From an optimization exercise on the open Yosys and OpenROAD flow, aimed at small area; shortcuts taken in it are not production practice. Where RTL was checked, it was by simulation tests only, not by an equivalence proof against the original. Not every run is shown, and edits may drop behaviour that the tests do not exercise. For runs 2 and 5, only the layout was checked, not whether the RTL still works. Power figures rest on the tool's default switching activity, not on a simulated workload.

--- flow/run.sh ---
#!/bin/bash
# synth_recipe.tcl (not shown) runs the flow's synth.tcl, then flattens the netlist and writes it again
# the make line also repeats each setting of config.mk as NAME=value (left out here)
make -C /OpenROAD-flow-scripts/flow DESIGN_CONFIG=/design/flow/config.mk WORK_HOME=/design/flow/orfs CLKGATE_MAP_FILE= SYNTH_SCRIPT=/design/flow/synth_recipe.tcl finish
--- flow/config.mk ---
export PLATFORM = sky130hd
export DESIGN_NAME = sdr_ctrl
export DESIGN_NICKNAME = sdr_ctrl
export VERILOG_FILES = /design/flow/design.v
export SDC_FILE = /design/flow/constraint.sdc
export NUM_CORES = 4
export LEC_CHECK = 0
export CAP_MARGIN = 20
export CORE_MARGIN = 2
export CORE_UTILIZATION = 40
export SLEW_MARGIN = 20
--- flow/constraint.sdc ---
create_clock -name core_clock -period 10.0 [get_ports {clk}]
set_input_delay 2.0000 -clock core_clock [delete_from_list [all_inputs] [get_ports {clk}]]
set_output_delay 2.0000 -clock core_clock [all_outputs]
set_load 0.01 [all_outputs]
--- flow/design.v ---
module async_transmitter(
	input clk,
	input rst,
	input TxD_start,
	input [7:0] TxD_data,
	output TxD,
	output TxD_busy
);
parameter ClkFrequency = 25000000;	 
parameter Baud = 512000;
wire BitTick;
BaudTickGen #(ClkFrequency, Baud) tickgen(.clk(clk), .rst(rst), .enable(TxD_busy), .tick(BitTick));
reg [3:0] TxD_state;
wire TxD_ready = (TxD_state==0);
assign TxD_busy = ~TxD_ready;
reg [7:0] TxD_shift;
always @(posedge clk)
if (rst)
begin
	TxD_shift <= 0;
	TxD_state <= 0;
end
else
begin
	if(TxD_ready & TxD_start)
		TxD_shift <= TxD_data;
	else
	if(TxD_state[3] & BitTick)
		TxD_shift <= (TxD_shift >> 1);
	case(TxD_state)
		4'b0000: if(TxD_start) TxD_state <= 4'b0100;
		4'b0100: if(BitTick) TxD_state <= 4'b1000;   
		4'b1000: if(BitTick) TxD_state <= 4'b1001;   
		4'b1001: if(BitTick) TxD_state <= 4'b1010;   
		4'b1010: if(BitTick) TxD_state <= 4'b1011;   
		4'b1011: if(BitTick) TxD_state <= 4'b1100;   
		4'b1100: if(BitTick) TxD_state <= 4'b1101;   
		4'b1101: if(BitTick) TxD_state <= 4'b1110;   
		4'b1110: if(BitTick) TxD_state <= 4'b1111;   
		4'b1111: if(BitTick) TxD_state <= 4'b0010;   
		4'b0010: if(BitTick) TxD_state <= 4'b0011;   
		4'b0011: if(BitTick) TxD_state <= 4'b0000;   
		default: if(BitTick) TxD_state <= 4'b0000;
	endcase
end
assign TxD = (TxD_state<4) | (TxD_state[3] & TxD_shift[0]);   
endmodule
module async_receiver(
	input clk,
	input rst,
	input RxD,
	output reg RxD_data_ready,
	output reg [7:0] RxD_data,   
	output RxD_idle,   
	output reg RxD_endofpacket   
);
parameter ClkFrequency = 25000000;  
parameter Baud = 512000;
parameter Oversampling = 16;   
reg [3:0] RxD_state;
wire OversamplingTick;
BaudTickGen #(ClkFrequency, Baud, Oversampling) tickgen(.clk(clk), .rst(rst), .enable(1'b1), .tick(OversamplingTick));
reg [1:0] RxD_sync;
always @(posedge clk) if (rst) RxD_sync <= 2'b11; else if(OversamplingTick) RxD_sync <= {RxD_sync[0], RxD};
reg [1:0] Filter_cnt;
reg RxD_bit;
always @(posedge clk)
if (rst)
begin
	Filter_cnt <= 2'b11;
	RxD_bit <= 1'b1;
end
else
if(OversamplingTick)
begin
	if(RxD_sync[1]==1'b1 && Filter_cnt!=2'b11) Filter_cnt <= Filter_cnt + 1'd1;
	else 
	if(RxD_sync[1]==1'b0 && Filter_cnt!=2'b00) Filter_cnt <= Filter_cnt - 1'd1;
	if(Filter_cnt==2'b11) RxD_bit <= 1'b1;
	else
	if(Filter_cnt==2'b00) RxD_bit <= 1'b0;
end
function integer log2(input integer v); begin log2=0; while(v>>log2) log2=log2+1; end endfunction
localparam l2o = log2(Oversampling);
reg [l2o-2:0] OversamplingCnt;
always @(posedge clk) if (rst) OversamplingCnt <= 0; else if(OversamplingTick) OversamplingCnt <= (RxD_state==0) ? 1'd0 : OversamplingCnt + 1'd1;
wire sampleNow = OversamplingTick && (OversamplingCnt==Oversampling/2-1);
always @(posedge clk)
if (rst) RxD_state <= 4'b0000; else
case(RxD_state)
	4'b0000: if(~RxD_bit) RxD_state <=     4'b0001 ;   
	4'b0001: if(sampleNow) RxD_state <= 4'b1000;   
	4'b1000: if(sampleNow) RxD_state <= 4'b1001;   
	4'b1001: if(sampleNow) RxD_state <= 4'b1010;   
	4'b1010: if(sampleNow) RxD_state <= 4'b1011;   
	4'b1011: if(sampleNow) RxD_state <= 4'b1100;   
	4'b1100: if(sampleNow) RxD_state <= 4'b1101;   
	4'b1101: if(sampleNow) RxD_state <= 4'b1110;   
	4'b1110: if(sampleNow) RxD_state <= 4'b1111;   
	4'b1111: if(sampleNow) RxD_state <= 4'b0010;   
	4'b0010: if(sampleNow) RxD_state <= 4'b0000;   
	default: RxD_state <= 4'b0000;
endcase
always @(posedge clk)
if (rst) RxD_data <= 0; else
if(sampleNow && RxD_state[3]) RxD_data <= {RxD_bit, RxD_data[7:1]};
always @(posedge clk)
if (rst) RxD_data_ready <= 0; else
begin
	RxD_data_ready <= (sampleNow && RxD_state==4'b0010 && RxD_bit);   
end
reg [l2o+1:0] GapCnt;
always @(posedge clk) if (rst) GapCnt<=0; else if (RxD_state!=0) GapCnt<=0; else if(OversamplingTick & ~GapCnt[log2(Oversampling)+1]) GapCnt <= GapCnt + 1'h1;
assign RxD_idle = GapCnt[l2o+1];
always @(posedge clk) if (rst) RxD_endofpacket <= 0; else RxD_endofpacket <= OversamplingTick & ~GapCnt[l2o+1] & &GapCnt[l2o:0];
endmodule
module BaudTickGen(
	input clk, rst, enable,
	output tick   
);
parameter ClkFrequency = 25000000;
parameter Baud = 512000;
parameter Oversampling = 1;
function integer log2(input integer v); begin log2=0; while(v>>log2) log2=log2+1; end endfunction
localparam AccWidth = log2(ClkFrequency/Baud)+8;   
reg [AccWidth:0] Acc;
localparam ShiftLimiter = log2(Baud*Oversampling >> (31-AccWidth));   
localparam Inc = ((Baud*Oversampling << (AccWidth-ShiftLimiter))+(ClkFrequency>>(ShiftLimiter+1)))/(ClkFrequency>>ShiftLimiter);
always @(posedge clk) if (rst) Acc <= 0; else if(enable) Acc <= Acc[AccWidth-1:0] + Inc[AccWidth:0]; else Acc <= Inc[AccWidth:0];
assign tick = Acc[AccWidth];
endmodule
`timescale 1 ns / 1 ps
module dds_fm (
	output wire fout,
	input wire clk,
	input wire signed [31:0] faza_m,
	input wire signed [31:0] faza_f0,
	input wire rst
);
reg signed [31:0] Accum;
always @(posedge clk)
	if (rst)
		Accum<=0;
	else
		begin
			Accum<=Accum+faza_f0+faza_m;	
		end
	assign 	fout=Accum[31];
endmodule
`timescale 1 ns / 1 ps
module master_control (
	output wire [7:0] tx_data,
	output wire send,
	output wire [31:0] fm_freq,
	output wire [31:0] am_freq,
	output wire [1:0] switch,
	output wire led1, 
	output wire [18:0] adr_sram,
	output wire [15:0] wdata_sram,
	input  wire [15:0] rdata_sram, 
	output wire [31:0] sample_code,
	output wire z,
	output wire wr,
	output wire rd,	
	output wire tst,
	output wire regim_sram,
	input wire clk,
	input wire rbyte_ready,
	input wire uart_busy,
	input wire rst,
	input wire [7:0] rx_data
);
reg [7:0] step;
reg [7:0] char_byte [0:2];
reg flag_send;
reg [7:0] command [0:8]	;  
reg [7:0] crc;
reg [7:0] index; 
reg flag_start;
reg flag_end;
reg flag_rcv;
reg flag_crc_ok; 
reg [7:0] flag_error;
reg [31:0] freq_fm; 
reg [31:0] freq_am; 
reg [1:0] pos_switch;
reg led_ok;	  
reg flag_uart_tx;	 
reg [7:0] msg; 
reg [18:0] reg_adr_sram;
reg [15:0] mem_wdata;
reg [15:0] mem_rdata;
reg [31:0] cont_sample_clk;
reg reg_wr;
reg reg_rd;
reg regim_reg;  
reg tst_reg;
reg reg_z;
reg [31:0] zzz;
always @(posedge clk)
if (rst)
begin
zzz<=0;
led_ok<=0;
end
else
if (flag_crc_ok==1)
begin
zzz<=0;
end else
begin
if (zzz!=32'h0012000) begin zzz<=zzz+1; led_ok<=0; end else  led_ok<=1;
end
always @(posedge clk)
	if (rst)
		begin
		command[0]<=0;
		command[1]<=0;
		command[2]<=0;
		command[3]<=0;
		command[4]<=0;
		command[5]<=0;
		command[6]<=0;
		command[7]<=0;
		command[8]<=0;
		flag_send<=0;
		index<=0;
		flag_start<=0;
		flag_end<=0;
		crc<=0;	
		flag_rcv<=0;
		flag_crc_ok<=0;	
		flag_error<=0;
		msg<=0;
		reg_z<=0;
		char_byte[0]<=0;
		char_byte[1]<=0;
		char_byte[2]<=0;
		freq_fm<=32'h4cccccc;
		freq_am<=32'h33333333;
		pos_switch<=0;
		reg_adr_sram<=0;
		mem_wdata<=0;
		cont_sample_clk<=0;
		reg_wr<=0;
		reg_rd<=0;
		regim_reg<=0;
		tst_reg<=0;
		end 
	else
		if (rbyte_ready==1)     
			begin  
			char_byte[0]<=rx_data;
			char_byte[1]<=char_byte[0];
			char_byte[2]<=char_byte[1];
			flag_rcv<=1;
			end	
		else
	 if (flag_rcv==1)   
	 begin
		 flag_rcv<=0;
		 if ((char_byte[2]=="~")&&	  
			 (char_byte[1]=="0")&&
			 (char_byte[0]=="_"))
			begin 
			command[0]<=0;
			command[1]<=0;
			command[2]<=0;
			command[3]<=0;
			command[4]<=0;
			command[5]<=0;
			command[6]<=0;
			command[7]<=0;
			command[8]<=0;
				crc<=0;
				flag_start<=1;
				index<=0;
				flag_crc_ok<=0;
				flag_error<=0;
				msg<=0;
			end	 
		 if (flag_start==1)			  
			begin
			index<=index+1;
			command[index]<=char_byte[0];
			if (index<5) crc<=crc+char_byte[0];
			end	
	  end 
	  else
		  if ((flag_start==1)&&(index==6)) 	   
			  begin
				  flag_start<=0;
				  if (crc==command[index-1]) flag_crc_ok<=1; 
				  else 
					  begin  
					  flag_error<=1; 	 
					  flag_send<=1;
					  end 			  
			  end
			  else
				if (flag_crc_ok==1)	   
					begin
						flag_crc_ok<=0;
						flag_send<=1;
						reg_z<=1;
						if (command[0]=="f")    
							begin 								
								freq_fm<=(command[1]<<24)+(command[2]<<16)+(command[3]<<8)+(command[4]<<0);								
							end 
						else	
						if (command[0]=="a")     
							begin 								
								freq_am<=(command[1]<<24)+(command[2]<<16)+(command[3]<<8)+(command[4]<<0);								
							end 
						else
						if (command[0]=="z")     
							begin 								
								reg_adr_sram<=(command[1]<<24)+(command[2]<<16)+(command[3]<<8)+(command[4]<<0);
								flag_error<=8'h12;
							end 
						else 
						if (command[0]=="w")     
							begin 								
								mem_wdata<=(command[1]<<24)+(command[2]<<16)+(command[3]<<8)+(command[4]<<0);
								reg_wr<=1;
								flag_error<=8'h11;
							end 
						else
						if (command[0]=="c")     
							begin 								
								cont_sample_clk<=(command[1]<<24)+(command[2]<<16)+(command[3]<<8)+(command[4]<<0);
								reg_wr<=1;
							end 
						else
						if (command[0]=="r")     
							begin 								
								reg_rd<=1;
								flag_error<=8'h10; 
							end 
						else
						if (command[0]=="g")     
							begin 								
								reg_rd<=1;
							   regim_reg<=command[4];
							end 
						else
						if (command[0]=="i")     
							begin 								
								reg_rd<=1;
							   tst_reg<=command[4];
							end
						else
						if (command[0]=="s")	  
							begin 								
								pos_switch<=command[4];								
							end
							else  flag_error<=2; 
					end	
					else 
						if ((flag_send==1)||(flag_error>0))	 
							begin
								pos_switch<={1'b0,pos_switch[0]};
								reg_wr<=0;
								reg_rd<=0;
								flag_error<=0;
								flag_send<=0;
								msg<=flag_error;
								reg_z<=0;
							end
reg [8*14:1] string1;	
reg [8*11:1] string2;
reg [8*15:1] string3;  
reg [8*4 :1] string4;   
reg [8*12:1] string5;  
reg [8*13:1] string6;
reg [7:0] send_byte; 
reg [7:0] inx;	
reg [24:1] string_data;
always @(posedge clk)
	if (rst)
		begin
		 step<=0;
		 flag_uart_tx<=0; 
		 send_byte<=0;
		 inx<=0;		 
		 mem_rdata<=0;
		 string_data<=0;
		 string1 <= ("Hello, World!"<<8)+8'h0d;
		 string2 <= ("Error crc!"<<8)+8'h0d;
		 string3 <= ("Error command!"<<8)+8'h0d;
		 string4 <= ("ok!"<<8)+8'h0d;
		 string5 <= ("command WR!" <<8)+8'h0d;
		 string6 <= ("command ADR!"<<8)+8'h0d;
		end 
	else 
		if (step==0)
			begin
			flag_uart_tx<=0;
			step<=1;
			end
			else 			
		if (flag_send==1)
			begin
			 step<=2;
			 inx<=0; 
			 mem_rdata<=rdata_sram;
			string_data<={8'h7e,rdata_sram};  
  			string1 <= ("Hello, World!"<<8)+8'h0d;	
 			string2 <= ("Error crc!"<<8)+8'h0d;
 			string3 <= ("Error command!"<<8)+8'h0d;  
 			string4 <= ("ok!"<<8)+8'h0d;   
 			string5 <= ("command WR!" <<8)+8'h0d;  
 			string6 <= ("command ADR!"<<8)+8'h0d;
			end
		else
			if (step==2)
				begin
					if ((uart_busy==0)&&(flag_uart_tx==0))
						begin
							case (msg)
								8'h00:
									begin
									if (inx==4)  step<=0; else step<=3;
								    send_byte<=string4[8*4:8*4-7];
									string4<=string4<<8;									
									end
								8'h01:
									begin
									if (inx==11) step<=0; else step<=3;
									send_byte<=string2[8*11:8*11-7];
									string2<=string2<<8;
									end
								8'h02:
									begin
									if (inx==15) step<=0; else step<=3;
									send_byte<=string3[8*15:8*15-7];
									string3<=string3<<8;
									end	
								8'h10:
									begin
									if (inx==3) step<=0; else step<=3;
									send_byte<=string_data[8*3:8*3-7];
									string_data<=string_data<<8;
									end
								8'h11:
									begin
									if (inx==12) step<=0; else step<=3;
									send_byte<=string5[8*5:8*5-7];
									string5<=string5<<8;
									end	
								8'h12:
									begin
									if (inx==13) step<=0; else step<=3;
									send_byte<=string6[8*5:8*5-7];
									string6<=string6<<8;
									end
								8'hff: 
									begin
									if (inx==14) step<=0; else step<=3;
									send_byte<=string1[8*14:8*14-7];
									string1<=string1<<8; 
									end
							endcase
						end												
				end	
				else
					if (step==3)
						begin						
							inx<=inx+1; 
							flag_uart_tx<=1;
							step<=4;							
						end	
					else
						if (step==4)
							begin
							flag_uart_tx<=0;
							step<=2;									
							end				
assign 	send   =flag_uart_tx;
assign  tx_data=send_byte;			
assign 	fm_freq=freq_fm;
assign  am_freq=freq_am;
assign  switch =pos_switch;
assign  led1   =led_ok;	 
assign wr=reg_wr;
assign rd=reg_rd;
assign adr_sram  =reg_adr_sram;
assign wdata_sram=mem_wdata;
assign regim_sram=regim_reg;
assign sample_code=cont_sample_clk;
assign tst=tst_reg;
assign z=reg_z;
endmodule
`timescale 1 ns / 1 ps
module control_flash (	
	output wire tx_uart,
	input  wire rx_uart,
	output wire [7:0] command_data,
	output wire wr,
	output wire [23:0] adr_flash,
	input  wire [31:0] rddata_flash,
	input  wire bff,  
	input  wire rd,	
	output wire pause,
	input wire clk,
	input wire rst
);
reg pause_reg;
reg [31:0] rddata_flesh_reg;
reg [ 7:0] command_flash_reg; 
reg [23:0] reg_adr_flash;
reg [7:0] step;
reg [7:0] char_byte [0:2];
reg flag_send;
reg flag_send2;
reg [7:0] command [0:8]	;  
reg [7:0] crc;
reg [7:0] index; 
reg flag_start;
reg flag_end;
reg flag_rcv;
reg flag_crc_ok; 
reg [7:0] flag_error;
reg flag_uart_tx;	 
reg [7:0] msg; 
reg [7:0] msg2; 
reg [31:0] cont_sample_clk;
reg reg_wr;
reg reg_rd;
wire uart_busy;
wire [7:0] rx_data;
wire rbyte_ready;
assign 	command_data=command_flash_reg;
assign 	adr_flash=reg_adr_flash;
assign  wr=reg_wr; 
assign pause=pause_reg; 
always @(posedge clk)
if (rst)
	begin
		rddata_flesh_reg<=0;
		flag_send2<=0;
		msg2<=0;
	end
else
if (rd||bff)  
	begin
		rddata_flesh_reg<=rddata_flash;
		flag_send2<=1;
		if ( rd) msg2<=8'hf0;else 
		if (bff) msg2<=8'hf1;     
	end
else flag_send2<=0;
always @(posedge clk)
	if (rst)
		begin
		command[0]<=0;
		command[1]<=0;
		command[2]<=0;
		command[3]<=0;
		command[4]<=0;
		command[5]<=0;
		command[6]<=0;
		command[7]<=0;
		command[8]<=0;
		flag_send<=0;
		index<=0;
		flag_start<=0;
		flag_end<=0;
		crc<=0;	
		flag_rcv<=0;
		flag_crc_ok<=0;	
		flag_error<=0;
		msg<=0;
		char_byte[0]<=0;
		char_byte[1]<=0;
		char_byte[2]<=0;
		reg_wr<=0;
		reg_rd<=0;
		command_flash_reg<=0;
		reg_adr_flash<=0;
		end 
	else
		if (rbyte_ready==1)     
			begin  
			char_byte[0]<=rx_data;
			char_byte[1]<=char_byte[0];
			char_byte[2]<=char_byte[1];
			flag_rcv<=1;
			end	
		else
	 if (flag_rcv==1)   
	 begin
		 flag_rcv<=0;
		 if ((char_byte[2]=="~")&&	  
			 (char_byte[1]=="1")&&	  
			 (char_byte[0]=="_"))
			begin 
			command[0]<=0;
			command[1]<=0;
			command[2]<=0;
			command[3]<=0;
			command[4]<=0;
			command[5]<=0;
			command[6]<=0;
			command[7]<=0;
			command[8]<=0;
			crc<=0;
			flag_start<=1;
			index<=0;
			flag_crc_ok<=0;
			flag_error<=0;
			msg<=0;
			end	 
		 if (flag_start==1)			  
			begin
			index<=index+1;
			command[index]<=char_byte[0];
			if (index<5) crc<=crc+char_byte[0];
			end	
	  end 
	  else
		  if ((flag_start==1)&&(index==6)) 	   
			  begin
				  flag_start<=0;
				  if (crc==command[index-1]) flag_crc_ok<=1; 
				  else 
					  begin  
					  flag_error<=1; 	 
					  flag_send<=1;
					  end 			  
			  end
			  else
				if (flag_crc_ok==1)	   
					begin
						flag_crc_ok<=0;
						reg_wr<=1;  
						if (command[0]==8'h9f)     
							begin 								
								command_flash_reg<=8'h9f;
								flag_error<=8'haa; 
							end 
						else 
						if (command[0]==8'hc7)     
							begin 								
								command_flash_reg<=8'hc7;
								flag_error<=8'h00;
									flag_send<=1;
							end 
						else
						if (command[0]==8'h81)     
							begin 								
								command_flash_reg<=8'h81;
								reg_adr_flash<={command[1],command[2],command[3]};
								flag_error<=8'h00;
									flag_send<=1;
							end 
						else
						if (command[0]==8'hd7)     
							begin 								
								command_flash_reg<=8'hd7;
								flag_error<=8'haa; 
							end 
						else
						if (command[0]==8'he8)     
							begin 								
							   command_flash_reg<=8'he8; 
							   reg_adr_flash<={command[1],command[2],command[3]};
							   flag_error<=8'h00; 
									flag_send<=1;
							end 
						else
						if (command[0]==8'hd4)     
							begin 								
							   command_flash_reg<=8'hd4;
							   reg_adr_flash<={command[1],command[2],command[3]};
							   flag_error<=8'haa; 
							end
						else
						if (command[0]==8'hd6)	  
							begin 								
							   command_flash_reg<=8'hd6;
							   reg_adr_flash<={command[1],command[2],command[3]};
							   flag_error<=8'haa; 
							end
						else
						if (command[0]==8'h83)	  
							begin 								
							   command_flash_reg<=8'h83;
							   reg_adr_flash<={command[1],command[2],command[3]};
							   flag_error<=8'h00; 
										flag_send<=1;
							end
						else
						if (command[0]==8'h86)	  
							begin 								
							   command_flash_reg<=8'h86;
							   reg_adr_flash<={command[1],command[2],command[3]};
							   flag_error<=8'h00; 
										flag_send<=1;
							end
						else
						if (command[0]==8'h84)	  
							begin 								
							   command_flash_reg<=8'h84;
							   reg_adr_flash<={command[1],command[2],command[3]};
							   flag_error<=8'h00; 
										flag_send<=1;
							end
						else
						if (command[0]==8'h87)	  
							begin 								
							   command_flash_reg<=8'h87;
							   reg_adr_flash<={command[1],command[2],command[3]};
							   flag_error<=8'h00; 
										flag_send<=1;
							end
						else
						if (command[0]==8'h82)	  
							begin 								
							   command_flash_reg<=8'h82;
							   reg_adr_flash<={command[1],command[2],command[3]};
							   flag_error<=8'h00; 
										flag_send<=1;
							end
						else
						if (command[0]==8'h85)	  
							begin 								
							   command_flash_reg<=8'h85;
							   reg_adr_flash<={command[1],command[2],command[3]};
							   flag_error<=8'h00; 
										flag_send<=1;
							end
							else  flag_error<=2; 
					end	
					else 
						if ((flag_send==1)||(flag_error>0))	 
							begin
								reg_wr<=0;
								reg_rd<=0;
								flag_error<=0;
								flag_send<=0;
								msg<=flag_error;								
							end
reg [8*14:1] string1;	
reg [8*11:1] string2;
reg [8*15:1] string3;  
reg [8*4 :1] string4;   
reg [8*12:1] string5;  
reg [8*13:1] string6;
reg [8*13:1] string7;
reg [7:0] send_byte; 
reg [7:0] inx;	
reg [64:1] string_data;
reg [7:0] message;
always @(posedge clk)
	if (rst)
		begin
		 step<=0;
		 flag_uart_tx<=0; 
		 send_byte<=0;
		 inx<=0;		 
		 pause_reg<=0;
		 message<=0;
		 string_data<=0;
		 string1 <= ("Hello, World!"<<8)+8'h0d;
		 string2 <= ("Error crc!"<<8)+8'h0d;
		 string3 <= ("Error command!"<<8)+8'h0d;
		 string4 <= ("ok!"<<8)+8'h0d;
		 string5 <= ("command WR!" <<8)+8'h0d;
		 string6 <= ("command ADR!"<<8)+8'h0d;
		 string7 <= ("buffer full!"<<8)+8'h0d;
		end 
	else 
		if (step==0)
			begin
			flag_uart_tx<=0;
			step<=1;
			pause_reg<=0;
			end
			else 			
				if ((flag_send==1)||(flag_send2==1))
				begin
					 step<=2;
					 inx<=0;
					pause_reg<=1;
					string_data<={"~","k","_",rddata_flesh_reg,8'h0d};  
		  			string1 <= ("Hello, World!"<<8)+8'h0d;	
		 			string2 <= ("Error crc!"<<8)+8'h0d;
		 			string3 <= ("Error command!"<<8)+8'h0d;  
		 			string4 <= ("ok!"<<8)+8'h0d;   
		 			string5 <= ("command WR!" <<8)+8'h0d;  
		 			string6 <= ("command ADR!"<<8)+8'h0d;
					string7 <= ("buffer full!"<<8)+8'h0d;
					if (flag_send ) message<=msg;else
					if (flag_send2) message<=msg2;
				end
		else
			if (step==2)
				begin
					if ((uart_busy==0)&&(flag_uart_tx==0))
						begin
							case (message)
								8'h00:
									begin
									if (inx==4)  step<=0; else step<=3;
								   send_byte<=string4[8*4:8*4-7];
									string4<=string4<<8;									
									end
								8'h01:
									begin
									if (inx==11) step<=0; else step<=3;
									send_byte<=string2[8*11:8*11-7];
									string2<=string2<<8;
									end
								8'h02:
									begin
									if (inx==15) step<=0; else step<=3;
									send_byte<=string3[8*15:8*15-7];
									string3<=string3<<8;
									end	
								8'hf0:
									begin
									if (inx==8) step<=0; else step<=3;
									send_byte<=string_data[8*8:8*8-7];
									string_data<=string_data<<8;
									end
								8'hf1:
									begin
									if (inx==13) step<=0; else step<=3;
									send_byte<=string7[8*13:8*13-7];
									string7<=string7<<8;
									end
								8'h11:
									begin
									if (inx==12) step<=0; else step<=3;
									send_byte<=string5[8*5:8*5-7];
									string5<=string5<<8;
									end	
								8'h12:
									begin
									if (inx==13) step<=0; else step<=3;
									send_byte<=string6[8*5:8*5-7];
									string6<=string6<<8;
									end
								8'hff: 
									begin
									if (inx==14) step<=0; else step<=3;
									send_byte<=string1[8*14:8*14-7];
									string1<=string1<<8; 
									end
							endcase
						end												
				end	
				else
					if (step==3)
						begin						
							inx<=inx+1; 
							flag_uart_tx<=1;
							step<=4;							
						end	
					else
						if (step==4)
							begin
							flag_uart_tx<=0;
							step<=2;									
							end				
async_receiver
uart_rx(
	.clk(clk),
	.rst(rst),
	.RxD(rx_uart),
	.RxD_data_ready(rbyte_ready) ,
	.RxD_data(rx_data) ,   
	.RxD_idle(),   
	.RxD_endofpacket()   
);
async_transmitter
uart_tx(
	.clk(clk),
	.rst(rst),
	.TxD_start(flag_uart_tx),
	.TxD_data(send_byte),
	.TxD(tx_uart),
	.TxD_busy(uart_busy)
);
endmodule
 `timescale 1 ns / 1 ps
module upr_at45db321 (
	input wire rst,
	input wire clk,
	input wire [7:0] command,
	input wire en,
	input wire [23 :0] adr_data,
	input  wire [7 :0] data_in,
	output wire [31:0] data_out,
	output wire  fifo_rd,
	output wire  wr,
	output wire  bufer_full,
	output wire  flash_write,
	input  wire  pause,
	output wire  MOSI,
	output wire  CS_AT45,
	output wire  SCLK,
	input  wire  MISO
);
reg reg_fifo_rd;
reg [7:0] data_mosi;
reg [7:0] reg_comm;
reg [31:0] reg_data_out;
reg [31:0] read_data0; 
reg [31:0] read_data1;
reg wr_reg;
reg flash_write_reg;
reg reg_MOSI;
reg reg_SCLK;
reg reg_CS;
reg [7:0] MISO_data;
reg [2:0] frnt; 
reg [7:0] step;  
reg [15:0] sch_bit;  	 
reg [ 7:0] sch_bit_data; 
reg [31:0] comm_spi;	
reg [ 7:0] sch_tick;	 
reg [7:0] status;
reg [9:0] sch_byte;
reg bufer_full_reg;
assign bufer_full=bufer_full_reg;
assign data_out=read_data1;
assign MOSI=reg_MOSI;   
assign CS_AT45=reg_CS;
assign SCLK=(!reg_CS)?reg_SCLK:0;
assign wr=wr_reg;
assign fifo_rd=reg_fifo_rd;
assign flash_write=flash_write_reg;
always @(posedge clk) if (rst) frnt<=0; else frnt<={frnt[1:0],reg_SCLK};
always @(posedge clk)
	if (rst)
	begin
		sch_tick<=0;
		reg_SCLK<=0;
	end
	else
	begin
		if (sch_tick!=9) sch_tick<=sch_tick+1; 
		else
			begin			
				sch_tick<=0;
				reg_SCLK<=~reg_SCLK;				
			end	 		
	end
always @(posedge clk)
	if (rst) 
		begin
		step<=0;
		reg_CS<=1;
		reg_MOSI<=1;
		wr_reg<=0;
		status<=0;
		reg_fifo_rd<=0;
		data_mosi<=0;
		reg_comm<=0;
		read_data0<=0;
		read_data1<=0;
		flash_write_reg<=0;
		sch_bit<=0;
		sch_bit_data<=0;
		comm_spi<=0;
		sch_byte<=0;
		bufer_full_reg<=0;
		end
	else
		if (en)
		begin 
		reg_fifo_rd<=0;	
		reg_comm<=command;
		step<=1; 
		status<=0;
		reg_CS<=1;
		reg_MOSI<=1;
		wr_reg<=0;
		sch_bit_data<=0;
		sch_bit<=0;
		read_data0<=0; 
		data_mosi<=data_in;	
		sch_byte<=0;
		end
		else
			if (step==1)
				begin 
					step<=2;
					sch_bit_data<=0;
					case (reg_comm)	
					8'h9f:	   
					begin
						sch_bit<=32;
						comm_spi<={8'h9f,8'h00,8'h00,8'h00}; 
						status<=1;
						flash_write_reg<=0; 
					end	 
					8'hc7:	   
					begin
						sch_bit<=32;
						comm_spi<={8'hc7,8'h94,8'h80,8'h9a}; 
						status<=0; 
					end	
					8'h81:	   
					begin
						sch_bit<=32;
						comm_spi<={8'h81,adr_data[23:0]}; 
						status<=0;
					end
					8'hd7:	   
					begin
						sch_bit<=32;
						comm_spi<={8'hd7,8'h00,8'h00,8'h00};
						status<=1;	 
					end	
					8'he8:	   
					begin
						sch_bit<=64;
						comm_spi<={8'he8,adr_data[23:0]};  
						status<=2; 
					end	
					8'hd4:	   
					begin
						sch_bit<=32;
						comm_spi<={8'hd4,adr_data[23:0]};  
						status<=2; 
					end	 
					8'hd6:	   
					begin
						sch_bit<=32;
						comm_spi<={8'hd6,adr_data[23:0]};  
						status<=2; 
					end	
					8'h83:	   
					begin
						sch_bit<=32;
						comm_spi<={8'h83,adr_data[23:0]};  
						status<=1;
					end
					8'h86:	   
					begin
						sch_bit<=32;
						comm_spi<={8'h86,adr_data[23:0]};  
						status<=1;
					end
					8'h84:	   
					begin
						sch_bit<=32;
						comm_spi<={8'h84,adr_data[23:0]};  
						status<=3; 
					end	
					8'h87:	   
					begin
						sch_bit<=32;
						comm_spi<={8'h87,adr_data[23:0]};  
						status<=3; 
					end
					8'h82:	   
					begin
						sch_bit<=32;
						comm_spi<={8'h82,adr_data[23:0]};  
						status<=3; 
					end
					8'h85:	   
					begin
						sch_bit<=32;
						comm_spi<={8'h85,adr_data[23:0]};  
						status<=3; 
					end
					endcase				
				end
			else
			if (status==0)
				begin
					if (step==2)
						    begin
								if( sch_bit!=0) 
									begin
										if (frnt==3'b110)
											begin
											reg_CS<=0;
											reg_MOSI<=comm_spi[31];
											comm_spi<=comm_spi<<1;
											sch_bit<=sch_bit-1;	
											end
						    		 end
											else 
														begin
														step<=3;					
														reg_CS<=1;
														reg_MOSI<=1;
														read_data1<=read_data0;														
														end							
							end	
				end
				else
				if (status==1)
				begin
					if (step==2)
						    begin
								if( sch_bit!=0) 
									begin
										if (frnt==3'b110)
											begin
											reg_CS<=0;
											reg_MOSI<=comm_spi[31];
											comm_spi<=comm_spi<<1;
											sch_bit<=sch_bit-1;	
											if (reg_CS==0) sch_bit_data<=sch_bit_data+1;	
											if (sch_bit_data>7)  read_data0<={read_data0[30:0],MISO};
											end
						    		 end
											else 
														begin
														step<=3;					
														reg_CS<=1;
														reg_MOSI<=1;
														read_data1<=read_data0;	
														wr_reg<=1;
														end							
							end	
						else
							begin
							wr_reg<=0;							
							end
				end
				else
				if (pause==0)
				begin
							if (status==2)	    
							begin
								if (step==2)
										begin
											if (frnt==3'b110)
														begin
															reg_CS<=0;
															reg_MOSI<=comm_spi[31];
															comm_spi<=comm_spi<<1;
															sch_bit<=sch_bit-1;	
															read_data0<={read_data0[6:0],MISO};
															if (reg_CS==0) 
																begin
																	if (sch_bit_data!=7)  sch_bit_data<=sch_bit_data+1; 
																		else 
																			begin
																			sch_bit_data<=0;
																			read_data1<=read_data0[7:0]; 
																			wr_reg<=1;
																			end
																end
														end else wr_reg<=0;	
										end
							end
							else
								if (status==3)	  
									begin
									flash_write_reg<=1; 
									 if (step==2)
										begin
											if( sch_bit!=0) 
												begin
													if (frnt==3'b110)
														begin
														reg_CS<=0;
														reg_MOSI<=comm_spi[31];
														comm_spi<=comm_spi<<1;
														sch_bit<=sch_bit-1;								
														end
												end
												else
													if (frnt==3'b110)
														begin
															reg_MOSI<=data_mosi[7];
															data_mosi<=data_mosi<<1;	
															if (sch_bit_data!=7)  sch_bit_data<=sch_bit_data+1;
															else 
																begin 
																	data_mosi<=data_in;
																	reg_fifo_rd<=1;	
																	sch_bit_data<=0;
																	if (sch_byte<527) sch_byte<=sch_byte+1; 
																	else 
																		begin 
																			status<=4; 
																			bufer_full_reg<=1;
																		end
																end																
														end	else 
																begin 
																	reg_fifo_rd<=0;
																end	
										end							
									end
									else
										if (status==4)
											begin
											bufer_full_reg<=0;
											status<=0;
											step<=0;
											reg_CS<=1;	
											reg_MOSI<=1;
											end
			    end						
endmodule				
`timescale 1 ns / 1 ps
module sram_upr (
	output wire [15:0] data_to_fpga,
	output wire [15:0] data_to_sram,
	output wire [18:0] adr_sram,
	output wire cs_n,
	output wire we_n,
	output wire oe_n,
	output wire ub_n,
	output wire lb_n,
	input wire clk,			  
	input wire rst,
	input wire [15:0] data_fpga,	
	input wire [15:0] data_sram,
	input wire wr,
	input wire rd,
	input wire [18:0] adr,
	input wire tst,
	input wire [15:0] data_fpga_comp,	
	input wire wr_comp,
	input wire rd_comp,
	input wire [18:0] adr_comp
);
reg cs;
reg we;
reg oe;
reg ub;
reg lb;	
reg [15:0] data_rd;
reg [15:0] data_wr;  
reg [18:0] data_adr;
reg [7:0] step;
always @(posedge clk)
	if (rst)
		begin
			cs<=1;
			we<=1;
			oe<=1;
			ub<=1;
			lb<=1;
			data_rd<=0;
			data_wr<=0;
			data_adr<=0;
			step<=8'hff;
		end
	else
	if ((wr)||(wr_comp))
		begin
			cs<=0;
			we<=0;
			oe<=1;
			ub<=0;
			lb<=0;
			if (tst==0)
				begin
					data_adr<=adr;
			        data_wr <=data_fpga;
				end
			else 
				begin
					data_adr<=adr_comp;
			        data_wr <=data_fpga_comp;
				end
		end
	else
		if ((rd)||(rd_comp))
			begin
			step<=0;
			end
			else
				if (step==0)
					begin
						cs<=0;
						we<=1;
						oe<=0;
						ub<=0;
						lb<=0;	
						if (tst==1) data_adr<=adr; else data_adr<=adr_comp;
						step<=1;
					end	
				else
					if (step==1)
						begin							
						data_rd<=data_sram;
						step<=2;
						end
					else
						if (step==2)
							begin
							cs<=1;
							we<=1;
							oe<=1;
							ub<=1;
							lb<=1;	
							step<=3;
							end	
						else 
							begin
							cs<=1;
							we<=1;
							oe<=1;
							ub<=1;
							lb<=1;							
							end
assign 	data_to_fpga=data_rd;
assign 	adr_sram    =data_adr;
assign 	data_to_sram=data_wr;
assign 	cs_n=cs;
assign  we_n=we;
assign 	oe_n=oe;
assign  ub_n=ub;
assign 	lb_n=lb;
endmodule
`timescale 1 ns / 1 ps
module dma_sram_dds (
	output wire [15:0] data,
	output wire [18:0] adr,
	output wire wr,	
	output wire rd,
	input wire clk,		 
	input wire [31:0] code_clk_sample,
	input wire [15:0] in,
	input wire rst,
	input wire regim,   
	input wire en
);
reg [18:0] adr_sch_wr;
reg [18:0] adr_sch_rd;
reg [15:0] data_reg; 
reg wr_reg; 
reg rd_reg;
reg [2:0] fnt1;
reg [2:0] fnt2;
wire clk_sample;  
assign data=data_reg;
assign adr=(regim==1)?adr_sch_wr:adr_sch_rd;
assign wr=wr_reg;	 
assign rd=rd_reg;
always @(posedge clk) if (rst) fnt2<=0; else fnt2<={fnt2[1:0],regim};
always @(posedge clk) if (rst) fnt1<=0; else fnt1<={fnt1[1:0],clk_sample};
always @(posedge clk)
	if (rst)
	begin
		adr_sch_wr<=0;	
		data_reg<=0;
		wr_reg<=0;
	end
	else
		if (fnt2==3'b001)
			begin
			adr_sch_wr<=0;	
			end
			else
				if (regim==1)
				begin
					if (en)
					begin
						data_reg<=in;
						adr_sch_wr<=adr_sch_wr+1;
						wr_reg<=1;
					end
					else wr_reg<=0;	 
				end
always @(posedge clk)
	if (rst)
		begin
			adr_sch_rd<=0;			
			rd_reg<=0;
		end
	else
		if (fnt2==3'b110)
			begin				
			 adr_sch_rd<=0;					
			end
			else
			if (regim==0)
			begin
				if (fnt1==3'b001)
				begin
					adr_sch_rd<=adr_sch_rd+1;
					rd_reg<=1;			
				end
				else  rd_reg<=0;
			end
dds_fm
dds_sample(
	.fout(clk_sample),
	.clk(clk), 
	.faza_m (0), 
	.faza_f0(code_clk_sample),    
	.rst(rst)
);	
endmodule
`timescale 1ns / 1ps
module sdr_ctrl(
	input  wire clk,
	input  wire rst,
	input  wire        uart_rx,
	output wire        uart_tx,
	input  wire        stream_rx,
	output wire [31:0] fm_freq,
	output wire [31:0] am_freq,
	output wire [1:0]  chanel_am_fm,
	output wire        led1,
	output wire        z,
	output wire [31:0] sample_code,
	output wire [18:0] sram_a,
	output wire [15:0] sram_dout,
	input  wire [15:0] sram_din,
	output wire        sram_ce0,
	output wire        sram_we,
	output wire        sram_lb,
	output wire        sram_oe,
	output wire        sram_ub,
	input  wire        MISO_AT45,
	output wire        MOSI_AT45,
	output wire        SCLK_AT45,
	output wire        CS_AT45,
	input  wire [7:0]  flash_din,
	output wire        flash_fifo_rd,
	output wire        flash_write
);
wire uart_reciv_byte_flag;
wire [7:0] resive_byte_fpga;
async_receiver
fpga_u2_rx(
	.clk(clk),
	.rst(rst),
	.RxD(uart_rx),
	.RxD_data_ready(uart_reciv_byte_flag) ,
	.RxD_data(resive_byte_fpga) ,
	.RxD_idle(),
	.RxD_endofpacket()
);
wire send_uart_fpga;
wire uart_fpga_busy;
wire [7:0] send_byte_fpga;
wire tx_uart1;
wire tx_uart2;
assign uart_tx=tx_uart1&tx_uart2;
async_transmitter
fpga_u2_tx(
	.clk(clk),
	.rst(rst),
	.TxD_start(send_uart_fpga),
	.TxD_data(send_byte_fpga),
	.TxD(tx_uart1),
	.TxD_busy(uart_fpga_busy)
);
wire [15:0] data_sram_rd;
wire [15:0] data_sram_wr;
wire [18:0] wadr_sram;
wire wr;
wire rd;
wire regim_reg;
wire [18:0] adr_sram_comp;
wire [15:0] data_sram_comp;
wire wr_comp;
wire rd_comp;
wire tst_comp;
master_control
m1(
	.tx_data(send_byte_fpga),
	.send(send_uart_fpga),
	.fm_freq(fm_freq),
	.am_freq(am_freq),
	.switch(chanel_am_fm),
	.led1(led1),
	.adr_sram(adr_sram_comp),
	.wdata_sram(data_sram_comp),
	.rdata_sram(data_sram_rd),
	.sample_code(sample_code),
	.z(z),
	.wr(wr_comp),
	.rd(rd_comp),
	.tst(tst_comp),
	.regim_sram(regim_reg),
	.clk(clk),
	.rbyte_ready(uart_reciv_byte_flag),
	.uart_busy(uart_fpga_busy),
	.rst(rst),
	.rx_data(resive_byte_fpga)
);
wire uart_stream_reciv_byte_flag;
wire [7:0] stream_resive_byte_fpga;
async_receiver
fpga_u3_rx(
	.clk(clk),
	.rst(rst),
	.RxD(stream_rx),
	.RxD_data_ready(uart_stream_reciv_byte_flag) ,
	.RxD_data(stream_resive_byte_fpga) ,
	.RxD_idle(),
	.RxD_endofpacket()
);
dma_sram_dds
dma1(
	.data(data_sram_wr),
	.adr(wadr_sram),
	.wr(wr),
	.rd(rd),
	.clk(clk),
	.code_clk_sample(32'h3eea20),
	.in({8'hff,stream_resive_byte_fpga}),
	.rst(rst),
	.regim(regim_reg),
	.en(uart_stream_reciv_byte_flag)
);
sram_upr
s1(
	.data_to_fpga(data_sram_rd),
	.data_to_sram(sram_dout),
	.adr_sram(sram_a),
	.cs_n(sram_ce0),
	.we_n(sram_we),
	.oe_n(sram_oe),
	.ub_n(sram_ub),
	.lb_n(sram_lb),
	.clk(clk),
	.rst(rst),
	.data_fpga(data_sram_wr),
	.data_sram(sram_din),
	.wr(wr),
	.rd(rd),
	.adr(wadr_sram),
	.tst(tst_comp),
	.data_fpga_comp(data_sram_comp),
	.wr_comp(wr_comp),
	.rd_comp(rd_comp),
	.adr_comp(adr_sram_comp)
);
wire [7:0] command_to_spi;
wire en_to_spi;
wire [23:0] adr_to_spi;
wire [31:0] data_from_spi;
wire wr_to_comp_from_spi;
wire bufer_full_to_comp;
wire uart_pause;
control_flash
cf1(
	.tx_uart(tx_uart2),
	.rx_uart(uart_rx),
	.command_data(command_to_spi),
	.wr(en_to_spi),
	.adr_flash(adr_to_spi),
	.rddata_flash(data_from_spi),
	.bff(bufer_full_to_comp),
	.rd(wr_to_comp_from_spi),
	.pause(uart_pause),
	.clk(clk),
	.rst(rst)
);
upr_at45db321
upr_at45db321_1(
	.rst(rst),
	.clk(clk),
	.command(command_to_spi),
	.en(en_to_spi),
	.adr_data(adr_to_spi),
	.data_in(flash_din),
	.data_out(data_from_spi),
	.fifo_rd(flash_fifo_rd),
	.wr(wr_to_comp_from_spi),
	.bufer_full(bufer_full_to_comp),
	.flash_write(flash_write),
	.pause(uart_pause),
	.MOSI(MOSI_AT45),
	.CS_AT45(CS_AT45),
	.SCLK(SCLK_AT45),
	.MISO(MISO_AT45)
);
endmodule
Figure 1. Hierarchy map of the flops (run 1).
(1.5 px per um) Other sequential cells in the stronger gray, the rest of the logic in the fainter gray.
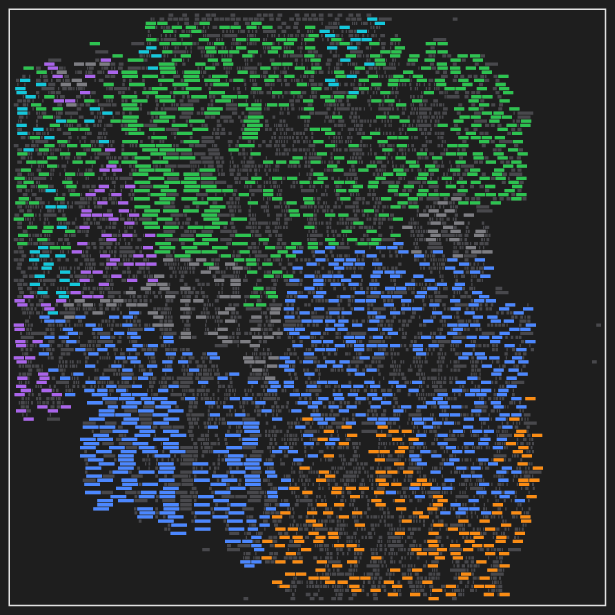
upr_at45db321_1 -> orange  # placed flops 175
m1 -> green  # placed flops 533
dma1 -> purple  # placed flops 82
s1 -> cyan  # placed flops 57
cf1 -> blue  # placed flops 569
not colored = 97
Final Core Density: 0.457
Die Footprint: 0.157 mm2
fin cells: 8,595

Figure 2. Placement density heat map (run 1).
(1 px per um) The die is cut into 40 by 40 equal tiles; dark purple is low, yellow is high, 0 to 100% covered.
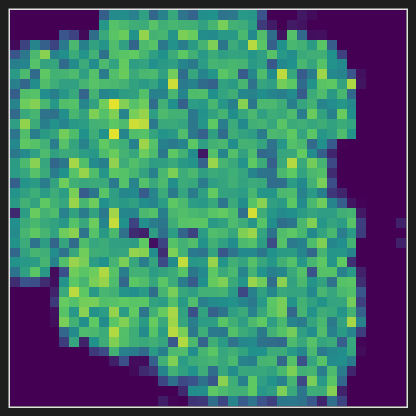
fullest tile = 96%
mean over tiles = 43%
tiles over 75% full = 7.4%
nearly empty tiles = 22%
Floorplan Core Area: 0.154 mm2
starting density of the core: 0.401

Figure 3. Routed clock nets over the placement (run 1).
(1 px per um)
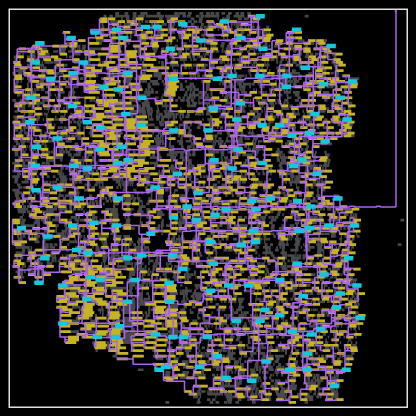
flip-flops -> yellow  # count 1,513
cells driving clock nets -> cyan  # count 157
clock wires -> purple  # length 18,600 um
flops lie = spread over the die
part of the power in the clock network: 0.463
Final Skew: 24.5 ps

==> flow_summary.ini, run 1 <==
[cells_and_area]
multi_input_gate_share_of_the_layout_cell_area = 0.382
layout-drive-gt1-share = 0.0722
seq_cell_count = 1513
flow.area_growth_from_synthesis_pct = 13.9
seq_total_area = 0.468
nonClockBufferCount = 251
mostFrequentLayoutCells = sky130_fd_sc_hd__dfxtp_1, sky130_fd_sc_hd__nor2_1, sky130_fd_sc_hd__nand2_1
fillerInstances = 14500
layout.nonclk_buf_frac = 0.0333
area_dominant_class = registers
multi_input_comb_area_mm2 = 0.0268
insertedDiodeCount = 1
seqCellArea_mm2 = 0.0329
multi_input_cells = 4418
n_all_inverters = 86
clock_cell_area_share = 0.0757

[power]
cell_internal_pwr_uw = 10000
ir_drop_v = 0.000188
fin_total_pwr_uw = 13000
pwr.group.clock_uw = 6000
comb-power_uw = 544
p_sw_uw = 2920
power_per_cell_area_mw_per_mm2 = 185
power_leader = registers
power_consumed_by_sequential_cells_uw = 6420
sequentialPowerShare = 0.495
switching_share_of_power = 0.225

[floorplan]
floorplan.die.height_um = 396
io_pins = 175
rows = 144
die_w_um = 396
tap-cell-count = 2044

[synthesis]
yosysMostFrequentCell = sky130_fd_sc_hd__dfxtp_1
most_used_flip_flop_cell_after_synthesis = sky130_fd_sc_hd__dfxtp_1
largest_family_of_logic_cells_by_synthesized_area = simple AND/OR/NAND/NOR gates
ys_top_cells_by_count = sky130_fd_sc_hd__dfxtp_1, sky130_fd_sc_hd__nor2_1, sky130_fd_sc_hd__nand2_1, sky130_fd_sc_hd__a21oi_1, sky130_fd_sc_hd__clkbuf_1
ys_async_rst_share = 0
synth_fa_ha_area_frac = 0.0116
synth_compound_area_frac = 0.131
post_synth_xor_area_fraction = 0.0303
syn_inst = 6451
ys.warnings.count = 12
number_of_enable_type_register_cells_in_the_synthesized_netlist = 256
netlist_area_mm2 = 0.0616
post_synth_num_cell_types = 85
syn_nets = 6536
seq_area_frac_synth = 0.533

[clock_tree]
clk_latency_ps = 800
htreeDepth = 4
tritoncts_clock_tree = yes
numClockSinks = 1513
tritoncts.num_buffers = 157
cts_repair_resize_count = 0
clock-root-buffer = sky130_fd_sc_hd__clkbuf_16
cts_hold_buf = 0

[global_routing]
first_global_vias = 43100
busiest_layer = met2
grt_antenna_before_repair = 4
grt_usage = 0.182
grt.met2_usage = 0.289
grt_start_max_net_pins = 171
use_met3 = 0.0332

[drt]
m1WireLength_um = 69400
via_count = 45700
maxUsedRoutingLayer = met4
postRouteAntennaNets = 0
routed_wl_um = 146000
met3WireLength_um = 6980
drcViolationCount = 0
met2WireLength_um = 67000
drt-wirelength-per-cell_um = 17.0
detail_route.iter0.violations = 3250

[timing]
worst_slew_pin_slew_ps = 1090
min_period_over_period = 0.465
hold_viol = 0
drv_slew = 0
postLayoutSetupSlackWorst_ps = 5350
maxClockFrequency_ghz = 0.215
finalSetupViolCount = 0
relSlewSlack = 0.269
fin_worst_hold_slack_ps = 450
period_minus_slack_ps = 4650
grt_setup_unrepaired = no

[critical_path]
path_cells = buf_4 -> inv_1 -> ha_1 -> buf_4 -> mux4_2 -> mux4_2 -> xor2_1 -> nor4_1 -> nand4_1 -> or3_1 -> a31oi_1
worst-endpoint-arrival_ps = 5350
setup.worst_path.start = m1.index[0]
worstSetupPathDepth = 11
crit_fanout = 50
timing.critical_path.to_type = flop
crit-reg2reg-capture = m1.flag_crc_ok
slowest_delay_ps = 560
critPathRequiredTime_ps = 10700
setup.worst_path.start_class = flop
worst_reg2reg_startpoint = m1.index[0]
critical_path.n_buffers_inverters = 3
worst_path_max_delay_cell = sky130_fd_sc_hd__buf_4
endpoint = m1.flag_crc_ok
worstSetupPathType = reg2reg
setup.reg_to_reg.worst_slack_ps = 5350

[placed_design]
place_hpwl_um = 95000
dp_cells = 8312
io_buffers = 174
dp_worst_setup_slack_ps = 5140

[min_path]
whs_path_depth = 2
timing.hold.worst_endpoint = cf1.command_flash_reg[7]
min_path_type = reg2reg

[run_status]
outcome = finished clean
Figure 4. Placement view (run 1).
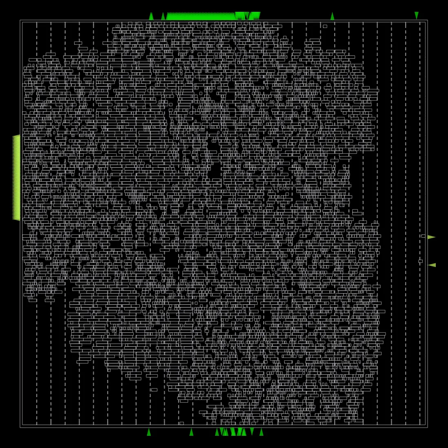

## Run 2: files that changed since run 1, shown whole
==> flow/design.v <==
module uart_os_tick(
	input  clk,
	input  rst,
	output tick
);
reg [14:0] Acc;
always @(posedge clk) if (rst) Acc <= 0; else Acc <= Acc[13:0] + 15'd5369;
assign tick = Acc[14];
endmodule
module async_receiver(
	input  clk,
	input  rst,
	input  tick,            
	input  RxD,
	output reg RxD_data_ready,
	output reg [7:0] RxD_data
);
reg [3:0] RxD_state;
reg [1:0] RxD_sync;
reg [1:0] Filter_cnt;
reg       RxD_bit;
reg [3:0] OversamplingCnt;
always @(posedge clk) if (rst) RxD_sync <= 2'b11; else if (tick) RxD_sync <= {RxD_sync[0], RxD};
always @(posedge clk)
if (rst) begin
	Filter_cnt <= 2'b11;
	RxD_bit <= 1'b1;
end else if (tick) begin
	if (RxD_sync[1] && Filter_cnt != 2'b11) Filter_cnt <= Filter_cnt + 1'd1;
	else if (!RxD_sync[1] && Filter_cnt != 2'b00) Filter_cnt <= Filter_cnt - 1'd1;
	if (Filter_cnt == 2'b11) RxD_bit <= 1'b1;
	else if (Filter_cnt == 2'b00) RxD_bit <= 1'b0;
end
always @(posedge clk) if (rst) OversamplingCnt <= 0; else if (tick) OversamplingCnt <= (RxD_state == 0) ? 4'd0 : OversamplingCnt + 1'd1;
wire sampleNow = tick && (OversamplingCnt == 4'd7);
always @(posedge clk)
if (rst) RxD_state <= 4'b0000; else
case (RxD_state)
	4'b0000: if (~RxD_bit)  RxD_state <= 4'b0001;
	4'b0001: if (sampleNow) RxD_state <= 4'b1000;
	4'b1000: if (sampleNow) RxD_state <= 4'b1001;
	4'b1001: if (sampleNow) RxD_state <= 4'b1010;
	4'b1010: if (sampleNow) RxD_state <= 4'b1011;
	4'b1011: if (sampleNow) RxD_state <= 4'b1100;
	4'b1100: if (sampleNow) RxD_state <= 4'b1101;
	4'b1101: if (sampleNow) RxD_state <= 4'b1110;
	4'b1110: if (sampleNow) RxD_state <= 4'b1111;
	4'b1111: if (sampleNow) RxD_state <= 4'b0010;
	4'b0010: if (sampleNow) RxD_state <= 4'b0000;
	default: RxD_state <= 4'b0000;
endcase
always @(posedge clk)
if (sampleNow && RxD_state[3]) RxD_data <= {RxD_bit, RxD_data[7:1]};
always @(posedge clk)
if (rst) RxD_data_ready <= 0; else
RxD_data_ready <= (sampleNow && RxD_state == 4'b0010 && RxD_bit);
endmodule
module async_transmitter(
	input  clk,
	input  rst,
	input  TxD_start,
	input  [7:0] TxD_data,
	output TxD,
	output TxD_busy
);
reg [3:0]  TxD_state;
reg [10:0] Acc;              
wire BitTick = Acc[10];
assign TxD_busy = (TxD_state != 0);
always @(posedge clk)
if (rst) Acc <= 0;
else if (TxD_busy) Acc <= Acc[9:0] + 11'd21;
else Acc <= 11'd21;
always @(posedge clk)
if (rst) TxD_state <= 0; else
case (TxD_state)
	4'b0000: if (TxD_start) TxD_state <= 4'b0100;
	4'b0100: if (BitTick) TxD_state <= 4'b1000;
	4'b1000: if (BitTick) TxD_state <= 4'b1001;
	4'b1001: if (BitTick) TxD_state <= 4'b1010;
	4'b1010: if (BitTick) TxD_state <= 4'b1011;
	4'b1011: if (BitTick) TxD_state <= 4'b1100;
	4'b1100: if (BitTick) TxD_state <= 4'b1101;
	4'b1101: if (BitTick) TxD_state <= 4'b1110;
	4'b1110: if (BitTick) TxD_state <= 4'b1111;
	4'b1111: if (BitTick) TxD_state <= 4'b0010;
	4'b0010: if (BitTick) TxD_state <= 4'b0011;
	4'b0011: if (BitTick) TxD_state <= 4'b0000;
	default: if (BitTick) TxD_state <= 4'b0000;
endcase
assign TxD = (TxD_state < 4) | (TxD_state[3] & TxD_data[TxD_state[2:0]]);
endmodule
module dds_fm (
	output wire fout,
	input  wire clk,
	input  wire rst
);
reg [26:0] Accum;
always @(posedge clk)
	if (rst) Accum <= 0;
	else     Accum <= Accum + 27'h1f751;
assign fout = Accum[26];
endmodule
module master_control (
	output reg  [7:0]  tx_data,
	output reg         send,
	output reg  [31:0] fm_freq,
	output reg  [31:0] am_freq,
	output reg  [1:0]  switch,
	output reg         led1,
	output reg  [18:0] adr_sram,
	output reg  [15:0] wdata_sram,
	input  wire [15:0] rdata_sram,
	output reg  [31:0] sample_code,
	output reg         z,
	output reg         wr,
	output reg         rd,
	output reg         tst,
	output reg         regim_sram,
	input  wire clk,
	input  wire rst,
	input  wire flag_rcv,
	input  wire [7:0] c0,
	input  wire [7:0] c1,
	input  wire [7:0] c2,
	input  wire uart_busy
);
localparam K_NONE = 4'd0, K_F = 4'd1, K_A = 4'd2, K_Z = 4'd3, K_W = 4'd4, K_C = 4'd5,
           K_R = 4'd6, K_G = 4'd7, K_I = 4'd8, K_S = 4'd9;
localparam M_OK = 3'd0, M_CRC = 3'd1, M_CMD = 3'd2, M_DATA = 3'd3, M_WR = 3'd4, M_ADR = 3'd5;
function [3:0] kenc(input [7:0] b);
	case (b)
		"f": kenc = K_F; "a": kenc = K_A; "z": kenc = K_Z; "w": kenc = K_W; "c": kenc = K_C;
		"r": kenc = K_R; "g": kenc = K_G; "i": kenc = K_I; "s": kenc = K_S;
		default: kenc = K_NONE;
	endcase
endfunction
reg [3:0] cmd0;
reg [7:0] cmd1, cmd2;
reg [7:0] crc;
reg [2:0] index;
reg flag_start;
reg flag_crc_ok;
reg flag_send;
reg [2:0] flag_error;
reg [2:0] msg;
reg [16:0] zzz;
wire start_seq = (c2 == "~") && (c1 == "0") && (c0 == "_");
always @(posedge clk)
if (rst) begin
	zzz <= 0;
	led1 <= 0;
end else if (flag_crc_ok) begin
	zzz <= 0;
end else if (zzz != 17'h12000) begin
	zzz <= zzz + 1'd1;
	led1 <= 0;
end else led1 <= 1;
always @(posedge clk)
	if (rst) begin
		flag_send <= 0;
		flag_start <= 0;
		flag_crc_ok <= 0;
		z <= 0;
		fm_freq <= 32'h4cccccc;
		am_freq <= 32'h33333333;
		switch <= 0;
		adr_sram <= 0;
		wdata_sram <= 0;
		sample_code <= 0;
		wr <= 0;
		rd <= 0;
		regim_sram <= 0;
		tst <= 0;
	end else if (flag_rcv) begin
		if (start_seq) begin
			cmd0 <= K_NONE;
			crc <= 0;
			flag_start <= 1;
			index <= 0;
			flag_crc_ok <= 0;
			flag_error <= M_OK;
			msg <= M_OK;
		end
		if (flag_start) begin
			index <= index + 1'd1;
			case (index)
				3'd0: cmd0 <= kenc(c0);
				3'd1: cmd1 <= c0;
				3'd2: cmd2 <= c0;
				default: ;
			endcase
			if (index < 5) crc <= crc + c0;
		end
	end else if (flag_start && index == 3'd6) begin
		flag_start <= 0;
		if (crc == c0) flag_crc_ok <= 1;
		else begin
			flag_error <= M_CRC;
			flag_send <= 1;
		end
	end else if (flag_crc_ok) begin
		flag_crc_ok <= 0;
		flag_send <= 1;
		z <= 1;
		case (cmd0)
			K_F: fm_freq <= {cmd1, cmd2, c2, c1};
			K_A: am_freq <= {cmd1, cmd2, c2, c1};
			K_Z: begin adr_sram <= {cmd2[2:0], c2, c1}; flag_error <= M_ADR; end
			K_W: begin wdata_sram <= {c2, c1}; wr <= 1; flag_error <= M_WR; end
			K_C: begin sample_code <= {cmd1, cmd2, c2, c1}; wr <= 1; end
			K_R: begin rd <= 1; flag_error <= M_DATA; end
			K_G: begin rd <= 1; regim_sram <= c1[0]; end
			K_I: begin rd <= 1; tst <= c1[0]; end
			K_S: switch <= c1[1:0];
			default: flag_error <= M_CMD;
		endcase
	end else if (flag_send) begin
		switch <= {1'b0, switch[0]};
		wr <= 0;
		rd <= 0;
		flag_error <= M_OK;
		flag_send <= 0;
		msg <= flag_error;
		z <= 0;
	end
reg [2:0]  step;
reg [7:0]  inx;
reg [2:0]  n_ok;
reg [15:0] rdata;
function [7:0] t_ok(input [2:0] i);
	case (i) 0: t_ok = "o"; 1: t_ok = "k"; 2: t_ok = "!"; 3: t_ok = 8'h0d; default: t_ok = 0; endcase
endfunction
function [7:0] t_crc(input [7:0] i);
	case (i)
		0: t_crc = "E"; 1: t_crc = "r"; 2: t_crc = "r"; 3: t_crc = "o"; 4: t_crc = "r"; 5: t_crc = " ";
		6: t_crc = "c"; 7: t_crc = "r"; 8: t_crc = "c"; 9: t_crc = "!"; 10: t_crc = 8'h0d;
		default: t_crc = 0;
	endcase
endfunction
function [7:0] t_cmd(input [7:0] i);
	case (i)
		0: t_cmd = "E"; 1: t_cmd = "r"; 2: t_cmd = "r"; 3: t_cmd = "o"; 4: t_cmd = "r"; 5: t_cmd = " ";
		6: t_cmd = "c"; 7: t_cmd = "o"; 8: t_cmd = "m"; 9: t_cmd = "m"; 10: t_cmd = "a"; 11: t_cmd = "n";
		12: t_cmd = "d"; 13: t_cmd = "!"; 14: t_cmd = 8'h0d;
		default: t_cmd = 0;
	endcase
endfunction
function [7:0] t_wr(input [7:0] i);
	case (i) 0: t_wr = " "; 1: t_wr = "W"; 2: t_wr = "R"; 3: t_wr = "!"; 4: t_wr = 8'h0d; default: t_wr = 0; endcase
endfunction
function [7:0] t_adr(input [7:0] i);
	case (i) 0: t_adr = "A"; 1: t_adr = "D"; 2: t_adr = "R"; 3: t_adr = "!"; 4: t_adr = 8'h0d; default: t_adr = 0; endcase
endfunction
always @(posedge clk)
	if (rst) begin
		step <= 0;
		send <= 0;
	end else if (step == 3'd0) begin
		send <= 0;
		step <= 3'd1;
	end else if (flag_send) begin
		step <= 3'd2;
		inx <= 0;
		n_ok <= 0;
		rdata <= rdata_sram;
	end else if (step == 3'd2) begin
		if (!uart_busy && !send) begin
			case (msg)
				M_OK: begin
					step <= (inx == 4) ? 3'd0 : 3'd3;
					tx_data <= t_ok(n_ok);
					if (n_ok != 3'd4) n_ok <= n_ok + 1'd1;
				end
				M_CRC: begin
					step <= (inx == 11) ? 3'd0 : 3'd3;
					tx_data <= t_crc(inx);
				end
				M_CMD: begin
					step <= (inx == 15) ? 3'd0 : 3'd3;
					tx_data <= t_cmd(inx);
				end
				M_DATA: begin
					step <= (inx == 3) ? 3'd0 : 3'd3;
					tx_data <= (inx == 0) ? 8'h7e : (inx == 1) ? rdata[15:8] : (inx == 2) ? rdata[7:0] : 8'h00;
				end
				M_WR: begin
					step <= (inx == 12) ? 3'd0 : 3'd3;
					tx_data <= t_wr(inx);
				end
				M_ADR: begin
					step <= (inx == 13) ? 3'd0 : 3'd3;
					tx_data <= t_adr(inx);
				end
				default: ;
			endcase
		end
	end else if (step == 3'd3) begin
		inx <= inx + 1'd1;
		send <= 1;
		step <= 3'd4;
	end else if (step == 3'd4) begin
		send <= 0;
		step <= 3'd2;
	end
endmodule
module control_flash (
	output reg  [7:0]  tx_data,
	output reg         send,
	input  wire        uart_busy,
	output reg  [3:0]  command_data,     
	output reg         wr,
	output reg  [23:0] adr_flash,
	input  wire [22:0] rddata_flash,     
	input  wire        bff,
	input  wire        rd,
	output reg         pause,
	input  wire clk,
	input  wire rst,
	input  wire flag_rcv,
	input  wire [7:0] c0,
	input  wire [7:0] c1,
	input  wire [7:0] c2
);
localparam K_NONE = 4'd0, K_9F = 4'd1, K_C7 = 4'd2, K_81 = 4'd3, K_D7 = 4'd4, K_E8 = 4'd5,
           K_D4 = 4'd6, K_D6 = 4'd7, K_83 = 4'd8, K_86 = 4'd9, K_84 = 4'd10, K_87 = 4'd11,
           K_82 = 4'd12, K_85 = 4'd13;
localparam M_OK = 2'd0, M_CRC = 2'd1, M_CMD = 2'd2, M_NONE = 2'd3;
localparam R_OK = 3'd0, R_CRC = 3'd1, R_CMD = 3'd2, R_NONE = 3'd3, R_DATA = 3'd4, R_FULL = 3'd5;
function [3:0] kenc(input [7:0] b);
	case (b)
		8'h9f: kenc = K_9F; 8'hc7: kenc = K_C7; 8'h81: kenc = K_81; 8'hd7: kenc = K_D7;
		8'he8: kenc = K_E8; 8'hd4: kenc = K_D4; 8'hd6: kenc = K_D6; 8'h83: kenc = K_83;
		8'h86: kenc = K_86; 8'h84: kenc = K_84; 8'h87: kenc = K_87; 8'h82: kenc = K_82;
		8'h85: kenc = K_85;
		default: kenc = K_NONE;
	endcase
endfunction
reg flag_send2;
reg msg2_full;
always @(posedge clk)
	if (rst) flag_send2 <= 0;
	else flag_send2 <= rd || bff;
always @(posedge clk)
	if (rd || bff) msg2_full <= !rd;
reg [3:0] cmd0;
reg [7:0] cmd1, cmd2;
reg [7:0] crc;
reg [2:0] index;
reg flag_start;
reg flag_crc_ok;
reg flag_send;
reg [1:0] flag_error;
reg [1:0] msg;
wire start_seq = (c2 == "~") && (c1 == "1") && (c0 == "_");
wire [23:0] adr_new = {cmd1, cmd2, c2};
always @(posedge clk)
	if (rst) begin
		flag_send <= 0;
		flag_start <= 0;
		flag_crc_ok <= 0;
		flag_error <= M_OK;
		wr <= 0;
		command_data <= K_NONE;
	end else if (flag_rcv) begin
		if (start_seq) begin
			cmd0 <= K_NONE;
			crc <= 0;
			flag_start <= 1;
			index <= 0;
			flag_crc_ok <= 0;
			flag_error <= M_OK;
			msg <= M_OK;
		end
		if (flag_start) begin
			index <= index + 1'd1;
			case (index)
				3'd0: cmd0 <= kenc(c0);
				3'd1: cmd1 <= c0;
				3'd2: cmd2 <= c0;
				default: ;
			endcase
			if (index < 5) crc <= crc + c0;
		end
	end else if (flag_start && index == 3'd6) begin
		flag_start <= 0;
		if (crc == c0) flag_crc_ok <= 1;
		else begin
			flag_error <= M_CRC;
			flag_send <= 1;
		end
	end else if (flag_crc_ok) begin
		flag_crc_ok <= 0;
		wr <= 1;
		if (cmd0 != K_NONE) command_data <= cmd0;
		case (cmd0)
			K_9F, K_D7: flag_error <= M_NONE;
			K_D4, K_D6: begin adr_flash <= adr_new; flag_error <= M_NONE; end
			K_C7: begin flag_error <= M_OK; flag_send <= 1; end
			K_81, K_E8, K_83, K_86, K_84, K_87, K_82, K_85:
				begin adr_flash <= adr_new; flag_error <= M_OK; flag_send <= 1; end
			default: flag_error <= M_CMD;
		endcase
	end else if (flag_send || flag_error != M_OK) begin
		wr <= 0;
		flag_error <= M_OK;
		flag_send <= 0;
		msg <= flag_error;
	end
reg [2:0] step;
reg [7:0] inx;
reg [2:0] message;
function [7:0] t_ok(input [7:0] i);
	case (i) 0: t_ok = "o"; 1: t_ok = "k"; 2: t_ok = "!"; 3: t_ok = 8'h0d; default: t_ok = 0; endcase
endfunction
function [7:0] t_crc(input [7:0] i);
	case (i)
		0: t_crc = "E"; 1: t_crc = "r"; 2: t_crc = "r"; 3: t_crc = "o"; 4: t_crc = "r"; 5: t_crc = " ";
		6: t_crc = "c"; 7: t_crc = "r"; 8: t_crc = "c"; 9: t_crc = "!"; 10: t_crc = 8'h0d;
		default: t_crc = 0;
	endcase
endfunction
function [7:0] t_cmd(input [7:0] i);
	case (i)
		0: t_cmd = "E"; 1: t_cmd = "r"; 2: t_cmd = "r"; 3: t_cmd = "o"; 4: t_cmd = "r"; 5: t_cmd = " ";
		6: t_cmd = "c"; 7: t_cmd = "o"; 8: t_cmd = "m"; 9: t_cmd = "m"; 10: t_cmd = "a"; 11: t_cmd = "n";
		12: t_cmd = "d"; 13: t_cmd = "!"; 14: t_cmd = 8'h0d;
		default: t_cmd = 0;
	endcase
endfunction
function [7:0] t_full(input [7:0] i);
	case (i)
		0: t_full = "b"; 1: t_full = "u"; 2: t_full = "f"; 3: t_full = "f"; 4: t_full = "e"; 5: t_full = "r";
		6: t_full = " "; 7: t_full = "f"; 8: t_full = "u"; 9: t_full = "l"; 10: t_full = "l"; 11: t_full = "!";
		12: t_full = 8'h0d;
		default: t_full = 0;
	endcase
endfunction
function [7:0] t_data(input [7:0] i, input [22:0] d);
	case (i)
		0: t_data = "~"; 1: t_data = "k"; 2: t_data = "_"; 3: t_data = 8'h00;
		4: t_data = {1'b0, d[22:16]}; 5: t_data = d[15:8]; 6: t_data = d[7:0]; 7: t_data = 8'h0d;
		default: t_data = 0;
	endcase
endfunction
always @(posedge clk)
	if (rst) begin
		step <= 0;
		send <= 0;
		pause <= 0;
	end else if (step == 3'd0) begin
		send <= 0;
		step <= 3'd1;
		pause <= 0;
	end else if (flag_send || flag_send2) begin
		step <= 3'd2;
		inx <= 0;
		pause <= 1;
		if (flag_send) message <= {1'b0, msg};
		else message <= msg2_full ? R_FULL : R_DATA;
	end else if (step == 3'd2) begin
		if (!uart_busy && !send) begin
			case (message)
				R_OK: begin
					step <= (inx == 4) ? 3'd0 : 3'd3;
					tx_data <= t_ok(inx);
				end
				R_CRC: begin
					step <= (inx == 11) ? 3'd0 : 3'd3;
					tx_data <= t_crc(inx);
				end
				R_CMD: begin
					step <= (inx == 15) ? 3'd0 : 3'd3;
					tx_data <= t_cmd(inx);
				end
				R_DATA: begin
					step <= (inx == 8) ? 3'd0 : 3'd3;
					tx_data <= t_data(inx, rddata_flash);
				end
				R_FULL: begin
					step <= (inx == 13) ? 3'd0 : 3'd3;
					tx_data <= t_full(inx);
				end
				default: ;
			endcase
		end
	end else if (step == 3'd3) begin
		inx <= inx + 1'd1;
		send <= 1;
		step <= 3'd4;
	end else if (step == 3'd4) begin
		send <= 0;
		step <= 3'd2;
	end
endmodule
module upr_at45db321 (
	input  wire rst,
	input  wire clk,
	input  wire [3:0] command,
	input  wire en,
	input  wire [23:0] adr_data,
	input  wire [7:0] data_in,
	output wire [22:0] data_out,     
	output reg  fifo_rd,
	output reg  wr,
	output reg  bufer_full,
	output reg  flash_write,
	input  wire pause,
	output reg  MOSI,
	output reg  CS_AT45,
	output wire SCLK,
	input  wire MISO
);
localparam K_NONE = 4'd0, K_9F = 4'd1, K_C7 = 4'd2, K_81 = 4'd3, K_D7 = 4'd4, K_E8 = 4'd5,
           K_D4 = 4'd6, K_D6 = 4'd7, K_83 = 4'd8, K_86 = 4'd9, K_84 = 4'd10, K_87 = 4'd11,
           K_82 = 4'd12, K_85 = 4'd13;
reg [3:0] sch_tick;
reg reg_SCLK;
reg [1:0] step;
reg [2:0] status;
reg [7:0] data_mosi;
reg [22:0] read_data0;
reg [22:0] read_data1;
reg [5:0] E;
reg [9:0] sch_byte;
assign data_out = read_data1;
assign SCLK = !CS_AT45 ? reg_SCLK : 1'b0;
always @(posedge clk)
	if (rst) begin
		sch_tick <= 0;
		reg_SCLK <= 0;
	end else if (sch_tick != 4'd9) sch_tick <= sch_tick + 1'd1;
	else begin
		sch_tick <= 0;
		reg_SCLK <= ~reg_SCLK;
	end
wire edge_ = (sch_tick == 4'd1) && !reg_SCLK;
reg [7:0] cbyte;
always @(*)
	case (command)
		K_9F: cbyte = 8'h9f; K_C7: cbyte = 8'hc7; K_81: cbyte = 8'h81; K_D7: cbyte = 8'hd7;
		K_E8: cbyte = 8'he8; K_D4: cbyte = 8'hd4; K_D6: cbyte = 8'hd6; K_83: cbyte = 8'h83;
		K_86: cbyte = 8'h86; K_84: cbyte = 8'h84; K_87: cbyte = 8'h87; K_82: cbyte = 8'h82;
		K_85: cbyte = 8'h85; default: cbyte = 8'h00;
	endcase
wire [23:0] tail = (command == K_9F || command == K_D7) ? 24'h000000 :
                   (command == K_C7) ? 24'h94809a : adr_data;
wire [31:0] word = {cbyte, tail};
wire wbit = E[5] ? 1'b0 : word[~E[4:0]];
always @(posedge clk)
	if (rst) begin
		step <= 0;
		CS_AT45 <= 1;
		MOSI <= 1;
		wr <= 0;
		status <= 0;
		fifo_rd <= 0;
		flash_write <= 0;
		bufer_full <= 0;
	end else if (en) begin
		fifo_rd <= 0;
		step <= 2'd1;
		status <= 0;
		CS_AT45 <= 1;
		MOSI <= 1;
		wr <= 0;
		read_data0 <= 0;
		data_mosi <= data_in;
		sch_byte <= 0;
	end else if (step == 2'd1) begin
		step <= 2'd2;
		E <= 0;
		case (command)
			K_9F: begin status <= 3'd1; flash_write <= 0; end
			K_C7, K_81: status <= 3'd0;
			K_D7, K_83, K_86: status <= 3'd1;
			K_E8, K_D4, K_D6: status <= 3'd2;
			K_84, K_87, K_82, K_85: status <= 3'd3;
			default: E <= 6'd32;      
		endcase
	end else if (status == 3'd0) begin
		if (step == 2'd2) begin
			if (!E[5]) begin
				if (edge_) begin
					CS_AT45 <= 0;
					MOSI <= wbit;
					E <= E + 1'd1;
				end
			end else begin
				step <= 2'd3;
				CS_AT45 <= 1;
				MOSI <= 1;
			end
		end
	end else if (status == 3'd1) begin
		if (step == 2'd2) begin
			if (!E[5]) begin
				if (edge_) begin
					CS_AT45 <= 0;
					MOSI <= wbit;
					E <= E + 1'd1;
					if (E >= 6'd9) read_data0 <= {read_data0[21:0], MISO};
				end
			end else begin
				step <= 2'd3;
				CS_AT45 <= 1;
				MOSI <= 1;
				read_data1 <= read_data0;
				wr <= 1;
			end
		end else wr <= 0;
	end else if (!pause) begin
		if (status == 3'd2) begin
			if (step == 2'd2) begin
				if (edge_) begin
					CS_AT45 <= 0;
					MOSI <= wbit;
					E <= (E == 6'd39) ? 6'd32 : E + 1'd1;
					read_data0 <= {15'd0, read_data0[6:0], MISO};
					if (!CS_AT45 && E[2:0] == 3'd0) begin
						read_data1 <= {15'd0, read_data0[7:0]};
						wr <= 1;
					end
				end else wr <= 0;
			end
		end else if (status == 3'd3) begin
			flash_write <= 1;
			if (step == 2'd2) begin
				if (!E[5]) begin
					if (edge_) begin
						CS_AT45 <= 0;
						MOSI <= wbit;
						E <= E + 1'd1;
					end
				end else if (edge_) begin
					MOSI <= data_mosi[7];
					data_mosi <= data_mosi << 1;
					if (E[2:0] != 3'd7) E <= E + 1'd1;
					else begin
						E <= 6'd32;
						data_mosi <= data_in;
						fifo_rd <= 1;
						if (sch_byte < 10'd527) sch_byte <= sch_byte + 1'd1;
						else begin
							status <= 3'd4;
							bufer_full <= 1;
						end
					end
				end else fifo_rd <= 0;
			end
		end else if (status == 3'd4) begin
			bufer_full <= 0;
			status <= 0;
			step <= 0;
			CS_AT45 <= 1;
			MOSI <= 1;
		end
	end
endmodule
module sram_upr (
	output wire [15:0] data_to_fpga,
	output wire [15:0] data_to_sram,
	output wire [18:0] adr_sram,
	output wire cs_n,
	output wire we_n,
	output wire oe_n,
	output wire ub_n,
	output wire lb_n,
	input  wire clk,
	input  wire rst,
	input  wire [15:0] data_fpga,
	input  wire [15:0] data_sram,
	input  wire wr,
	input  wire rd,
	input  wire [18:0] adr,
	input  wire tst,
	input  wire [15:0] data_fpga_comp,
	input  wire wr_comp,
	input  wire rd_comp,
	input  wire [18:0] adr_comp
);
reg cs;                  
reg we;
reg oe;
reg [15:0] data_rd;
reg [15:0] data_wr;
reg [18:0] data_adr;
reg [1:0]  step;         
always @(posedge clk)
	if (rst) begin
		cs <= 1; we <= 1; oe <= 1;
		data_rd <= 0; data_wr <= 0; data_adr <= 0;
		step <= 2'd3;
	end else if (wr || wr_comp) begin
		cs <= 0; we <= 0; oe <= 1;
		if (!tst) begin data_adr <= adr;      data_wr <= data_fpga; end
		else      begin data_adr <= adr_comp; data_wr <= data_fpga_comp; end
	end else if (rd || rd_comp) begin
		step <= 0;
	end else if (step == 2'd0) begin
		cs <= 0; we <= 1; oe <= 0;
		data_adr <= tst ? adr : adr_comp;
		step <= 2'd1;
	end else if (step == 2'd1) begin
		data_rd <= data_sram;
		step <= 2'd2;
	end else begin
		cs <= 1; we <= 1; oe <= 1;
		step <= 2'd3;
	end
assign data_to_fpga = data_rd;
assign adr_sram     = data_adr;
assign data_to_sram = data_wr;
assign cs_n = cs;
assign we_n = we;
assign oe_n = oe;
assign ub_n = cs;
assign lb_n = cs;
endmodule
module dma_sram_dds (
	output wire [15:0] data,
	output wire [18:0] adr,
	output wire wr,
	output wire rd,
	input  wire clk,
	input  wire [7:0] in,
	input  wire rst,
	input  wire regim,
	input  wire en
);
reg [18:0] adr_sch_wr;
reg [18:0] adr_sch_rd;
reg [7:0]  data_lo;
reg        data_hi;         
reg wr_reg;
reg rd_reg;
reg [1:0] fnt1;
reg [1:0] fnt2;
wire clk_sample;
assign data = {{8{data_hi}}, data_lo};
assign adr  = regim ? adr_sch_wr : adr_sch_rd;
assign wr   = wr_reg;
assign rd   = rd_reg;
always @(posedge clk) if (rst) fnt2 <= 0; else fnt2 <= {fnt2[0], regim};
always @(posedge clk) if (rst) fnt1 <= 0; else fnt1 <= {fnt1[0], clk_sample};
always @(posedge clk)
	if (rst) begin
		adr_sch_wr <= 0;
		data_lo <= 0;
		data_hi <= 0;
		wr_reg <= 0;
	end else if (fnt2 == 2'b01) begin
		adr_sch_wr <= 0;
	end else if (regim) begin
		if (en) begin
			data_lo <= in;
			data_hi <= 1'b1;
			adr_sch_wr <= adr_sch_wr + 1'd1;
			wr_reg <= 1;
		end else wr_reg <= 0;
	end
always @(posedge clk)
	if (rst) begin
		adr_sch_rd <= 0;
		rd_reg <= 0;
	end else if (fnt2 == 2'b10) begin
		adr_sch_rd <= 0;
	end else if (!regim) begin
		if (fnt1 == 2'b01) begin
			adr_sch_rd <= adr_sch_rd + 1'd1;
			rd_reg <= 1;
		end else rd_reg <= 0;
	end
dds_fm dds_sample(.fout(clk_sample), .clk(clk), .rst(rst));
endmodule
`timescale 1ns / 1ps
module sdr_ctrl(
	input  wire clk,
	input  wire rst,
	input  wire        uart_rx,
	output wire        uart_tx,
	input  wire        stream_rx,
	output wire [31:0] fm_freq,
	output wire [31:0] am_freq,
	output wire [1:0]  chanel_am_fm,
	output wire        led1,
	output wire        z,
	output wire [31:0] sample_code,
	output wire [18:0] sram_a,
	output wire [15:0] sram_dout,
	input  wire [15:0] sram_din,
	output wire        sram_ce0,
	output wire        sram_we,
	output wire        sram_lb,
	output wire        sram_oe,
	output wire        sram_ub,
	input  wire        MISO_AT45,
	output wire        MOSI_AT45,
	output wire        SCLK_AT45,
	output wire        CS_AT45,
	input  wire [7:0]  flash_din,
	output wire        flash_fifo_rd,
	output wire        flash_write
);
wire os_tick;
uart_os_tick os_tick_gen(.clk(clk), .rst(rst), .tick(os_tick));
wire rx_ready;
wire [7:0] rx_byte;
async_receiver cmd_rx(
	.clk(clk), .rst(rst), .tick(os_tick), .RxD(uart_rx),
	.RxD_data_ready(rx_ready), .RxD_data(rx_byte)
);
reg [7:0] c0, c1, c2;
reg flag_rcv;
always @(posedge clk)
	if (rst) begin
		c0 <= 0; c1 <= 0; c2 <= 0;
		flag_rcv <= 0;
	end else begin
		flag_rcv <= rx_ready;
		if (rx_ready) begin
			c0 <= rx_byte;
			c1 <= c0;
			c2 <= c1;
		end
	end
wire send1, busy1, send2, busy2;
wire [7:0] byte1, byte2;
wire tx_uart1, tx_uart2;
assign uart_tx = tx_uart1 & tx_uart2;
async_transmitter tx1(.clk(clk), .rst(rst), .TxD_start(send1), .TxD_data(byte1), .TxD(tx_uart1), .TxD_busy(busy1));
async_transmitter tx2(.clk(clk), .rst(rst), .TxD_start(send2), .TxD_data(byte2), .TxD(tx_uart2), .TxD_busy(busy2));
wire [15:0] data_sram_rd;
wire [15:0] data_sram_wr;
wire [18:0] wadr_sram;
wire wr, rd;
wire regim_reg;
wire [18:0] adr_sram_comp;
wire [15:0] data_sram_comp;
wire wr_comp, rd_comp, tst_comp;
master_control m1(
	.tx_data(byte1), .send(send1),
	.fm_freq(fm_freq), .am_freq(am_freq), .switch(chanel_am_fm), .led1(led1),
	.adr_sram(adr_sram_comp), .wdata_sram(data_sram_comp), .rdata_sram(data_sram_rd),
	.sample_code(sample_code), .z(z), .wr(wr_comp), .rd(rd_comp), .tst(tst_comp),
	.regim_sram(regim_reg),
	.clk(clk), .rst(rst), .flag_rcv(flag_rcv), .c0(c0), .c1(c1), .c2(c2), .uart_busy(busy1)
);
wire stream_ready;
wire [7:0] stream_byte;
async_receiver stream_rx_i(
	.clk(clk), .rst(rst), .tick(os_tick), .RxD(stream_rx),
	.RxD_data_ready(stream_ready), .RxD_data(stream_byte)
);
dma_sram_dds dma1(
	.data(data_sram_wr), .adr(wadr_sram), .wr(wr), .rd(rd),
	.clk(clk), .in(stream_byte), .rst(rst), .regim(regim_reg), .en(stream_ready)
);
sram_upr s1(
	.data_to_fpga(data_sram_rd), .data_to_sram(sram_dout), .adr_sram(sram_a),
	.cs_n(sram_ce0), .we_n(sram_we), .oe_n(sram_oe), .ub_n(sram_ub), .lb_n(sram_lb),
	.clk(clk), .rst(rst),
	.data_fpga(data_sram_wr), .data_sram(sram_din), .wr(wr), .rd(rd), .adr(wadr_sram),
	.tst(tst_comp), .data_fpga_comp(data_sram_comp), .wr_comp(wr_comp), .rd_comp(rd_comp),
	.adr_comp(adr_sram_comp)
);
wire [3:0] command_to_spi;
wire en_to_spi;
wire [23:0] adr_to_spi;
wire [22:0] data_from_spi;
wire wr_from_spi;
wire bufer_full;
wire uart_pause;
control_flash cf1(
	.tx_data(byte2), .send(send2), .uart_busy(busy2),
	.command_data(command_to_spi), .wr(en_to_spi), .adr_flash(adr_to_spi),
	.rddata_flash(data_from_spi), .bff(bufer_full), .rd(wr_from_spi), .pause(uart_pause),
	.clk(clk), .rst(rst), .flag_rcv(flag_rcv), .c0(c0), .c1(c1), .c2(c2)
);
upr_at45db321 upr_at45db321_1(
	.rst(rst), .clk(clk),
	.command(command_to_spi), .en(en_to_spi), .adr_data(adr_to_spi),
	.data_in(flash_din), .data_out(data_from_spi),
	.fifo_rd(flash_fifo_rd), .wr(wr_from_spi), .bufer_full(bufer_full),
	.flash_write(flash_write), .pause(uart_pause),
	.MOSI(MOSI_AT45), .CS_AT45(CS_AT45), .SCLK(SCLK_AT45), .MISO(MISO_AT45)
);
endmodule
==> flow/config.mk <==
export PLATFORM = sky130hd
export DESIGN_NAME = sdr_ctrl
export DESIGN_NICKNAME = sdr_ctrl
export VERILOG_FILES = /design/flow/design.v
export SDC_FILE = /design/flow/constraint.sdc
export NUM_CORES = 4
export LEC_CHECK = 0
export ABC_AREA = 1
export CAP_MARGIN = 20
export CORE_MARGIN = 2
export CORE_UTILIZATION = 40
export CTS_BUF_LIST = sky130_fd_sc_hd__clkbuf_4
export CTS_CLUSTER_DIAMETER = 40
export CTS_CLUSTER_SIZE = 10
export SLEW_MARGIN = 20
Figure 5. Placement view (run 2).
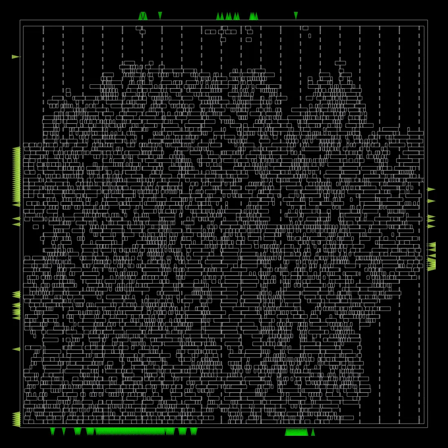
Rows: 102
Final Core Density: 0.464
Seq/total area: 0.459

Figure 6. Placement density heat map (run 2).
(1.5 px per um) The die is cut into 28 by 28 equal tiles; dark purple is low, yellow is high, 0 to 100% covered.
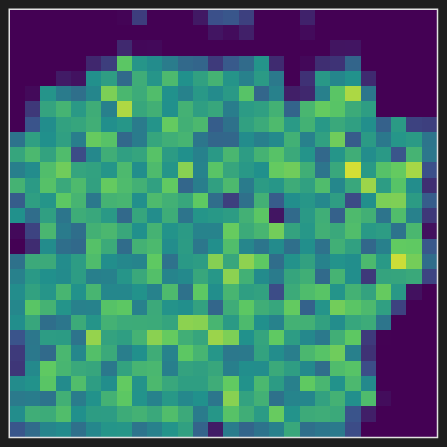
nearly empty tiles = 17%
emptiest ninth of the die = upper right
fullest tile = 94%
starting density of the core: 0.405
Floorplan Core Area: 0.0776 mm2

Figure 7. Met2 routing (run 2).
(1.5 px per um) Cells faint in the background.
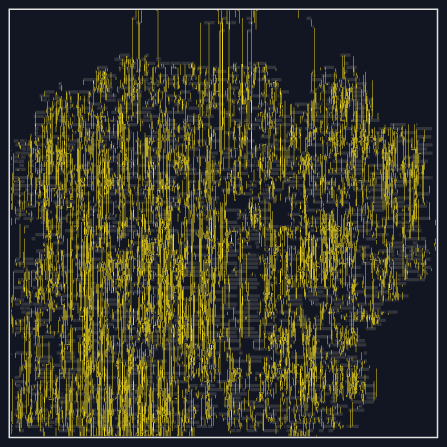
wire length on this layer = 37.7 mm
longest straight run = 135 um
main direction = vertical
nets with wire on the layer = 3,160
share of all routed wire = 46%
met2 demand-to-capacity share in global routing: 0.324
routed wire length: 81,900 um

Figure 8. Hierarchy map of the flops (run 2).
(2 px per um) Other sequential cells in the stronger gray, the rest of the logic in the fainter gray.
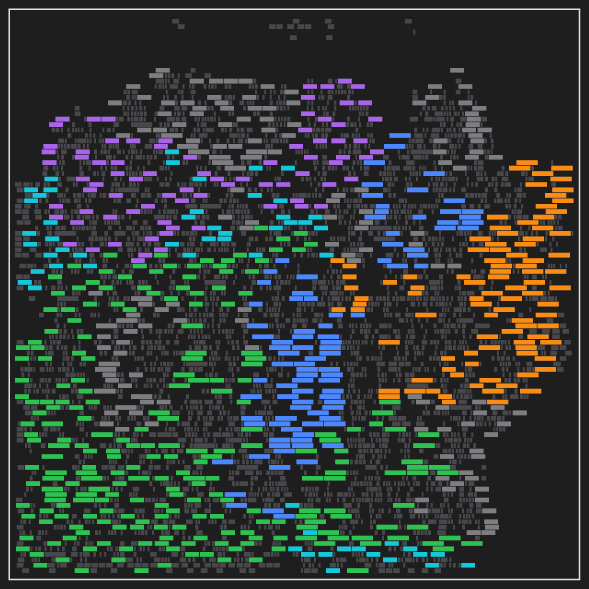
s1 -> cyan  # placed flops 56, where spread over the die
upr_at45db321_1 -> orange  # placed flops 94, where middle right
m1 -> green  # placed flops 235
cf1 -> blue  # placed flops 93
dma1 -> purple  # placed flops 80
not colored = 149
fin cells: 5,135
Die Footprint: 0.0809 mm2

==> flow_summary.ini, run 2 <==
[critical_path]
worst_reg2reg_startpoint = m1.flag_send
path_cells = inv_1 -> nor2_1 -> a22oi_1 -> nand2_1 -> a21oi_1 -> nor3_1 -> clkdlybuf4s50_1
worst_path_max_delay_cell = sky130_fd_sc_hd__clkdlybuf4s50_1
timing.critical_path.to_type = output pin
worst-endpoint-arrival_ps = 2840
slowest_delay_ps = 610

[run_status]
outcome = finished clean

[synthesis]
post_synth_xor_area_fraction = 0.0111
synth_compound_area_frac = 0.142
syn_nets = 3920
post_synth_num_cell_types = 73
number_of_enable_type_register_cells_in_the_synthesized_netlist = 235
most_used_flip_flop_cell_after_synthesis = sky130_fd_sc_hd__dfxtp_1
netlist_area_mm2 = 0.0315
synth_fa_ha_area_frac = 0.0315
ys.warnings.count = 10

[floorplan]
tap-cell-count = 1040
die_w_um = 284
floorplan.die.height_um = 284

[placed_design]
io_buffers = 174
place_hpwl_um = 56200

[timing]
finalSetupViolCount = 0
fin_worst_hold_slack_ps = 427
worst_slew_pin_slew_ps = 1010
relSlewSlack = 0.323
hold_viol = 0

[global_routing]
grt_start_max_net_pins = 164
grt_antenna_before_repair = 4
busiest_layer = met2
first_global_vias = 24100

[clock_tree]
htreeDepth = 3
clk_latency_ps = 980
cts_hold_buf = 0

[power]
power_consumed_by_sequential_cells_uw = 3140
pwr.group.clock_uw = 2200
ir_drop_v = 0.0000897

[cells_and_area]
flow.area_growth_from_synthesis_pct = 14.4
nonClockBufferCount = 192
seqCellArea_mm2 = 0.0165
layout.nonclk_buf_frac = 0.0522
multi_input_cells = 2510
multi_input_comb_area_mm2 = 0.0127
multi_input_gate_share_of_the_layout_cell_area = 0.353

[drt]
m1WireLength_um = 37700
met3WireLength_um = 4430
drcViolationCount = 0
maxUsedRoutingLayer = met4
via_count = 25800

[min_path]
whs_path_depth = 0
timing.hold.worst_endpoint = cf1.adr_flash[12]
Figure 9. Routed clock nets over the placement (run 2).
(1.5 px per um)
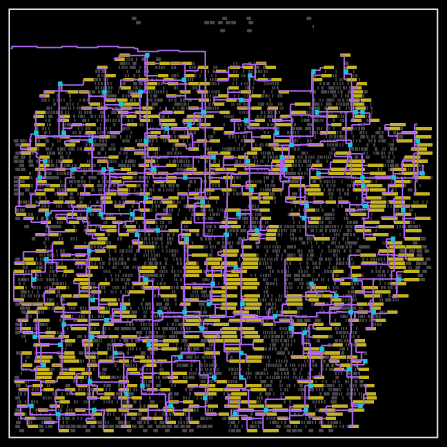

==> inputs of run 3 (changes only) <==
--- a/flow/design.v
+++ b/flow/design.v
@@ -50,6 +50,7 @@
 	default: RxD_state <= 4'b0000;
 endcase
 always @(posedge clk)
+if (rst) RxD_data <= 0; else
 if (sampleNow && RxD_state[3]) RxD_data <= {RxD_bit, RxD_data[7:1]};
 always @(posedge clk)
 if (rst) RxD_data_ready <= 0; else
@@ -158,9 +159,16 @@
 end else led1 <= 1;
 always @(posedge clk)
 	if (rst) begin
+		cmd0 <= K_NONE;
+		cmd1 <= 0;
+		cmd2 <= 0;
 		flag_send <= 0;
+		index <= 0;
 		flag_start <= 0;
+		crc <= 0;
 		flag_crc_ok <= 0;
+		flag_error <= M_OK;
+		msg <= M_OK;
 		z <= 0;
 		fm_freq <= 32'h4cccccc;
 		am_freq <= 32'h33333333;
@@ -256,6 +264,10 @@
 	if (rst) begin
 		step <= 0;
 		send <= 0;
+		tx_data <= 0;
+		inx <= 0;
+		n_ok <= 0;
+		rdata <= 0;
 	end else if (step == 3'd0) begin
 		send <= 0;
 		step <= 3'd1;
@@ -336,13 +348,19 @@
 		default: kenc = K_NONE;
 	endcase
 endfunction
+reg [22:0] rddata;
 reg flag_send2;
 reg msg2_full;
 always @(posedge clk)
-	if (rst) flag_send2 <= 0;
-	else flag_send2 <= rd || bff;
-always @(posedge clk)
-	if (rd || bff) msg2_full <= !rd;
+if (rst) begin
+	rddata <= 0;
+	flag_send2 <= 0;
+	msg2_full <= 0;
+end else if (rd || bff) begin
+	rddata <= rddata_flash;
+	flag_send2 <= 1;
+	msg2_full <= !rd;
+end else flag_send2 <= 0;
 reg [3:0] cmd0;
 reg [7:0] cmd1, cmd2;
 reg [7:0] crc;
@@ -356,12 +374,19 @@
 wire [23:0] adr_new = {cmd1, cmd2, c2};
 always @(posedge clk)
 	if (rst) begin
+		cmd0 <= K_NONE;
+		cmd1 <= 0;
+		cmd2 <= 0;
 		flag_send <= 0;
+		index <= 0;
 		flag_start <= 0;
+		crc <= 0;
 		flag_crc_ok <= 0;
 		flag_error <= M_OK;
+		msg <= M_OK;
 		wr <= 0;
 		command_data <= K_NONE;
+		adr_flash <= 0;
 	end else if (flag_rcv) begin
 		if (start_seq) begin
 			cmd0 <= K_NONE;
@@ -447,7 +472,10 @@
 	if (rst) begin
 		step <= 0;
 		send <= 0;
+		tx_data <= 0;
+		inx <= 0;
 		pause <= 0;
+		message <= R_OK;
 	end else if (step == 3'd0) begin
 		send <= 0;
 		step <= 3'd1;
@@ -475,7 +503,7 @@
 				end
 				R_DATA: begin
 					step <= (inx == 8) ? 3'd0 : 3'd3;
-					tx_data <= t_data(inx, rddata_flash);
+					tx_data <= t_data(inx, rddata);
 				end
 				R_FULL: begin
 					step <= (inx == 13) ? 3'd0 : 3'd3;
@@ -555,7 +583,12 @@
 		wr <= 0;
 		status <= 0;
 		fifo_rd <= 0;
+		data_mosi <= 0;
+		read_data0 <= 0;
+		read_data1 <= 0;
 		flash_write <= 0;
+		E <= 0;
+		sch_byte <= 0;
 		bufer_full <= 0;
 	end else if (en) begin
 		fifo_rd <= 0;
@@ -590,6 +623,7 @@
 				step <= 2'd3;
 				CS_AT45 <= 1;
 				MOSI <= 1;
+				read_data1 <= read_data0;
 			end
 		end
 	end else if (status == 3'd1) begin
==> flow/config.mk (replaced) <==
export PLATFORM = sky130hd
export DESIGN_NAME = sdr_ctrl
export DESIGN_NICKNAME = sdr_ctrl
export VERILOG_FILES = /design/flow/design.v
export SDC_FILE = /design/flow/constraint.sdc
export NUM_CORES = 4
export LEC_CHECK = 0
export CAP_MARGIN = 20
export CORE_MARGIN = 2
export CORE_UTILIZATION = 40
export SLEW_MARGIN = 20
Figure 10. Routed clock nets over the placement (run 3).
(1.5 px per um)
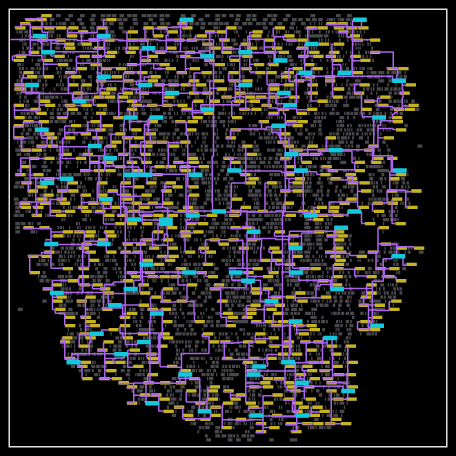
flip-flops -> yellow  # count 730
clock wires -> purple  # length 9,390 um
cells driving clock nets -> cyan  # count 81
flops lie = spread over the die
clock distribution power: 3130 uW
part of the power in the clock network: 0.492

Figure 11. Met2 routing (run 3).
(1.5 px per um) Cells faint in the background.
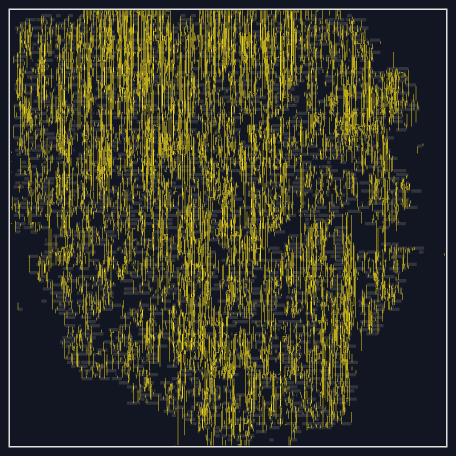
wire length on this layer = 39.2 mm
longest straight run = 92.8 um
nets with wire on the layer = 3,159
share of all routed wire = 48%
routed wire length: 82,000 um
met2 demand-to-capacity share in global routing: 0.320
via total after detailed routing: 27,100

==> flow_summary.ini, run 3 <==
[global_routing]
grt_usage = 0.188
grt_antenna_before_repair = 0

[placed_design]
place_hpwl_um = 54600
io_buffers = 174
dp_worst_setup_slack_ps = 5390

[clock_tree]
cts_hold_buf = 0
clk_latency_ps = 640
tritoncts.num_buffers = 81

[synthesis]
syn_nets = 4096
number_of_enable_type_register_cells_in_the_synthesized_netlist = 0
syn_inst = 3989
largest_family_of_logic_cells_by_synthesized_area = simple AND/OR/NAND/NOR gates
ys_async_rst_share = 0

[timing]
period_minus_slack_ps = 4660
final_skew_ps = 32.7
maxClockFrequency_ghz = 0.214
relSlewSlack = 0.276
drv_slew = 0
grt_setup_unrepaired = no

[drt]
drcViolationCount = 0
postRouteAntennaNets = 0
met3WireLength_um = 2920
drt-wirelength-per-cell_um = 16.0

[cells_and_area]
n_all_inverters = 81
insertedDiodeCount = 0
multi_input_cells = 2895

[critical_path]
setup.reg_to_reg.worst_slack_ps = 6700
worst-endpoint-arrival_ps = 2660
worstSetupPathDepth = 4
slowest_delay_ps = 560
setup.worst_path.start_class = flop
timing.critical_path.to_type = output pin
critical_path.n_buffers_inverters = 1
path_cells = mux4_2 -> nor3b_1 -> nor3_1 -> clkdlybuf4s50_1

[floorplan]
die_w_um = 291
design.die.area_mm2 = 0.0845

[power]
switching_share_of_power = 0.224
comb-power_uw = 232
fin_total_pwr_uw = 6370

[min_path]
timing.hold.worst_endpoint = tx2.Acc[10]
min_path_type = reg2reg

[run_status]
outcome = finished clean
Figure 12. Placement density heat map (run 3).
(1 px per um) The die is cut into 29 by 29 equal tiles; dark purple is low, yellow is high, 0 to 100% covered.
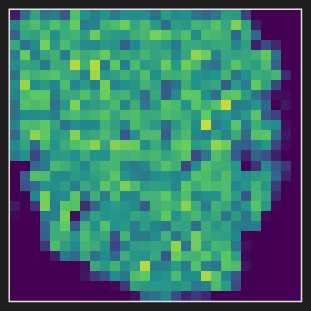
fullest tile = 92%
mean over tiles = 43%
nearly empty tiles = 18%
starting density of the core: 0.402
Floorplan Core Area: 0.0817 mm2

Figure 13. Placement view (run 3).
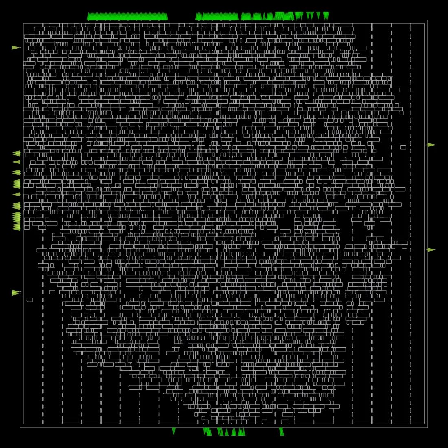
Seq/total area: 0.384
Final Core Density: 0.465
Seq cells: 730
Rows: 105
fin cells: 5,132

Figure 14. Hierarchy map of the flops (run 3).
(2 px per um) Other sequential cells in the stronger gray, the rest of the logic in the fainter gray.
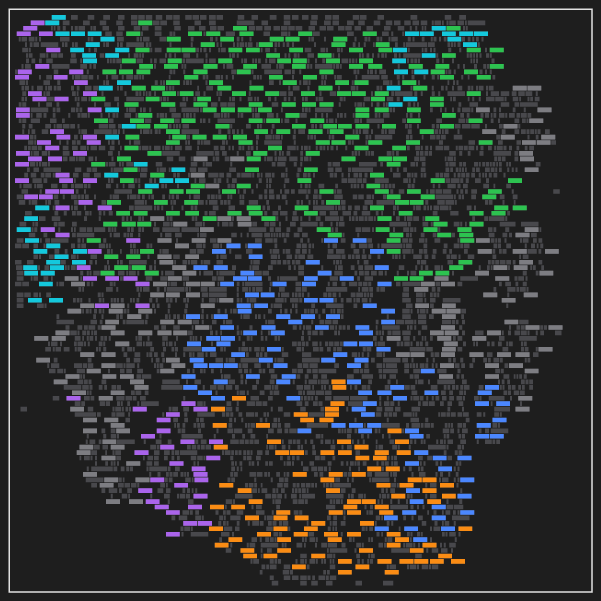

==> inputs of run 4 (changes only) <==
--- a/flow/design.v
+++ b/flow/design.v
@@ -50,7 +50,6 @@
 	default: RxD_state <= 4'b0000;
 endcase
 always @(posedge clk)
-if (rst) RxD_data <= 0; else
 if (sampleNow && RxD_state[3]) RxD_data <= {RxD_bit, RxD_data[7:1]};
 always @(posedge clk)
 if (rst) RxD_data_ready <= 0; else
@@ -124,6 +123,9 @@
 	input  wire [7:0] c0,
 	input  wire [7:0] c1,
 	input  wire [7:0] c2,
+	input  wire [7:0] c3,
+	input  wire [7:0] c4,
+	input  wire [7:0] c5,
 	input  wire uart_busy
 );
 localparam K_NONE = 4'd0, K_F = 4'd1, K_A = 4'd2, K_Z = 4'd3, K_W = 4'd4, K_C = 4'd5,
@@ -136,8 +138,7 @@
 		default: kenc = K_NONE;
 	endcase
 endfunction
-reg [3:0] cmd0;
-reg [7:0] cmd1, cmd2;
+reg clean;         
 reg [7:0] crc;
 reg [2:0] index;
 reg flag_start;
@@ -146,6 +147,7 @@
 reg [2:0] flag_error;
 reg [2:0] msg;
 reg [16:0] zzz;
+wire [3:0] cmd0 = clean ? kenc(c5) : K_NONE;
 wire start_seq = (c2 == "~") && (c1 == "0") && (c0 == "_");
 always @(posedge clk)
 if (rst) begin
@@ -159,16 +161,9 @@
 end else led1 <= 1;
 always @(posedge clk)
 	if (rst) begin
-		cmd0 <= K_NONE;
-		cmd1 <= 0;
-		cmd2 <= 0;
 		flag_send <= 0;
-		index <= 0;
 		flag_start <= 0;
-		crc <= 0;
 		flag_crc_ok <= 0;
-		flag_error <= M_OK;
-		msg <= M_OK;
 		z <= 0;
 		fm_freq <= 32'h4cccccc;
 		am_freq <= 32'h33333333;
@@ -182,7 +177,7 @@
 		tst <= 0;
 	end else if (flag_rcv) begin
 		if (start_seq) begin
-			cmd0 <= K_NONE;
+			clean <= !flag_start;
 			crc <= 0;
 			flag_start <= 1;
 			index <= 0;
@@ -192,12 +187,6 @@
 		end
 		if (flag_start) begin
 			index <= index + 1'd1;
-			case (index)
-				3'd0: cmd0 <= kenc(c0);
-				3'd1: cmd1 <= c0;
-				3'd2: cmd2 <= c0;
-				default: ;
-			endcase
 			if (index < 5) crc <= crc + c0;
 		end
 	end else if (flag_start && index == 3'd6) begin
@@ -212,11 +201,11 @@
 		flag_send <= 1;
 		z <= 1;
 		case (cmd0)
-			K_F: fm_freq <= {cmd1, cmd2, c2, c1};
-			K_A: am_freq <= {cmd1, cmd2, c2, c1};
-			K_Z: begin adr_sram <= {cmd2[2:0], c2, c1}; flag_error <= M_ADR; end
+			K_F: fm_freq <= {c4, c3, c2, c1};
+			K_A: am_freq <= {c4, c3, c2, c1};
+			K_Z: begin adr_sram <= {c3[2:0], c2, c1}; flag_error <= M_ADR; end
 			K_W: begin wdata_sram <= {c2, c1}; wr <= 1; flag_error <= M_WR; end
-			K_C: begin sample_code <= {cmd1, cmd2, c2, c1}; wr <= 1; end
+			K_C: begin sample_code <= {c4, c3, c2, c1}; wr <= 1; end
 			K_R: begin rd <= 1; flag_error <= M_DATA; end
 			K_G: begin rd <= 1; regim_sram <= c1[0]; end
 			K_I: begin rd <= 1; tst <= c1[0]; end
@@ -264,10 +253,6 @@
 	if (rst) begin
 		step <= 0;
 		send <= 0;
-		tx_data <= 0;
-		inx <= 0;
-		n_ok <= 0;
-		rdata <= 0;
 	end else if (step == 3'd0) begin
 		send <= 0;
 		step <= 3'd1;
@@ -332,7 +317,10 @@
 	input  wire flag_rcv,
 	input  wire [7:0] c0,
 	input  wire [7:0] c1,
-	input  wire [7:0] c2
+	input  wire [7:0] c2,
+	input  wire [7:0] c3,
+	input  wire [7:0] c4,
+	input  wire [7:0] c5
 );
 localparam K_NONE = 4'd0, K_9F = 4'd1, K_C7 = 4'd2, K_81 = 4'd3, K_D7 = 4'd4, K_E8 = 4'd5,
            K_D4 = 4'd6, K_D6 = 4'd7, K_83 = 4'd8, K_86 = 4'd9, K_84 = 4'd10, K_87 = 4'd11,
@@ -348,21 +336,14 @@
 		default: kenc = K_NONE;
 	endcase
 endfunction
-reg [22:0] rddata;
 reg flag_send2;
 reg msg2_full;
 always @(posedge clk)
-if (rst) begin
-	rddata <= 0;
-	flag_send2 <= 0;
-	msg2_full <= 0;
-end else if (rd || bff) begin
-	rddata <= rddata_flash;
-	flag_send2 <= 1;
-	msg2_full <= !rd;
-end else flag_send2 <= 0;
-reg [3:0] cmd0;
-reg [7:0] cmd1, cmd2;
+	if (rst) flag_send2 <= 0;
+	else flag_send2 <= rd || bff;
+always @(posedge clk)
+	if (rd || bff) msg2_full <= !rd;
+reg clean;         
 reg [7:0] crc;
 reg [2:0] index;
 reg flag_start;
@@ -370,26 +351,20 @@
 reg flag_send;
 reg [1:0] flag_error;
 reg [1:0] msg;
+wire [3:0] cmd0 = clean ? kenc(c5) : K_NONE;
 wire start_seq = (c2 == "~") && (c1 == "1") && (c0 == "_");
-wire [23:0] adr_new = {cmd1, cmd2, c2};
+wire [23:0] adr_new = {c4, c3, c2};
 always @(posedge clk)
 	if (rst) begin
-		cmd0 <= K_NONE;
-		cmd1 <= 0;
-		cmd2 <= 0;
 		flag_send <= 0;
-		index <= 0;
 		flag_start <= 0;
-		crc <= 0;
 		flag_crc_ok <= 0;
 		flag_error <= M_OK;
-		msg <= M_OK;
 		wr <= 0;
 		command_data <= K_NONE;
-		adr_flash <= 0;
 	end else if (flag_rcv) begin
 		if (start_seq) begin
-			cmd0 <= K_NONE;
+			clean <= !flag_start;
 			crc <= 0;
 			flag_start <= 1;
 			index <= 0;
@@ -399,12 +374,6 @@
 		end
 		if (flag_start) begin
 			index <= index + 1'd1;
-			case (index)
-				3'd0: cmd0 <= kenc(c0);
-				3'd1: cmd1 <= c0;
-				3'd2: cmd2 <= c0;
-				default: ;
-			endcase
 			if (index < 5) crc <= crc + c0;
 		end
 	end else if (flag_start && index == 3'd6) begin
@@ -472,10 +441,7 @@
 	if (rst) begin
 		step <= 0;
 		send <= 0;
-		tx_data <= 0;
-		inx <= 0;
 		pause <= 0;
-		message <= R_OK;
 	end else if (step == 3'd0) begin
 		send <= 0;
 		step <= 3'd1;
@@ -503,7 +469,7 @@
 				end
 				R_DATA: begin
 					step <= (inx == 8) ? 3'd0 : 3'd3;
-					tx_data <= t_data(inx, rddata);
+					tx_data <= t_data(inx, rddata_flash);
 				end
 				R_FULL: begin
 					step <= (inx == 13) ? 3'd0 : 3'd3;
@@ -583,12 +549,7 @@
 		wr <= 0;
 		status <= 0;
 		fifo_rd <= 0;
-		data_mosi <= 0;
-		read_data0 <= 0;
-		read_data1 <= 0;
 		flash_write <= 0;
-		E <= 0;
-		sch_byte <= 0;
 		bufer_full <= 0;
 	end else if (en) begin
 		fifo_rd <= 0;
@@ -623,7 +584,6 @@
 				step <= 2'd3;
 				CS_AT45 <= 1;
 				MOSI <= 1;
-				read_data1 <= read_data0;
 			end
 		end
 	end else if (status == 3'd1) begin
@@ -844,7 +804,7 @@
 	.clk(clk), .rst(rst), .tick(os_tick), .RxD(uart_rx),
 	.RxD_data_ready(rx_ready), .RxD_data(rx_byte)
 );
-reg [7:0] c0, c1, c2;
+reg [7:0] c0, c1, c2, c3, c4, c5;
 reg flag_rcv;
 always @(posedge clk)
 	if (rst) begin
@@ -858,6 +818,12 @@
 			c2 <= c1;
 		end
 	end
+always @(posedge clk)
+	if (rx_ready) begin
+		c3 <= c2;
+		c4 <= c3;
+		c5 <= c4;
+	end
 wire send1, busy1, send2, busy2;
 wire [7:0] byte1, byte2;
 wire tx_uart1, tx_uart2;
@@ -878,7 +844,7 @@
 	.adr_sram(adr_sram_comp), .wdata_sram(data_sram_comp), .rdata_sram(data_sram_rd),
 	.sample_code(sample_code), .z(z), .wr(wr_comp), .rd(rd_comp), .tst(tst_comp),
 	.regim_sram(regim_reg),
-	.clk(clk), .rst(rst), .flag_rcv(flag_rcv), .c0(c0), .c1(c1), .c2(c2), .uart_busy(busy1)
+	.clk(clk), .rst(rst), .flag_rcv(flag_rcv), .c0(c0), .c1(c1), .c2(c2), .c3(c3), .c4(c4), .c5(c5), .uart_busy(busy1)
 );
 wire stream_ready;
 wire [7:0] stream_byte;
@@ -909,7 +875,7 @@
 	.tx_data(byte2), .send(send2), .uart_busy(busy2),
 	.command_data(command_to_spi), .wr(en_to_spi), .adr_flash(adr_to_spi),
 	.rddata_flash(data_from_spi), .bff(bufer_full), .rd(wr_from_spi), .pause(uart_pause),
-	.clk(clk), .rst(rst), .flag_rcv(flag_rcv), .c0(c0), .c1(c1), .c2(c2)
+	.clk(clk), .rst(rst), .flag_rcv(flag_rcv), .c0(c0), .c1(c1), .c2(c2), .c3(c3), .c4(c4), .c5(c5)
 );
 upr_at45db321 upr_at45db321_1(
 	.rst(rst), .clk(clk),
--- a/flow/config.mk
+++ b/flow/config.mk
@@ -5,7 +5,11 @@
 export SDC_FILE = /design/flow/constraint.sdc
 export NUM_CORES = 4
 export LEC_CHECK = 0
+export ABC_AREA = 1
 export CAP_MARGIN = 20
 export CORE_MARGIN = 2
 export CORE_UTILIZATION = 40
+export CTS_BUF_LIST = sky130_fd_sc_hd__clkbuf_4
+export CTS_CLUSTER_DIAMETER = 40
+export CTS_CLUSTER_SIZE = 10
 export SLEW_MARGIN = 20
Figure 15. Hierarchy map of the flops (run 4).
(2 px per um) Other sequential cells in the stronger gray, the rest of the logic in the fainter gray.
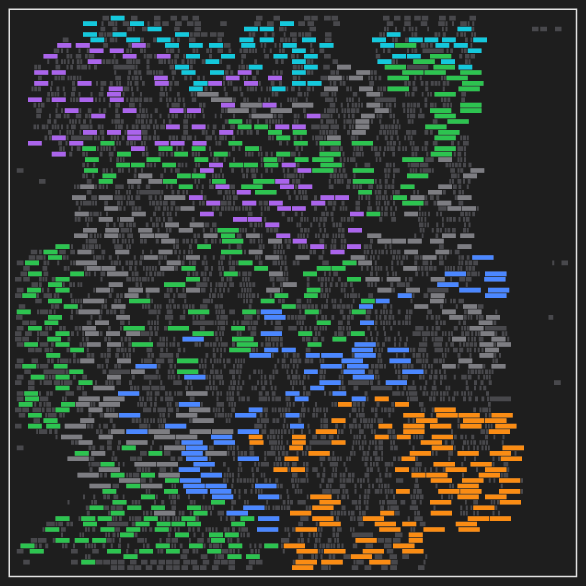
m1 -> green  # placed flops 216, where spread over the die
dma1 -> purple  # placed flops 80
s1 -> cyan  # placed flops 56
cf1 -> blue  # placed flops 74
upr_at45db321_1 -> orange  # placed flops 94
Die Footprint: 0.0800 mm2
fin cells: 5,178

Figure 16. Met2 routing (run 4).
(1.5 px per um) Cells faint in the background.
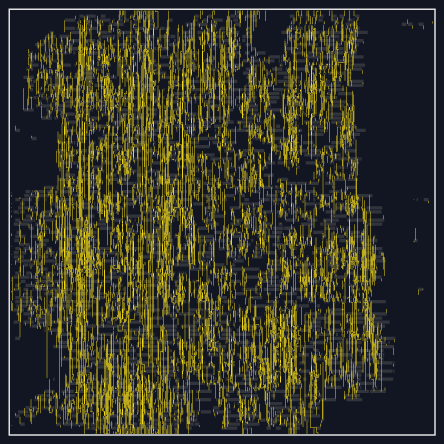
wire length on this layer = 36.4 mm
longest straight run = 122 um
routed wire length: 79,200 um
met2 demand-to-capacity share in global routing: 0.323
via total after detailed routing: 26,000

Figure 17. Placement view (run 4).
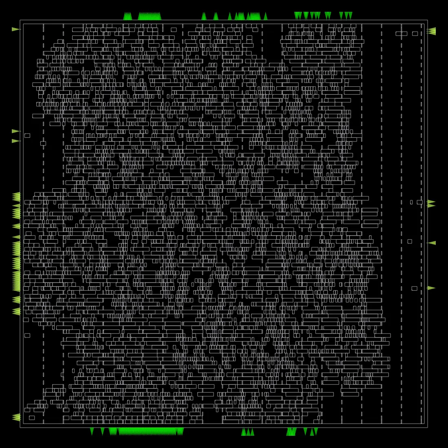
tap cell instance count: 1,040
Floorplan Core Area: 0.0772 mm2
Seq cells: 693
Final Core Density: 0.462

Figure 18. Placement density heat map (run 4).
(1.5 px per um) The die is cut into 28 by 28 equal tiles; dark purple is low, yellow is high, 0 to 100% covered.
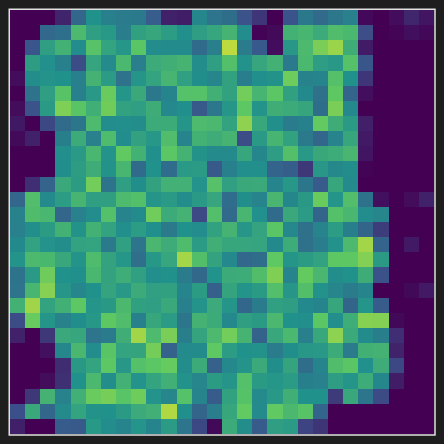
tiles over 75% full = 4.8%
mean over tiles = 43%
fullest tile = 90%
emptiest ninth of the die = upper right
nearly empty tiles = 16%
starting density of the core: 0.403

==> flow_summary.ini, run 4 <==
[synthesis]
post_synth_num_cell_types = 62
ys_top_cells_by_area = sky130_fd_sc_hd__dfxtp_1, sky130_fd_sc_hd__edfxtp_1, sky130_fd_sc_hd__nand2_1, sky130_fd_sc_hd__nor2_1, sky130_fd_sc_hd__o21ai_0
most_used_flip_flop_cell_after_synthesis = sky130_fd_sc_hd__dfxtp_1
ys_async_rst_share = 0
number_of_enable_type_register_cells_in_the_synthesized_netlist = 221
synth_top_area_share = 0.304
yosys.area.top_type = sky130_fd_sc_hd__dfxtp_1
seq_area_frac_synth = 0.517
ys.warnings.count = 10
yosysMostFrequentCell = sky130_fd_sc_hd__nand2_1
synth_compound_area_frac = 0.143
ys_top_cells_by_count = sky130_fd_sc_hd__nand2_1, sky130_fd_sc_hd__nor2_1, sky130_fd_sc_hd__dfxtp_1, sky130_fd_sc_hd__inv_1, sky130_fd_sc_hd__o21ai_0
syn_inst = 3854
largest_family_of_logic_cells_by_synthesized_area = simple AND/OR/NAND/NOR gates
synth_fa_ha_area_frac = 0.0298
post_synth_xor_area_fraction = 0.00985

[cells_and_area]
multi_input_cells = 2580
layout.nonclk_buf_frac = 0.0530
seq_total_area = 0.451
mostFrequentLayoutCells = sky130_fd_sc_hd__nand2_1, sky130_fd_sc_hd__nor2_1, sky130_fd_sc_hd__dfxtp_1
multi_input_comb_area_mm2 = 0.0128
layout-drive-gt1-share = 0.0701
multi_input_gate_share_of_the_layout_cell_area = 0.359
clock_cell_area_share = 0.0506
fillerInstances = 7672
flow.area_growth_from_synthesis_pct = 14.6
n_all_inverters = 465
area_dominant_class = registers
nonClockBufferCount = 194
insertedDiodeCount = 3

[placed_design]
io_buffers = 174
place_hpwl_um = 55100
dp_cells = 4972
dp_worst_setup_slack_ps = 5010

[timing]
period_minus_slack_ps = 4750
finalSetupViolCount = 0
maxClockFrequency_ghz = 0.211
drv_slew = 0
postLayoutSetupSlackWorst_ps = 5250
worst_slew_pin_slew_ps = 1070
final_skew_ps = 62.3
min_period_over_period = 0.475
grt_setup_unrepaired = no
hold_viol = 0

[clock_tree]
cts_repair_resize_count = 0
ctsLongestPathBuffers = 3
clock-root-buffer = sky130_fd_sc_hd__clkbuf_4
htreeDepth = 3
tritoncts.num_buffers = 107
clk_latency_ps = 910
cts_hold_buf = 0
tritoncts_clock_tree = yes
numClockSinks = 693

[power]
cell_internal_pwr_uw = 4270
pwr.group.clock_uw = 2200
switching_share_of_power = 0.264
sequentialPowerShare = 0.527
fin_total_pwr_uw = 5800
comb-power_uw = 538
part_of_the_power_in_the_clock_network = 0.380
power_per_cell_area_mw_per_mm2 = 163
power_leader = registers
p_sw_uw = 1530
ir_drop_v = 0.0000810
power_consumed_by_sequential_cells_uw = 3060

[floorplan]
die_w_um = 283
rows = 102
io_pins = 175
floorplan.die.height_um = 283

[min_path]
timing.hold.worst_endpoint = m1.rdata[6]
min_path_type = reg2reg
whs_path_depth = 0

[critical_path]
critPathRequiredTime_ps = 8000
crit_fanout = 6
crit-reg2reg-capture = s1.data_adr[0]
timing.critical_path.to_type = output pin
worstSetupPathType = reg2out
setup.worst_path.start = tx1.TxD_state[1]
setup.worst_path.start_class = flop
critical_path.n_buffers_inverters = 2
worst_reg2reg_startpoint = m1.wr
path_cells = nor2_1 -> a221oi_1 -> a31oi_1 -> o22ai_1 -> inv_1 -> clkdlybuf4s50_1
slowest_delay_ps = 520
worst-endpoint-arrival_ps = 2750
endpoint = uart_tx
setup.reg_to_reg.worst_slack_ps = 6510
worst_path_max_delay_cell = sky130_fd_sc_hd__clkdlybuf4s50_1

[drt]
drt-wirelength-per-cell_um = 15.3
detail_route.iter0.violations = 1753
met3WireLength_um = 3600
m1WireLength_um = 37600
maxUsedRoutingLayer = met4
postRouteAntennaNets = 0
met2WireLength_um = 36400
drcViolationCount = 0

[global_routing]
busiest_layer = met2
grt_usage = 0.197
first_global_vias = 24300
grt_start_max_net_pins = 90
use_met3 = 0.0299

[run_status]
outcome = finished clean
Figure 19. Routed clock nets over the placement (run 4).
(1.5 px per um)
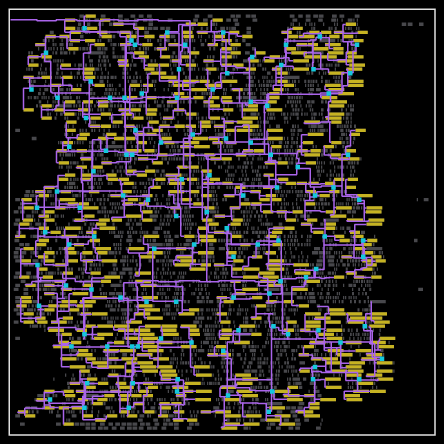

==> inputs of run 5 (changes only) <==
--- a/flow/design.v
+++ b/flow/design.v
@@ -13,7 +13,8 @@
 	input  tick,            
 	input  RxD,
 	output reg RxD_data_ready,
-	output reg [7:0] RxD_data
+	output reg [7:0] RxD_data,
+	output first_shift      
 );
 reg [3:0] RxD_state;
 reg [1:0] RxD_sync;
@@ -31,8 +32,9 @@
 	if (Filter_cnt == 2'b11) RxD_bit <= 1'b1;
 	else if (Filter_cnt == 2'b00) RxD_bit <= 1'b0;
 end
-always @(posedge clk) if (rst) OversamplingCnt <= 0; else if (tick) OversamplingCnt <= (RxD_state == 0) ? 4'd0 : OversamplingCnt + 1'd1;
+always @(posedge clk) if (tick) OversamplingCnt <= (RxD_state == 0) ? 4'd0 : OversamplingCnt + 1'd1;
 wire sampleNow = tick && (OversamplingCnt == 4'd7);
+assign first_shift = sampleNow && (RxD_state == 4'b1000);
 always @(posedge clk)
 if (rst) RxD_state <= 4'b0000; else
 case (RxD_state)
@@ -149,16 +151,17 @@
 reg [16:0] zzz;
 wire [3:0] cmd0 = clean ? kenc(c5) : K_NONE;
 wire start_seq = (c2 == "~") && (c1 == "0") && (c0 == "_");
+localparam [16:0] ZZZ_END = 17'h01cdb;
 always @(posedge clk)
 if (rst) begin
 	zzz <= 0;
 	led1 <= 0;
 end else if (flag_crc_ok) begin
 	zzz <= 0;
-end else if (zzz != 17'h12000) begin
-	zzz <= zzz + 1'd1;
-	led1 <= 0;
-end else led1 <= 1;
+end else begin
+	zzz <= {zzz[15:0], ~(zzz[16] ^ zzz[13])};
+	led1 <= (zzz == ZZZ_END) || (led1 && !z);
+end
 always @(posedge clk)
 	if (rst) begin
 		flag_send <= 0;
@@ -225,29 +228,25 @@
 reg [7:0]  inx;
 reg [2:0]  n_ok;
 reg [15:0] rdata;
+localparam [63:0] S_OK = 64'h6f6b210d00000000;
+localparam [127:0] S_CRC = 128'h4572726f7220637263210d0000000000;
+localparam [127:0] S_CMD = 128'h4572726f7220636f6d6d616e64210d00;
+localparam [63:0] S_WR = 64'h205752210d000000;
+localparam [63:0] S_ADR = 64'h414452210d000000;
 function [7:0] t_ok(input [2:0] i);
-	case (i) 0: t_ok = "o"; 1: t_ok = "k"; 2: t_ok = "!"; 3: t_ok = 8'h0d; default: t_ok = 0; endcase
+	t_ok = S_OK[8*(7 - i) +: 8];
 endfunction
 function [7:0] t_crc(input [7:0] i);
-	case (i)
-		0: t_crc = "E"; 1: t_crc = "r"; 2: t_crc = "r"; 3: t_crc = "o"; 4: t_crc = "r"; 5: t_crc = " ";
-		6: t_crc = "c"; 7: t_crc = "r"; 8: t_crc = "c"; 9: t_crc = "!"; 10: t_crc = 8'h0d;
-		default: t_crc = 0;
-	endcase
+	t_crc = (i[7:4] == 0) ? S_CRC[8*(15 - i[3:0]) +: 8] : 8'h00;
 endfunction
 function [7:0] t_cmd(input [7:0] i);
-	case (i)
-		0: t_cmd = "E"; 1: t_cmd = "r"; 2: t_cmd = "r"; 3: t_cmd = "o"; 4: t_cmd = "r"; 5: t_cmd = " ";
-		6: t_cmd = "c"; 7: t_cmd = "o"; 8: t_cmd = "m"; 9: t_cmd = "m"; 10: t_cmd = "a"; 11: t_cmd = "n";
-		12: t_cmd = "d"; 13: t_cmd = "!"; 14: t_cmd = 8'h0d;
-		default: t_cmd = 0;
-	endcase
+	t_cmd = (i[7:4] == 0) ? S_CMD[8*(15 - i[3:0]) +: 8] : 8'h00;
 endfunction
 function [7:0] t_wr(input [7:0] i);
-	case (i) 0: t_wr = " "; 1: t_wr = "W"; 2: t_wr = "R"; 3: t_wr = "!"; 4: t_wr = 8'h0d; default: t_wr = 0; endcase
+	t_wr = (i[7:3] == 0) ? S_WR[8*(7 - i[2:0]) +: 8] : 8'h00;
 endfunction
 function [7:0] t_adr(input [7:0] i);
-	case (i) 0: t_adr = "A"; 1: t_adr = "D"; 2: t_adr = "R"; 3: t_adr = "!"; 4: t_adr = 8'h0d; default: t_adr = 0; endcase
+	t_adr = (i[7:3] == 0) ? S_ADR[8*(7 - i[2:0]) +: 8] : 8'h00;
 endfunction
 always @(posedge clk)
 	if (rst) begin
@@ -402,40 +401,28 @@
 		msg <= flag_error;
 	end
 reg [2:0] step;
-reg [7:0] inx;
+reg [3:0] inx;       
 reg [2:0] message;
-function [7:0] t_ok(input [7:0] i);
-	case (i) 0: t_ok = "o"; 1: t_ok = "k"; 2: t_ok = "!"; 3: t_ok = 8'h0d; default: t_ok = 0; endcase
-endfunction
-function [7:0] t_crc(input [7:0] i);
-	case (i)
-		0: t_crc = "E"; 1: t_crc = "r"; 2: t_crc = "r"; 3: t_crc = "o"; 4: t_crc = "r"; 5: t_crc = " ";
-		6: t_crc = "c"; 7: t_crc = "r"; 8: t_crc = "c"; 9: t_crc = "!"; 10: t_crc = 8'h0d;
-		default: t_crc = 0;
-	endcase
-endfunction
-function [7:0] t_cmd(input [7:0] i);
-	case (i)
-		0: t_cmd = "E"; 1: t_cmd = "r"; 2: t_cmd = "r"; 3: t_cmd = "o"; 4: t_cmd = "r"; 5: t_cmd = " ";
-		6: t_cmd = "c"; 7: t_cmd = "o"; 8: t_cmd = "m"; 9: t_cmd = "m"; 10: t_cmd = "a"; 11: t_cmd = "n";
-		12: t_cmd = "d"; 13: t_cmd = "!"; 14: t_cmd = 8'h0d;
-		default: t_cmd = 0;
-	endcase
-endfunction
-function [7:0] t_full(input [7:0] i);
-	case (i)
-		0: t_full = "b"; 1: t_full = "u"; 2: t_full = "f"; 3: t_full = "f"; 4: t_full = "e"; 5: t_full = "r";
-		6: t_full = " "; 7: t_full = "f"; 8: t_full = "u"; 9: t_full = "l"; 10: t_full = "l"; 11: t_full = "!";
-		12: t_full = 8'h0d;
-		default: t_full = 0;
-	endcase
-endfunction
-function [7:0] t_data(input [7:0] i, input [22:0] d);
-	case (i)
-		0: t_data = "~"; 1: t_data = "k"; 2: t_data = "_"; 3: t_data = 8'h00;
-		4: t_data = {1'b0, d[22:16]}; 5: t_data = d[15:8]; 6: t_data = d[7:0]; 7: t_data = 8'h0d;
-		default: t_data = 0;
-	endcase
+localparam [127:0] S_OK = 128'h6f6b210d000000000000000000000000;
+localparam [127:0] S_CRC = 128'h4572726f7220637263210d0000000000;
+localparam [127:0] S_CMD = 128'h4572726f7220636f6d6d616e64210d00;
+localparam [127:0] S_DATA = 128'h7e6b5f000000000d0000000000000000;    
+localparam [127:0] S_FULL = 128'h6275666665722066756c6c210d000000;
+function [7:0] t_ok(input [3:0] i);
+	t_ok = S_OK[8*(15 - i) +: 8];
+endfunction
+function [7:0] t_crc(input [3:0] i);
+	t_crc = S_CRC[8*(15 - i) +: 8];
+endfunction
+function [7:0] t_cmd(input [3:0] i);
+	t_cmd = S_CMD[8*(15 - i) +: 8];
+endfunction
+function [7:0] t_full(input [3:0] i);
+	t_full = S_FULL[8*(15 - i) +: 8];
+endfunction
+function [7:0] t_data(input [3:0] i, input [22:0] d);
+	t_data = (i == 4'd4) ? {1'b0, d[22:16]} : (i == 4'd5) ? d[15:8] : (i == 4'd6) ? d[7:0] :
+	         S_DATA[8*(15 - i) +: 8];
 endfunction
 always @(posedge clk)
 	if (rst) begin
@@ -517,6 +504,7 @@
 reg [22:0] read_data1;
 reg [5:0] E;
 reg [9:0] sch_byte;
+localparam [9:0] BYTE_END = 10'h190;
 assign data_out = read_data1;
 assign SCLK = !CS_AT45 ? reg_SCLK : 1'b0;
 always @(posedge clk)
@@ -529,14 +517,8 @@
 		reg_SCLK <= ~reg_SCLK;
 	end
 wire edge_ = (sch_tick == 4'd1) && !reg_SCLK;
-reg [7:0] cbyte;
-always @(*)
-	case (command)
-		K_9F: cbyte = 8'h9f; K_C7: cbyte = 8'hc7; K_81: cbyte = 8'h81; K_D7: cbyte = 8'hd7;
-		K_E8: cbyte = 8'he8; K_D4: cbyte = 8'hd4; K_D6: cbyte = 8'hd6; K_83: cbyte = 8'h83;
-		K_86: cbyte = 8'h86; K_84: cbyte = 8'h84; K_87: cbyte = 8'h87; K_82: cbyte = 8'h82;
-		K_85: cbyte = 8'h85; default: cbyte = 8'h00;
-	endcase
+localparam [127:0] CBYTES = 128'h00_9f_c7_81_d7_e8_d4_d6_83_86_84_87_82_85_00_00;
+wire [7:0] cbyte = CBYTES[8*(15 - command) +: 8];
 wire [23:0] tail = (command == K_9F || command == K_D7) ? 24'h000000 :
                    (command == K_C7) ? 24'h94809a : adr_data;
 wire [31:0] word = {cbyte, tail};
@@ -558,7 +540,6 @@
 		CS_AT45 <= 1;
 		MOSI <= 1;
 		wr <= 0;
-		read_data0 <= 0;
 		data_mosi <= data_in;
 		sch_byte <= 0;
 	end else if (step == 2'd1) begin
@@ -634,7 +615,7 @@
 						E <= 6'd32;
 						data_mosi <= data_in;
 						fifo_rd <= 1;
-						if (sch_byte < 10'd527) sch_byte <= sch_byte + 1'd1;
+						if (sch_byte != BYTE_END) sch_byte <= {sch_byte[8:0], ~(sch_byte[9] ^ sch_byte[6])};
 						else begin
 							status <= 3'd4;
 							bufer_full <= 1;
@@ -799,27 +780,33 @@
 wire os_tick;
 uart_os_tick os_tick_gen(.clk(clk), .rst(rst), .tick(os_tick));
 wire rx_ready;
+wire rx_first;
 wire [7:0] rx_byte;
 async_receiver cmd_rx(
 	.clk(clk), .rst(rst), .tick(os_tick), .RxD(uart_rx),
-	.RxD_data_ready(rx_ready), .RxD_data(rx_byte)
+	.RxD_data_ready(rx_ready), .RxD_data(rx_byte), .first_shift(rx_first)
 );
-reg [7:0] c0, c1, c2, c3, c4, c5;
+wire [7:0] c0 = rx_byte;
+reg [7:0] c1, c2, c3, c4, c5;
 reg flag_rcv;
+reg pend;           
+wire push = rx_first && pend;
 always @(posedge clk)
 	if (rst) begin
-		c0 <= 0; c1 <= 0; c2 <= 0;
+		c1 <= 0; c2 <= 0;
 		flag_rcv <= 0;
+		pend <= 0;
 	end else begin
 		flag_rcv <= rx_ready;
-		if (rx_ready) begin
-			c0 <= rx_byte;
+		if (rx_ready) pend <= 1'b1;
+		else if (rx_first) pend <= 1'b0;
+		if (push) begin
 			c1 <= c0;
 			c2 <= c1;
 		end
 	end
 always @(posedge clk)
-	if (rx_ready) begin
+	if (push) begin
 		c3 <= c2;
 		c4 <= c3;
 		c5 <= c4;
@@ -850,7 +837,7 @@
 wire [7:0] stream_byte;
 async_receiver stream_rx_i(
 	.clk(clk), .rst(rst), .tick(os_tick), .RxD(stream_rx),
-	.RxD_data_ready(stream_ready), .RxD_data(stream_byte)
+	.RxD_data_ready(stream_ready), .RxD_data(stream_byte), .first_shift()
 );
 dma_sram_dds dma1(
 	.data(data_sram_wr), .adr(wadr_sram), .wr(wr), .rd(rd),
==> flow/flow/run.sh (new file) <==
#!/bin/bash
# The standard layout (standard.sh) with these changes:
#  - synthesis maps logic with flow/area.abc (two rounds of strash; dc2;
#    dch -f; amap) instead of ORFS's abc script, and leaves adders to abc
#    (ADDER_MAP_FILE empty). Registers are mapped before abc, untouched;
#  - port buffers are sky130_fd_sc_hd__buf_1;
#  - clock tree synthesis uses CTS_ARGS below (clkbuf_8, no dummy loads).
# Every tool writes its log under orfs/logs as in the standard flow; this
# script's own output and make's go to run_sh.log.
set -euo pipefail
exec > run_sh.log 2>&1
W=$(pwd)
{
  echo 'proc abc {args} {'
  echo '  set i [lsearch -exact $args -script]'
  echo "  if { \$i >= 0 } { lset args [expr {\$i + 1}] $W/flow/area.abc }"
  echo '  yosys abc {*}$args'
  echo '}'
  cat synth_recipe.tcl
} > my_synth.tcl
sed -e "s#SYNTH_SCRIPT=[^ ]*synth_recipe.tcl#SYNTH_SCRIPT=$W/my_synth.tcl ADDER_MAP_FILE=#" standard.sh > my_standard.sh
grep -q "SYNTH_SCRIPT=$W/my_synth.tcl ADDER_MAP_FILE=" my_standard.sh
export BUFFER_PORTS_ARGS="-buffer_cell sky130_fd_sc_hd__buf_1"
export CTS_ARGS="-sink_clustering_enable -repair_clock_nets -dont_use_dummy_load -buf_list sky130_fd_sc_hd__clkbuf_8 -sink_clustering_size 18 -sink_clustering_max_diameter 60"
bash my_standard.sh
==> flow/flow/area.abc (new file) <==
strash
dc2
dch -f
amap
strash
dc2
dch -f
amap
==> flow/standard.sh (new file) <==
#!/bin/bash
# synth_recipe.tcl (not shown) runs the flow's synth.tcl, then flattens the netlist and writes it again
# the make line also repeats each setting of config.mk as NAME=value (left out here)
make -C /OpenROAD-flow-scripts/flow DESIGN_CONFIG=/design/flow/config.mk WORK_HOME=/design/flow/orfs CLKGATE_MAP_FILE= SYNTH_SCRIPT=/design/flow/synth_recipe.tcl "${@:-finish}"
--- a/flow/config.mk
+++ b/flow/config.mk
@@ -9,7 +9,4 @@
 export CAP_MARGIN = 20
 export CORE_MARGIN = 2
 export CORE_UTILIZATION = 40
-export CTS_BUF_LIST = sky130_fd_sc_hd__clkbuf_4
-export CTS_CLUSTER_DIAMETER = 40
-export CTS_CLUSTER_SIZE = 10
 export SLEW_MARGIN = 20
removed: flow/run.sh
Figure 20. Routed clock nets over the placement (run 5).
(2 px per um)
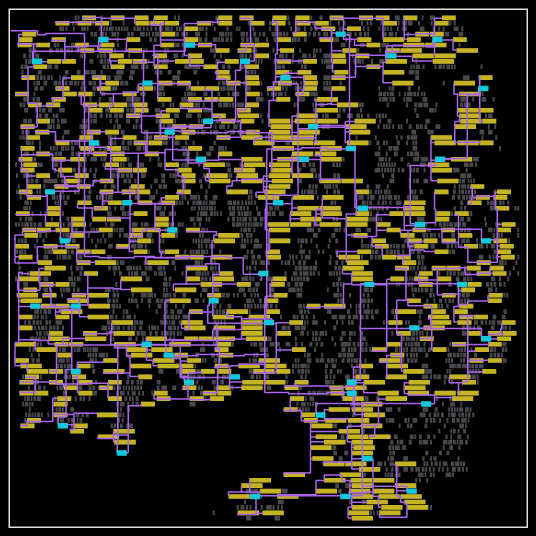
clock wires -> purple  # length 7,390 um
flip-flops -> yellow  # count 639
cells driving clock nets -> cyan  # count 50
routed clock nets = 51
Final Skew: 102 ps
part of the power in the clock network: 0.283
Worst-Skew Late Latency: 700 ps

Figure 21. Placement view (run 5).
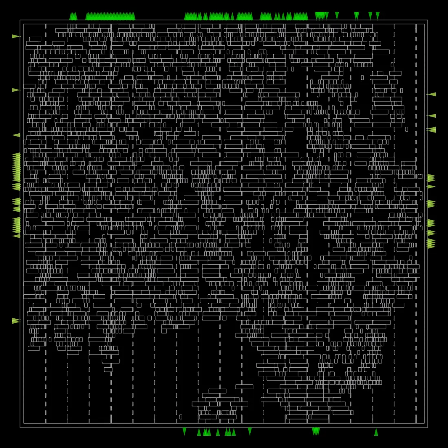
Seq/total area: 0.528
fin cells: 3,836

==> flow_summary.ini, run 5 <==
[run_status]
outcome = finished clean

[power]
pwr.group.clock_uw = 1240
fin_total_pwr_uw = 4390
p_sw_uw = 1090
comb-power_uw = 356
power_per_cell_area_mw_per_mm2 = 154
switching_share_of_power = 0.248

[global_routing]
grt_start_max_net_pins = 175
busiest_layer = met2
first_global_vias = 20600

[synthesis]
yosys.area.top_type = sky130_fd_sc_hd__dfxtp_1
yosysMostFrequentCell = sky130_fd_sc_hd__nor2_1
syn_inst = 2733
ys_top_cells_by_area = sky130_fd_sc_hd__dfxtp_1, sky130_fd_sc_hd__edfxtp_1, sky130_fd_sc_hd__nor2_1, sky130_fd_sc_hd__clkinv_1, sky130_fd_sc_hd__nor3_1
most_used_flip_flop_cell_after_synthesis = sky130_fd_sc_hd__dfxtp_1
post_synth_num_cell_types = 57
synth_top_area_share = 0.321

[cells_and_area]
layout.nonclk_buf_frac = 0.0298
insertedDiodeCount = 2
n_all_inverters = 288
clock_cell_area_share = 0.0241
area_dominant_class = registers
fillerInstances = 6360
multi_input_cells = 1804
mostFrequentLayoutCells = sky130_fd_sc_hd__nor2_1, sky130_fd_sc_hd__dfxtp_1, sky130_fd_sc_hd__clkinv_1

[timing]
relSlewSlack = 0.303
worst_slew_pin_slew_ps = 1040
fin_worst_hold_slack_ps = 387
min_period_over_period = 0.472

[critical_path]
worst-endpoint-arrival_ps = 5290
worstSetupPathType = reg2reg
worst_reg2reg_startpoint = c5[4]
setup.worst_path.start_class = flop
setup.worst_path.start = c5[4]
crit-reg2reg-capture = m1.fm_freq[27]
critical_path.n_buffers_inverters = 3
crit_fanout = 36
slowest_delay_ps = 1120

[drt]
m1WireLength_um = 31300
detail_route.iter0.violations = 1677
met3WireLength_um = 3780

[clock_tree]
numClockSinks = 639

[floorplan]
io_pins = 175
starting_density_of_the_core = 0.403
fp.coreArea_mm2 = 0.0642
die_w_um = 258

[min_path]
whs_path_depth = 2

[placed_design]
dp_worst_setup_slack_ps = 5160
dp_cells = 3784
Figure 22. Hierarchy map of the flops (run 5).
(2 px per um) Other sequential cells in the stronger gray, the rest of the logic in the fainter gray.
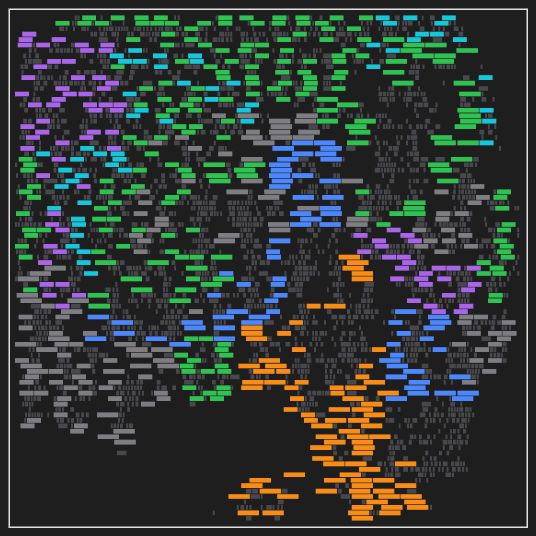
cf1 -> blue  # placed flops 70
s1 -> cyan  # placed flops 56
m1 -> green  # placed flops 216
dma1 -> purple  # placed flops 80
upr_at45db321_1 -> orange  # placed flops 86
not colored = 131
Die Footprint: 0.0667 mm2
Final Core Density: 0.444

Figure 23. Met2 routing (run 5).
(2 px per um) Cells faint in the background.
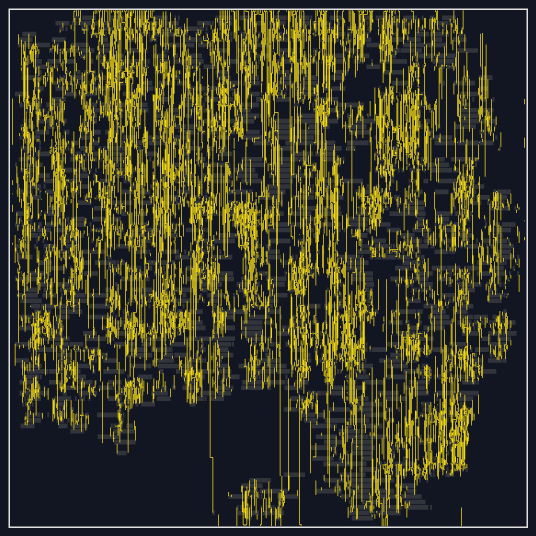
nets with wire on the layer = 2,592
longest straight run = 84.3 um
via total after detailed routing: 21,400
routed wire length: 69,000 um
met2 demand-to-capacity share in global routing: 0.338

Figure 24. Placement density heat map (run 5).
(1.5 px per um) The die is cut into 26 by 26 equal tiles; dark purple is low, yellow is high, 0 to 100% covered.
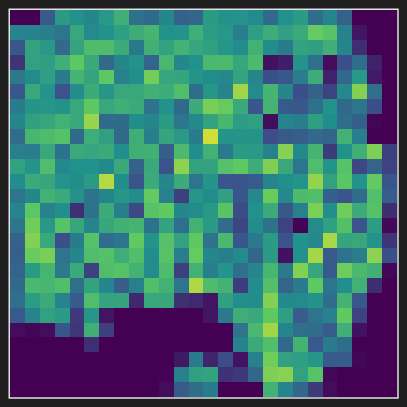

==> inputs of run 6 (changes only) <==
--- a/flow/design.v
+++ b/flow/design.v
@@ -540,6 +540,7 @@
 		CS_AT45 <= 1;
 		MOSI <= 1;
 		wr <= 0;
+		read_data0 <= 0;
 		data_mosi <= data_in;
 		sch_byte <= 0;
 	end else if (step == 2'd1) begin
Figure 25. Placement density heat map (run 6).
(1.5 px per um) The die is cut into 26 by 26 equal tiles; dark purple is low, yellow is high, 0 to 100% covered.
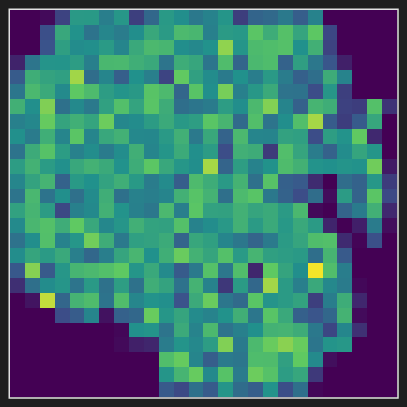
nearly empty tiles = 17%
emptiest ninth of the die = lower left
fullest tile = 99%
starting density of the core: 0.403
Final Core Density: 0.444

Figure 26. Met2 routing (run 6).
(2 px per um) Cells faint in the background.
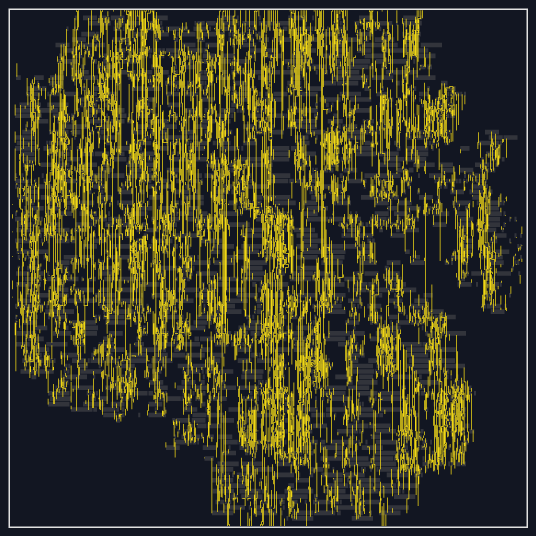
longest straight run = 106 um
nets with wire on the layer = 2,608
routed wire length: 71,200 um
met2 demand-to-capacity share in global routing: 0.341
via total after detailed routing: 21,800

Figure 27. Hierarchy map of the flops (run 6).
(2 px per um) Other sequential cells in the stronger gray, the rest of the logic in the fainter gray.
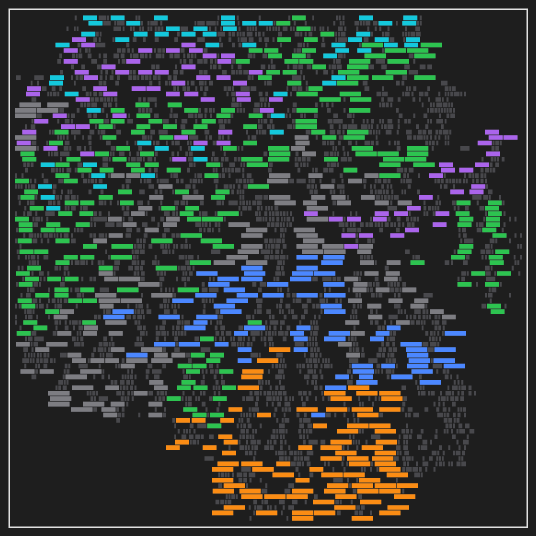
m1 -> green  # placed flops 216
cf1 -> blue  # placed flops 70
dma1 -> purple  # placed flops 80
upr_at45db321_1 -> orange  # placed flops 86
s1 -> cyan  # placed flops 56
not colored = 131
fin cells: 3,838
Die Footprint: 0.0667 mm2

Figure 28. Placement view (run 6).
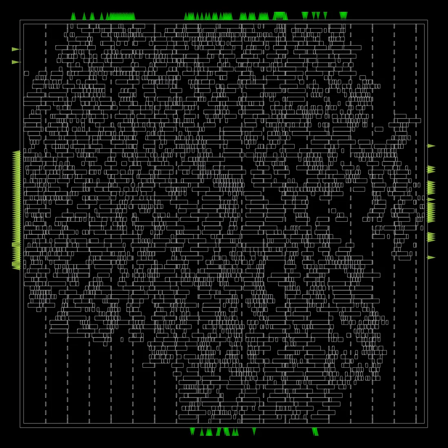
Seq cells: 639
Filler cells: 6,240
Rows: 93
Floorplan Core Area: 0.0642 mm2

==> flow_summary.ini, run 6 <==
[synthesis]
post_synth_num_cell_types = 54
largest_family_of_logic_cells_by_synthesized_area = compound AO/OA/AOI/OAI gates
syn_nets = 2759
yosysMostFrequentCell = sky130_fd_sc_hd__nor2_1
ys.warnings.count = 10
most_used_flip_flop_cell_after_synthesis = sky130_fd_sc_hd__dfxtp_1
seq_area_frac_synth = 0.582
post_synth_xor_area_fraction = 0
ys_top_cells_by_count = sky130_fd_sc_hd__nor2_1, sky130_fd_sc_hd__dfxtp_1, sky130_fd_sc_hd__clkinv_1, sky130_fd_sc_hd__edfxtp_1, sky130_fd_sc_hd__nand2_1
number_of_enable_type_register_cells_in_the_synthesized_netlist = 225
synth_fa_ha_area_frac = 0

[timing]
final_skew_ps = 133
relSlewSlack = 0.306
fin_worst_hold_slack_ps = 393
finalSetupViolCount = 0
worst_slew_pin_slew_ps = 1040
drv_slew = 0
maxClockFrequency_ghz = 0.232
postLayoutSetupSlackWorst_ps = 5690

[power]
cell_internal_pwr_uw = 3330
power_leader = registers
sequentialPowerShare = 0.631
comb-power_uw = 388
part_of_the_power_in_the_clock_network = 0.282
switching_share_of_power = 0.251
p_sw_uw = 1120
fin_total_pwr_uw = 4440

[global_routing]
first_global_vias = 20400
grt_antenna_before_repair = 1
grt_usage = 0.208
busiest_layer = met2

[critical_path]
setup.worst_path.start_class = flop
crit-reg2reg-capture = dma1.dds_sample.Accum[26]
worstSetupPathType = reg2reg
setup.worst_path.start = dma1.dds_sample.Accum[1]
critical_path.n_buffers_inverters = 7
worst-endpoint-arrival_ps = 4890
critPathRequiredTime_ps = 10580
timing.critical_path.to_type = flop
setup.reg_to_reg.worst_slack_ps = 5690

[drt]
detail_route.iter0.violations = 1803
m1WireLength_um = 32100
postRouteAntennaNets = 0
met2WireLength_um = 32800

[cells_and_area]
multi_input_cells = 1824
layout-drive-gt1-share = 0.0302
multi_input_gate_share_of_the_layout_cell_area = 0.345
mostFrequentLayoutCells = sky130_fd_sc_hd__nor2_1, sky130_fd_sc_hd__dfxtp_1, sky130_fd_sc_hd__clkinv_1
n_all_inverters = 265
seq_total_area = 0.527
clock_cell_area_share = 0.0241
insertedDiodeCount = 0
nonClockBufferCount = 205

[min_path]
timing.hold.worst_endpoint = m1.rdata[7]
min_path_type = reg2reg
whs_path_depth = 0

[clock_tree]
tritoncts_clock_tree = yes
ctsLongestPathBuffers = 3
numClockSinks = 639
clk_latency_ps = 730

[placed_design]
dp_cells = 3788

[floorplan]
tap-cell-count = 855
floorplan.die.height_um = 258

[run_status]
outcome = finished clean
Figure 29. Routed clock nets over the placement (run 6).
(2 px per um)
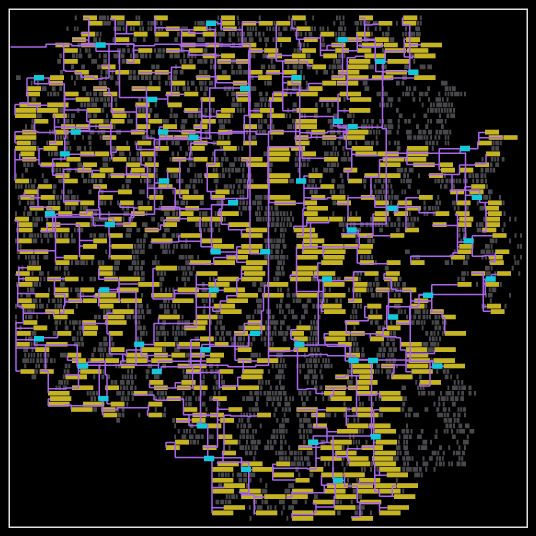

==> inputs of run 7 (changes only) <==
--- a/flow/design.v
+++ b/flow/design.v
@@ -146,7 +146,6 @@
 reg flag_start;
 reg flag_crc_ok;
 reg flag_send;
-reg [2:0] flag_error;
 reg [2:0] msg;
 reg [16:0] zzz;
 wire [3:0] cmd0 = clean ? kenc(c5) : K_NONE;
@@ -185,7 +184,6 @@
 			flag_start <= 1;
 			index <= 0;
 			flag_crc_ok <= 0;
-			flag_error <= M_OK;
 			msg <= M_OK;
 		end
 		if (flag_start) begin
@@ -196,32 +194,31 @@
 		flag_start <= 0;
 		if (crc == c0) flag_crc_ok <= 1;
 		else begin
-			flag_error <= M_CRC;
+			msg <= M_CRC;
 			flag_send <= 1;
 		end
 	end else if (flag_crc_ok) begin
 		flag_crc_ok <= 0;
 		flag_send <= 1;
 		z <= 1;
+		msg <= M_OK;
 		case (cmd0)
 			K_F: fm_freq <= {c4, c3, c2, c1};
 			K_A: am_freq <= {c4, c3, c2, c1};
-			K_Z: begin adr_sram <= {c3[2:0], c2, c1}; flag_error <= M_ADR; end
-			K_W: begin wdata_sram <= {c2, c1}; wr <= 1; flag_error <= M_WR; end
+			K_Z: begin adr_sram <= {c3[2:0], c2, c1}; msg <= M_ADR; end
+			K_W: begin wdata_sram <= {c2, c1}; wr <= 1; msg <= M_WR; end
 			K_C: begin sample_code <= {c4, c3, c2, c1}; wr <= 1; end
-			K_R: begin rd <= 1; flag_error <= M_DATA; end
+			K_R: begin rd <= 1; msg <= M_DATA; end
 			K_G: begin rd <= 1; regim_sram <= c1[0]; end
 			K_I: begin rd <= 1; tst <= c1[0]; end
 			K_S: switch <= c1[1:0];
-			default: flag_error <= M_CMD;
+			default: msg <= M_CMD;
 		endcase
 	end else if (flag_send) begin
 		switch <= {1'b0, switch[0]};
 		wr <= 0;
 		rd <= 0;
-		flag_error <= M_OK;
 		flag_send <= 0;
-		msg <= flag_error;
 		z <= 0;
 	end
 reg [2:0]  step;
@@ -540,7 +537,6 @@
 		CS_AT45 <= 1;
 		MOSI <= 1;
 		wr <= 0;
-		read_data0 <= 0;
 		data_mosi <= data_in;
 		sch_byte <= 0;
 	end else if (step == 2'd1) begin
--- a/flow/config.mk
+++ b/flow/config.mk
@@ -6,7 +6,7 @@
 export NUM_CORES = 4
 export LEC_CHECK = 0
 export ABC_AREA = 1
-export CAP_MARGIN = 20
+export CAP_MARGIN = 5
 export CORE_MARGIN = 2
 export CORE_UTILIZATION = 40
-export SLEW_MARGIN = 20
+export SLEW_MARGIN = 5
Figure 30. Routed clock nets over the placement (run 7).
(2 px per um)
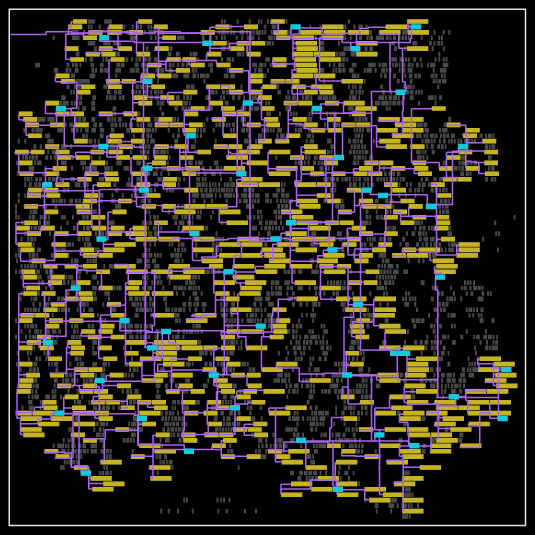
clock wires -> purple  # length 7,460 um
flip-flops -> yellow  # count 636
cells driving clock nets -> cyan  # count 52
flops lie = spread over the die
clock distribution power: 1270 uW
Worst-Skew Late Latency: 690 ps
part of the power in the clock network: 0.291
Final Skew: 94.1 ps

Figure 31. Placement view (run 7).
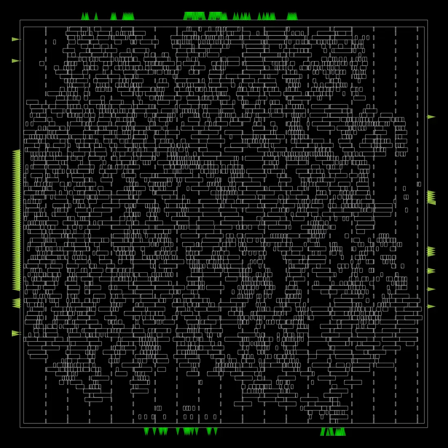
Rows: 92
Seq cells: 636
Final Core Density: 0.448
fin cells: 3,814

Figure 32. Hierarchy map of the flops (run 7).
(2 px per um) Other sequential cells in the stronger gray, the rest of the logic in the fainter gray.
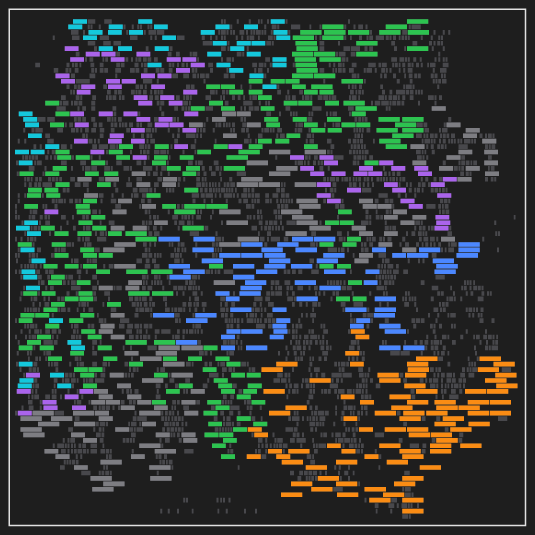
m1 -> green  # placed flops 213
dma1 -> purple  # placed flops 80
upr_at45db321_1 -> orange  # placed flops 86
cf1 -> blue  # placed flops 70, where center
s1 -> cyan  # placed flops 56
Die Footprint: 0.0662 mm2

Figure 33. Met2 routing (run 7).
(2 px per um) Cells faint in the background.
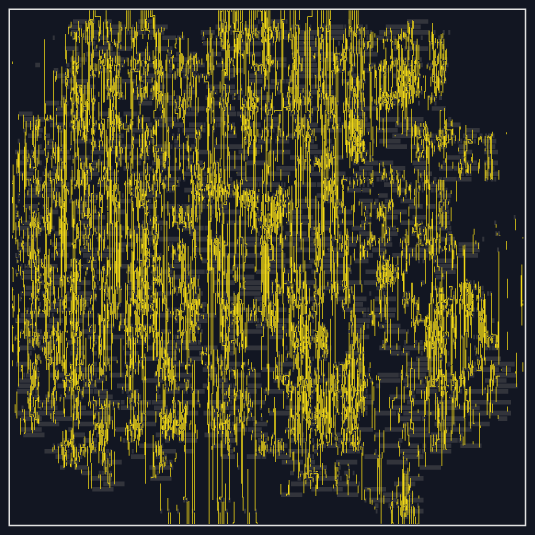
share of all routed wire = 48%
nets with wire on the layer = 2,574
main direction = vertical
via total after detailed routing: 21,600
met2 demand-to-capacity share in global routing: 0.360

==> flow_summary.ini, run 7 <==
[timing]
finalSetupViolCount = 0
hold_viol = 0
grt_setup_unrepaired = no
worst_slew_pin_slew_ps = 1140
period_minus_slack_ps = 4920
maxClockFrequency_ghz = 0.203
postLayoutSetupSlackWorst_ps = 5080

[cells_and_area]
layout.nonclk_buf_frac = 0.0308
nonClockBufferCount = 201
mostFrequentLayoutCells = sky130_fd_sc_hd__nor2_1, sky130_fd_sc_hd__dfxtp_1, sky130_fd_sc_hd__clkinv_1
n_all_inverters = 280
multi_input_gate_share_of_the_layout_cell_area = 0.342
clock_cell_area_share = 0.0252
multi_input_comb_area_mm2 = 0.00970
layout-drive-gt1-share = 0.0303
multi_input_cells = 1799

[clock_tree]
tritoncts_clock_tree = yes
tritoncts.num_buffers = 52
htreeDepth = 2
cts_hold_buf = 0
numClockSinks = 636

[synthesis]
synth_top_area_share = 0.323
yosys.area.top_type = sky130_fd_sc_hd__dfxtp_1
number_of_enable_type_register_cells_in_the_synthesized_netlist = 222
syn_nets = 2746
yosysMostFrequentCell = sky130_fd_sc_hd__nor2_1
ys_top_cells_by_area = sky130_fd_sc_hd__dfxtp_1, sky130_fd_sc_hd__edfxtp_1, sky130_fd_sc_hd__nor2_1, sky130_fd_sc_hd__clkinv_1, sky130_fd_sc_hd__a22oi_1
synth_fa_ha_area_frac = 0
post_synth_xor_area_fraction = 0
netlist_area_mm2 = 0.0257
seq_area_frac_synth = 0.583
ys.warnings.count = 10
ys_async_rst_share = 0
syn_inst = 2717
most_used_flip_flop_cell_after_synthesis = sky130_fd_sc_hd__dfxtp_1

[critical_path]
path_cells = clkinv_1 -> or3_1 -> or2_0 -> or3_1 -> o21bai_1 -> o41ai_1 -> nor2_1 -> nand2_1 -> nor2_4 -> clkinv_1 -> a22oi_1 -> nor2_1
setup.worst_path.start_class = flop
critPathRequiredTime_ps = 10520
critical_path.n_buffers_inverters = 2
crit-reg2reg-capture = m1.sample_code[27]
worstSetupPathType = reg2reg
worst-endpoint-arrival_ps = 5440
worst_path_max_delay_cell = sky130_fd_sc_hd__clkinv_1
slowest_delay_ps = 1200
worstSetupPathDepth = 12

[placed_design]
io_buffers = 174
place_hpwl_um = 52400

[drt]
maxUsedRoutingLayer = met4
detail_route.iter0.violations = 1740
met3WireLength_um = 3970
postRouteAntennaNets = 0
routed_wl_um = 73600
drt-wirelength-per-cell_um = 19.3
met2WireLength_um = 35100

[min_path]
whs_path_depth = 2
timing.hold.worst_endpoint = dma1.fnt1[1]
min_path_type = reg2reg

[floorplan]
floorplan.die.height_um = 257
io_pins = 175

[power]
sequentialPowerShare = 0.632
power_leader = registers
ir_drop_v = 0.0000995
power_consumed_by_sequential_cells_uw = 2770
comb-power_uw = 337
power_per_cell_area_mw_per_mm2 = 155

[global_routing]
grt_usage = 0.216
busiest_layer = met2
first_global_vias = 20500
grt_start_max_net_pins = 143

[run_status]
outcome = finished clean
Figure 34. Placement density heat map (run 7).
(1.5 px per um) The die is cut into 26 by 26 equal tiles; dark purple is low, yellow is high, 0 to 100% covered.
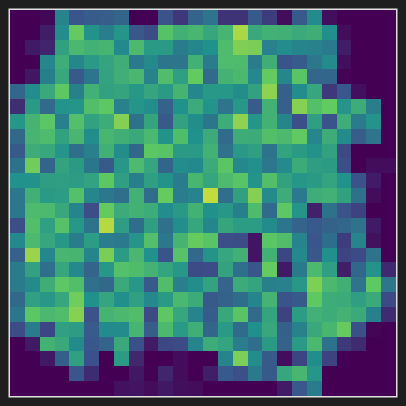

==> inputs of run 8 (changes only) <==
--- a/flow/config.mk
+++ b/flow/config.mk
@@ -6,7 +6,7 @@
 export NUM_CORES = 4
 export LEC_CHECK = 0
 export ABC_AREA = 1
-export CAP_MARGIN = 5
+export CAP_MARGIN = 20
 export CORE_MARGIN = 2
 export CORE_UTILIZATION = 40
-export SLEW_MARGIN = 5
+export SLEW_MARGIN = 20
Figure 35. Placement density heat map (run 8).
(1.5 px per um) The die is cut into 26 by 26 equal tiles; dark purple is low, yellow is high, 0 to 100% covered.
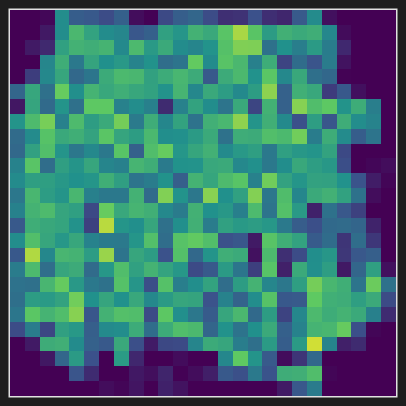
tiles over 75% full = 4.4%
nearly empty tiles = 14%
fullest tile = 93%
mean over tiles = 41%
starting density of the core: 0.405
Final Core Density: 0.448
Floorplan Core Area: 0.0633 mm2

Figure 36. Placement view (run 8).
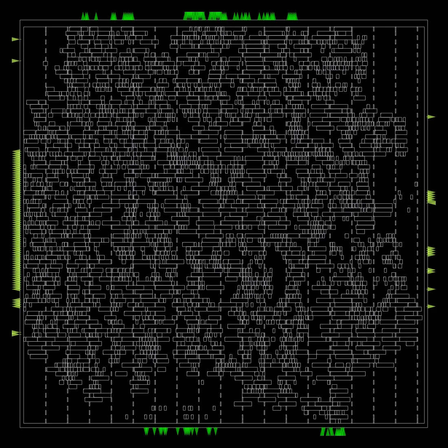
Filler cells: 6,211
Seq/total area: 0.527
tap cell instance count: 846

==> flow_summary.ini, run 8 <==
[timing]
finalSetupViolCount = 0
postLayoutSetupSlackWorst_ps = 5540
drv_slew = 0
worst_slew_pin_slew_ps = 1010
grt_setup_unrepaired = no
maxClockFrequency_ghz = 0.224
relSlewSlack = 0.323

[synthesis]
post_synth_num_cell_types = 51
seq_area_frac_synth = 0.583
yosysMostFrequentCell = sky130_fd_sc_hd__nor2_1
synth_top_area_share = 0.323
yosys.area.top_type = sky130_fd_sc_hd__dfxtp_1
number_of_enable_type_register_cells_in_the_synthesized_netlist = 222
ys.warnings.count = 10
synth_compound_area_frac = 0.189
largest_family_of_logic_cells_by_synthesized_area = compound AO/OA/AOI/OAI gates
syn_inst = 2717
netlist_area_mm2 = 0.0257
ys_top_cells_by_count = sky130_fd_sc_hd__nor2_1, sky130_fd_sc_hd__dfxtp_1, sky130_fd_sc_hd__clkinv_1, sky130_fd_sc_hd__edfxtp_1, sky130_fd_sc_hd__nand2_1
most_used_flip_flop_cell_after_synthesis = sky130_fd_sc_hd__dfxtp_1
ys_top_cells_by_area = sky130_fd_sc_hd__dfxtp_1, sky130_fd_sc_hd__edfxtp_1, sky130_fd_sc_hd__nor2_1, sky130_fd_sc_hd__clkinv_1, sky130_fd_sc_hd__a22oi_1

[cells_and_area]
layout.nonclk_buf_frac = 0.0308
multi_input_cells = 1799
multi_input_comb_area_mm2 = 0.00970
seq_cell_count = 636
seqCellArea_mm2 = 0.0150
layout.cells.non_filler = 3814
flow.area_growth_from_synthesis_pct = 10.5
layout-drive-gt1-share = 0.0310
insertedDiodeCount = 0
nonClockBufferCount = 201

[clock_tree]
tritoncts_clock_tree = yes
cts_repair_resize_count = 0
numClockSinks = 636
tritoncts.num_buffers = 52
cts_hold_buf = 0
htreeDepth = 2
clock-root-buffer = sky130_fd_sc_hd__clkbuf_8

[run_status]
outcome = finished clean

[drt]
postRouteAntennaNets = 0
routed_wl_um = 73500
maxUsedRoutingLayer = met4
drcViolationCount = 0
met2WireLength_um = 34900
via_count = 21600
met3WireLength_um = 4250
detail_route.iter0.violations = 1843

[power]
power_per_cell_area_mw_per_mm2 = 155
sequentialPowerShare = 0.632
comb-power_uw = 339
ir_drop_v = 0.0000950
fin_total_pwr_uw = 4390
power_consumed_by_sequential_cells_uw = 2770

[floorplan]
design.die.area_mm2 = 0.0662
floorplan.die.height_um = 257

[critical_path]
worst-endpoint-arrival_ps = 5050
setup.worst_path.start = dma1.dds_sample.Accum[0]
crit_fanout = 5
worst_reg2reg_startpoint = dma1.dds_sample.Accum[0]
endpoint = dma1.dds_sample.Accum[26]
worstSetupPathDepth = 29
worstSetupPathType = reg2reg
worst_path_max_delay_cell = sky130_fd_sc_hd__dfxtp_1
setup.reg_to_reg.worst_slack_ps = 5540
critical_path.n_buffers_inverters = 8
setup.worst_path.start_class = flop
critPathRequiredTime_ps = 10590

[placed_design]
dp_worst_setup_slack_ps = 5140
place_hpwl_um = 52400
dp_cells = 3762
io_buffers = 174

[global_routing]
grt_antenna_before_repair = 0
busiest_layer = met2
use_met3 = 0.0322

[min_path]
timing.hold.worst_endpoint = dma1.fnt1[1]
Figure 37. Routed clock nets over the placement (run 8).
(2 px per um)
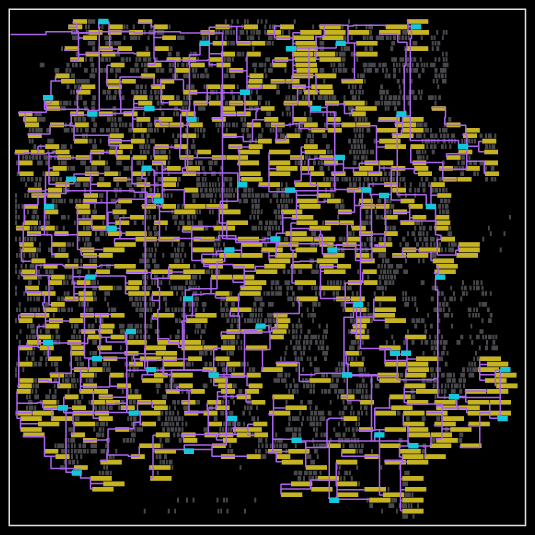
flip-flops -> yellow  # count 636
clock wires -> purple  # length 7,540 um
cells driving clock nets -> cyan  # count 52
routed clock nets = 53
Final Skew: 91.5 ps
clock distribution power: 1280 uW
Worst-Skew Late Latency: 680 ps

Figure 38. Hierarchy map of the flops (run 8).
(2 px per um) Other sequential cells in the stronger gray, the rest of the logic in the fainter gray.
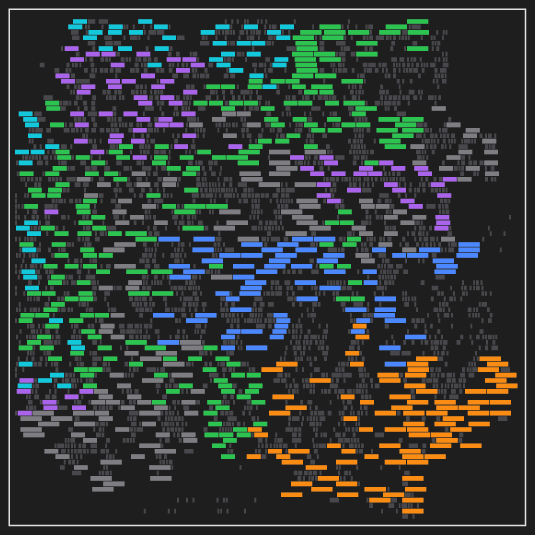
cf1 -> blue  # placed flops 70
upr_at45db321_1 -> orange  # placed flops 86
s1 -> cyan  # placed flops 56
dma1 -> purple  # placed flops 80
m1 -> green  # placed flops 213

Figure 39. Met2 routing (run 8).
(2 px per um) Cells faint in the background.
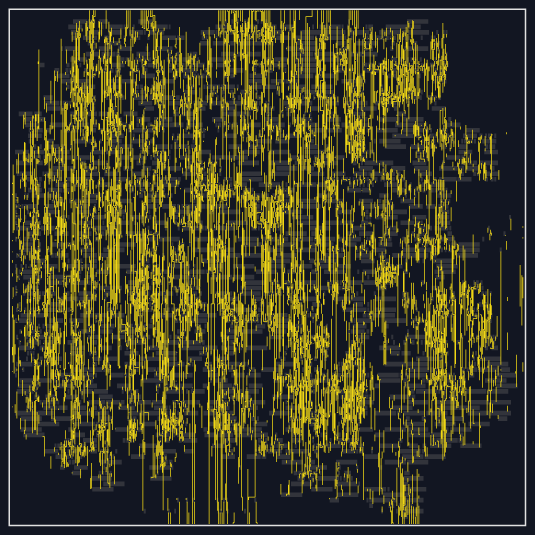

==> inputs of run 9 (changes only) <==
--- a/flow/design.v
+++ b/flow/design.v
@@ -128,6 +128,7 @@
 	input  wire [7:0] c3,
 	input  wire [7:0] c4,
 	input  wire [7:0] c5,
+	input  wire       sum_ok,        
 	input  wire uart_busy
 );
 localparam K_NONE = 4'd0, K_F = 4'd1, K_A = 4'd2, K_Z = 4'd3, K_W = 4'd4, K_C = 4'd5,
@@ -141,7 +142,6 @@
 	endcase
 endfunction
 reg clean;         
-reg [7:0] crc;
 reg [2:0] index;
 reg flag_start;
 reg flag_crc_ok;
@@ -180,7 +180,6 @@
 	end else if (flag_rcv) begin
 		if (start_seq) begin
 			clean <= !flag_start;
-			crc <= 0;
 			flag_start <= 1;
 			index <= 0;
 			flag_crc_ok <= 0;
@@ -188,11 +187,10 @@
 		end
 		if (flag_start) begin
 			index <= index + 1'd1;
-			if (index < 5) crc <= crc + c0;
 		end
 	end else if (flag_start && index == 3'd6) begin
 		flag_start <= 0;
-		if (crc == c0) flag_crc_ok <= 1;
+		if (sum_ok && !start_seq) flag_crc_ok <= 1;
 		else begin
 			msg <= M_CRC;
 			flag_send <= 1;
@@ -316,7 +314,8 @@
 	input  wire [7:0] c2,
 	input  wire [7:0] c3,
 	input  wire [7:0] c4,
-	input  wire [7:0] c5
+	input  wire [7:0] c5,
+	input  wire       sum_ok         
 );
 localparam K_NONE = 4'd0, K_9F = 4'd1, K_C7 = 4'd2, K_81 = 4'd3, K_D7 = 4'd4, K_E8 = 4'd5,
            K_D4 = 4'd6, K_D6 = 4'd7, K_83 = 4'd8, K_86 = 4'd9, K_84 = 4'd10, K_87 = 4'd11,
@@ -340,7 +339,6 @@
 always @(posedge clk)
 	if (rd || bff) msg2_full <= !rd;
 reg clean;         
-reg [7:0] crc;
 reg [2:0] index;
 reg flag_start;
 reg flag_crc_ok;
@@ -361,7 +359,6 @@
 	end else if (flag_rcv) begin
 		if (start_seq) begin
 			clean <= !flag_start;
-			crc <= 0;
 			flag_start <= 1;
 			index <= 0;
 			flag_crc_ok <= 0;
@@ -370,11 +367,10 @@
 		end
 		if (flag_start) begin
 			index <= index + 1'd1;
-			if (index < 5) crc <= crc + c0;
 		end
 	end else if (flag_start && index == 3'd6) begin
 		flag_start <= 0;
-		if (crc == c0) flag_crc_ok <= 1;
+		if (sum_ok && !start_seq) flag_crc_ok <= 1;
 		else begin
 			flag_error <= M_CRC;
 			flag_send <= 1;
@@ -808,6 +804,8 @@
 		c4 <= c3;
 		c5 <= c4;
 	end
+wire [7:0] frame_sum = c5 + c4 + c3 + c2 + c1;
+wire sum_ok = (frame_sum == c0);
 wire send1, busy1, send2, busy2;
 wire [7:0] byte1, byte2;
 wire tx_uart1, tx_uart2;
@@ -828,7 +826,7 @@
 	.adr_sram(adr_sram_comp), .wdata_sram(data_sram_comp), .rdata_sram(data_sram_rd),
 	.sample_code(sample_code), .z(z), .wr(wr_comp), .rd(rd_comp), .tst(tst_comp),
 	.regim_sram(regim_reg),
-	.clk(clk), .rst(rst), .flag_rcv(flag_rcv), .c0(c0), .c1(c1), .c2(c2), .c3(c3), .c4(c4), .c5(c5), .uart_busy(busy1)
+	.clk(clk), .rst(rst), .flag_rcv(flag_rcv), .c0(c0), .c1(c1), .c2(c2), .c3(c3), .c4(c4), .c5(c5), .sum_ok(sum_ok), .uart_busy(busy1)
 );
 wire stream_ready;
 wire [7:0] stream_byte;
@@ -859,7 +857,7 @@
 	.tx_data(byte2), .send(send2), .uart_busy(busy2),
 	.command_data(command_to_spi), .wr(en_to_spi), .adr_flash(adr_to_spi),
 	.rddata_flash(data_from_spi), .bff(bufer_full), .rd(wr_from_spi), .pause(uart_pause),
-	.clk(clk), .rst(rst), .flag_rcv(flag_rcv), .c0(c0), .c1(c1), .c2(c2), .c3(c3), .c4(c4), .c5(c5)
+	.clk(clk), .rst(rst), .flag_rcv(flag_rcv), .c0(c0), .c1(c1), .c2(c2), .c3(c3), .c4(c4), .c5(c5), .sum_ok(sum_ok)
 );
 upr_at45db321 upr_at45db321_1(
 	.rst(rst), .clk(clk),
--- a/flow/config.mk
+++ b/flow/config.mk
@@ -8,5 +8,5 @@
 export ABC_AREA = 1
 export CAP_MARGIN = 20
 export CORE_MARGIN = 2
-export CORE_UTILIZATION = 40
+export CORE_UTILIZATION = 55
 export SLEW_MARGIN = 20
Figure 40. Met2 routing (run 9).
(2 px per um) Cells faint in the background.
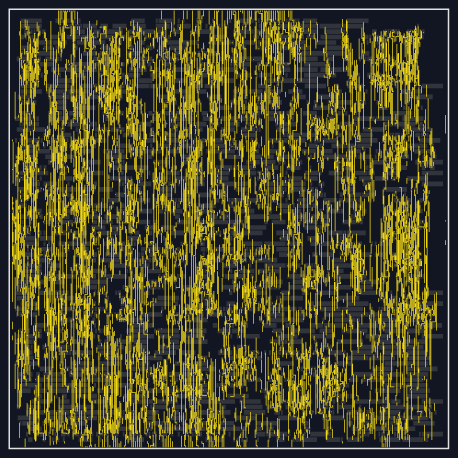
share of all routed wire = 48%
longest straight run = 77.2 um
wire length on this layer = 31.7 mm
main direction = vertical
routed wire length: 66,600 um
met2 demand-to-capacity share in global routing: 0.454
via total after detailed routing: 21,500

Figure 41. Placement density heat map (run 9).
(1.5 px per um) The die is cut into 22 by 22 equal tiles; dark purple is low, yellow is high, 0 to 100% covered.
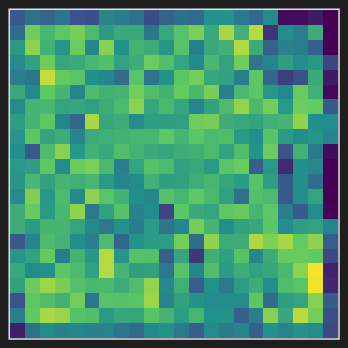
fullest tile = 99%
tiles over 75% full = 14%
mean over tiles = 56%
nearly empty tiles = 1.4%
Floorplan Core Area: 0.0455 mm2
starting density of the core: 0.558
Final Core Density: 0.608

Figure 42. Routed clock nets over the placement (run 9).
(2 px per um)
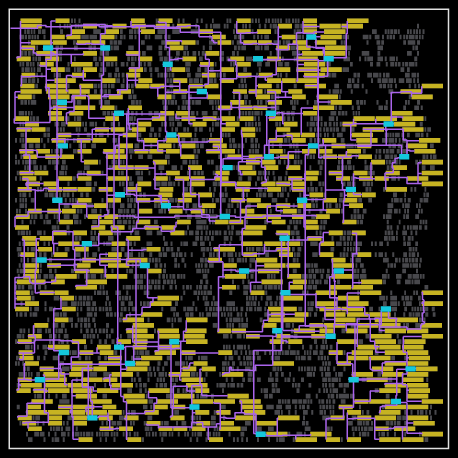
flip-flops -> yellow  # count 620
clock wires -> purple  # length 6,590 um
cells driving clock nets -> cyan  # count 44
flops lie = spread over the die
Final Skew: 56.5 ps
part of the power in the clock network: 0.273
clock distribution power: 1150 uW

Figure 43. Hierarchy map of the flops (run 9).
(2 px per um) Other sequential cells in the stronger gray, the rest of the logic in the fainter gray.
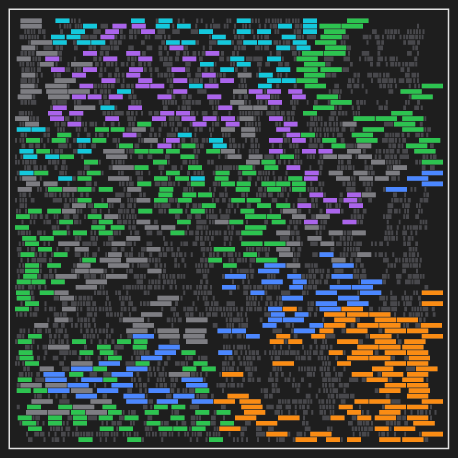
dma1 -> purple  # placed flops 80
cf1 -> blue  # placed flops 62
s1 -> cyan  # placed flops 56
m1 -> green  # placed flops 205, where spread over the die
upr_at45db321_1 -> orange  # placed flops 86, where lower right
fin cells: 3,589
Die Footprint: 0.0479 mm2

==> flow_summary.ini, run 9 <==
[run_status]
outcome = finished clean

[floorplan]
io_pins = 175
die_w_um = 219

[cells_and_area]
seqCellArea_mm2 = 0.0145
fillerInstances = 3960
layout.nonclk_buf_frac = 0.0319
n_all_inverters = 254
seq_total_area = 0.523
seq_cell_count = 620
multi_input_cells = 1868
layout-drive-gt1-share = 0.0284
flow.area_growth_from_synthesis_pct = 8.94
area_dominant_class = registers

[clock_tree]
clock-root-buffer = sky130_fd_sc_hd__clkbuf_8
htreeDepth = 2
ctsLongestPathBuffers = 3
tritoncts_clock_tree = yes

[global_routing]
first_global_vias = 19800
grt_antenna_before_repair = 0
grt_usage = 0.274

[placed_design]
io_buffers = 174
place_hpwl_um = 47300
dp_cells = 3544

[power]
fin_total_pwr_uw = 4200
sequentialPowerShare = 0.644
cell_internal_pwr_uw = 3160
comb-power_uw = 349
power_per_cell_area_mw_per_mm2 = 152
power_leader = registers

[synthesis]
ys_async_rst_share = 0
synth_top_area_share = 0.326
netlist_area_mm2 = 0.0254
ys.warnings.count = 10
yosys.area.top_type = sky130_fd_sc_hd__dfxtp_1
seq_area_frac_synth = 0.570
most_used_flip_flop_cell_after_synthesis = sky130_fd_sc_hd__dfxtp_1
synth_compound_area_frac = 0.198
syn_inst = 2744

[min_path]
whs_path_depth = 2

[drt]
m1WireLength_um = 29800
met2WireLength_um = 31700
drcViolationCount = 0

[timing]
postLayoutSetupSlackWorst_ps = 5000
drv_slew = 0
min_period_over_period = 0.500
maxClockFrequency_ghz = 0.200
period_minus_slack_ps = 5000

[critical_path]
timing.critical_path.to_type = flop
worst_reg2reg_startpoint = c5[7]
crit_fanout = 34
critPathRequiredTime_ps = 10520
Figure 44. Placement view (run 9).
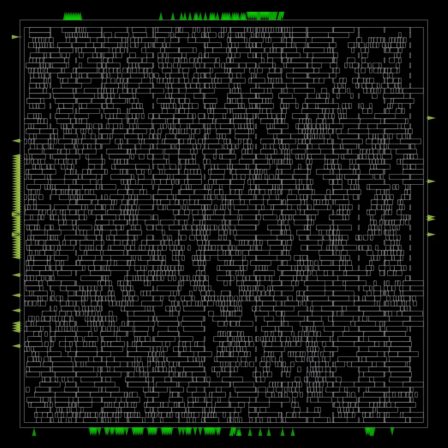

==> inputs of run 10 (changes only) <==
--- a/flow/config.mk
+++ b/flow/config.mk
@@ -8,5 +8,5 @@
 export ABC_AREA = 1
 export CAP_MARGIN = 20
 export CORE_MARGIN = 2
-export CORE_UTILIZATION = 55
+export CORE_UTILIZATION = 40
 export SLEW_MARGIN = 20
Figure 45. Placement view (run 10).
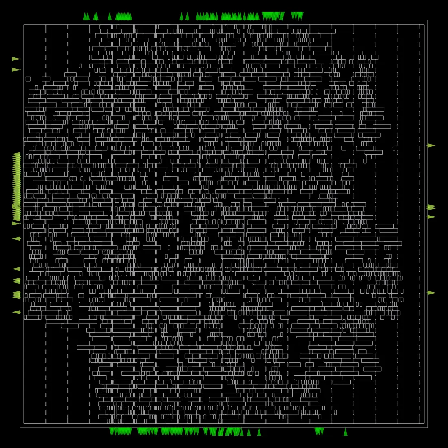
Seq/total area: 0.517
Filler cells: 6,161
Floorplan Core Area: 0.0630 mm2

Figure 46. Routed clock nets over the placement (run 10).
(2 px per um)
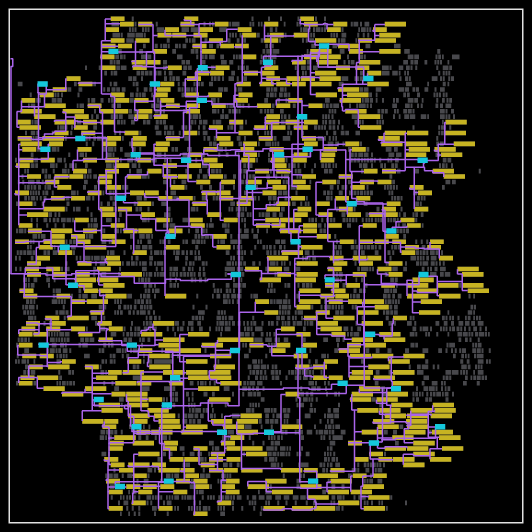
clock wires -> purple  # length 7,010 um
flip-flops -> yellow  # count 620
cells driving clock nets -> cyan  # count 45
routed clock nets = 46
Final Skew: 103 ps
part of the power in the clock network: 0.277
clock distribution power: 1170 uW

==> flow_summary.ini, run 10 <==
[timing]
hold_viol = 0
min_period_over_period = 0.529
fin_worst_hold_slack_ps = 416
worst_slew_pin_slew_ps = 1070

[global_routing]
grt_usage = 0.205
busiest_layer = met2
grt_start_max_net_pins = 88

[power]
sequentialPowerShare = 0.640
cell_internal_pwr_uw = 3170
power_leader = registers
power_consumed_by_sequential_cells_uw = 2700
fin_total_pwr_uw = 4220
switching_share_of_power = 0.249
power_per_cell_area_mw_per_mm2 = 151

[cells_and_area]
seqCellArea_mm2 = 0.0145
insertedDiodeCount = 1
layout.cells.non_filler = 3837
area_dominant_class = registers
nonClockBufferCount = 203
mostFrequentLayoutCells = sky130_fd_sc_hd__nor2_1, sky130_fd_sc_hd__dfxtp_1, sky130_fd_sc_hd__clkinv_1
layout.nonclk_buf_frac = 0.0319
multi_input_comb_area_mm2 = 0.0100
multi_input_gate_share_of_the_layout_cell_area = 0.357
clock_cell_area_share = 0.0221
flow.area_growth_from_synthesis_pct = 10.3

[drt]
detail_route.iter0.violations = 1606
drcViolationCount = 0
maxUsedRoutingLayer = met4
m1WireLength_um = 30500
postRouteAntennaNets = 0

[critical_path]
critPathRequiredTime_ps = 10440
worst-endpoint-arrival_ps = 5730
crit-reg2reg-capture = m1.sample_code[13]
setup.worst_path.start_class = flop
crit_fanout = 33

[synthesis]
synth_top_area_share = 0.326
number_of_enable_type_register_cells_in_the_synthesized_netlist = 206
post_synth_num_cell_types = 59
ys_async_rst_share = 0
ys_top_cells_by_count = sky130_fd_sc_hd__nor2_1, sky130_fd_sc_hd__dfxtp_1, sky130_fd_sc_hd__clkinv_1, sky130_fd_sc_hd__edfxtp_1, sky130_fd_sc_hd__nand2_1
syn_nets = 2773
ys.warnings.count = 10
synth_compound_area_frac = 0.198
netlist_area_mm2 = 0.0254
most_used_flip_flop_cell_after_synthesis = sky130_fd_sc_hd__dfxtp_1
ys_top_cells_by_area = sky130_fd_sc_hd__dfxtp_1, sky130_fd_sc_hd__edfxtp_1, sky130_fd_sc_hd__nor2_1, sky130_fd_sc_hd__clkinv_1, sky130_fd_sc_hd__o21ai_0
yosysMostFrequentCell = sky130_fd_sc_hd__nor2_1
synth_fa_ha_area_frac = 0
post_synth_xor_area_fraction = 0.00103

[clock_tree]
cts_repair_resize_count = 0
clock-root-buffer = sky130_fd_sc_hd__clkbuf_8
numClockSinks = 620
tritoncts_clock_tree = yes

[floorplan]
die_w_um = 256

[placed_design]
dp_worst_setup_slack_ps = 4880
place_hpwl_um = 49700
io_buffers = 174

[min_path]
whs_path_depth = 0
timing.hold.worst_endpoint = upr_at45db321_1.read_data1[0]

[run_status]
outcome = finished clean
Figure 47. Placement density heat map (run 10).
(1.5 px per um) The die is cut into 26 by 26 equal tiles; dark purple is low, yellow is high, 0 to 100% covered.
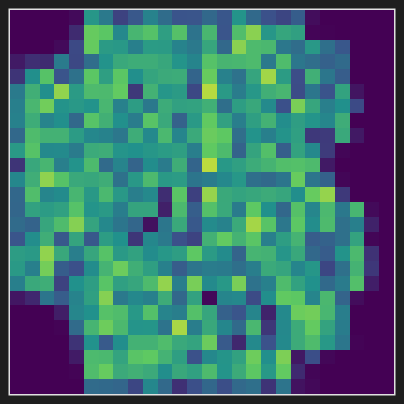
mean over tiles = 41%
fullest tile = 90%
tiles over 75% full = 6.1%
starting density of the core: 0.403
Final Core Density: 0.445

Figure 48. Met2 routing (run 10).
(2 px per um) Cells faint in the background.
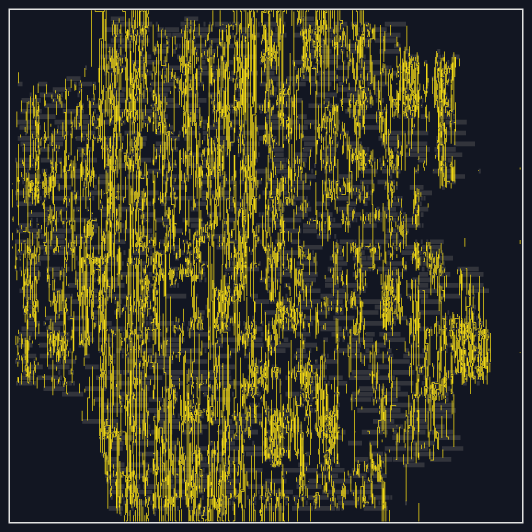
nets with wire on the layer = 2,588
share of all routed wire = 48%
wire length on this layer = 33.4 mm
longest straight run = 104 um
main direction = vertical
met2 demand-to-capacity share in global routing: 0.349
routed wire length: 69,300 um
via total after detailed routing: 21,400

Figure 49. Hierarchy map of the flops (run 10).
(2 px per um) Other sequential cells in the stronger gray, the rest of the logic in the fainter gray.
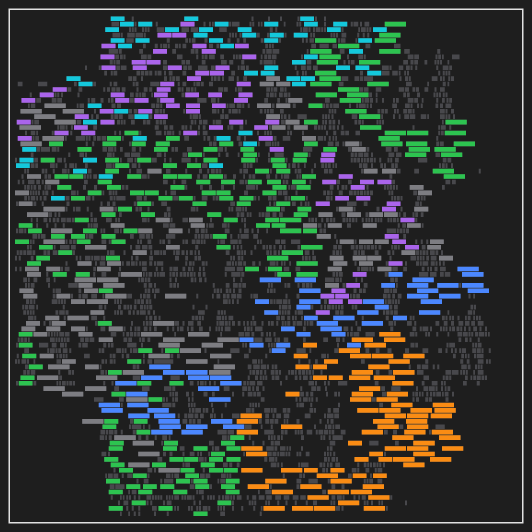

==> inputs of run 11 (changes only) <==
--- a/flow/design.v
+++ b/flow/design.v
@@ -70,8 +70,7 @@
 wire BitTick = Acc[10];
 assign TxD_busy = (TxD_state != 0);
 always @(posedge clk)
-if (rst) Acc <= 0;
-else if (TxD_busy) Acc <= Acc[9:0] + 11'd21;
+if (TxD_busy) Acc <= Acc[9:0] + 11'd21;
 else Acc <= 11'd21;
 always @(posedge clk)
 if (rst) TxD_state <= 0; else
@@ -334,8 +333,7 @@
 reg flag_send2;
 reg msg2_full;
 always @(posedge clk)
-	if (rst) flag_send2 <= 0;
-	else flag_send2 <= rd || bff;
+	flag_send2 <= rd || bff;
 always @(posedge clk)
 	if (rd || bff) msg2_full <= !rd;
 reg clean;         
@@ -709,7 +707,7 @@
 assign adr  = regim ? adr_sch_wr : adr_sch_rd;
 assign wr   = wr_reg;
 assign rd   = rd_reg;
-always @(posedge clk) if (rst) fnt2 <= 0; else fnt2 <= {fnt2[0], regim};
+always @(posedge clk) fnt2 <= {fnt2[0], regim};
 always @(posedge clk) if (rst) fnt1 <= 0; else fnt1 <= {fnt1[0], clk_sample};
 always @(posedge clk)
 	if (rst) begin
--- a/flow/config.mk
+++ b/flow/config.mk
@@ -8,5 +8,5 @@
 export ABC_AREA = 1
 export CAP_MARGIN = 20
 export CORE_MARGIN = 2
-export CORE_UTILIZATION = 40
+export CORE_UTILIZATION = 70
 export SLEW_MARGIN = 20
Figure 50. Hierarchy map of the flops (run 11).
(3 px per um) Other sequential cells in the stronger gray, the rest of the logic in the fainter gray.
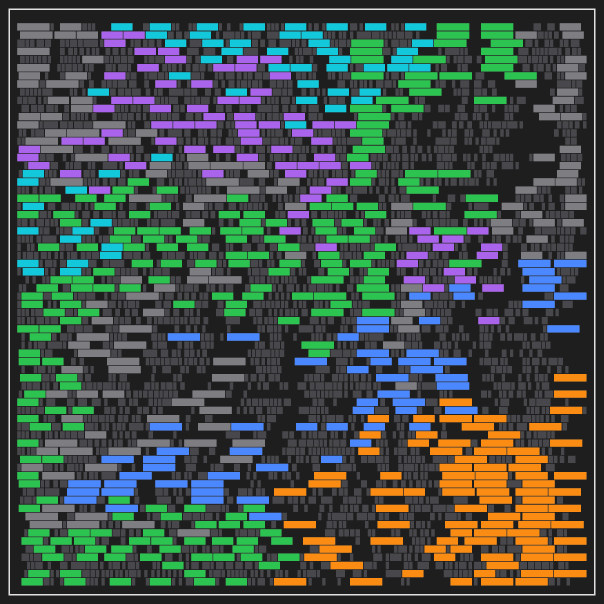
s1 -> cyan  # placed flops 56
m1 -> green  # placed flops 205, where spread over the die
dma1 -> purple  # placed flops 80
cf1 -> blue  # placed flops 62
upr_at45db321_1 -> orange  # placed flops 86, where lower right
not colored = 131
Final Core Density: 0.770
Die Footprint: 0.0379 mm2
fin cells: 3,485

Figure 51. Met2 routing (run 11).
(2 px per um) Cells faint in the background.
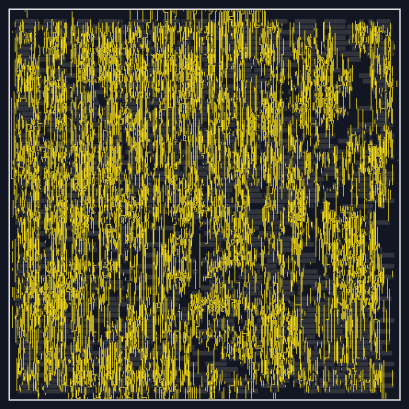
share of all routed wire = 47%
longest straight run = 63.9 um
wire length on this layer = 31.9 mm
via total after detailed routing: 22,700
routed wire length: 68,000 um
met2 demand-to-capacity share in global routing: 0.583

Figure 52. Placement density heat map (run 11).
(2 px per um) The die is cut into 19 by 19 equal tiles; dark purple is low, yellow is high, 0 to 100% covered.
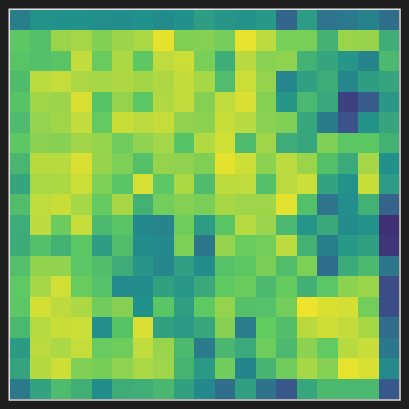
tiles over 75% full = 49%
fullest tile = 98%
mean over tiles = 71%
starting density of the core: 0.714
Floorplan Core Area: 0.0357 mm2

Figure 53. Placement view (run 11).
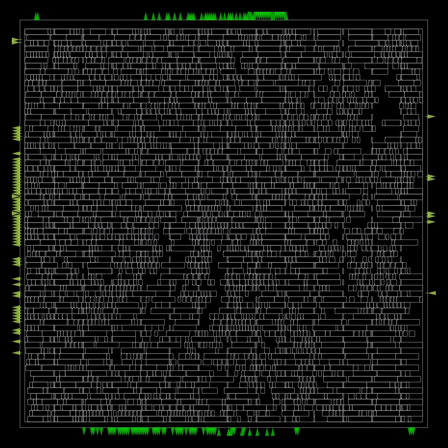
Seq cells: 620
Filler cells: 2,448
tap cell instance count: 461

==> flow_summary.ini, run 11 <==
[global_routing]
grt_antenna_before_repair = 0
use_met3 = 0.0595
first_global_vias = 21500

[synthesis]
post_synth_num_cell_types = 52
netlist_area_mm2 = 0.0255
syn_nets = 2817
yosys.area.top_type = sky130_fd_sc_hd__dfxtp_1
post_synth_xor_area_fraction = 0.000688
synth_fa_ha_area_frac = 0
number_of_enable_type_register_cells_in_the_synthesized_netlist = 206
ys_top_cells_by_count = sky130_fd_sc_hd__nor2_1, sky130_fd_sc_hd__dfxtp_1, sky130_fd_sc_hd__clkinv_1, sky130_fd_sc_hd__edfxtp_1, sky130_fd_sc_hd__nand2_1
synth_top_area_share = 0.326
most_used_flip_flop_cell_after_synthesis = sky130_fd_sc_hd__dfxtp_1
ys_async_rst_share = 0
syn_inst = 2788

[clock_tree]
cts_hold_buf = 0
clock-root-buffer = sky130_fd_sc_hd__clkbuf_8
numClockSinks = 620
ctsLongestPathBuffers = 3
tritoncts.num_buffers = 42
clk_latency_ps = 720
tritoncts_clock_tree = yes

[critical_path]
crit_fanout = 9
setup.worst_path.start = c2[2]
timing.critical_path.to_type = flop
endpoint = cf1.flag_error[0]
worst_path_max_delay_cell = sky130_fd_sc_hd__dfxtp_1
crit-reg2reg-capture = cf1.flag_error[0]
worstSetupPathDepth = 31
worst-endpoint-arrival_ps = 5910

[power]
part_of_the_power_in_the_clock_network = 0.266
comb-power_uw = 417
sequentialPowerShare = 0.637
pwr.group.clock_uw = 1130

[placed_design]
place_hpwl_um = 48200
io_buffers = 174

[cells_and_area]
n_all_inverters = 258
layout-drive-gt1-share = 0.0248
mostFrequentLayoutCells = sky130_fd_sc_hd__nor2_1, sky130_fd_sc_hd__dfxtp_1, sky130_fd_sc_hd__clkinv_1
multi_input_comb_area_mm2 = 0.0100
nonClockBufferCount = 196
area_dominant_class = registers
layout.nonclk_buf_frac = 0.0299
clock_cell_area_share = 0.0211

[timing]
min_period_over_period = 0.537
period_minus_slack_ps = 5370
fin_worst_hold_slack_ps = 366
maxClockFrequency_ghz = 0.186
drv_slew = 0
hold_viol = 0
grt_setup_unrepaired = no

[min_path]
timing.hold.worst_endpoint = m1.zzz[7]
min_path_type = reg2reg
whs_path_depth = 2

[floorplan]
die_w_um = 195

[run_status]
outcome = finished clean

[drt]
drcViolationCount = 0
m1WireLength_um = 26800
met3WireLength_um = 6000
Figure 54. Routed clock nets over the placement (run 11).
(2 px per um)
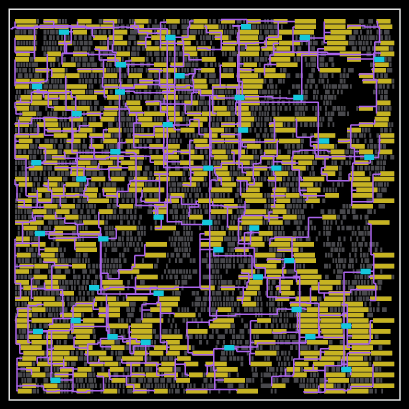

==> inputs of run 12 (changes only) <==
--- a/flow/config.mk
+++ b/flow/config.mk
@@ -8,5 +8,5 @@
 export ABC_AREA = 1
 export CAP_MARGIN = 20
 export CORE_MARGIN = 2
-export CORE_UTILIZATION = 70
+export CORE_UTILIZATION = 55
 export SLEW_MARGIN = 20
Figure 55. Routed clock nets over the placement (run 12).
(2 px per um)
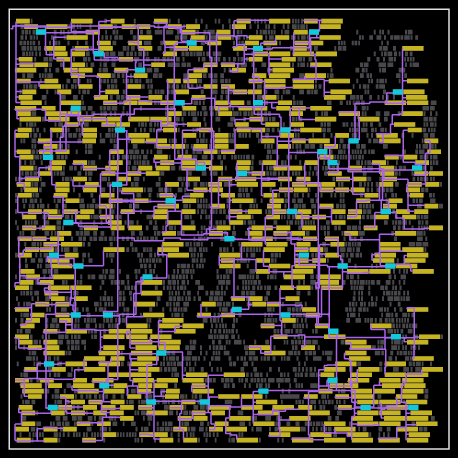
cells driving clock nets -> cyan  # count 47
clock wires -> purple  # length 6,770 um
flip-flops -> yellow  # count 620
routed clock nets = 48
flops lie = spread over the die
Final Skew: 98.5 ps
part of the power in the clock network: 0.276
clock distribution power: 1190 uW

Figure 56. Hierarchy map of the flops (run 12).
(2 px per um) Other sequential cells in the stronger gray, the rest of the logic in the fainter gray.
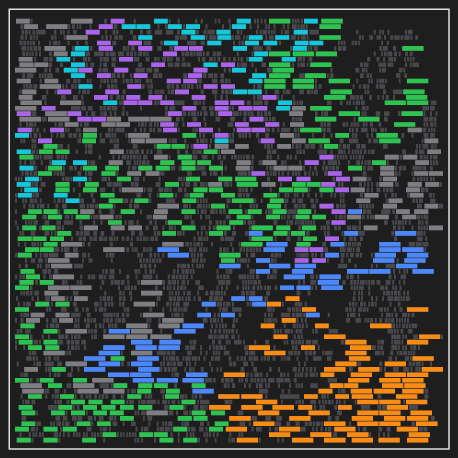
m1 -> green  # placed flops 205, where spread over the die
upr_at45db321_1 -> orange  # placed flops 86, where lower right
cf1 -> blue  # placed flops 62
dma1 -> purple  # placed flops 80
s1 -> cyan  # placed flops 56
not colored = 131
Final Core Density: 0.610
Die Footprint: 0.0480 mm2
fin cells: 3,631

==> flow_summary.ini, run 12 <==
[timing]
fin_worst_hold_slack_ps = 401
postLayoutSetupSlackWorst_ps = 4830
hold_viol = 0
drv_slew = 0
worst_slew_pin_slew_ps = 1010
min_period_over_period = 0.517
grt_setup_unrepaired = no
relSlewSlack = 0.322

[critical_path]
setup.worst_path.start_class = flop
crit_fanout = 9
endpoint = cf1.flag_error[0]
timing.critical_path.to_type = flop
worst_path_max_delay_cell = sky130_fd_sc_hd__dfxtp_1
slowest_delay_ps = 660
setup.reg_to_reg.worst_slack_ps = 4830
worstSetupPathDepth = 31
critPathRequiredTime_ps = 10530
worst-endpoint-arrival_ps = 5710

[drt]
drt-wirelength-per-cell_um = 18.7
drcViolationCount = 0
routed_wl_um = 68000
postRouteAntennaNets = 0
met2WireLength_um = 31300
via_count = 21900
maxUsedRoutingLayer = met5

[min_path]
whs_path_depth = 1
timing.hold.worst_endpoint = tx2.Acc[0]
min_path_type = reg2reg

[power]
power_leader = registers
comb-power_uw = 404
p_sw_uw = 1080
fin_total_pwr_uw = 4310
sequentialPowerShare = 0.630
cell_internal_pwr_uw = 3220
power_per_cell_area_mw_per_mm2 = 155
switching_share_of_power = 0.252
power_consumed_by_sequential_cells_uw = 2710

[global_routing]
grt.met2_usage = 0.451
grt_start_max_net_pins = 88
grt_usage = 0.280
use_met3 = 0.0486

[placed_design]
io_buffers = 174
dp_cells = 3584
place_hpwl_um = 48500

[floorplan]
die_w_um = 219
floorplan.die.height_um = 219

[synthesis]
seq_area_frac_synth = 0.569
synth_compound_area_frac = 0.193
ys_top_cells_by_count = sky130_fd_sc_hd__nor2_1, sky130_fd_sc_hd__dfxtp_1, sky130_fd_sc_hd__clkinv_1, sky130_fd_sc_hd__edfxtp_1, sky130_fd_sc_hd__nand2_1
number_of_enable_type_register_cells_in_the_synthesized_netlist = 206
yosys.area.top_type = sky130_fd_sc_hd__dfxtp_1
synth_top_area_share = 0.326
largest_family_of_logic_cells_by_synthesized_area = simple AND/OR/NAND/NOR gates
syn_inst = 2788
post_synth_xor_area_fraction = 0.000688
most_used_flip_flop_cell_after_synthesis = sky130_fd_sc_hd__dfxtp_1
synth_fa_ha_area_frac = 0
syn_nets = 2817

[cells_and_area]
clock_cell_area_share = 0.0233
seq_cell_count = 620
multi_input_comb_area_mm2 = 0.0100
seq_total_area = 0.522
mostFrequentLayoutCells = sky130_fd_sc_hd__nor2_1, sky130_fd_sc_hd__dfxtp_1, sky130_fd_sc_hd__clkinv_1
multi_input_gate_share_of_the_layout_cell_area = 0.362
nonClockBufferCount = 198
multi_input_cells = 1908
flow.area_growth_from_synthesis_pct = 8.94
insertedDiodeCount = 0
fillerInstances = 4032

[clock_tree]
clock-root-buffer = sky130_fd_sc_hd__clkbuf_8
cts_repair_resize_count = 0
tritoncts_clock_tree = yes
htreeDepth = 2

[run_status]
outcome = finished clean
Figure 57. Placement density heat map (run 12).
(1.5 px per um) The die is cut into 22 by 22 equal tiles; dark purple is low, yellow is high, 0 to 100% covered.
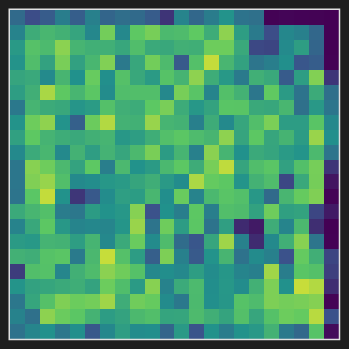
fullest tile = 92%
nearly empty tiles = 2.5%
tiles over 75% full = 15%
emptiest ninth of the die = upper right
mean over tiles = 56%
starting density of the core: 0.560
Floorplan Core Area: 0.0455 mm2

Figure 58. Placement view (run 12).
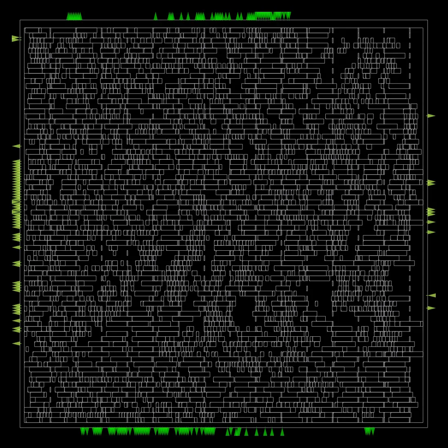
Rows: 78
tap cell instance count: 600

Figure 59. Met2 routing (run 12).
(2 px per um) Cells faint in the background.
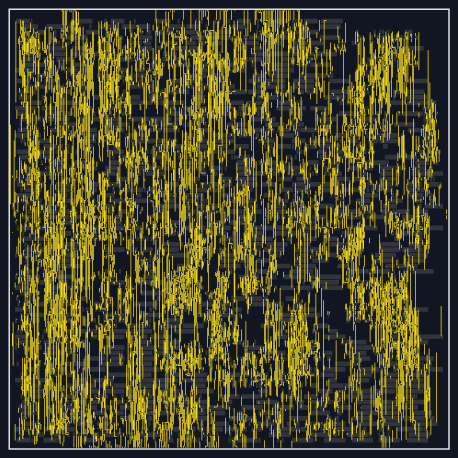

==> inputs of run 13 (changes only) <==
--- a/flow/flow/run.sh
+++ b/flow/flow/run.sh
@@ -1,8 +1,9 @@
 #!/bin/bash
 # The standard layout (standard.sh) with these changes:
-#  - synthesis maps logic with flow/area.abc (two rounds of strash; dc2;
-#    dch -f; amap) instead of ORFS's abc script, and leaves adders to abc
-#    (ADDER_MAP_FILE empty). Registers are mapped before abc, untouched;
+#  - synthesis optimizes and maps logic with flow/area.abc (&deepsyn, then
+#    two rounds of dch -f; amap) instead of ORFS's abc script, and leaves
+#    adders to abc (ADDER_MAP_FILE empty). Registers are mapped before abc
+#    and are untouched;
 #  - port buffers are sky130_fd_sc_hd__buf_1;
 #  - clock tree synthesis uses CTS_ARGS below (clkbuf_8, no dummy loads).
 # Every tool writes its log under orfs/logs as in the standard flow; this
==> flow/flow/area.abc (replaced) <==
strash
&get -n
&deepsyn -T 60
&put
dch -f
amap
strash
dc2
dch -f
amap
Figure 60. Met2 routing (run 13).
(2 px per um) Cells faint in the background.
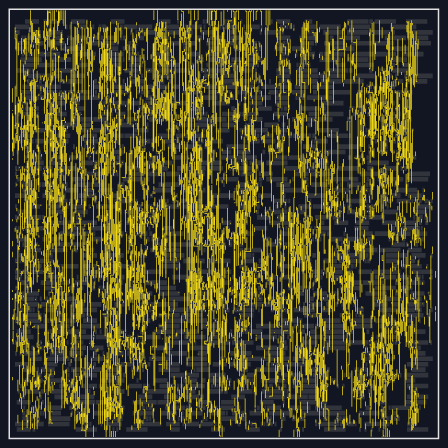
nets with wire on the layer = 2,455
wire length on this layer = 29.3 mm
main direction = vertical
longest straight run = 155 um
met2 demand-to-capacity share in global routing: 0.451
via total after detailed routing: 19,900
routed wire length: 64,400 um

Figure 61. Routed clock nets over the placement (run 13).
(2 px per um)
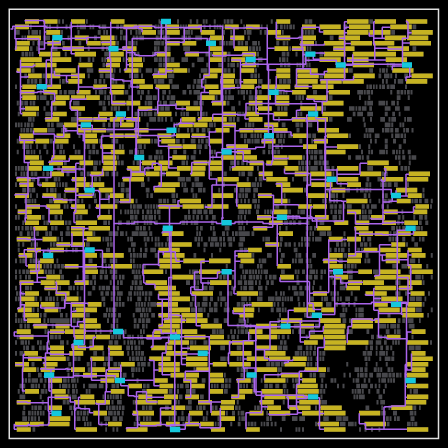
clock wires -> purple  # length 6,560 um
cells driving clock nets -> cyan  # count 43
flip-flops -> yellow  # count 620
routed clock nets = 44
flops lie = spread over the die
clock distribution power: 1140 uW
Final Skew: 40.6 ps
Worst-Skew Late Latency: 650 ps
part of the power in the clock network: 0.287

Figure 62. Hierarchy map of the flops (run 13).
(3 px per um) Other sequential cells in the stronger gray, the rest of the logic in the fainter gray.
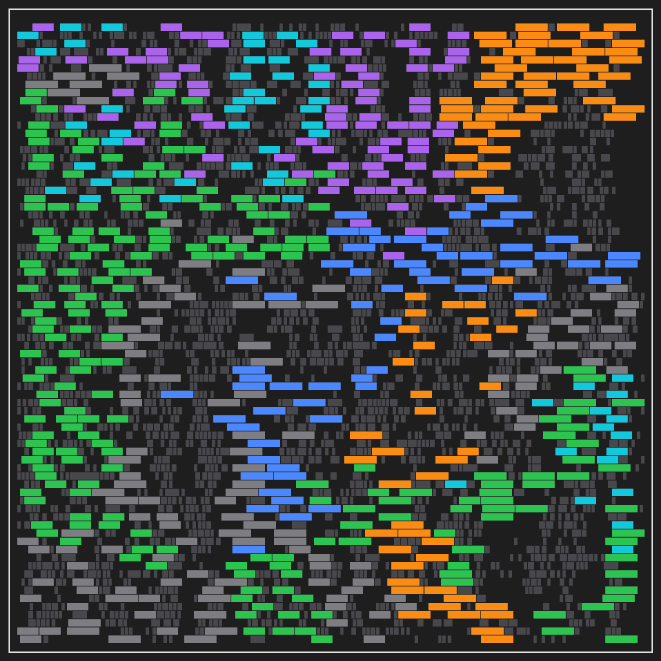
m1 -> green  # placed flops 205, where spread over the die
upr_at45db321_1 -> orange  # placed flops 86
cf1 -> blue  # placed flops 62
dma1 -> purple  # placed flops 80
s1 -> cyan  # placed flops 56, where spread over the die
Final Core Density: 0.610
fin cells: 3,369
Die Footprint: 0.0457 mm2

Figure 63. Placement view (run 13).
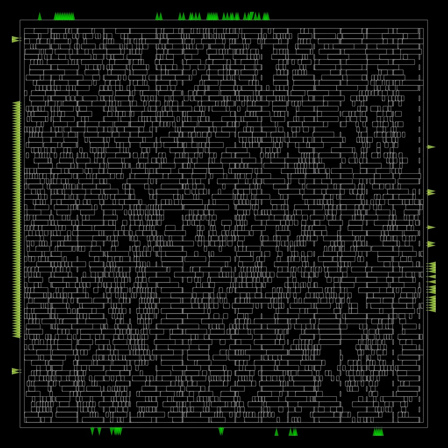
Floorplan Core Area: 0.0433 mm2
tap cell instance count: 585
Seq/total area: 0.548
Rows: 76
Filler cells: 3,759

==> flow_summary.ini, run 13 <==
[run_status]
outcome = finished clean

[clock_tree]
tritoncts_clock_tree = yes
cts_hold_buf = 0
cts_repair_resize_count = 0
tritoncts.num_buffers = 43
ctsLongestPathBuffers = 3
numClockSinks = 620
htreeDepth = 2
clock-root-buffer = sky130_fd_sc_hd__clkbuf_8

[global_routing]
grt_usage = 0.280
grt_remaining_overflow = 0
grt_antenna_before_repair = 0
busiest_layer = met2
use_met3 = 0.0422
grt_start_max_net_pins = 56

[cells_and_area]
multi_input_cells = 1594
seq_cell_count = 620
layout.clock_buffers = 43
area_dominant_class = registers
mostFrequentLayoutCells = sky130_fd_sc_hd__dfxtp_1, sky130_fd_sc_hd__nor2_1, sky130_fd_sc_hd__clkinv_1
clock_cell_area_share = 0.0224
insertedDiodeCount = 0
layout.nonclk_buf_frac = 0.0317
seqCellArea_mm2 = 0.0145
n_all_inverters = 332
layout-drive-gt1-share = 0.0266
multi_input_gate_share_of_the_layout_cell_area = 0.323

[power]
cell_internal_pwr_uw = 3070
sequentialPowerShare = 0.669
p_sw_uw = 895
fin_total_pwr_uw = 3960
power_per_cell_area_mw_per_mm2 = 150
switching_share_of_power = 0.226
power_consumed_by_sequential_cells_uw = 2650
power_leader = registers
comb-power_uw = 175

[timing]
worst_slew_pin_slew_ps = 1120
grt_setup_unrepaired = no
min_period_over_period = 0.551
finalSetupViolCount = 0
hold_viol = 0
fin_worst_hold_slack_ps = 391
postLayoutSetupSlackWorst_ps = 4490
fin_setup_tns_ps = 0
maxClockFrequency_ghz = 0.182

[synthesis]
ys_async_rst_share = 0
post_synth_num_cell_types = 55
ys_top_cells_by_area = sky130_fd_sc_hd__dfxtp_1, sky130_fd_sc_hd__edfxtp_1, sky130_fd_sc_hd__nor2_1, sky130_fd_sc_hd__clkinv_1, sky130_fd_sc_hd__o21ai_0
synth_fa_ha_area_frac = 0
synth_compound_area_frac = 0.183
syn_nets = 2577
synth_top_area_share = 0.342
number_of_enable_type_register_cells_in_the_synthesized_netlist = 206
post_synth_xor_area_fraction = 0
yosys.area.top_type = sky130_fd_sc_hd__dfxtp_1
syn_inst = 2548
yosysMostFrequentCell = sky130_fd_sc_hd__dfxtp_1
most_used_flip_flop_cell_after_synthesis = sky130_fd_sc_hd__dfxtp_1

[drt]
drt-wirelength-per-cell_um = 19.1
drcViolationCount = 0
m1WireLength_um = 28100
met3WireLength_um = 4500
postRouteAntennaNets = 0
detail_route.iter0.violations = 1614
met2WireLength_um = 29300
maxUsedRoutingLayer = met4

[critical_path]
timing.critical_path.to_type = flop
critical_path.n_buffers_inverters = 3
crit_fanout = 12
setup.worst_path.start_class = flop
worstSetupPathType = reg2reg
worstSetupPathDepth = 25
setup.reg_to_reg.worst_slack_ps = 4490
worst-endpoint-arrival_ps = 5880
worst_reg2reg_startpoint = c1[0]
worst_path_max_delay_cell = sky130_fd_sc_hd__dfxtp_1
crit-reg2reg-capture = m1.msg[2]
slowest_delay_ps = 450
critPathRequiredTime_ps = 10370

[placed_design]
io_buffers = 174
place_hpwl_um = 46600
dp_worst_setup_slack_ps = 4650
dp_cells = 3325

[min_path]
timing.hold.worst_endpoint = dma1.fnt2[1]
whs_path_depth = 0

[floorplan]
floorplan.die.height_um = 214
die_w_um = 214
io_pins = 175
starting_density_of_the_core = 0.560
Figure 64. Placement density heat map (run 13).
(2 px per um) The die is cut into 21 by 21 equal tiles; dark purple is low, yellow is high, 0 to 100% covered.
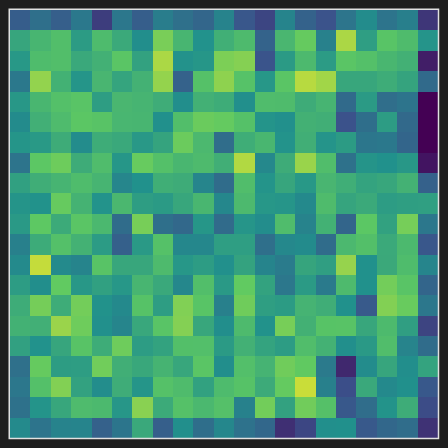

==> inputs of run 14 (changes only) <==
--- a/flow/flow/run.sh
+++ b/flow/flow/run.sh
@@ -1,7 +1,7 @@
 #!/bin/bash
 # The standard layout (standard.sh) with these changes:
-#  - synthesis optimizes and maps logic with flow/area.abc (&deepsyn, then
-#    two rounds of dch -f; amap) instead of ORFS's abc script, and leaves
+#  - synthesis optimizes and maps logic with flow/area.abc (two rounds of
+#    &deepsyn, dch -f, amap) instead of ORFS's abc script, and leaves
 #    adders to abc (ADDER_MAP_FILE empty). Registers are mapped before abc
 #    and are untouched;
 #  - port buffers are sky130_fd_sc_hd__buf_1;
==> flow/flow/area.abc (replaced) <==
strash
&get -n
&deepsyn -T 60
&put
dch -f
amap
strash
&get -n
&deepsyn -T 30
&put
dch -f
amap
--- a/flow/config.mk
+++ b/flow/config.mk
@@ -8,5 +8,5 @@
 export ABC_AREA = 1
 export CAP_MARGIN = 20
 export CORE_MARGIN = 2
-export CORE_UTILIZATION = 55
+export CORE_UTILIZATION = 70
 export SLEW_MARGIN = 20
Figure 65. Placement density heat map (run 14).
(2 px per um) The die is cut into 19 by 19 equal tiles; dark purple is low, yellow is high, 0 to 100% covered.
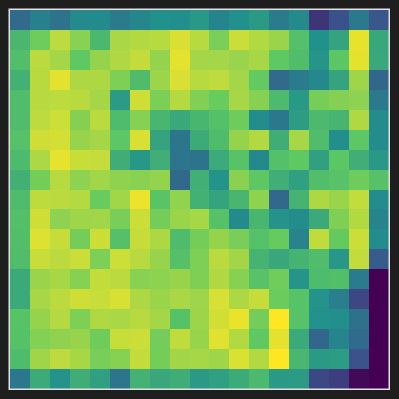
fullest tile = 100%
emptiest ninth of the die = lower right
tiles over 75% full = 52%
nearly empty tiles = 1.7%
starting density of the core: 0.713
Final Core Density: 0.771

Figure 66. Routed clock nets over the placement (run 14).
(2 px per um)
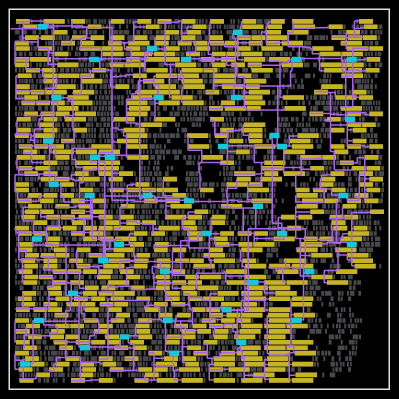
cells driving clock nets -> cyan  # count 42
flip-flops -> yellow  # count 620
clock wires -> purple  # length 5,850 um
routed clock nets = 43
flops lie = spread over the die
Final Skew: 91.3 ps
part of the power in the clock network: 0.284
clock distribution power: 1110 uW

==> flow_summary.ini, run 14 <==
[critical_path]
crit-reg2reg-capture = cf1.flag_error[1]
crit_family = compound AO/OA/AOI/OAI gates
setup.worst_path.start = c2[0]
critical-path-top-cell-by-count = sky130_fd_sc_hd__nor2_1
crit_fanout = 8
worst-endpoint-arrival_ps = 5800
worstSetupPathType = reg2reg
slowest_delay_ps = 480
setup.worst_path.start_class = flop
timing.critical_path.to_type = flop
critical_path.n_buffers_inverters = 2
endpoint = cf1.flag_error[1]
worstSetupPathDepth = 26
worst_path_max_delay_cell = sky130_fd_sc_hd__a221oi_1
critPathRequiredTime_ps = 10480
worst_reg2reg_startpoint = c2[0]
setup.reg_to_reg.worst_slack_ps = 4680

[floorplan]
design.die.area_mm2 = 0.0358
tap-cell-count = 448
floorplan.die.height_um = 189
die_w_um = 189

[global_routing]
grt_usage = 0.343
use_met3 = 0.0469
grt_antenna_before_repair = 0
grt_remaining_overflow = 0
busiest_layer = met2
grt_start_max_net_pins = 53

[placed_design]
place_hpwl_um = 45300
dp_worst_setup_slack_ps = 4780
dp_cells = 3117

[power]
power_leader = registers
power_consumed_by_sequential_cells_uw = 2650
p_sw_uw = 873
sequentialPowerShare = 0.675
power_per_cell_area_mw_per_mm2 = 151
ir_drop_v = 0.000131
comb-power_uw = 164
cell_internal_pwr_uw = 3050
fin_total_pwr_uw = 3920

[timing]
hold_viol = 0
relSlewSlack = 0.240
postLayoutSetupSlackWorst_ps = 4680
finalSetupViolCount = 0
maxClockFrequency_ghz = 0.188
worst_slew_pin_slew_ps = 1140
fin_worst_hold_slack_ps = 402
fin_setup_tns_ps = 0
min_period_over_period = 0.532
grt_setup_unrepaired = no
period_minus_slack_ps = 5320

[drt]
met3WireLength_um = 4660
maxUsedRoutingLayer = met4
drt-wirelength-per-cell_um = 19.7
m1WireLength_um = 24600
met2WireLength_um = 30000
drcViolationCount = 0
detail_route.iter0.violations = 2074
postRouteAntennaNets = 0

[min_path]
timing.hold.worst_endpoint = dma1.fnt2[1]
whs_path_depth = 0
min_path_type = reg2reg
worst_hold_startpoint = dma1.fnt2[0]

[synthesis]
syn_inst = 2481
syn_nets = 2510
ys_top_cells_by_area = sky130_fd_sc_hd__dfxtp_1, sky130_fd_sc_hd__edfxtp_1, sky130_fd_sc_hd__nor2_1, sky130_fd_sc_hd__clkinv_1, sky130_fd_sc_hd__o22ai_1
number_of_synthesized_register_bits = 620
synth_fa_ha_area_frac = 0
largest_family_of_logic_cells_by_synthesized_area = compound AO/OA/AOI/OAI gates
number_of_enable_type_register_cells_in_the_synthesized_netlist = 206
ys_top_cells_by_count = sky130_fd_sc_hd__dfxtp_1, sky130_fd_sc_hd__nor2_1, sky130_fd_sc_hd__clkinv_1, sky130_fd_sc_hd__edfxtp_1, sky130_fd_sc_hd__o22ai_1
synth_top_area_share = 0.345
post_synth_xor_area_fraction = 0
seq_area_frac_synth = 0.602
synth_compound_area_frac = 0.186
ys_async_rst_share = 0
post_synth_num_cell_types = 52
ys.warnings.count = 10
netlist_area_mm2 = 0.0240
yosys.area.top_type = sky130_fd_sc_hd__dfxtp_1
yosysMostFrequentCell = sky130_fd_sc_hd__dfxtp_1
most_used_flip_flop_cell_after_synthesis = sky130_fd_sc_hd__dfxtp_1

[cells_and_area]
seq_total_area = 0.557
seq_cell_count = 620
layout.clock_buffers = 42
multi_input_gate_share_of_the_layout_cell_area = 0.318
multi_input_comb_area_mm2 = 0.00826
clock_cell_area_share = 0.0222
layout-drive-gt1-share = 0.0262
layout_top_registers = m1.am_freq x32, m1.fm_freq x32, m1.sample_code x32
insertedDiodeCount = 0
seqCellArea_mm2 = 0.0145
nonClockBufferCount = 190
n_all_inverters = 355
multi_input_cells = 1504
layout.nonclk_buf_frac = 0.0300
flow.area_growth_from_synthesis_pct = 8.15

[clock_tree]
cts_hold_buf = 0
tritoncts.num_buffers = 42
tritoncts_clock_tree = yes
clock-root-buffer = sky130_fd_sc_hd__clkbuf_8
cts_setup_buffers = 0
ctsLongestPathBuffers = 3
cts_repair_resize_count = 0
htreeDepth = 2

[job]
drv_cap = 0

[run_status]
outcome = finished clean
Figure 67. Placement view (run 14).
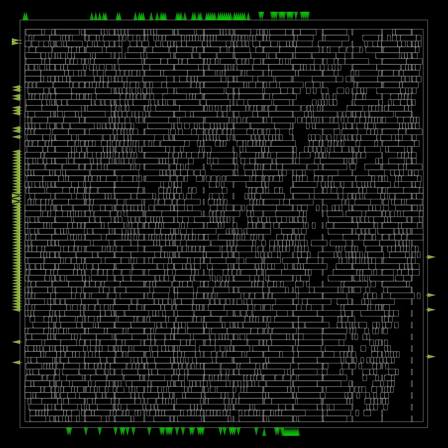
Floorplan Core Area: 0.0337 mm2
fin cells: 3,159
Rows: 67
Filler cells: 2,225

Figure 68. Met2 routing (run 14).
(2 px per um) Cells faint in the background.
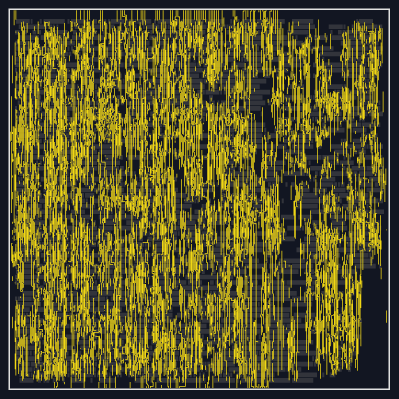
longest straight run = 77.9 um
wire length on this layer = 30.0 mm
share of all routed wire = 48%
main direction = vertical
routed wire length: 62,100 um
met2 demand-to-capacity share in global routing: 0.586
via total after detailed routing: 20,000

Figure 69. Hierarchy map of the flops (run 14).
(3 px per um) Other sequential cells in the stronger gray, the rest of the logic in the fainter gray.
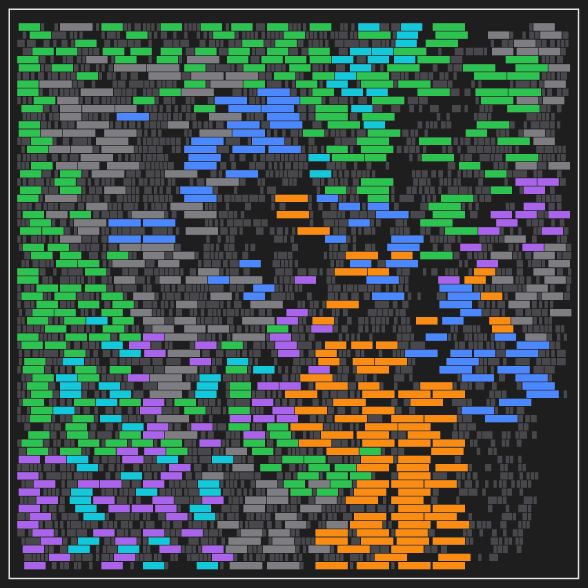

==> inputs of run 15 (changes only) <==
--- a/flow/config.mk
+++ b/flow/config.mk
@@ -8,5 +8,5 @@
 export ABC_AREA = 1
 export CAP_MARGIN = 20
 export CORE_MARGIN = 2
-export CORE_UTILIZATION = 70
+export CORE_UTILIZATION = 55
 export SLEW_MARGIN = 20
Figure 70. Hierarchy map of the flops (run 15).
(3 px per um) Other sequential cells in the stronger gray, the rest of the logic in the fainter gray.
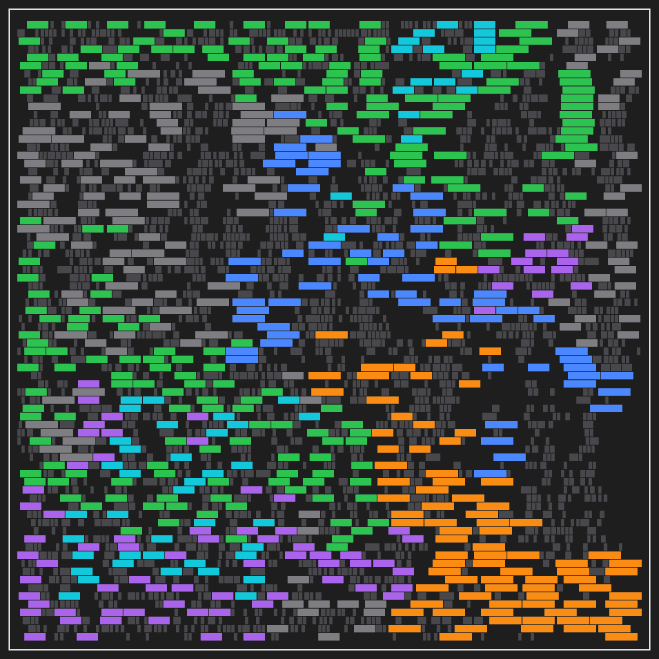
upr_at45db321_1 -> orange  # placed flops 86
m1 -> green  # placed flops 205, where spread over the die
dma1 -> purple  # placed flops 80
cf1 -> blue  # placed flops 62
s1 -> cyan  # placed flops 56
not colored = 131
Die Footprint: 0.0454 mm2
Final Core Density: 0.608
fin cells: 3,299

Figure 71. Routed clock nets over the placement (run 15).
(2 px per um)
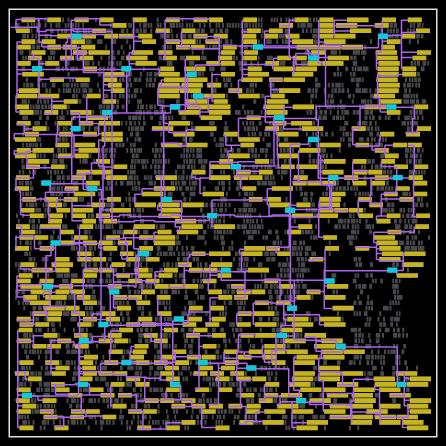
clock wires -> purple  # length 6,560 um
flip-flops -> yellow  # count 620
cells driving clock nets -> cyan  # count 43
flops lie = spread over the die
routed clock nets = 44
clock distribution power: 1140 uW
Worst-Skew Late Latency: 640 ps

==> flow_summary.ini, run 15 <==
[timing]
drv_slew = 0
fin_worst_hold_slack_ps = 385
relSlewSlack = 0.256
maxClockFrequency_ghz = 0.199
fin_setup_tns_ps = 0
min_period_over_period = 0.502
finalSetupViolCount = 0
period_minus_slack_ps = 5020

[run_status]
outcome = finished clean

[synthesis]
number_of_synthesized_register_bits = 620
largest_family_of_logic_cells_by_synthesized_area = compound AO/OA/AOI/OAI gates
ys_top_cells_by_area = sky130_fd_sc_hd__dfxtp_1, sky130_fd_sc_hd__edfxtp_1, sky130_fd_sc_hd__nor2_1, sky130_fd_sc_hd__clkinv_1, sky130_fd_sc_hd__o22ai_1
syn_inst = 2481
synth_fa_ha_area_frac = 0
syn_nets = 2510
seq_area_frac_synth = 0.602
ys_top_cells_by_count = sky130_fd_sc_hd__dfxtp_1, sky130_fd_sc_hd__nor2_1, sky130_fd_sc_hd__clkinv_1, sky130_fd_sc_hd__edfxtp_1, sky130_fd_sc_hd__o22ai_1
number_of_enable_type_register_cells_in_the_synthesized_netlist = 206
ys.warnings.count = 10

[cells_and_area]
insertedDiodeCount = 0
seq_cell_count = 620
layout_top_registers = m1.am_freq x32, m1.fm_freq x32, m1.sample_code x32
layout.nonclk_buf_frac = 0.0303
n_all_inverters = 355
layout.clock_buffers = 43
flow.area_growth_from_synthesis_pct = 8.92
seqCellArea_mm2 = 0.0145
mostFrequentLayoutCells = sky130_fd_sc_hd__dfxtp_1, sky130_fd_sc_hd__nor2_1, sky130_fd_sc_hd__clkinv_1

[drt]
via_count = 19100
m1WireLength_um = 26900
met2WireLength_um = 29600
drcViolationCount = 0
maxUsedRoutingLayer = met4
routed_wl_um = 61800

[floorplan]
tap-cell-count = 585

[power]
p_sw_uw = 886
power_consumed_by_sequential_cells_uw = 2640
power_leader = registers
switching_share_of_power = 0.224
cell_internal_pwr_uw = 3060

[global_routing]
grt_remaining_overflow = 0
busiest_layer = met2
first_global_vias = 18000
grt.met2_usage = 0.452
grt_usage = 0.268

[critical_path]
timing.critical_path.to_type = flop
crit_family = compound AO/OA/AOI/OAI gates
worst_reg2reg_startpoint = c2[1]
setup.reg_to_reg.worst_slack_ps = 4980
critical-path-top-cell-by-count = sky130_fd_sc_hd__nor2_1
worst_path_max_delay_cell = sky130_fd_sc_hd__dfxtp_1
critPathRequiredTime_ps = 10540

[clock_tree]
cts_setup_buffers = 0
cts_repair_resize_count = 0
ctsLongestPathBuffers = 3
htreeDepth = 2
tritoncts_clock_tree = yes
tritoncts.num_buffers = 43

[min_path]
timing.hold.worst_endpoint = dma1.fnt2[1]
Figure 72. Placement view (run 15).
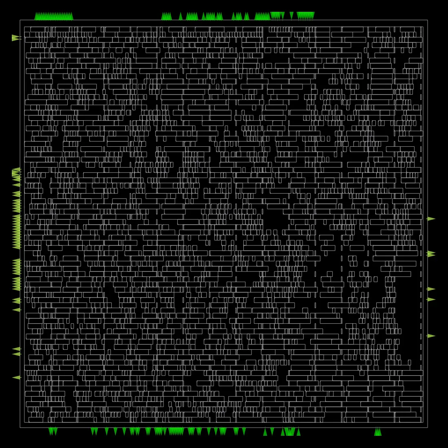
Filler cells: 3,802
Rows: 76
Floorplan Core Area: 0.0431 mm2
Seq/total area: 0.553

Figure 73. Placement density heat map (run 15).
(2 px per um) The die is cut into 21 by 21 equal tiles; dark purple is low, yellow is high, 0 to 100% covered.
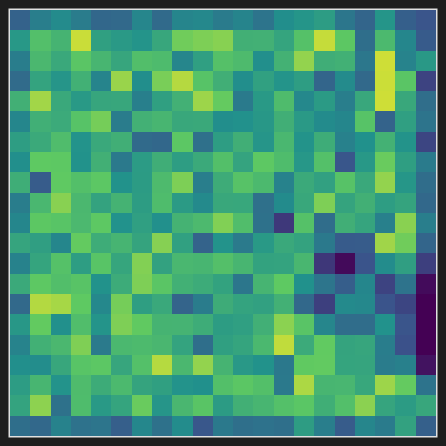
fullest tile = 93%
mean over tiles = 56%
nearly empty tiles = 0.70%
tiles over 75% full = 12%
starting density of the core: 0.558

-- what the ideal ports hide --
No port has a modelled driver above. Below, the same layouts with a new extraction and two added sets of constraints.
Step 1 assumes that a clkbuf_16 drives the clock port and a buf_2 every other input.
Step 2, shift: input delay + t, output delay - t, t = (earliest + latest rising clock arrival at the registers) / 2. This alone moves slack from input paths to output paths.
a / b / c = ideal ports / drivers / drivers and shift; a / b = the first two.
run | shift t [ns] | setup WS [ns] | worst hold slack (ns) | pins driven straight from the clock port
run 1 | 0.867 | 5.353 / 5.353 / 5.062 | 0.450 / 0.450 / 0.450 | 1
run 2 | 0.980 | 5.160 / 5.100 / 5.166 | 0.427 / 0.427 / 0.427 | 1
run 3 | 0.690 | 5.337 / 5.271 / 5.397 | 0.438 / 0.438 / 0.438 | 1
run 4 | 0.934 | 5.252 / 5.191 / 5.029 | 0.433 / 0.433 / 0.433 | 1
run 5 | 0.707 | 5.278 / 5.278 / 5.131 | 0.387 / 0.387 / 0.387 | 1
run 6 | 0.718 | 5.691 / 5.683 / 5.423 | 0.393 / 0.393 / 0.393 | 1
run 7 | 0.702 | 5.079 / 5.079 / 5.079 | 0.415 / 0.415 / 0.415 | 1
run 8 | 0.706 | 5.542 / 5.489 / 5.233 | 0.417 / 0.417 / 0.417 | 1
run 9 | 0.671 | 4.998 / 4.998 / 4.948 | 0.429 / 0.429 / 0.429 | 1
run 10 | 0.693 | 4.709 / 4.709 / 4.709 | 0.416 / 0.416 / 0.416 | 1
run 11 | 0.704 | 4.635 / 4.635 / 4.635 | 0.366 / 0.366 / 0.366 | 1
run 12 | 0.694 | 4.827 / 4.827 / 4.827 | 0.401 / 0.401 / 0.401 | 1
run 13 | 0.682 | 4.492 / 4.492 / 4.492 | 0.391 / 0.391 / 0.391 | 1
run 14 | 0.655 | 4.682 / 4.682 / 4.677 | 0.402 / 0.402 / 0.402 | 1
run 15 | 0.669 | 4.978 / 4.978 / 4.633 | 0.385 / 0.385 / 0.385 | 1
After both steps setup and hold are still met in every run listed. The setup slack of run 15, which loses most, moves by 0.000 ns with the drivers and by -0.345 ns with both steps.
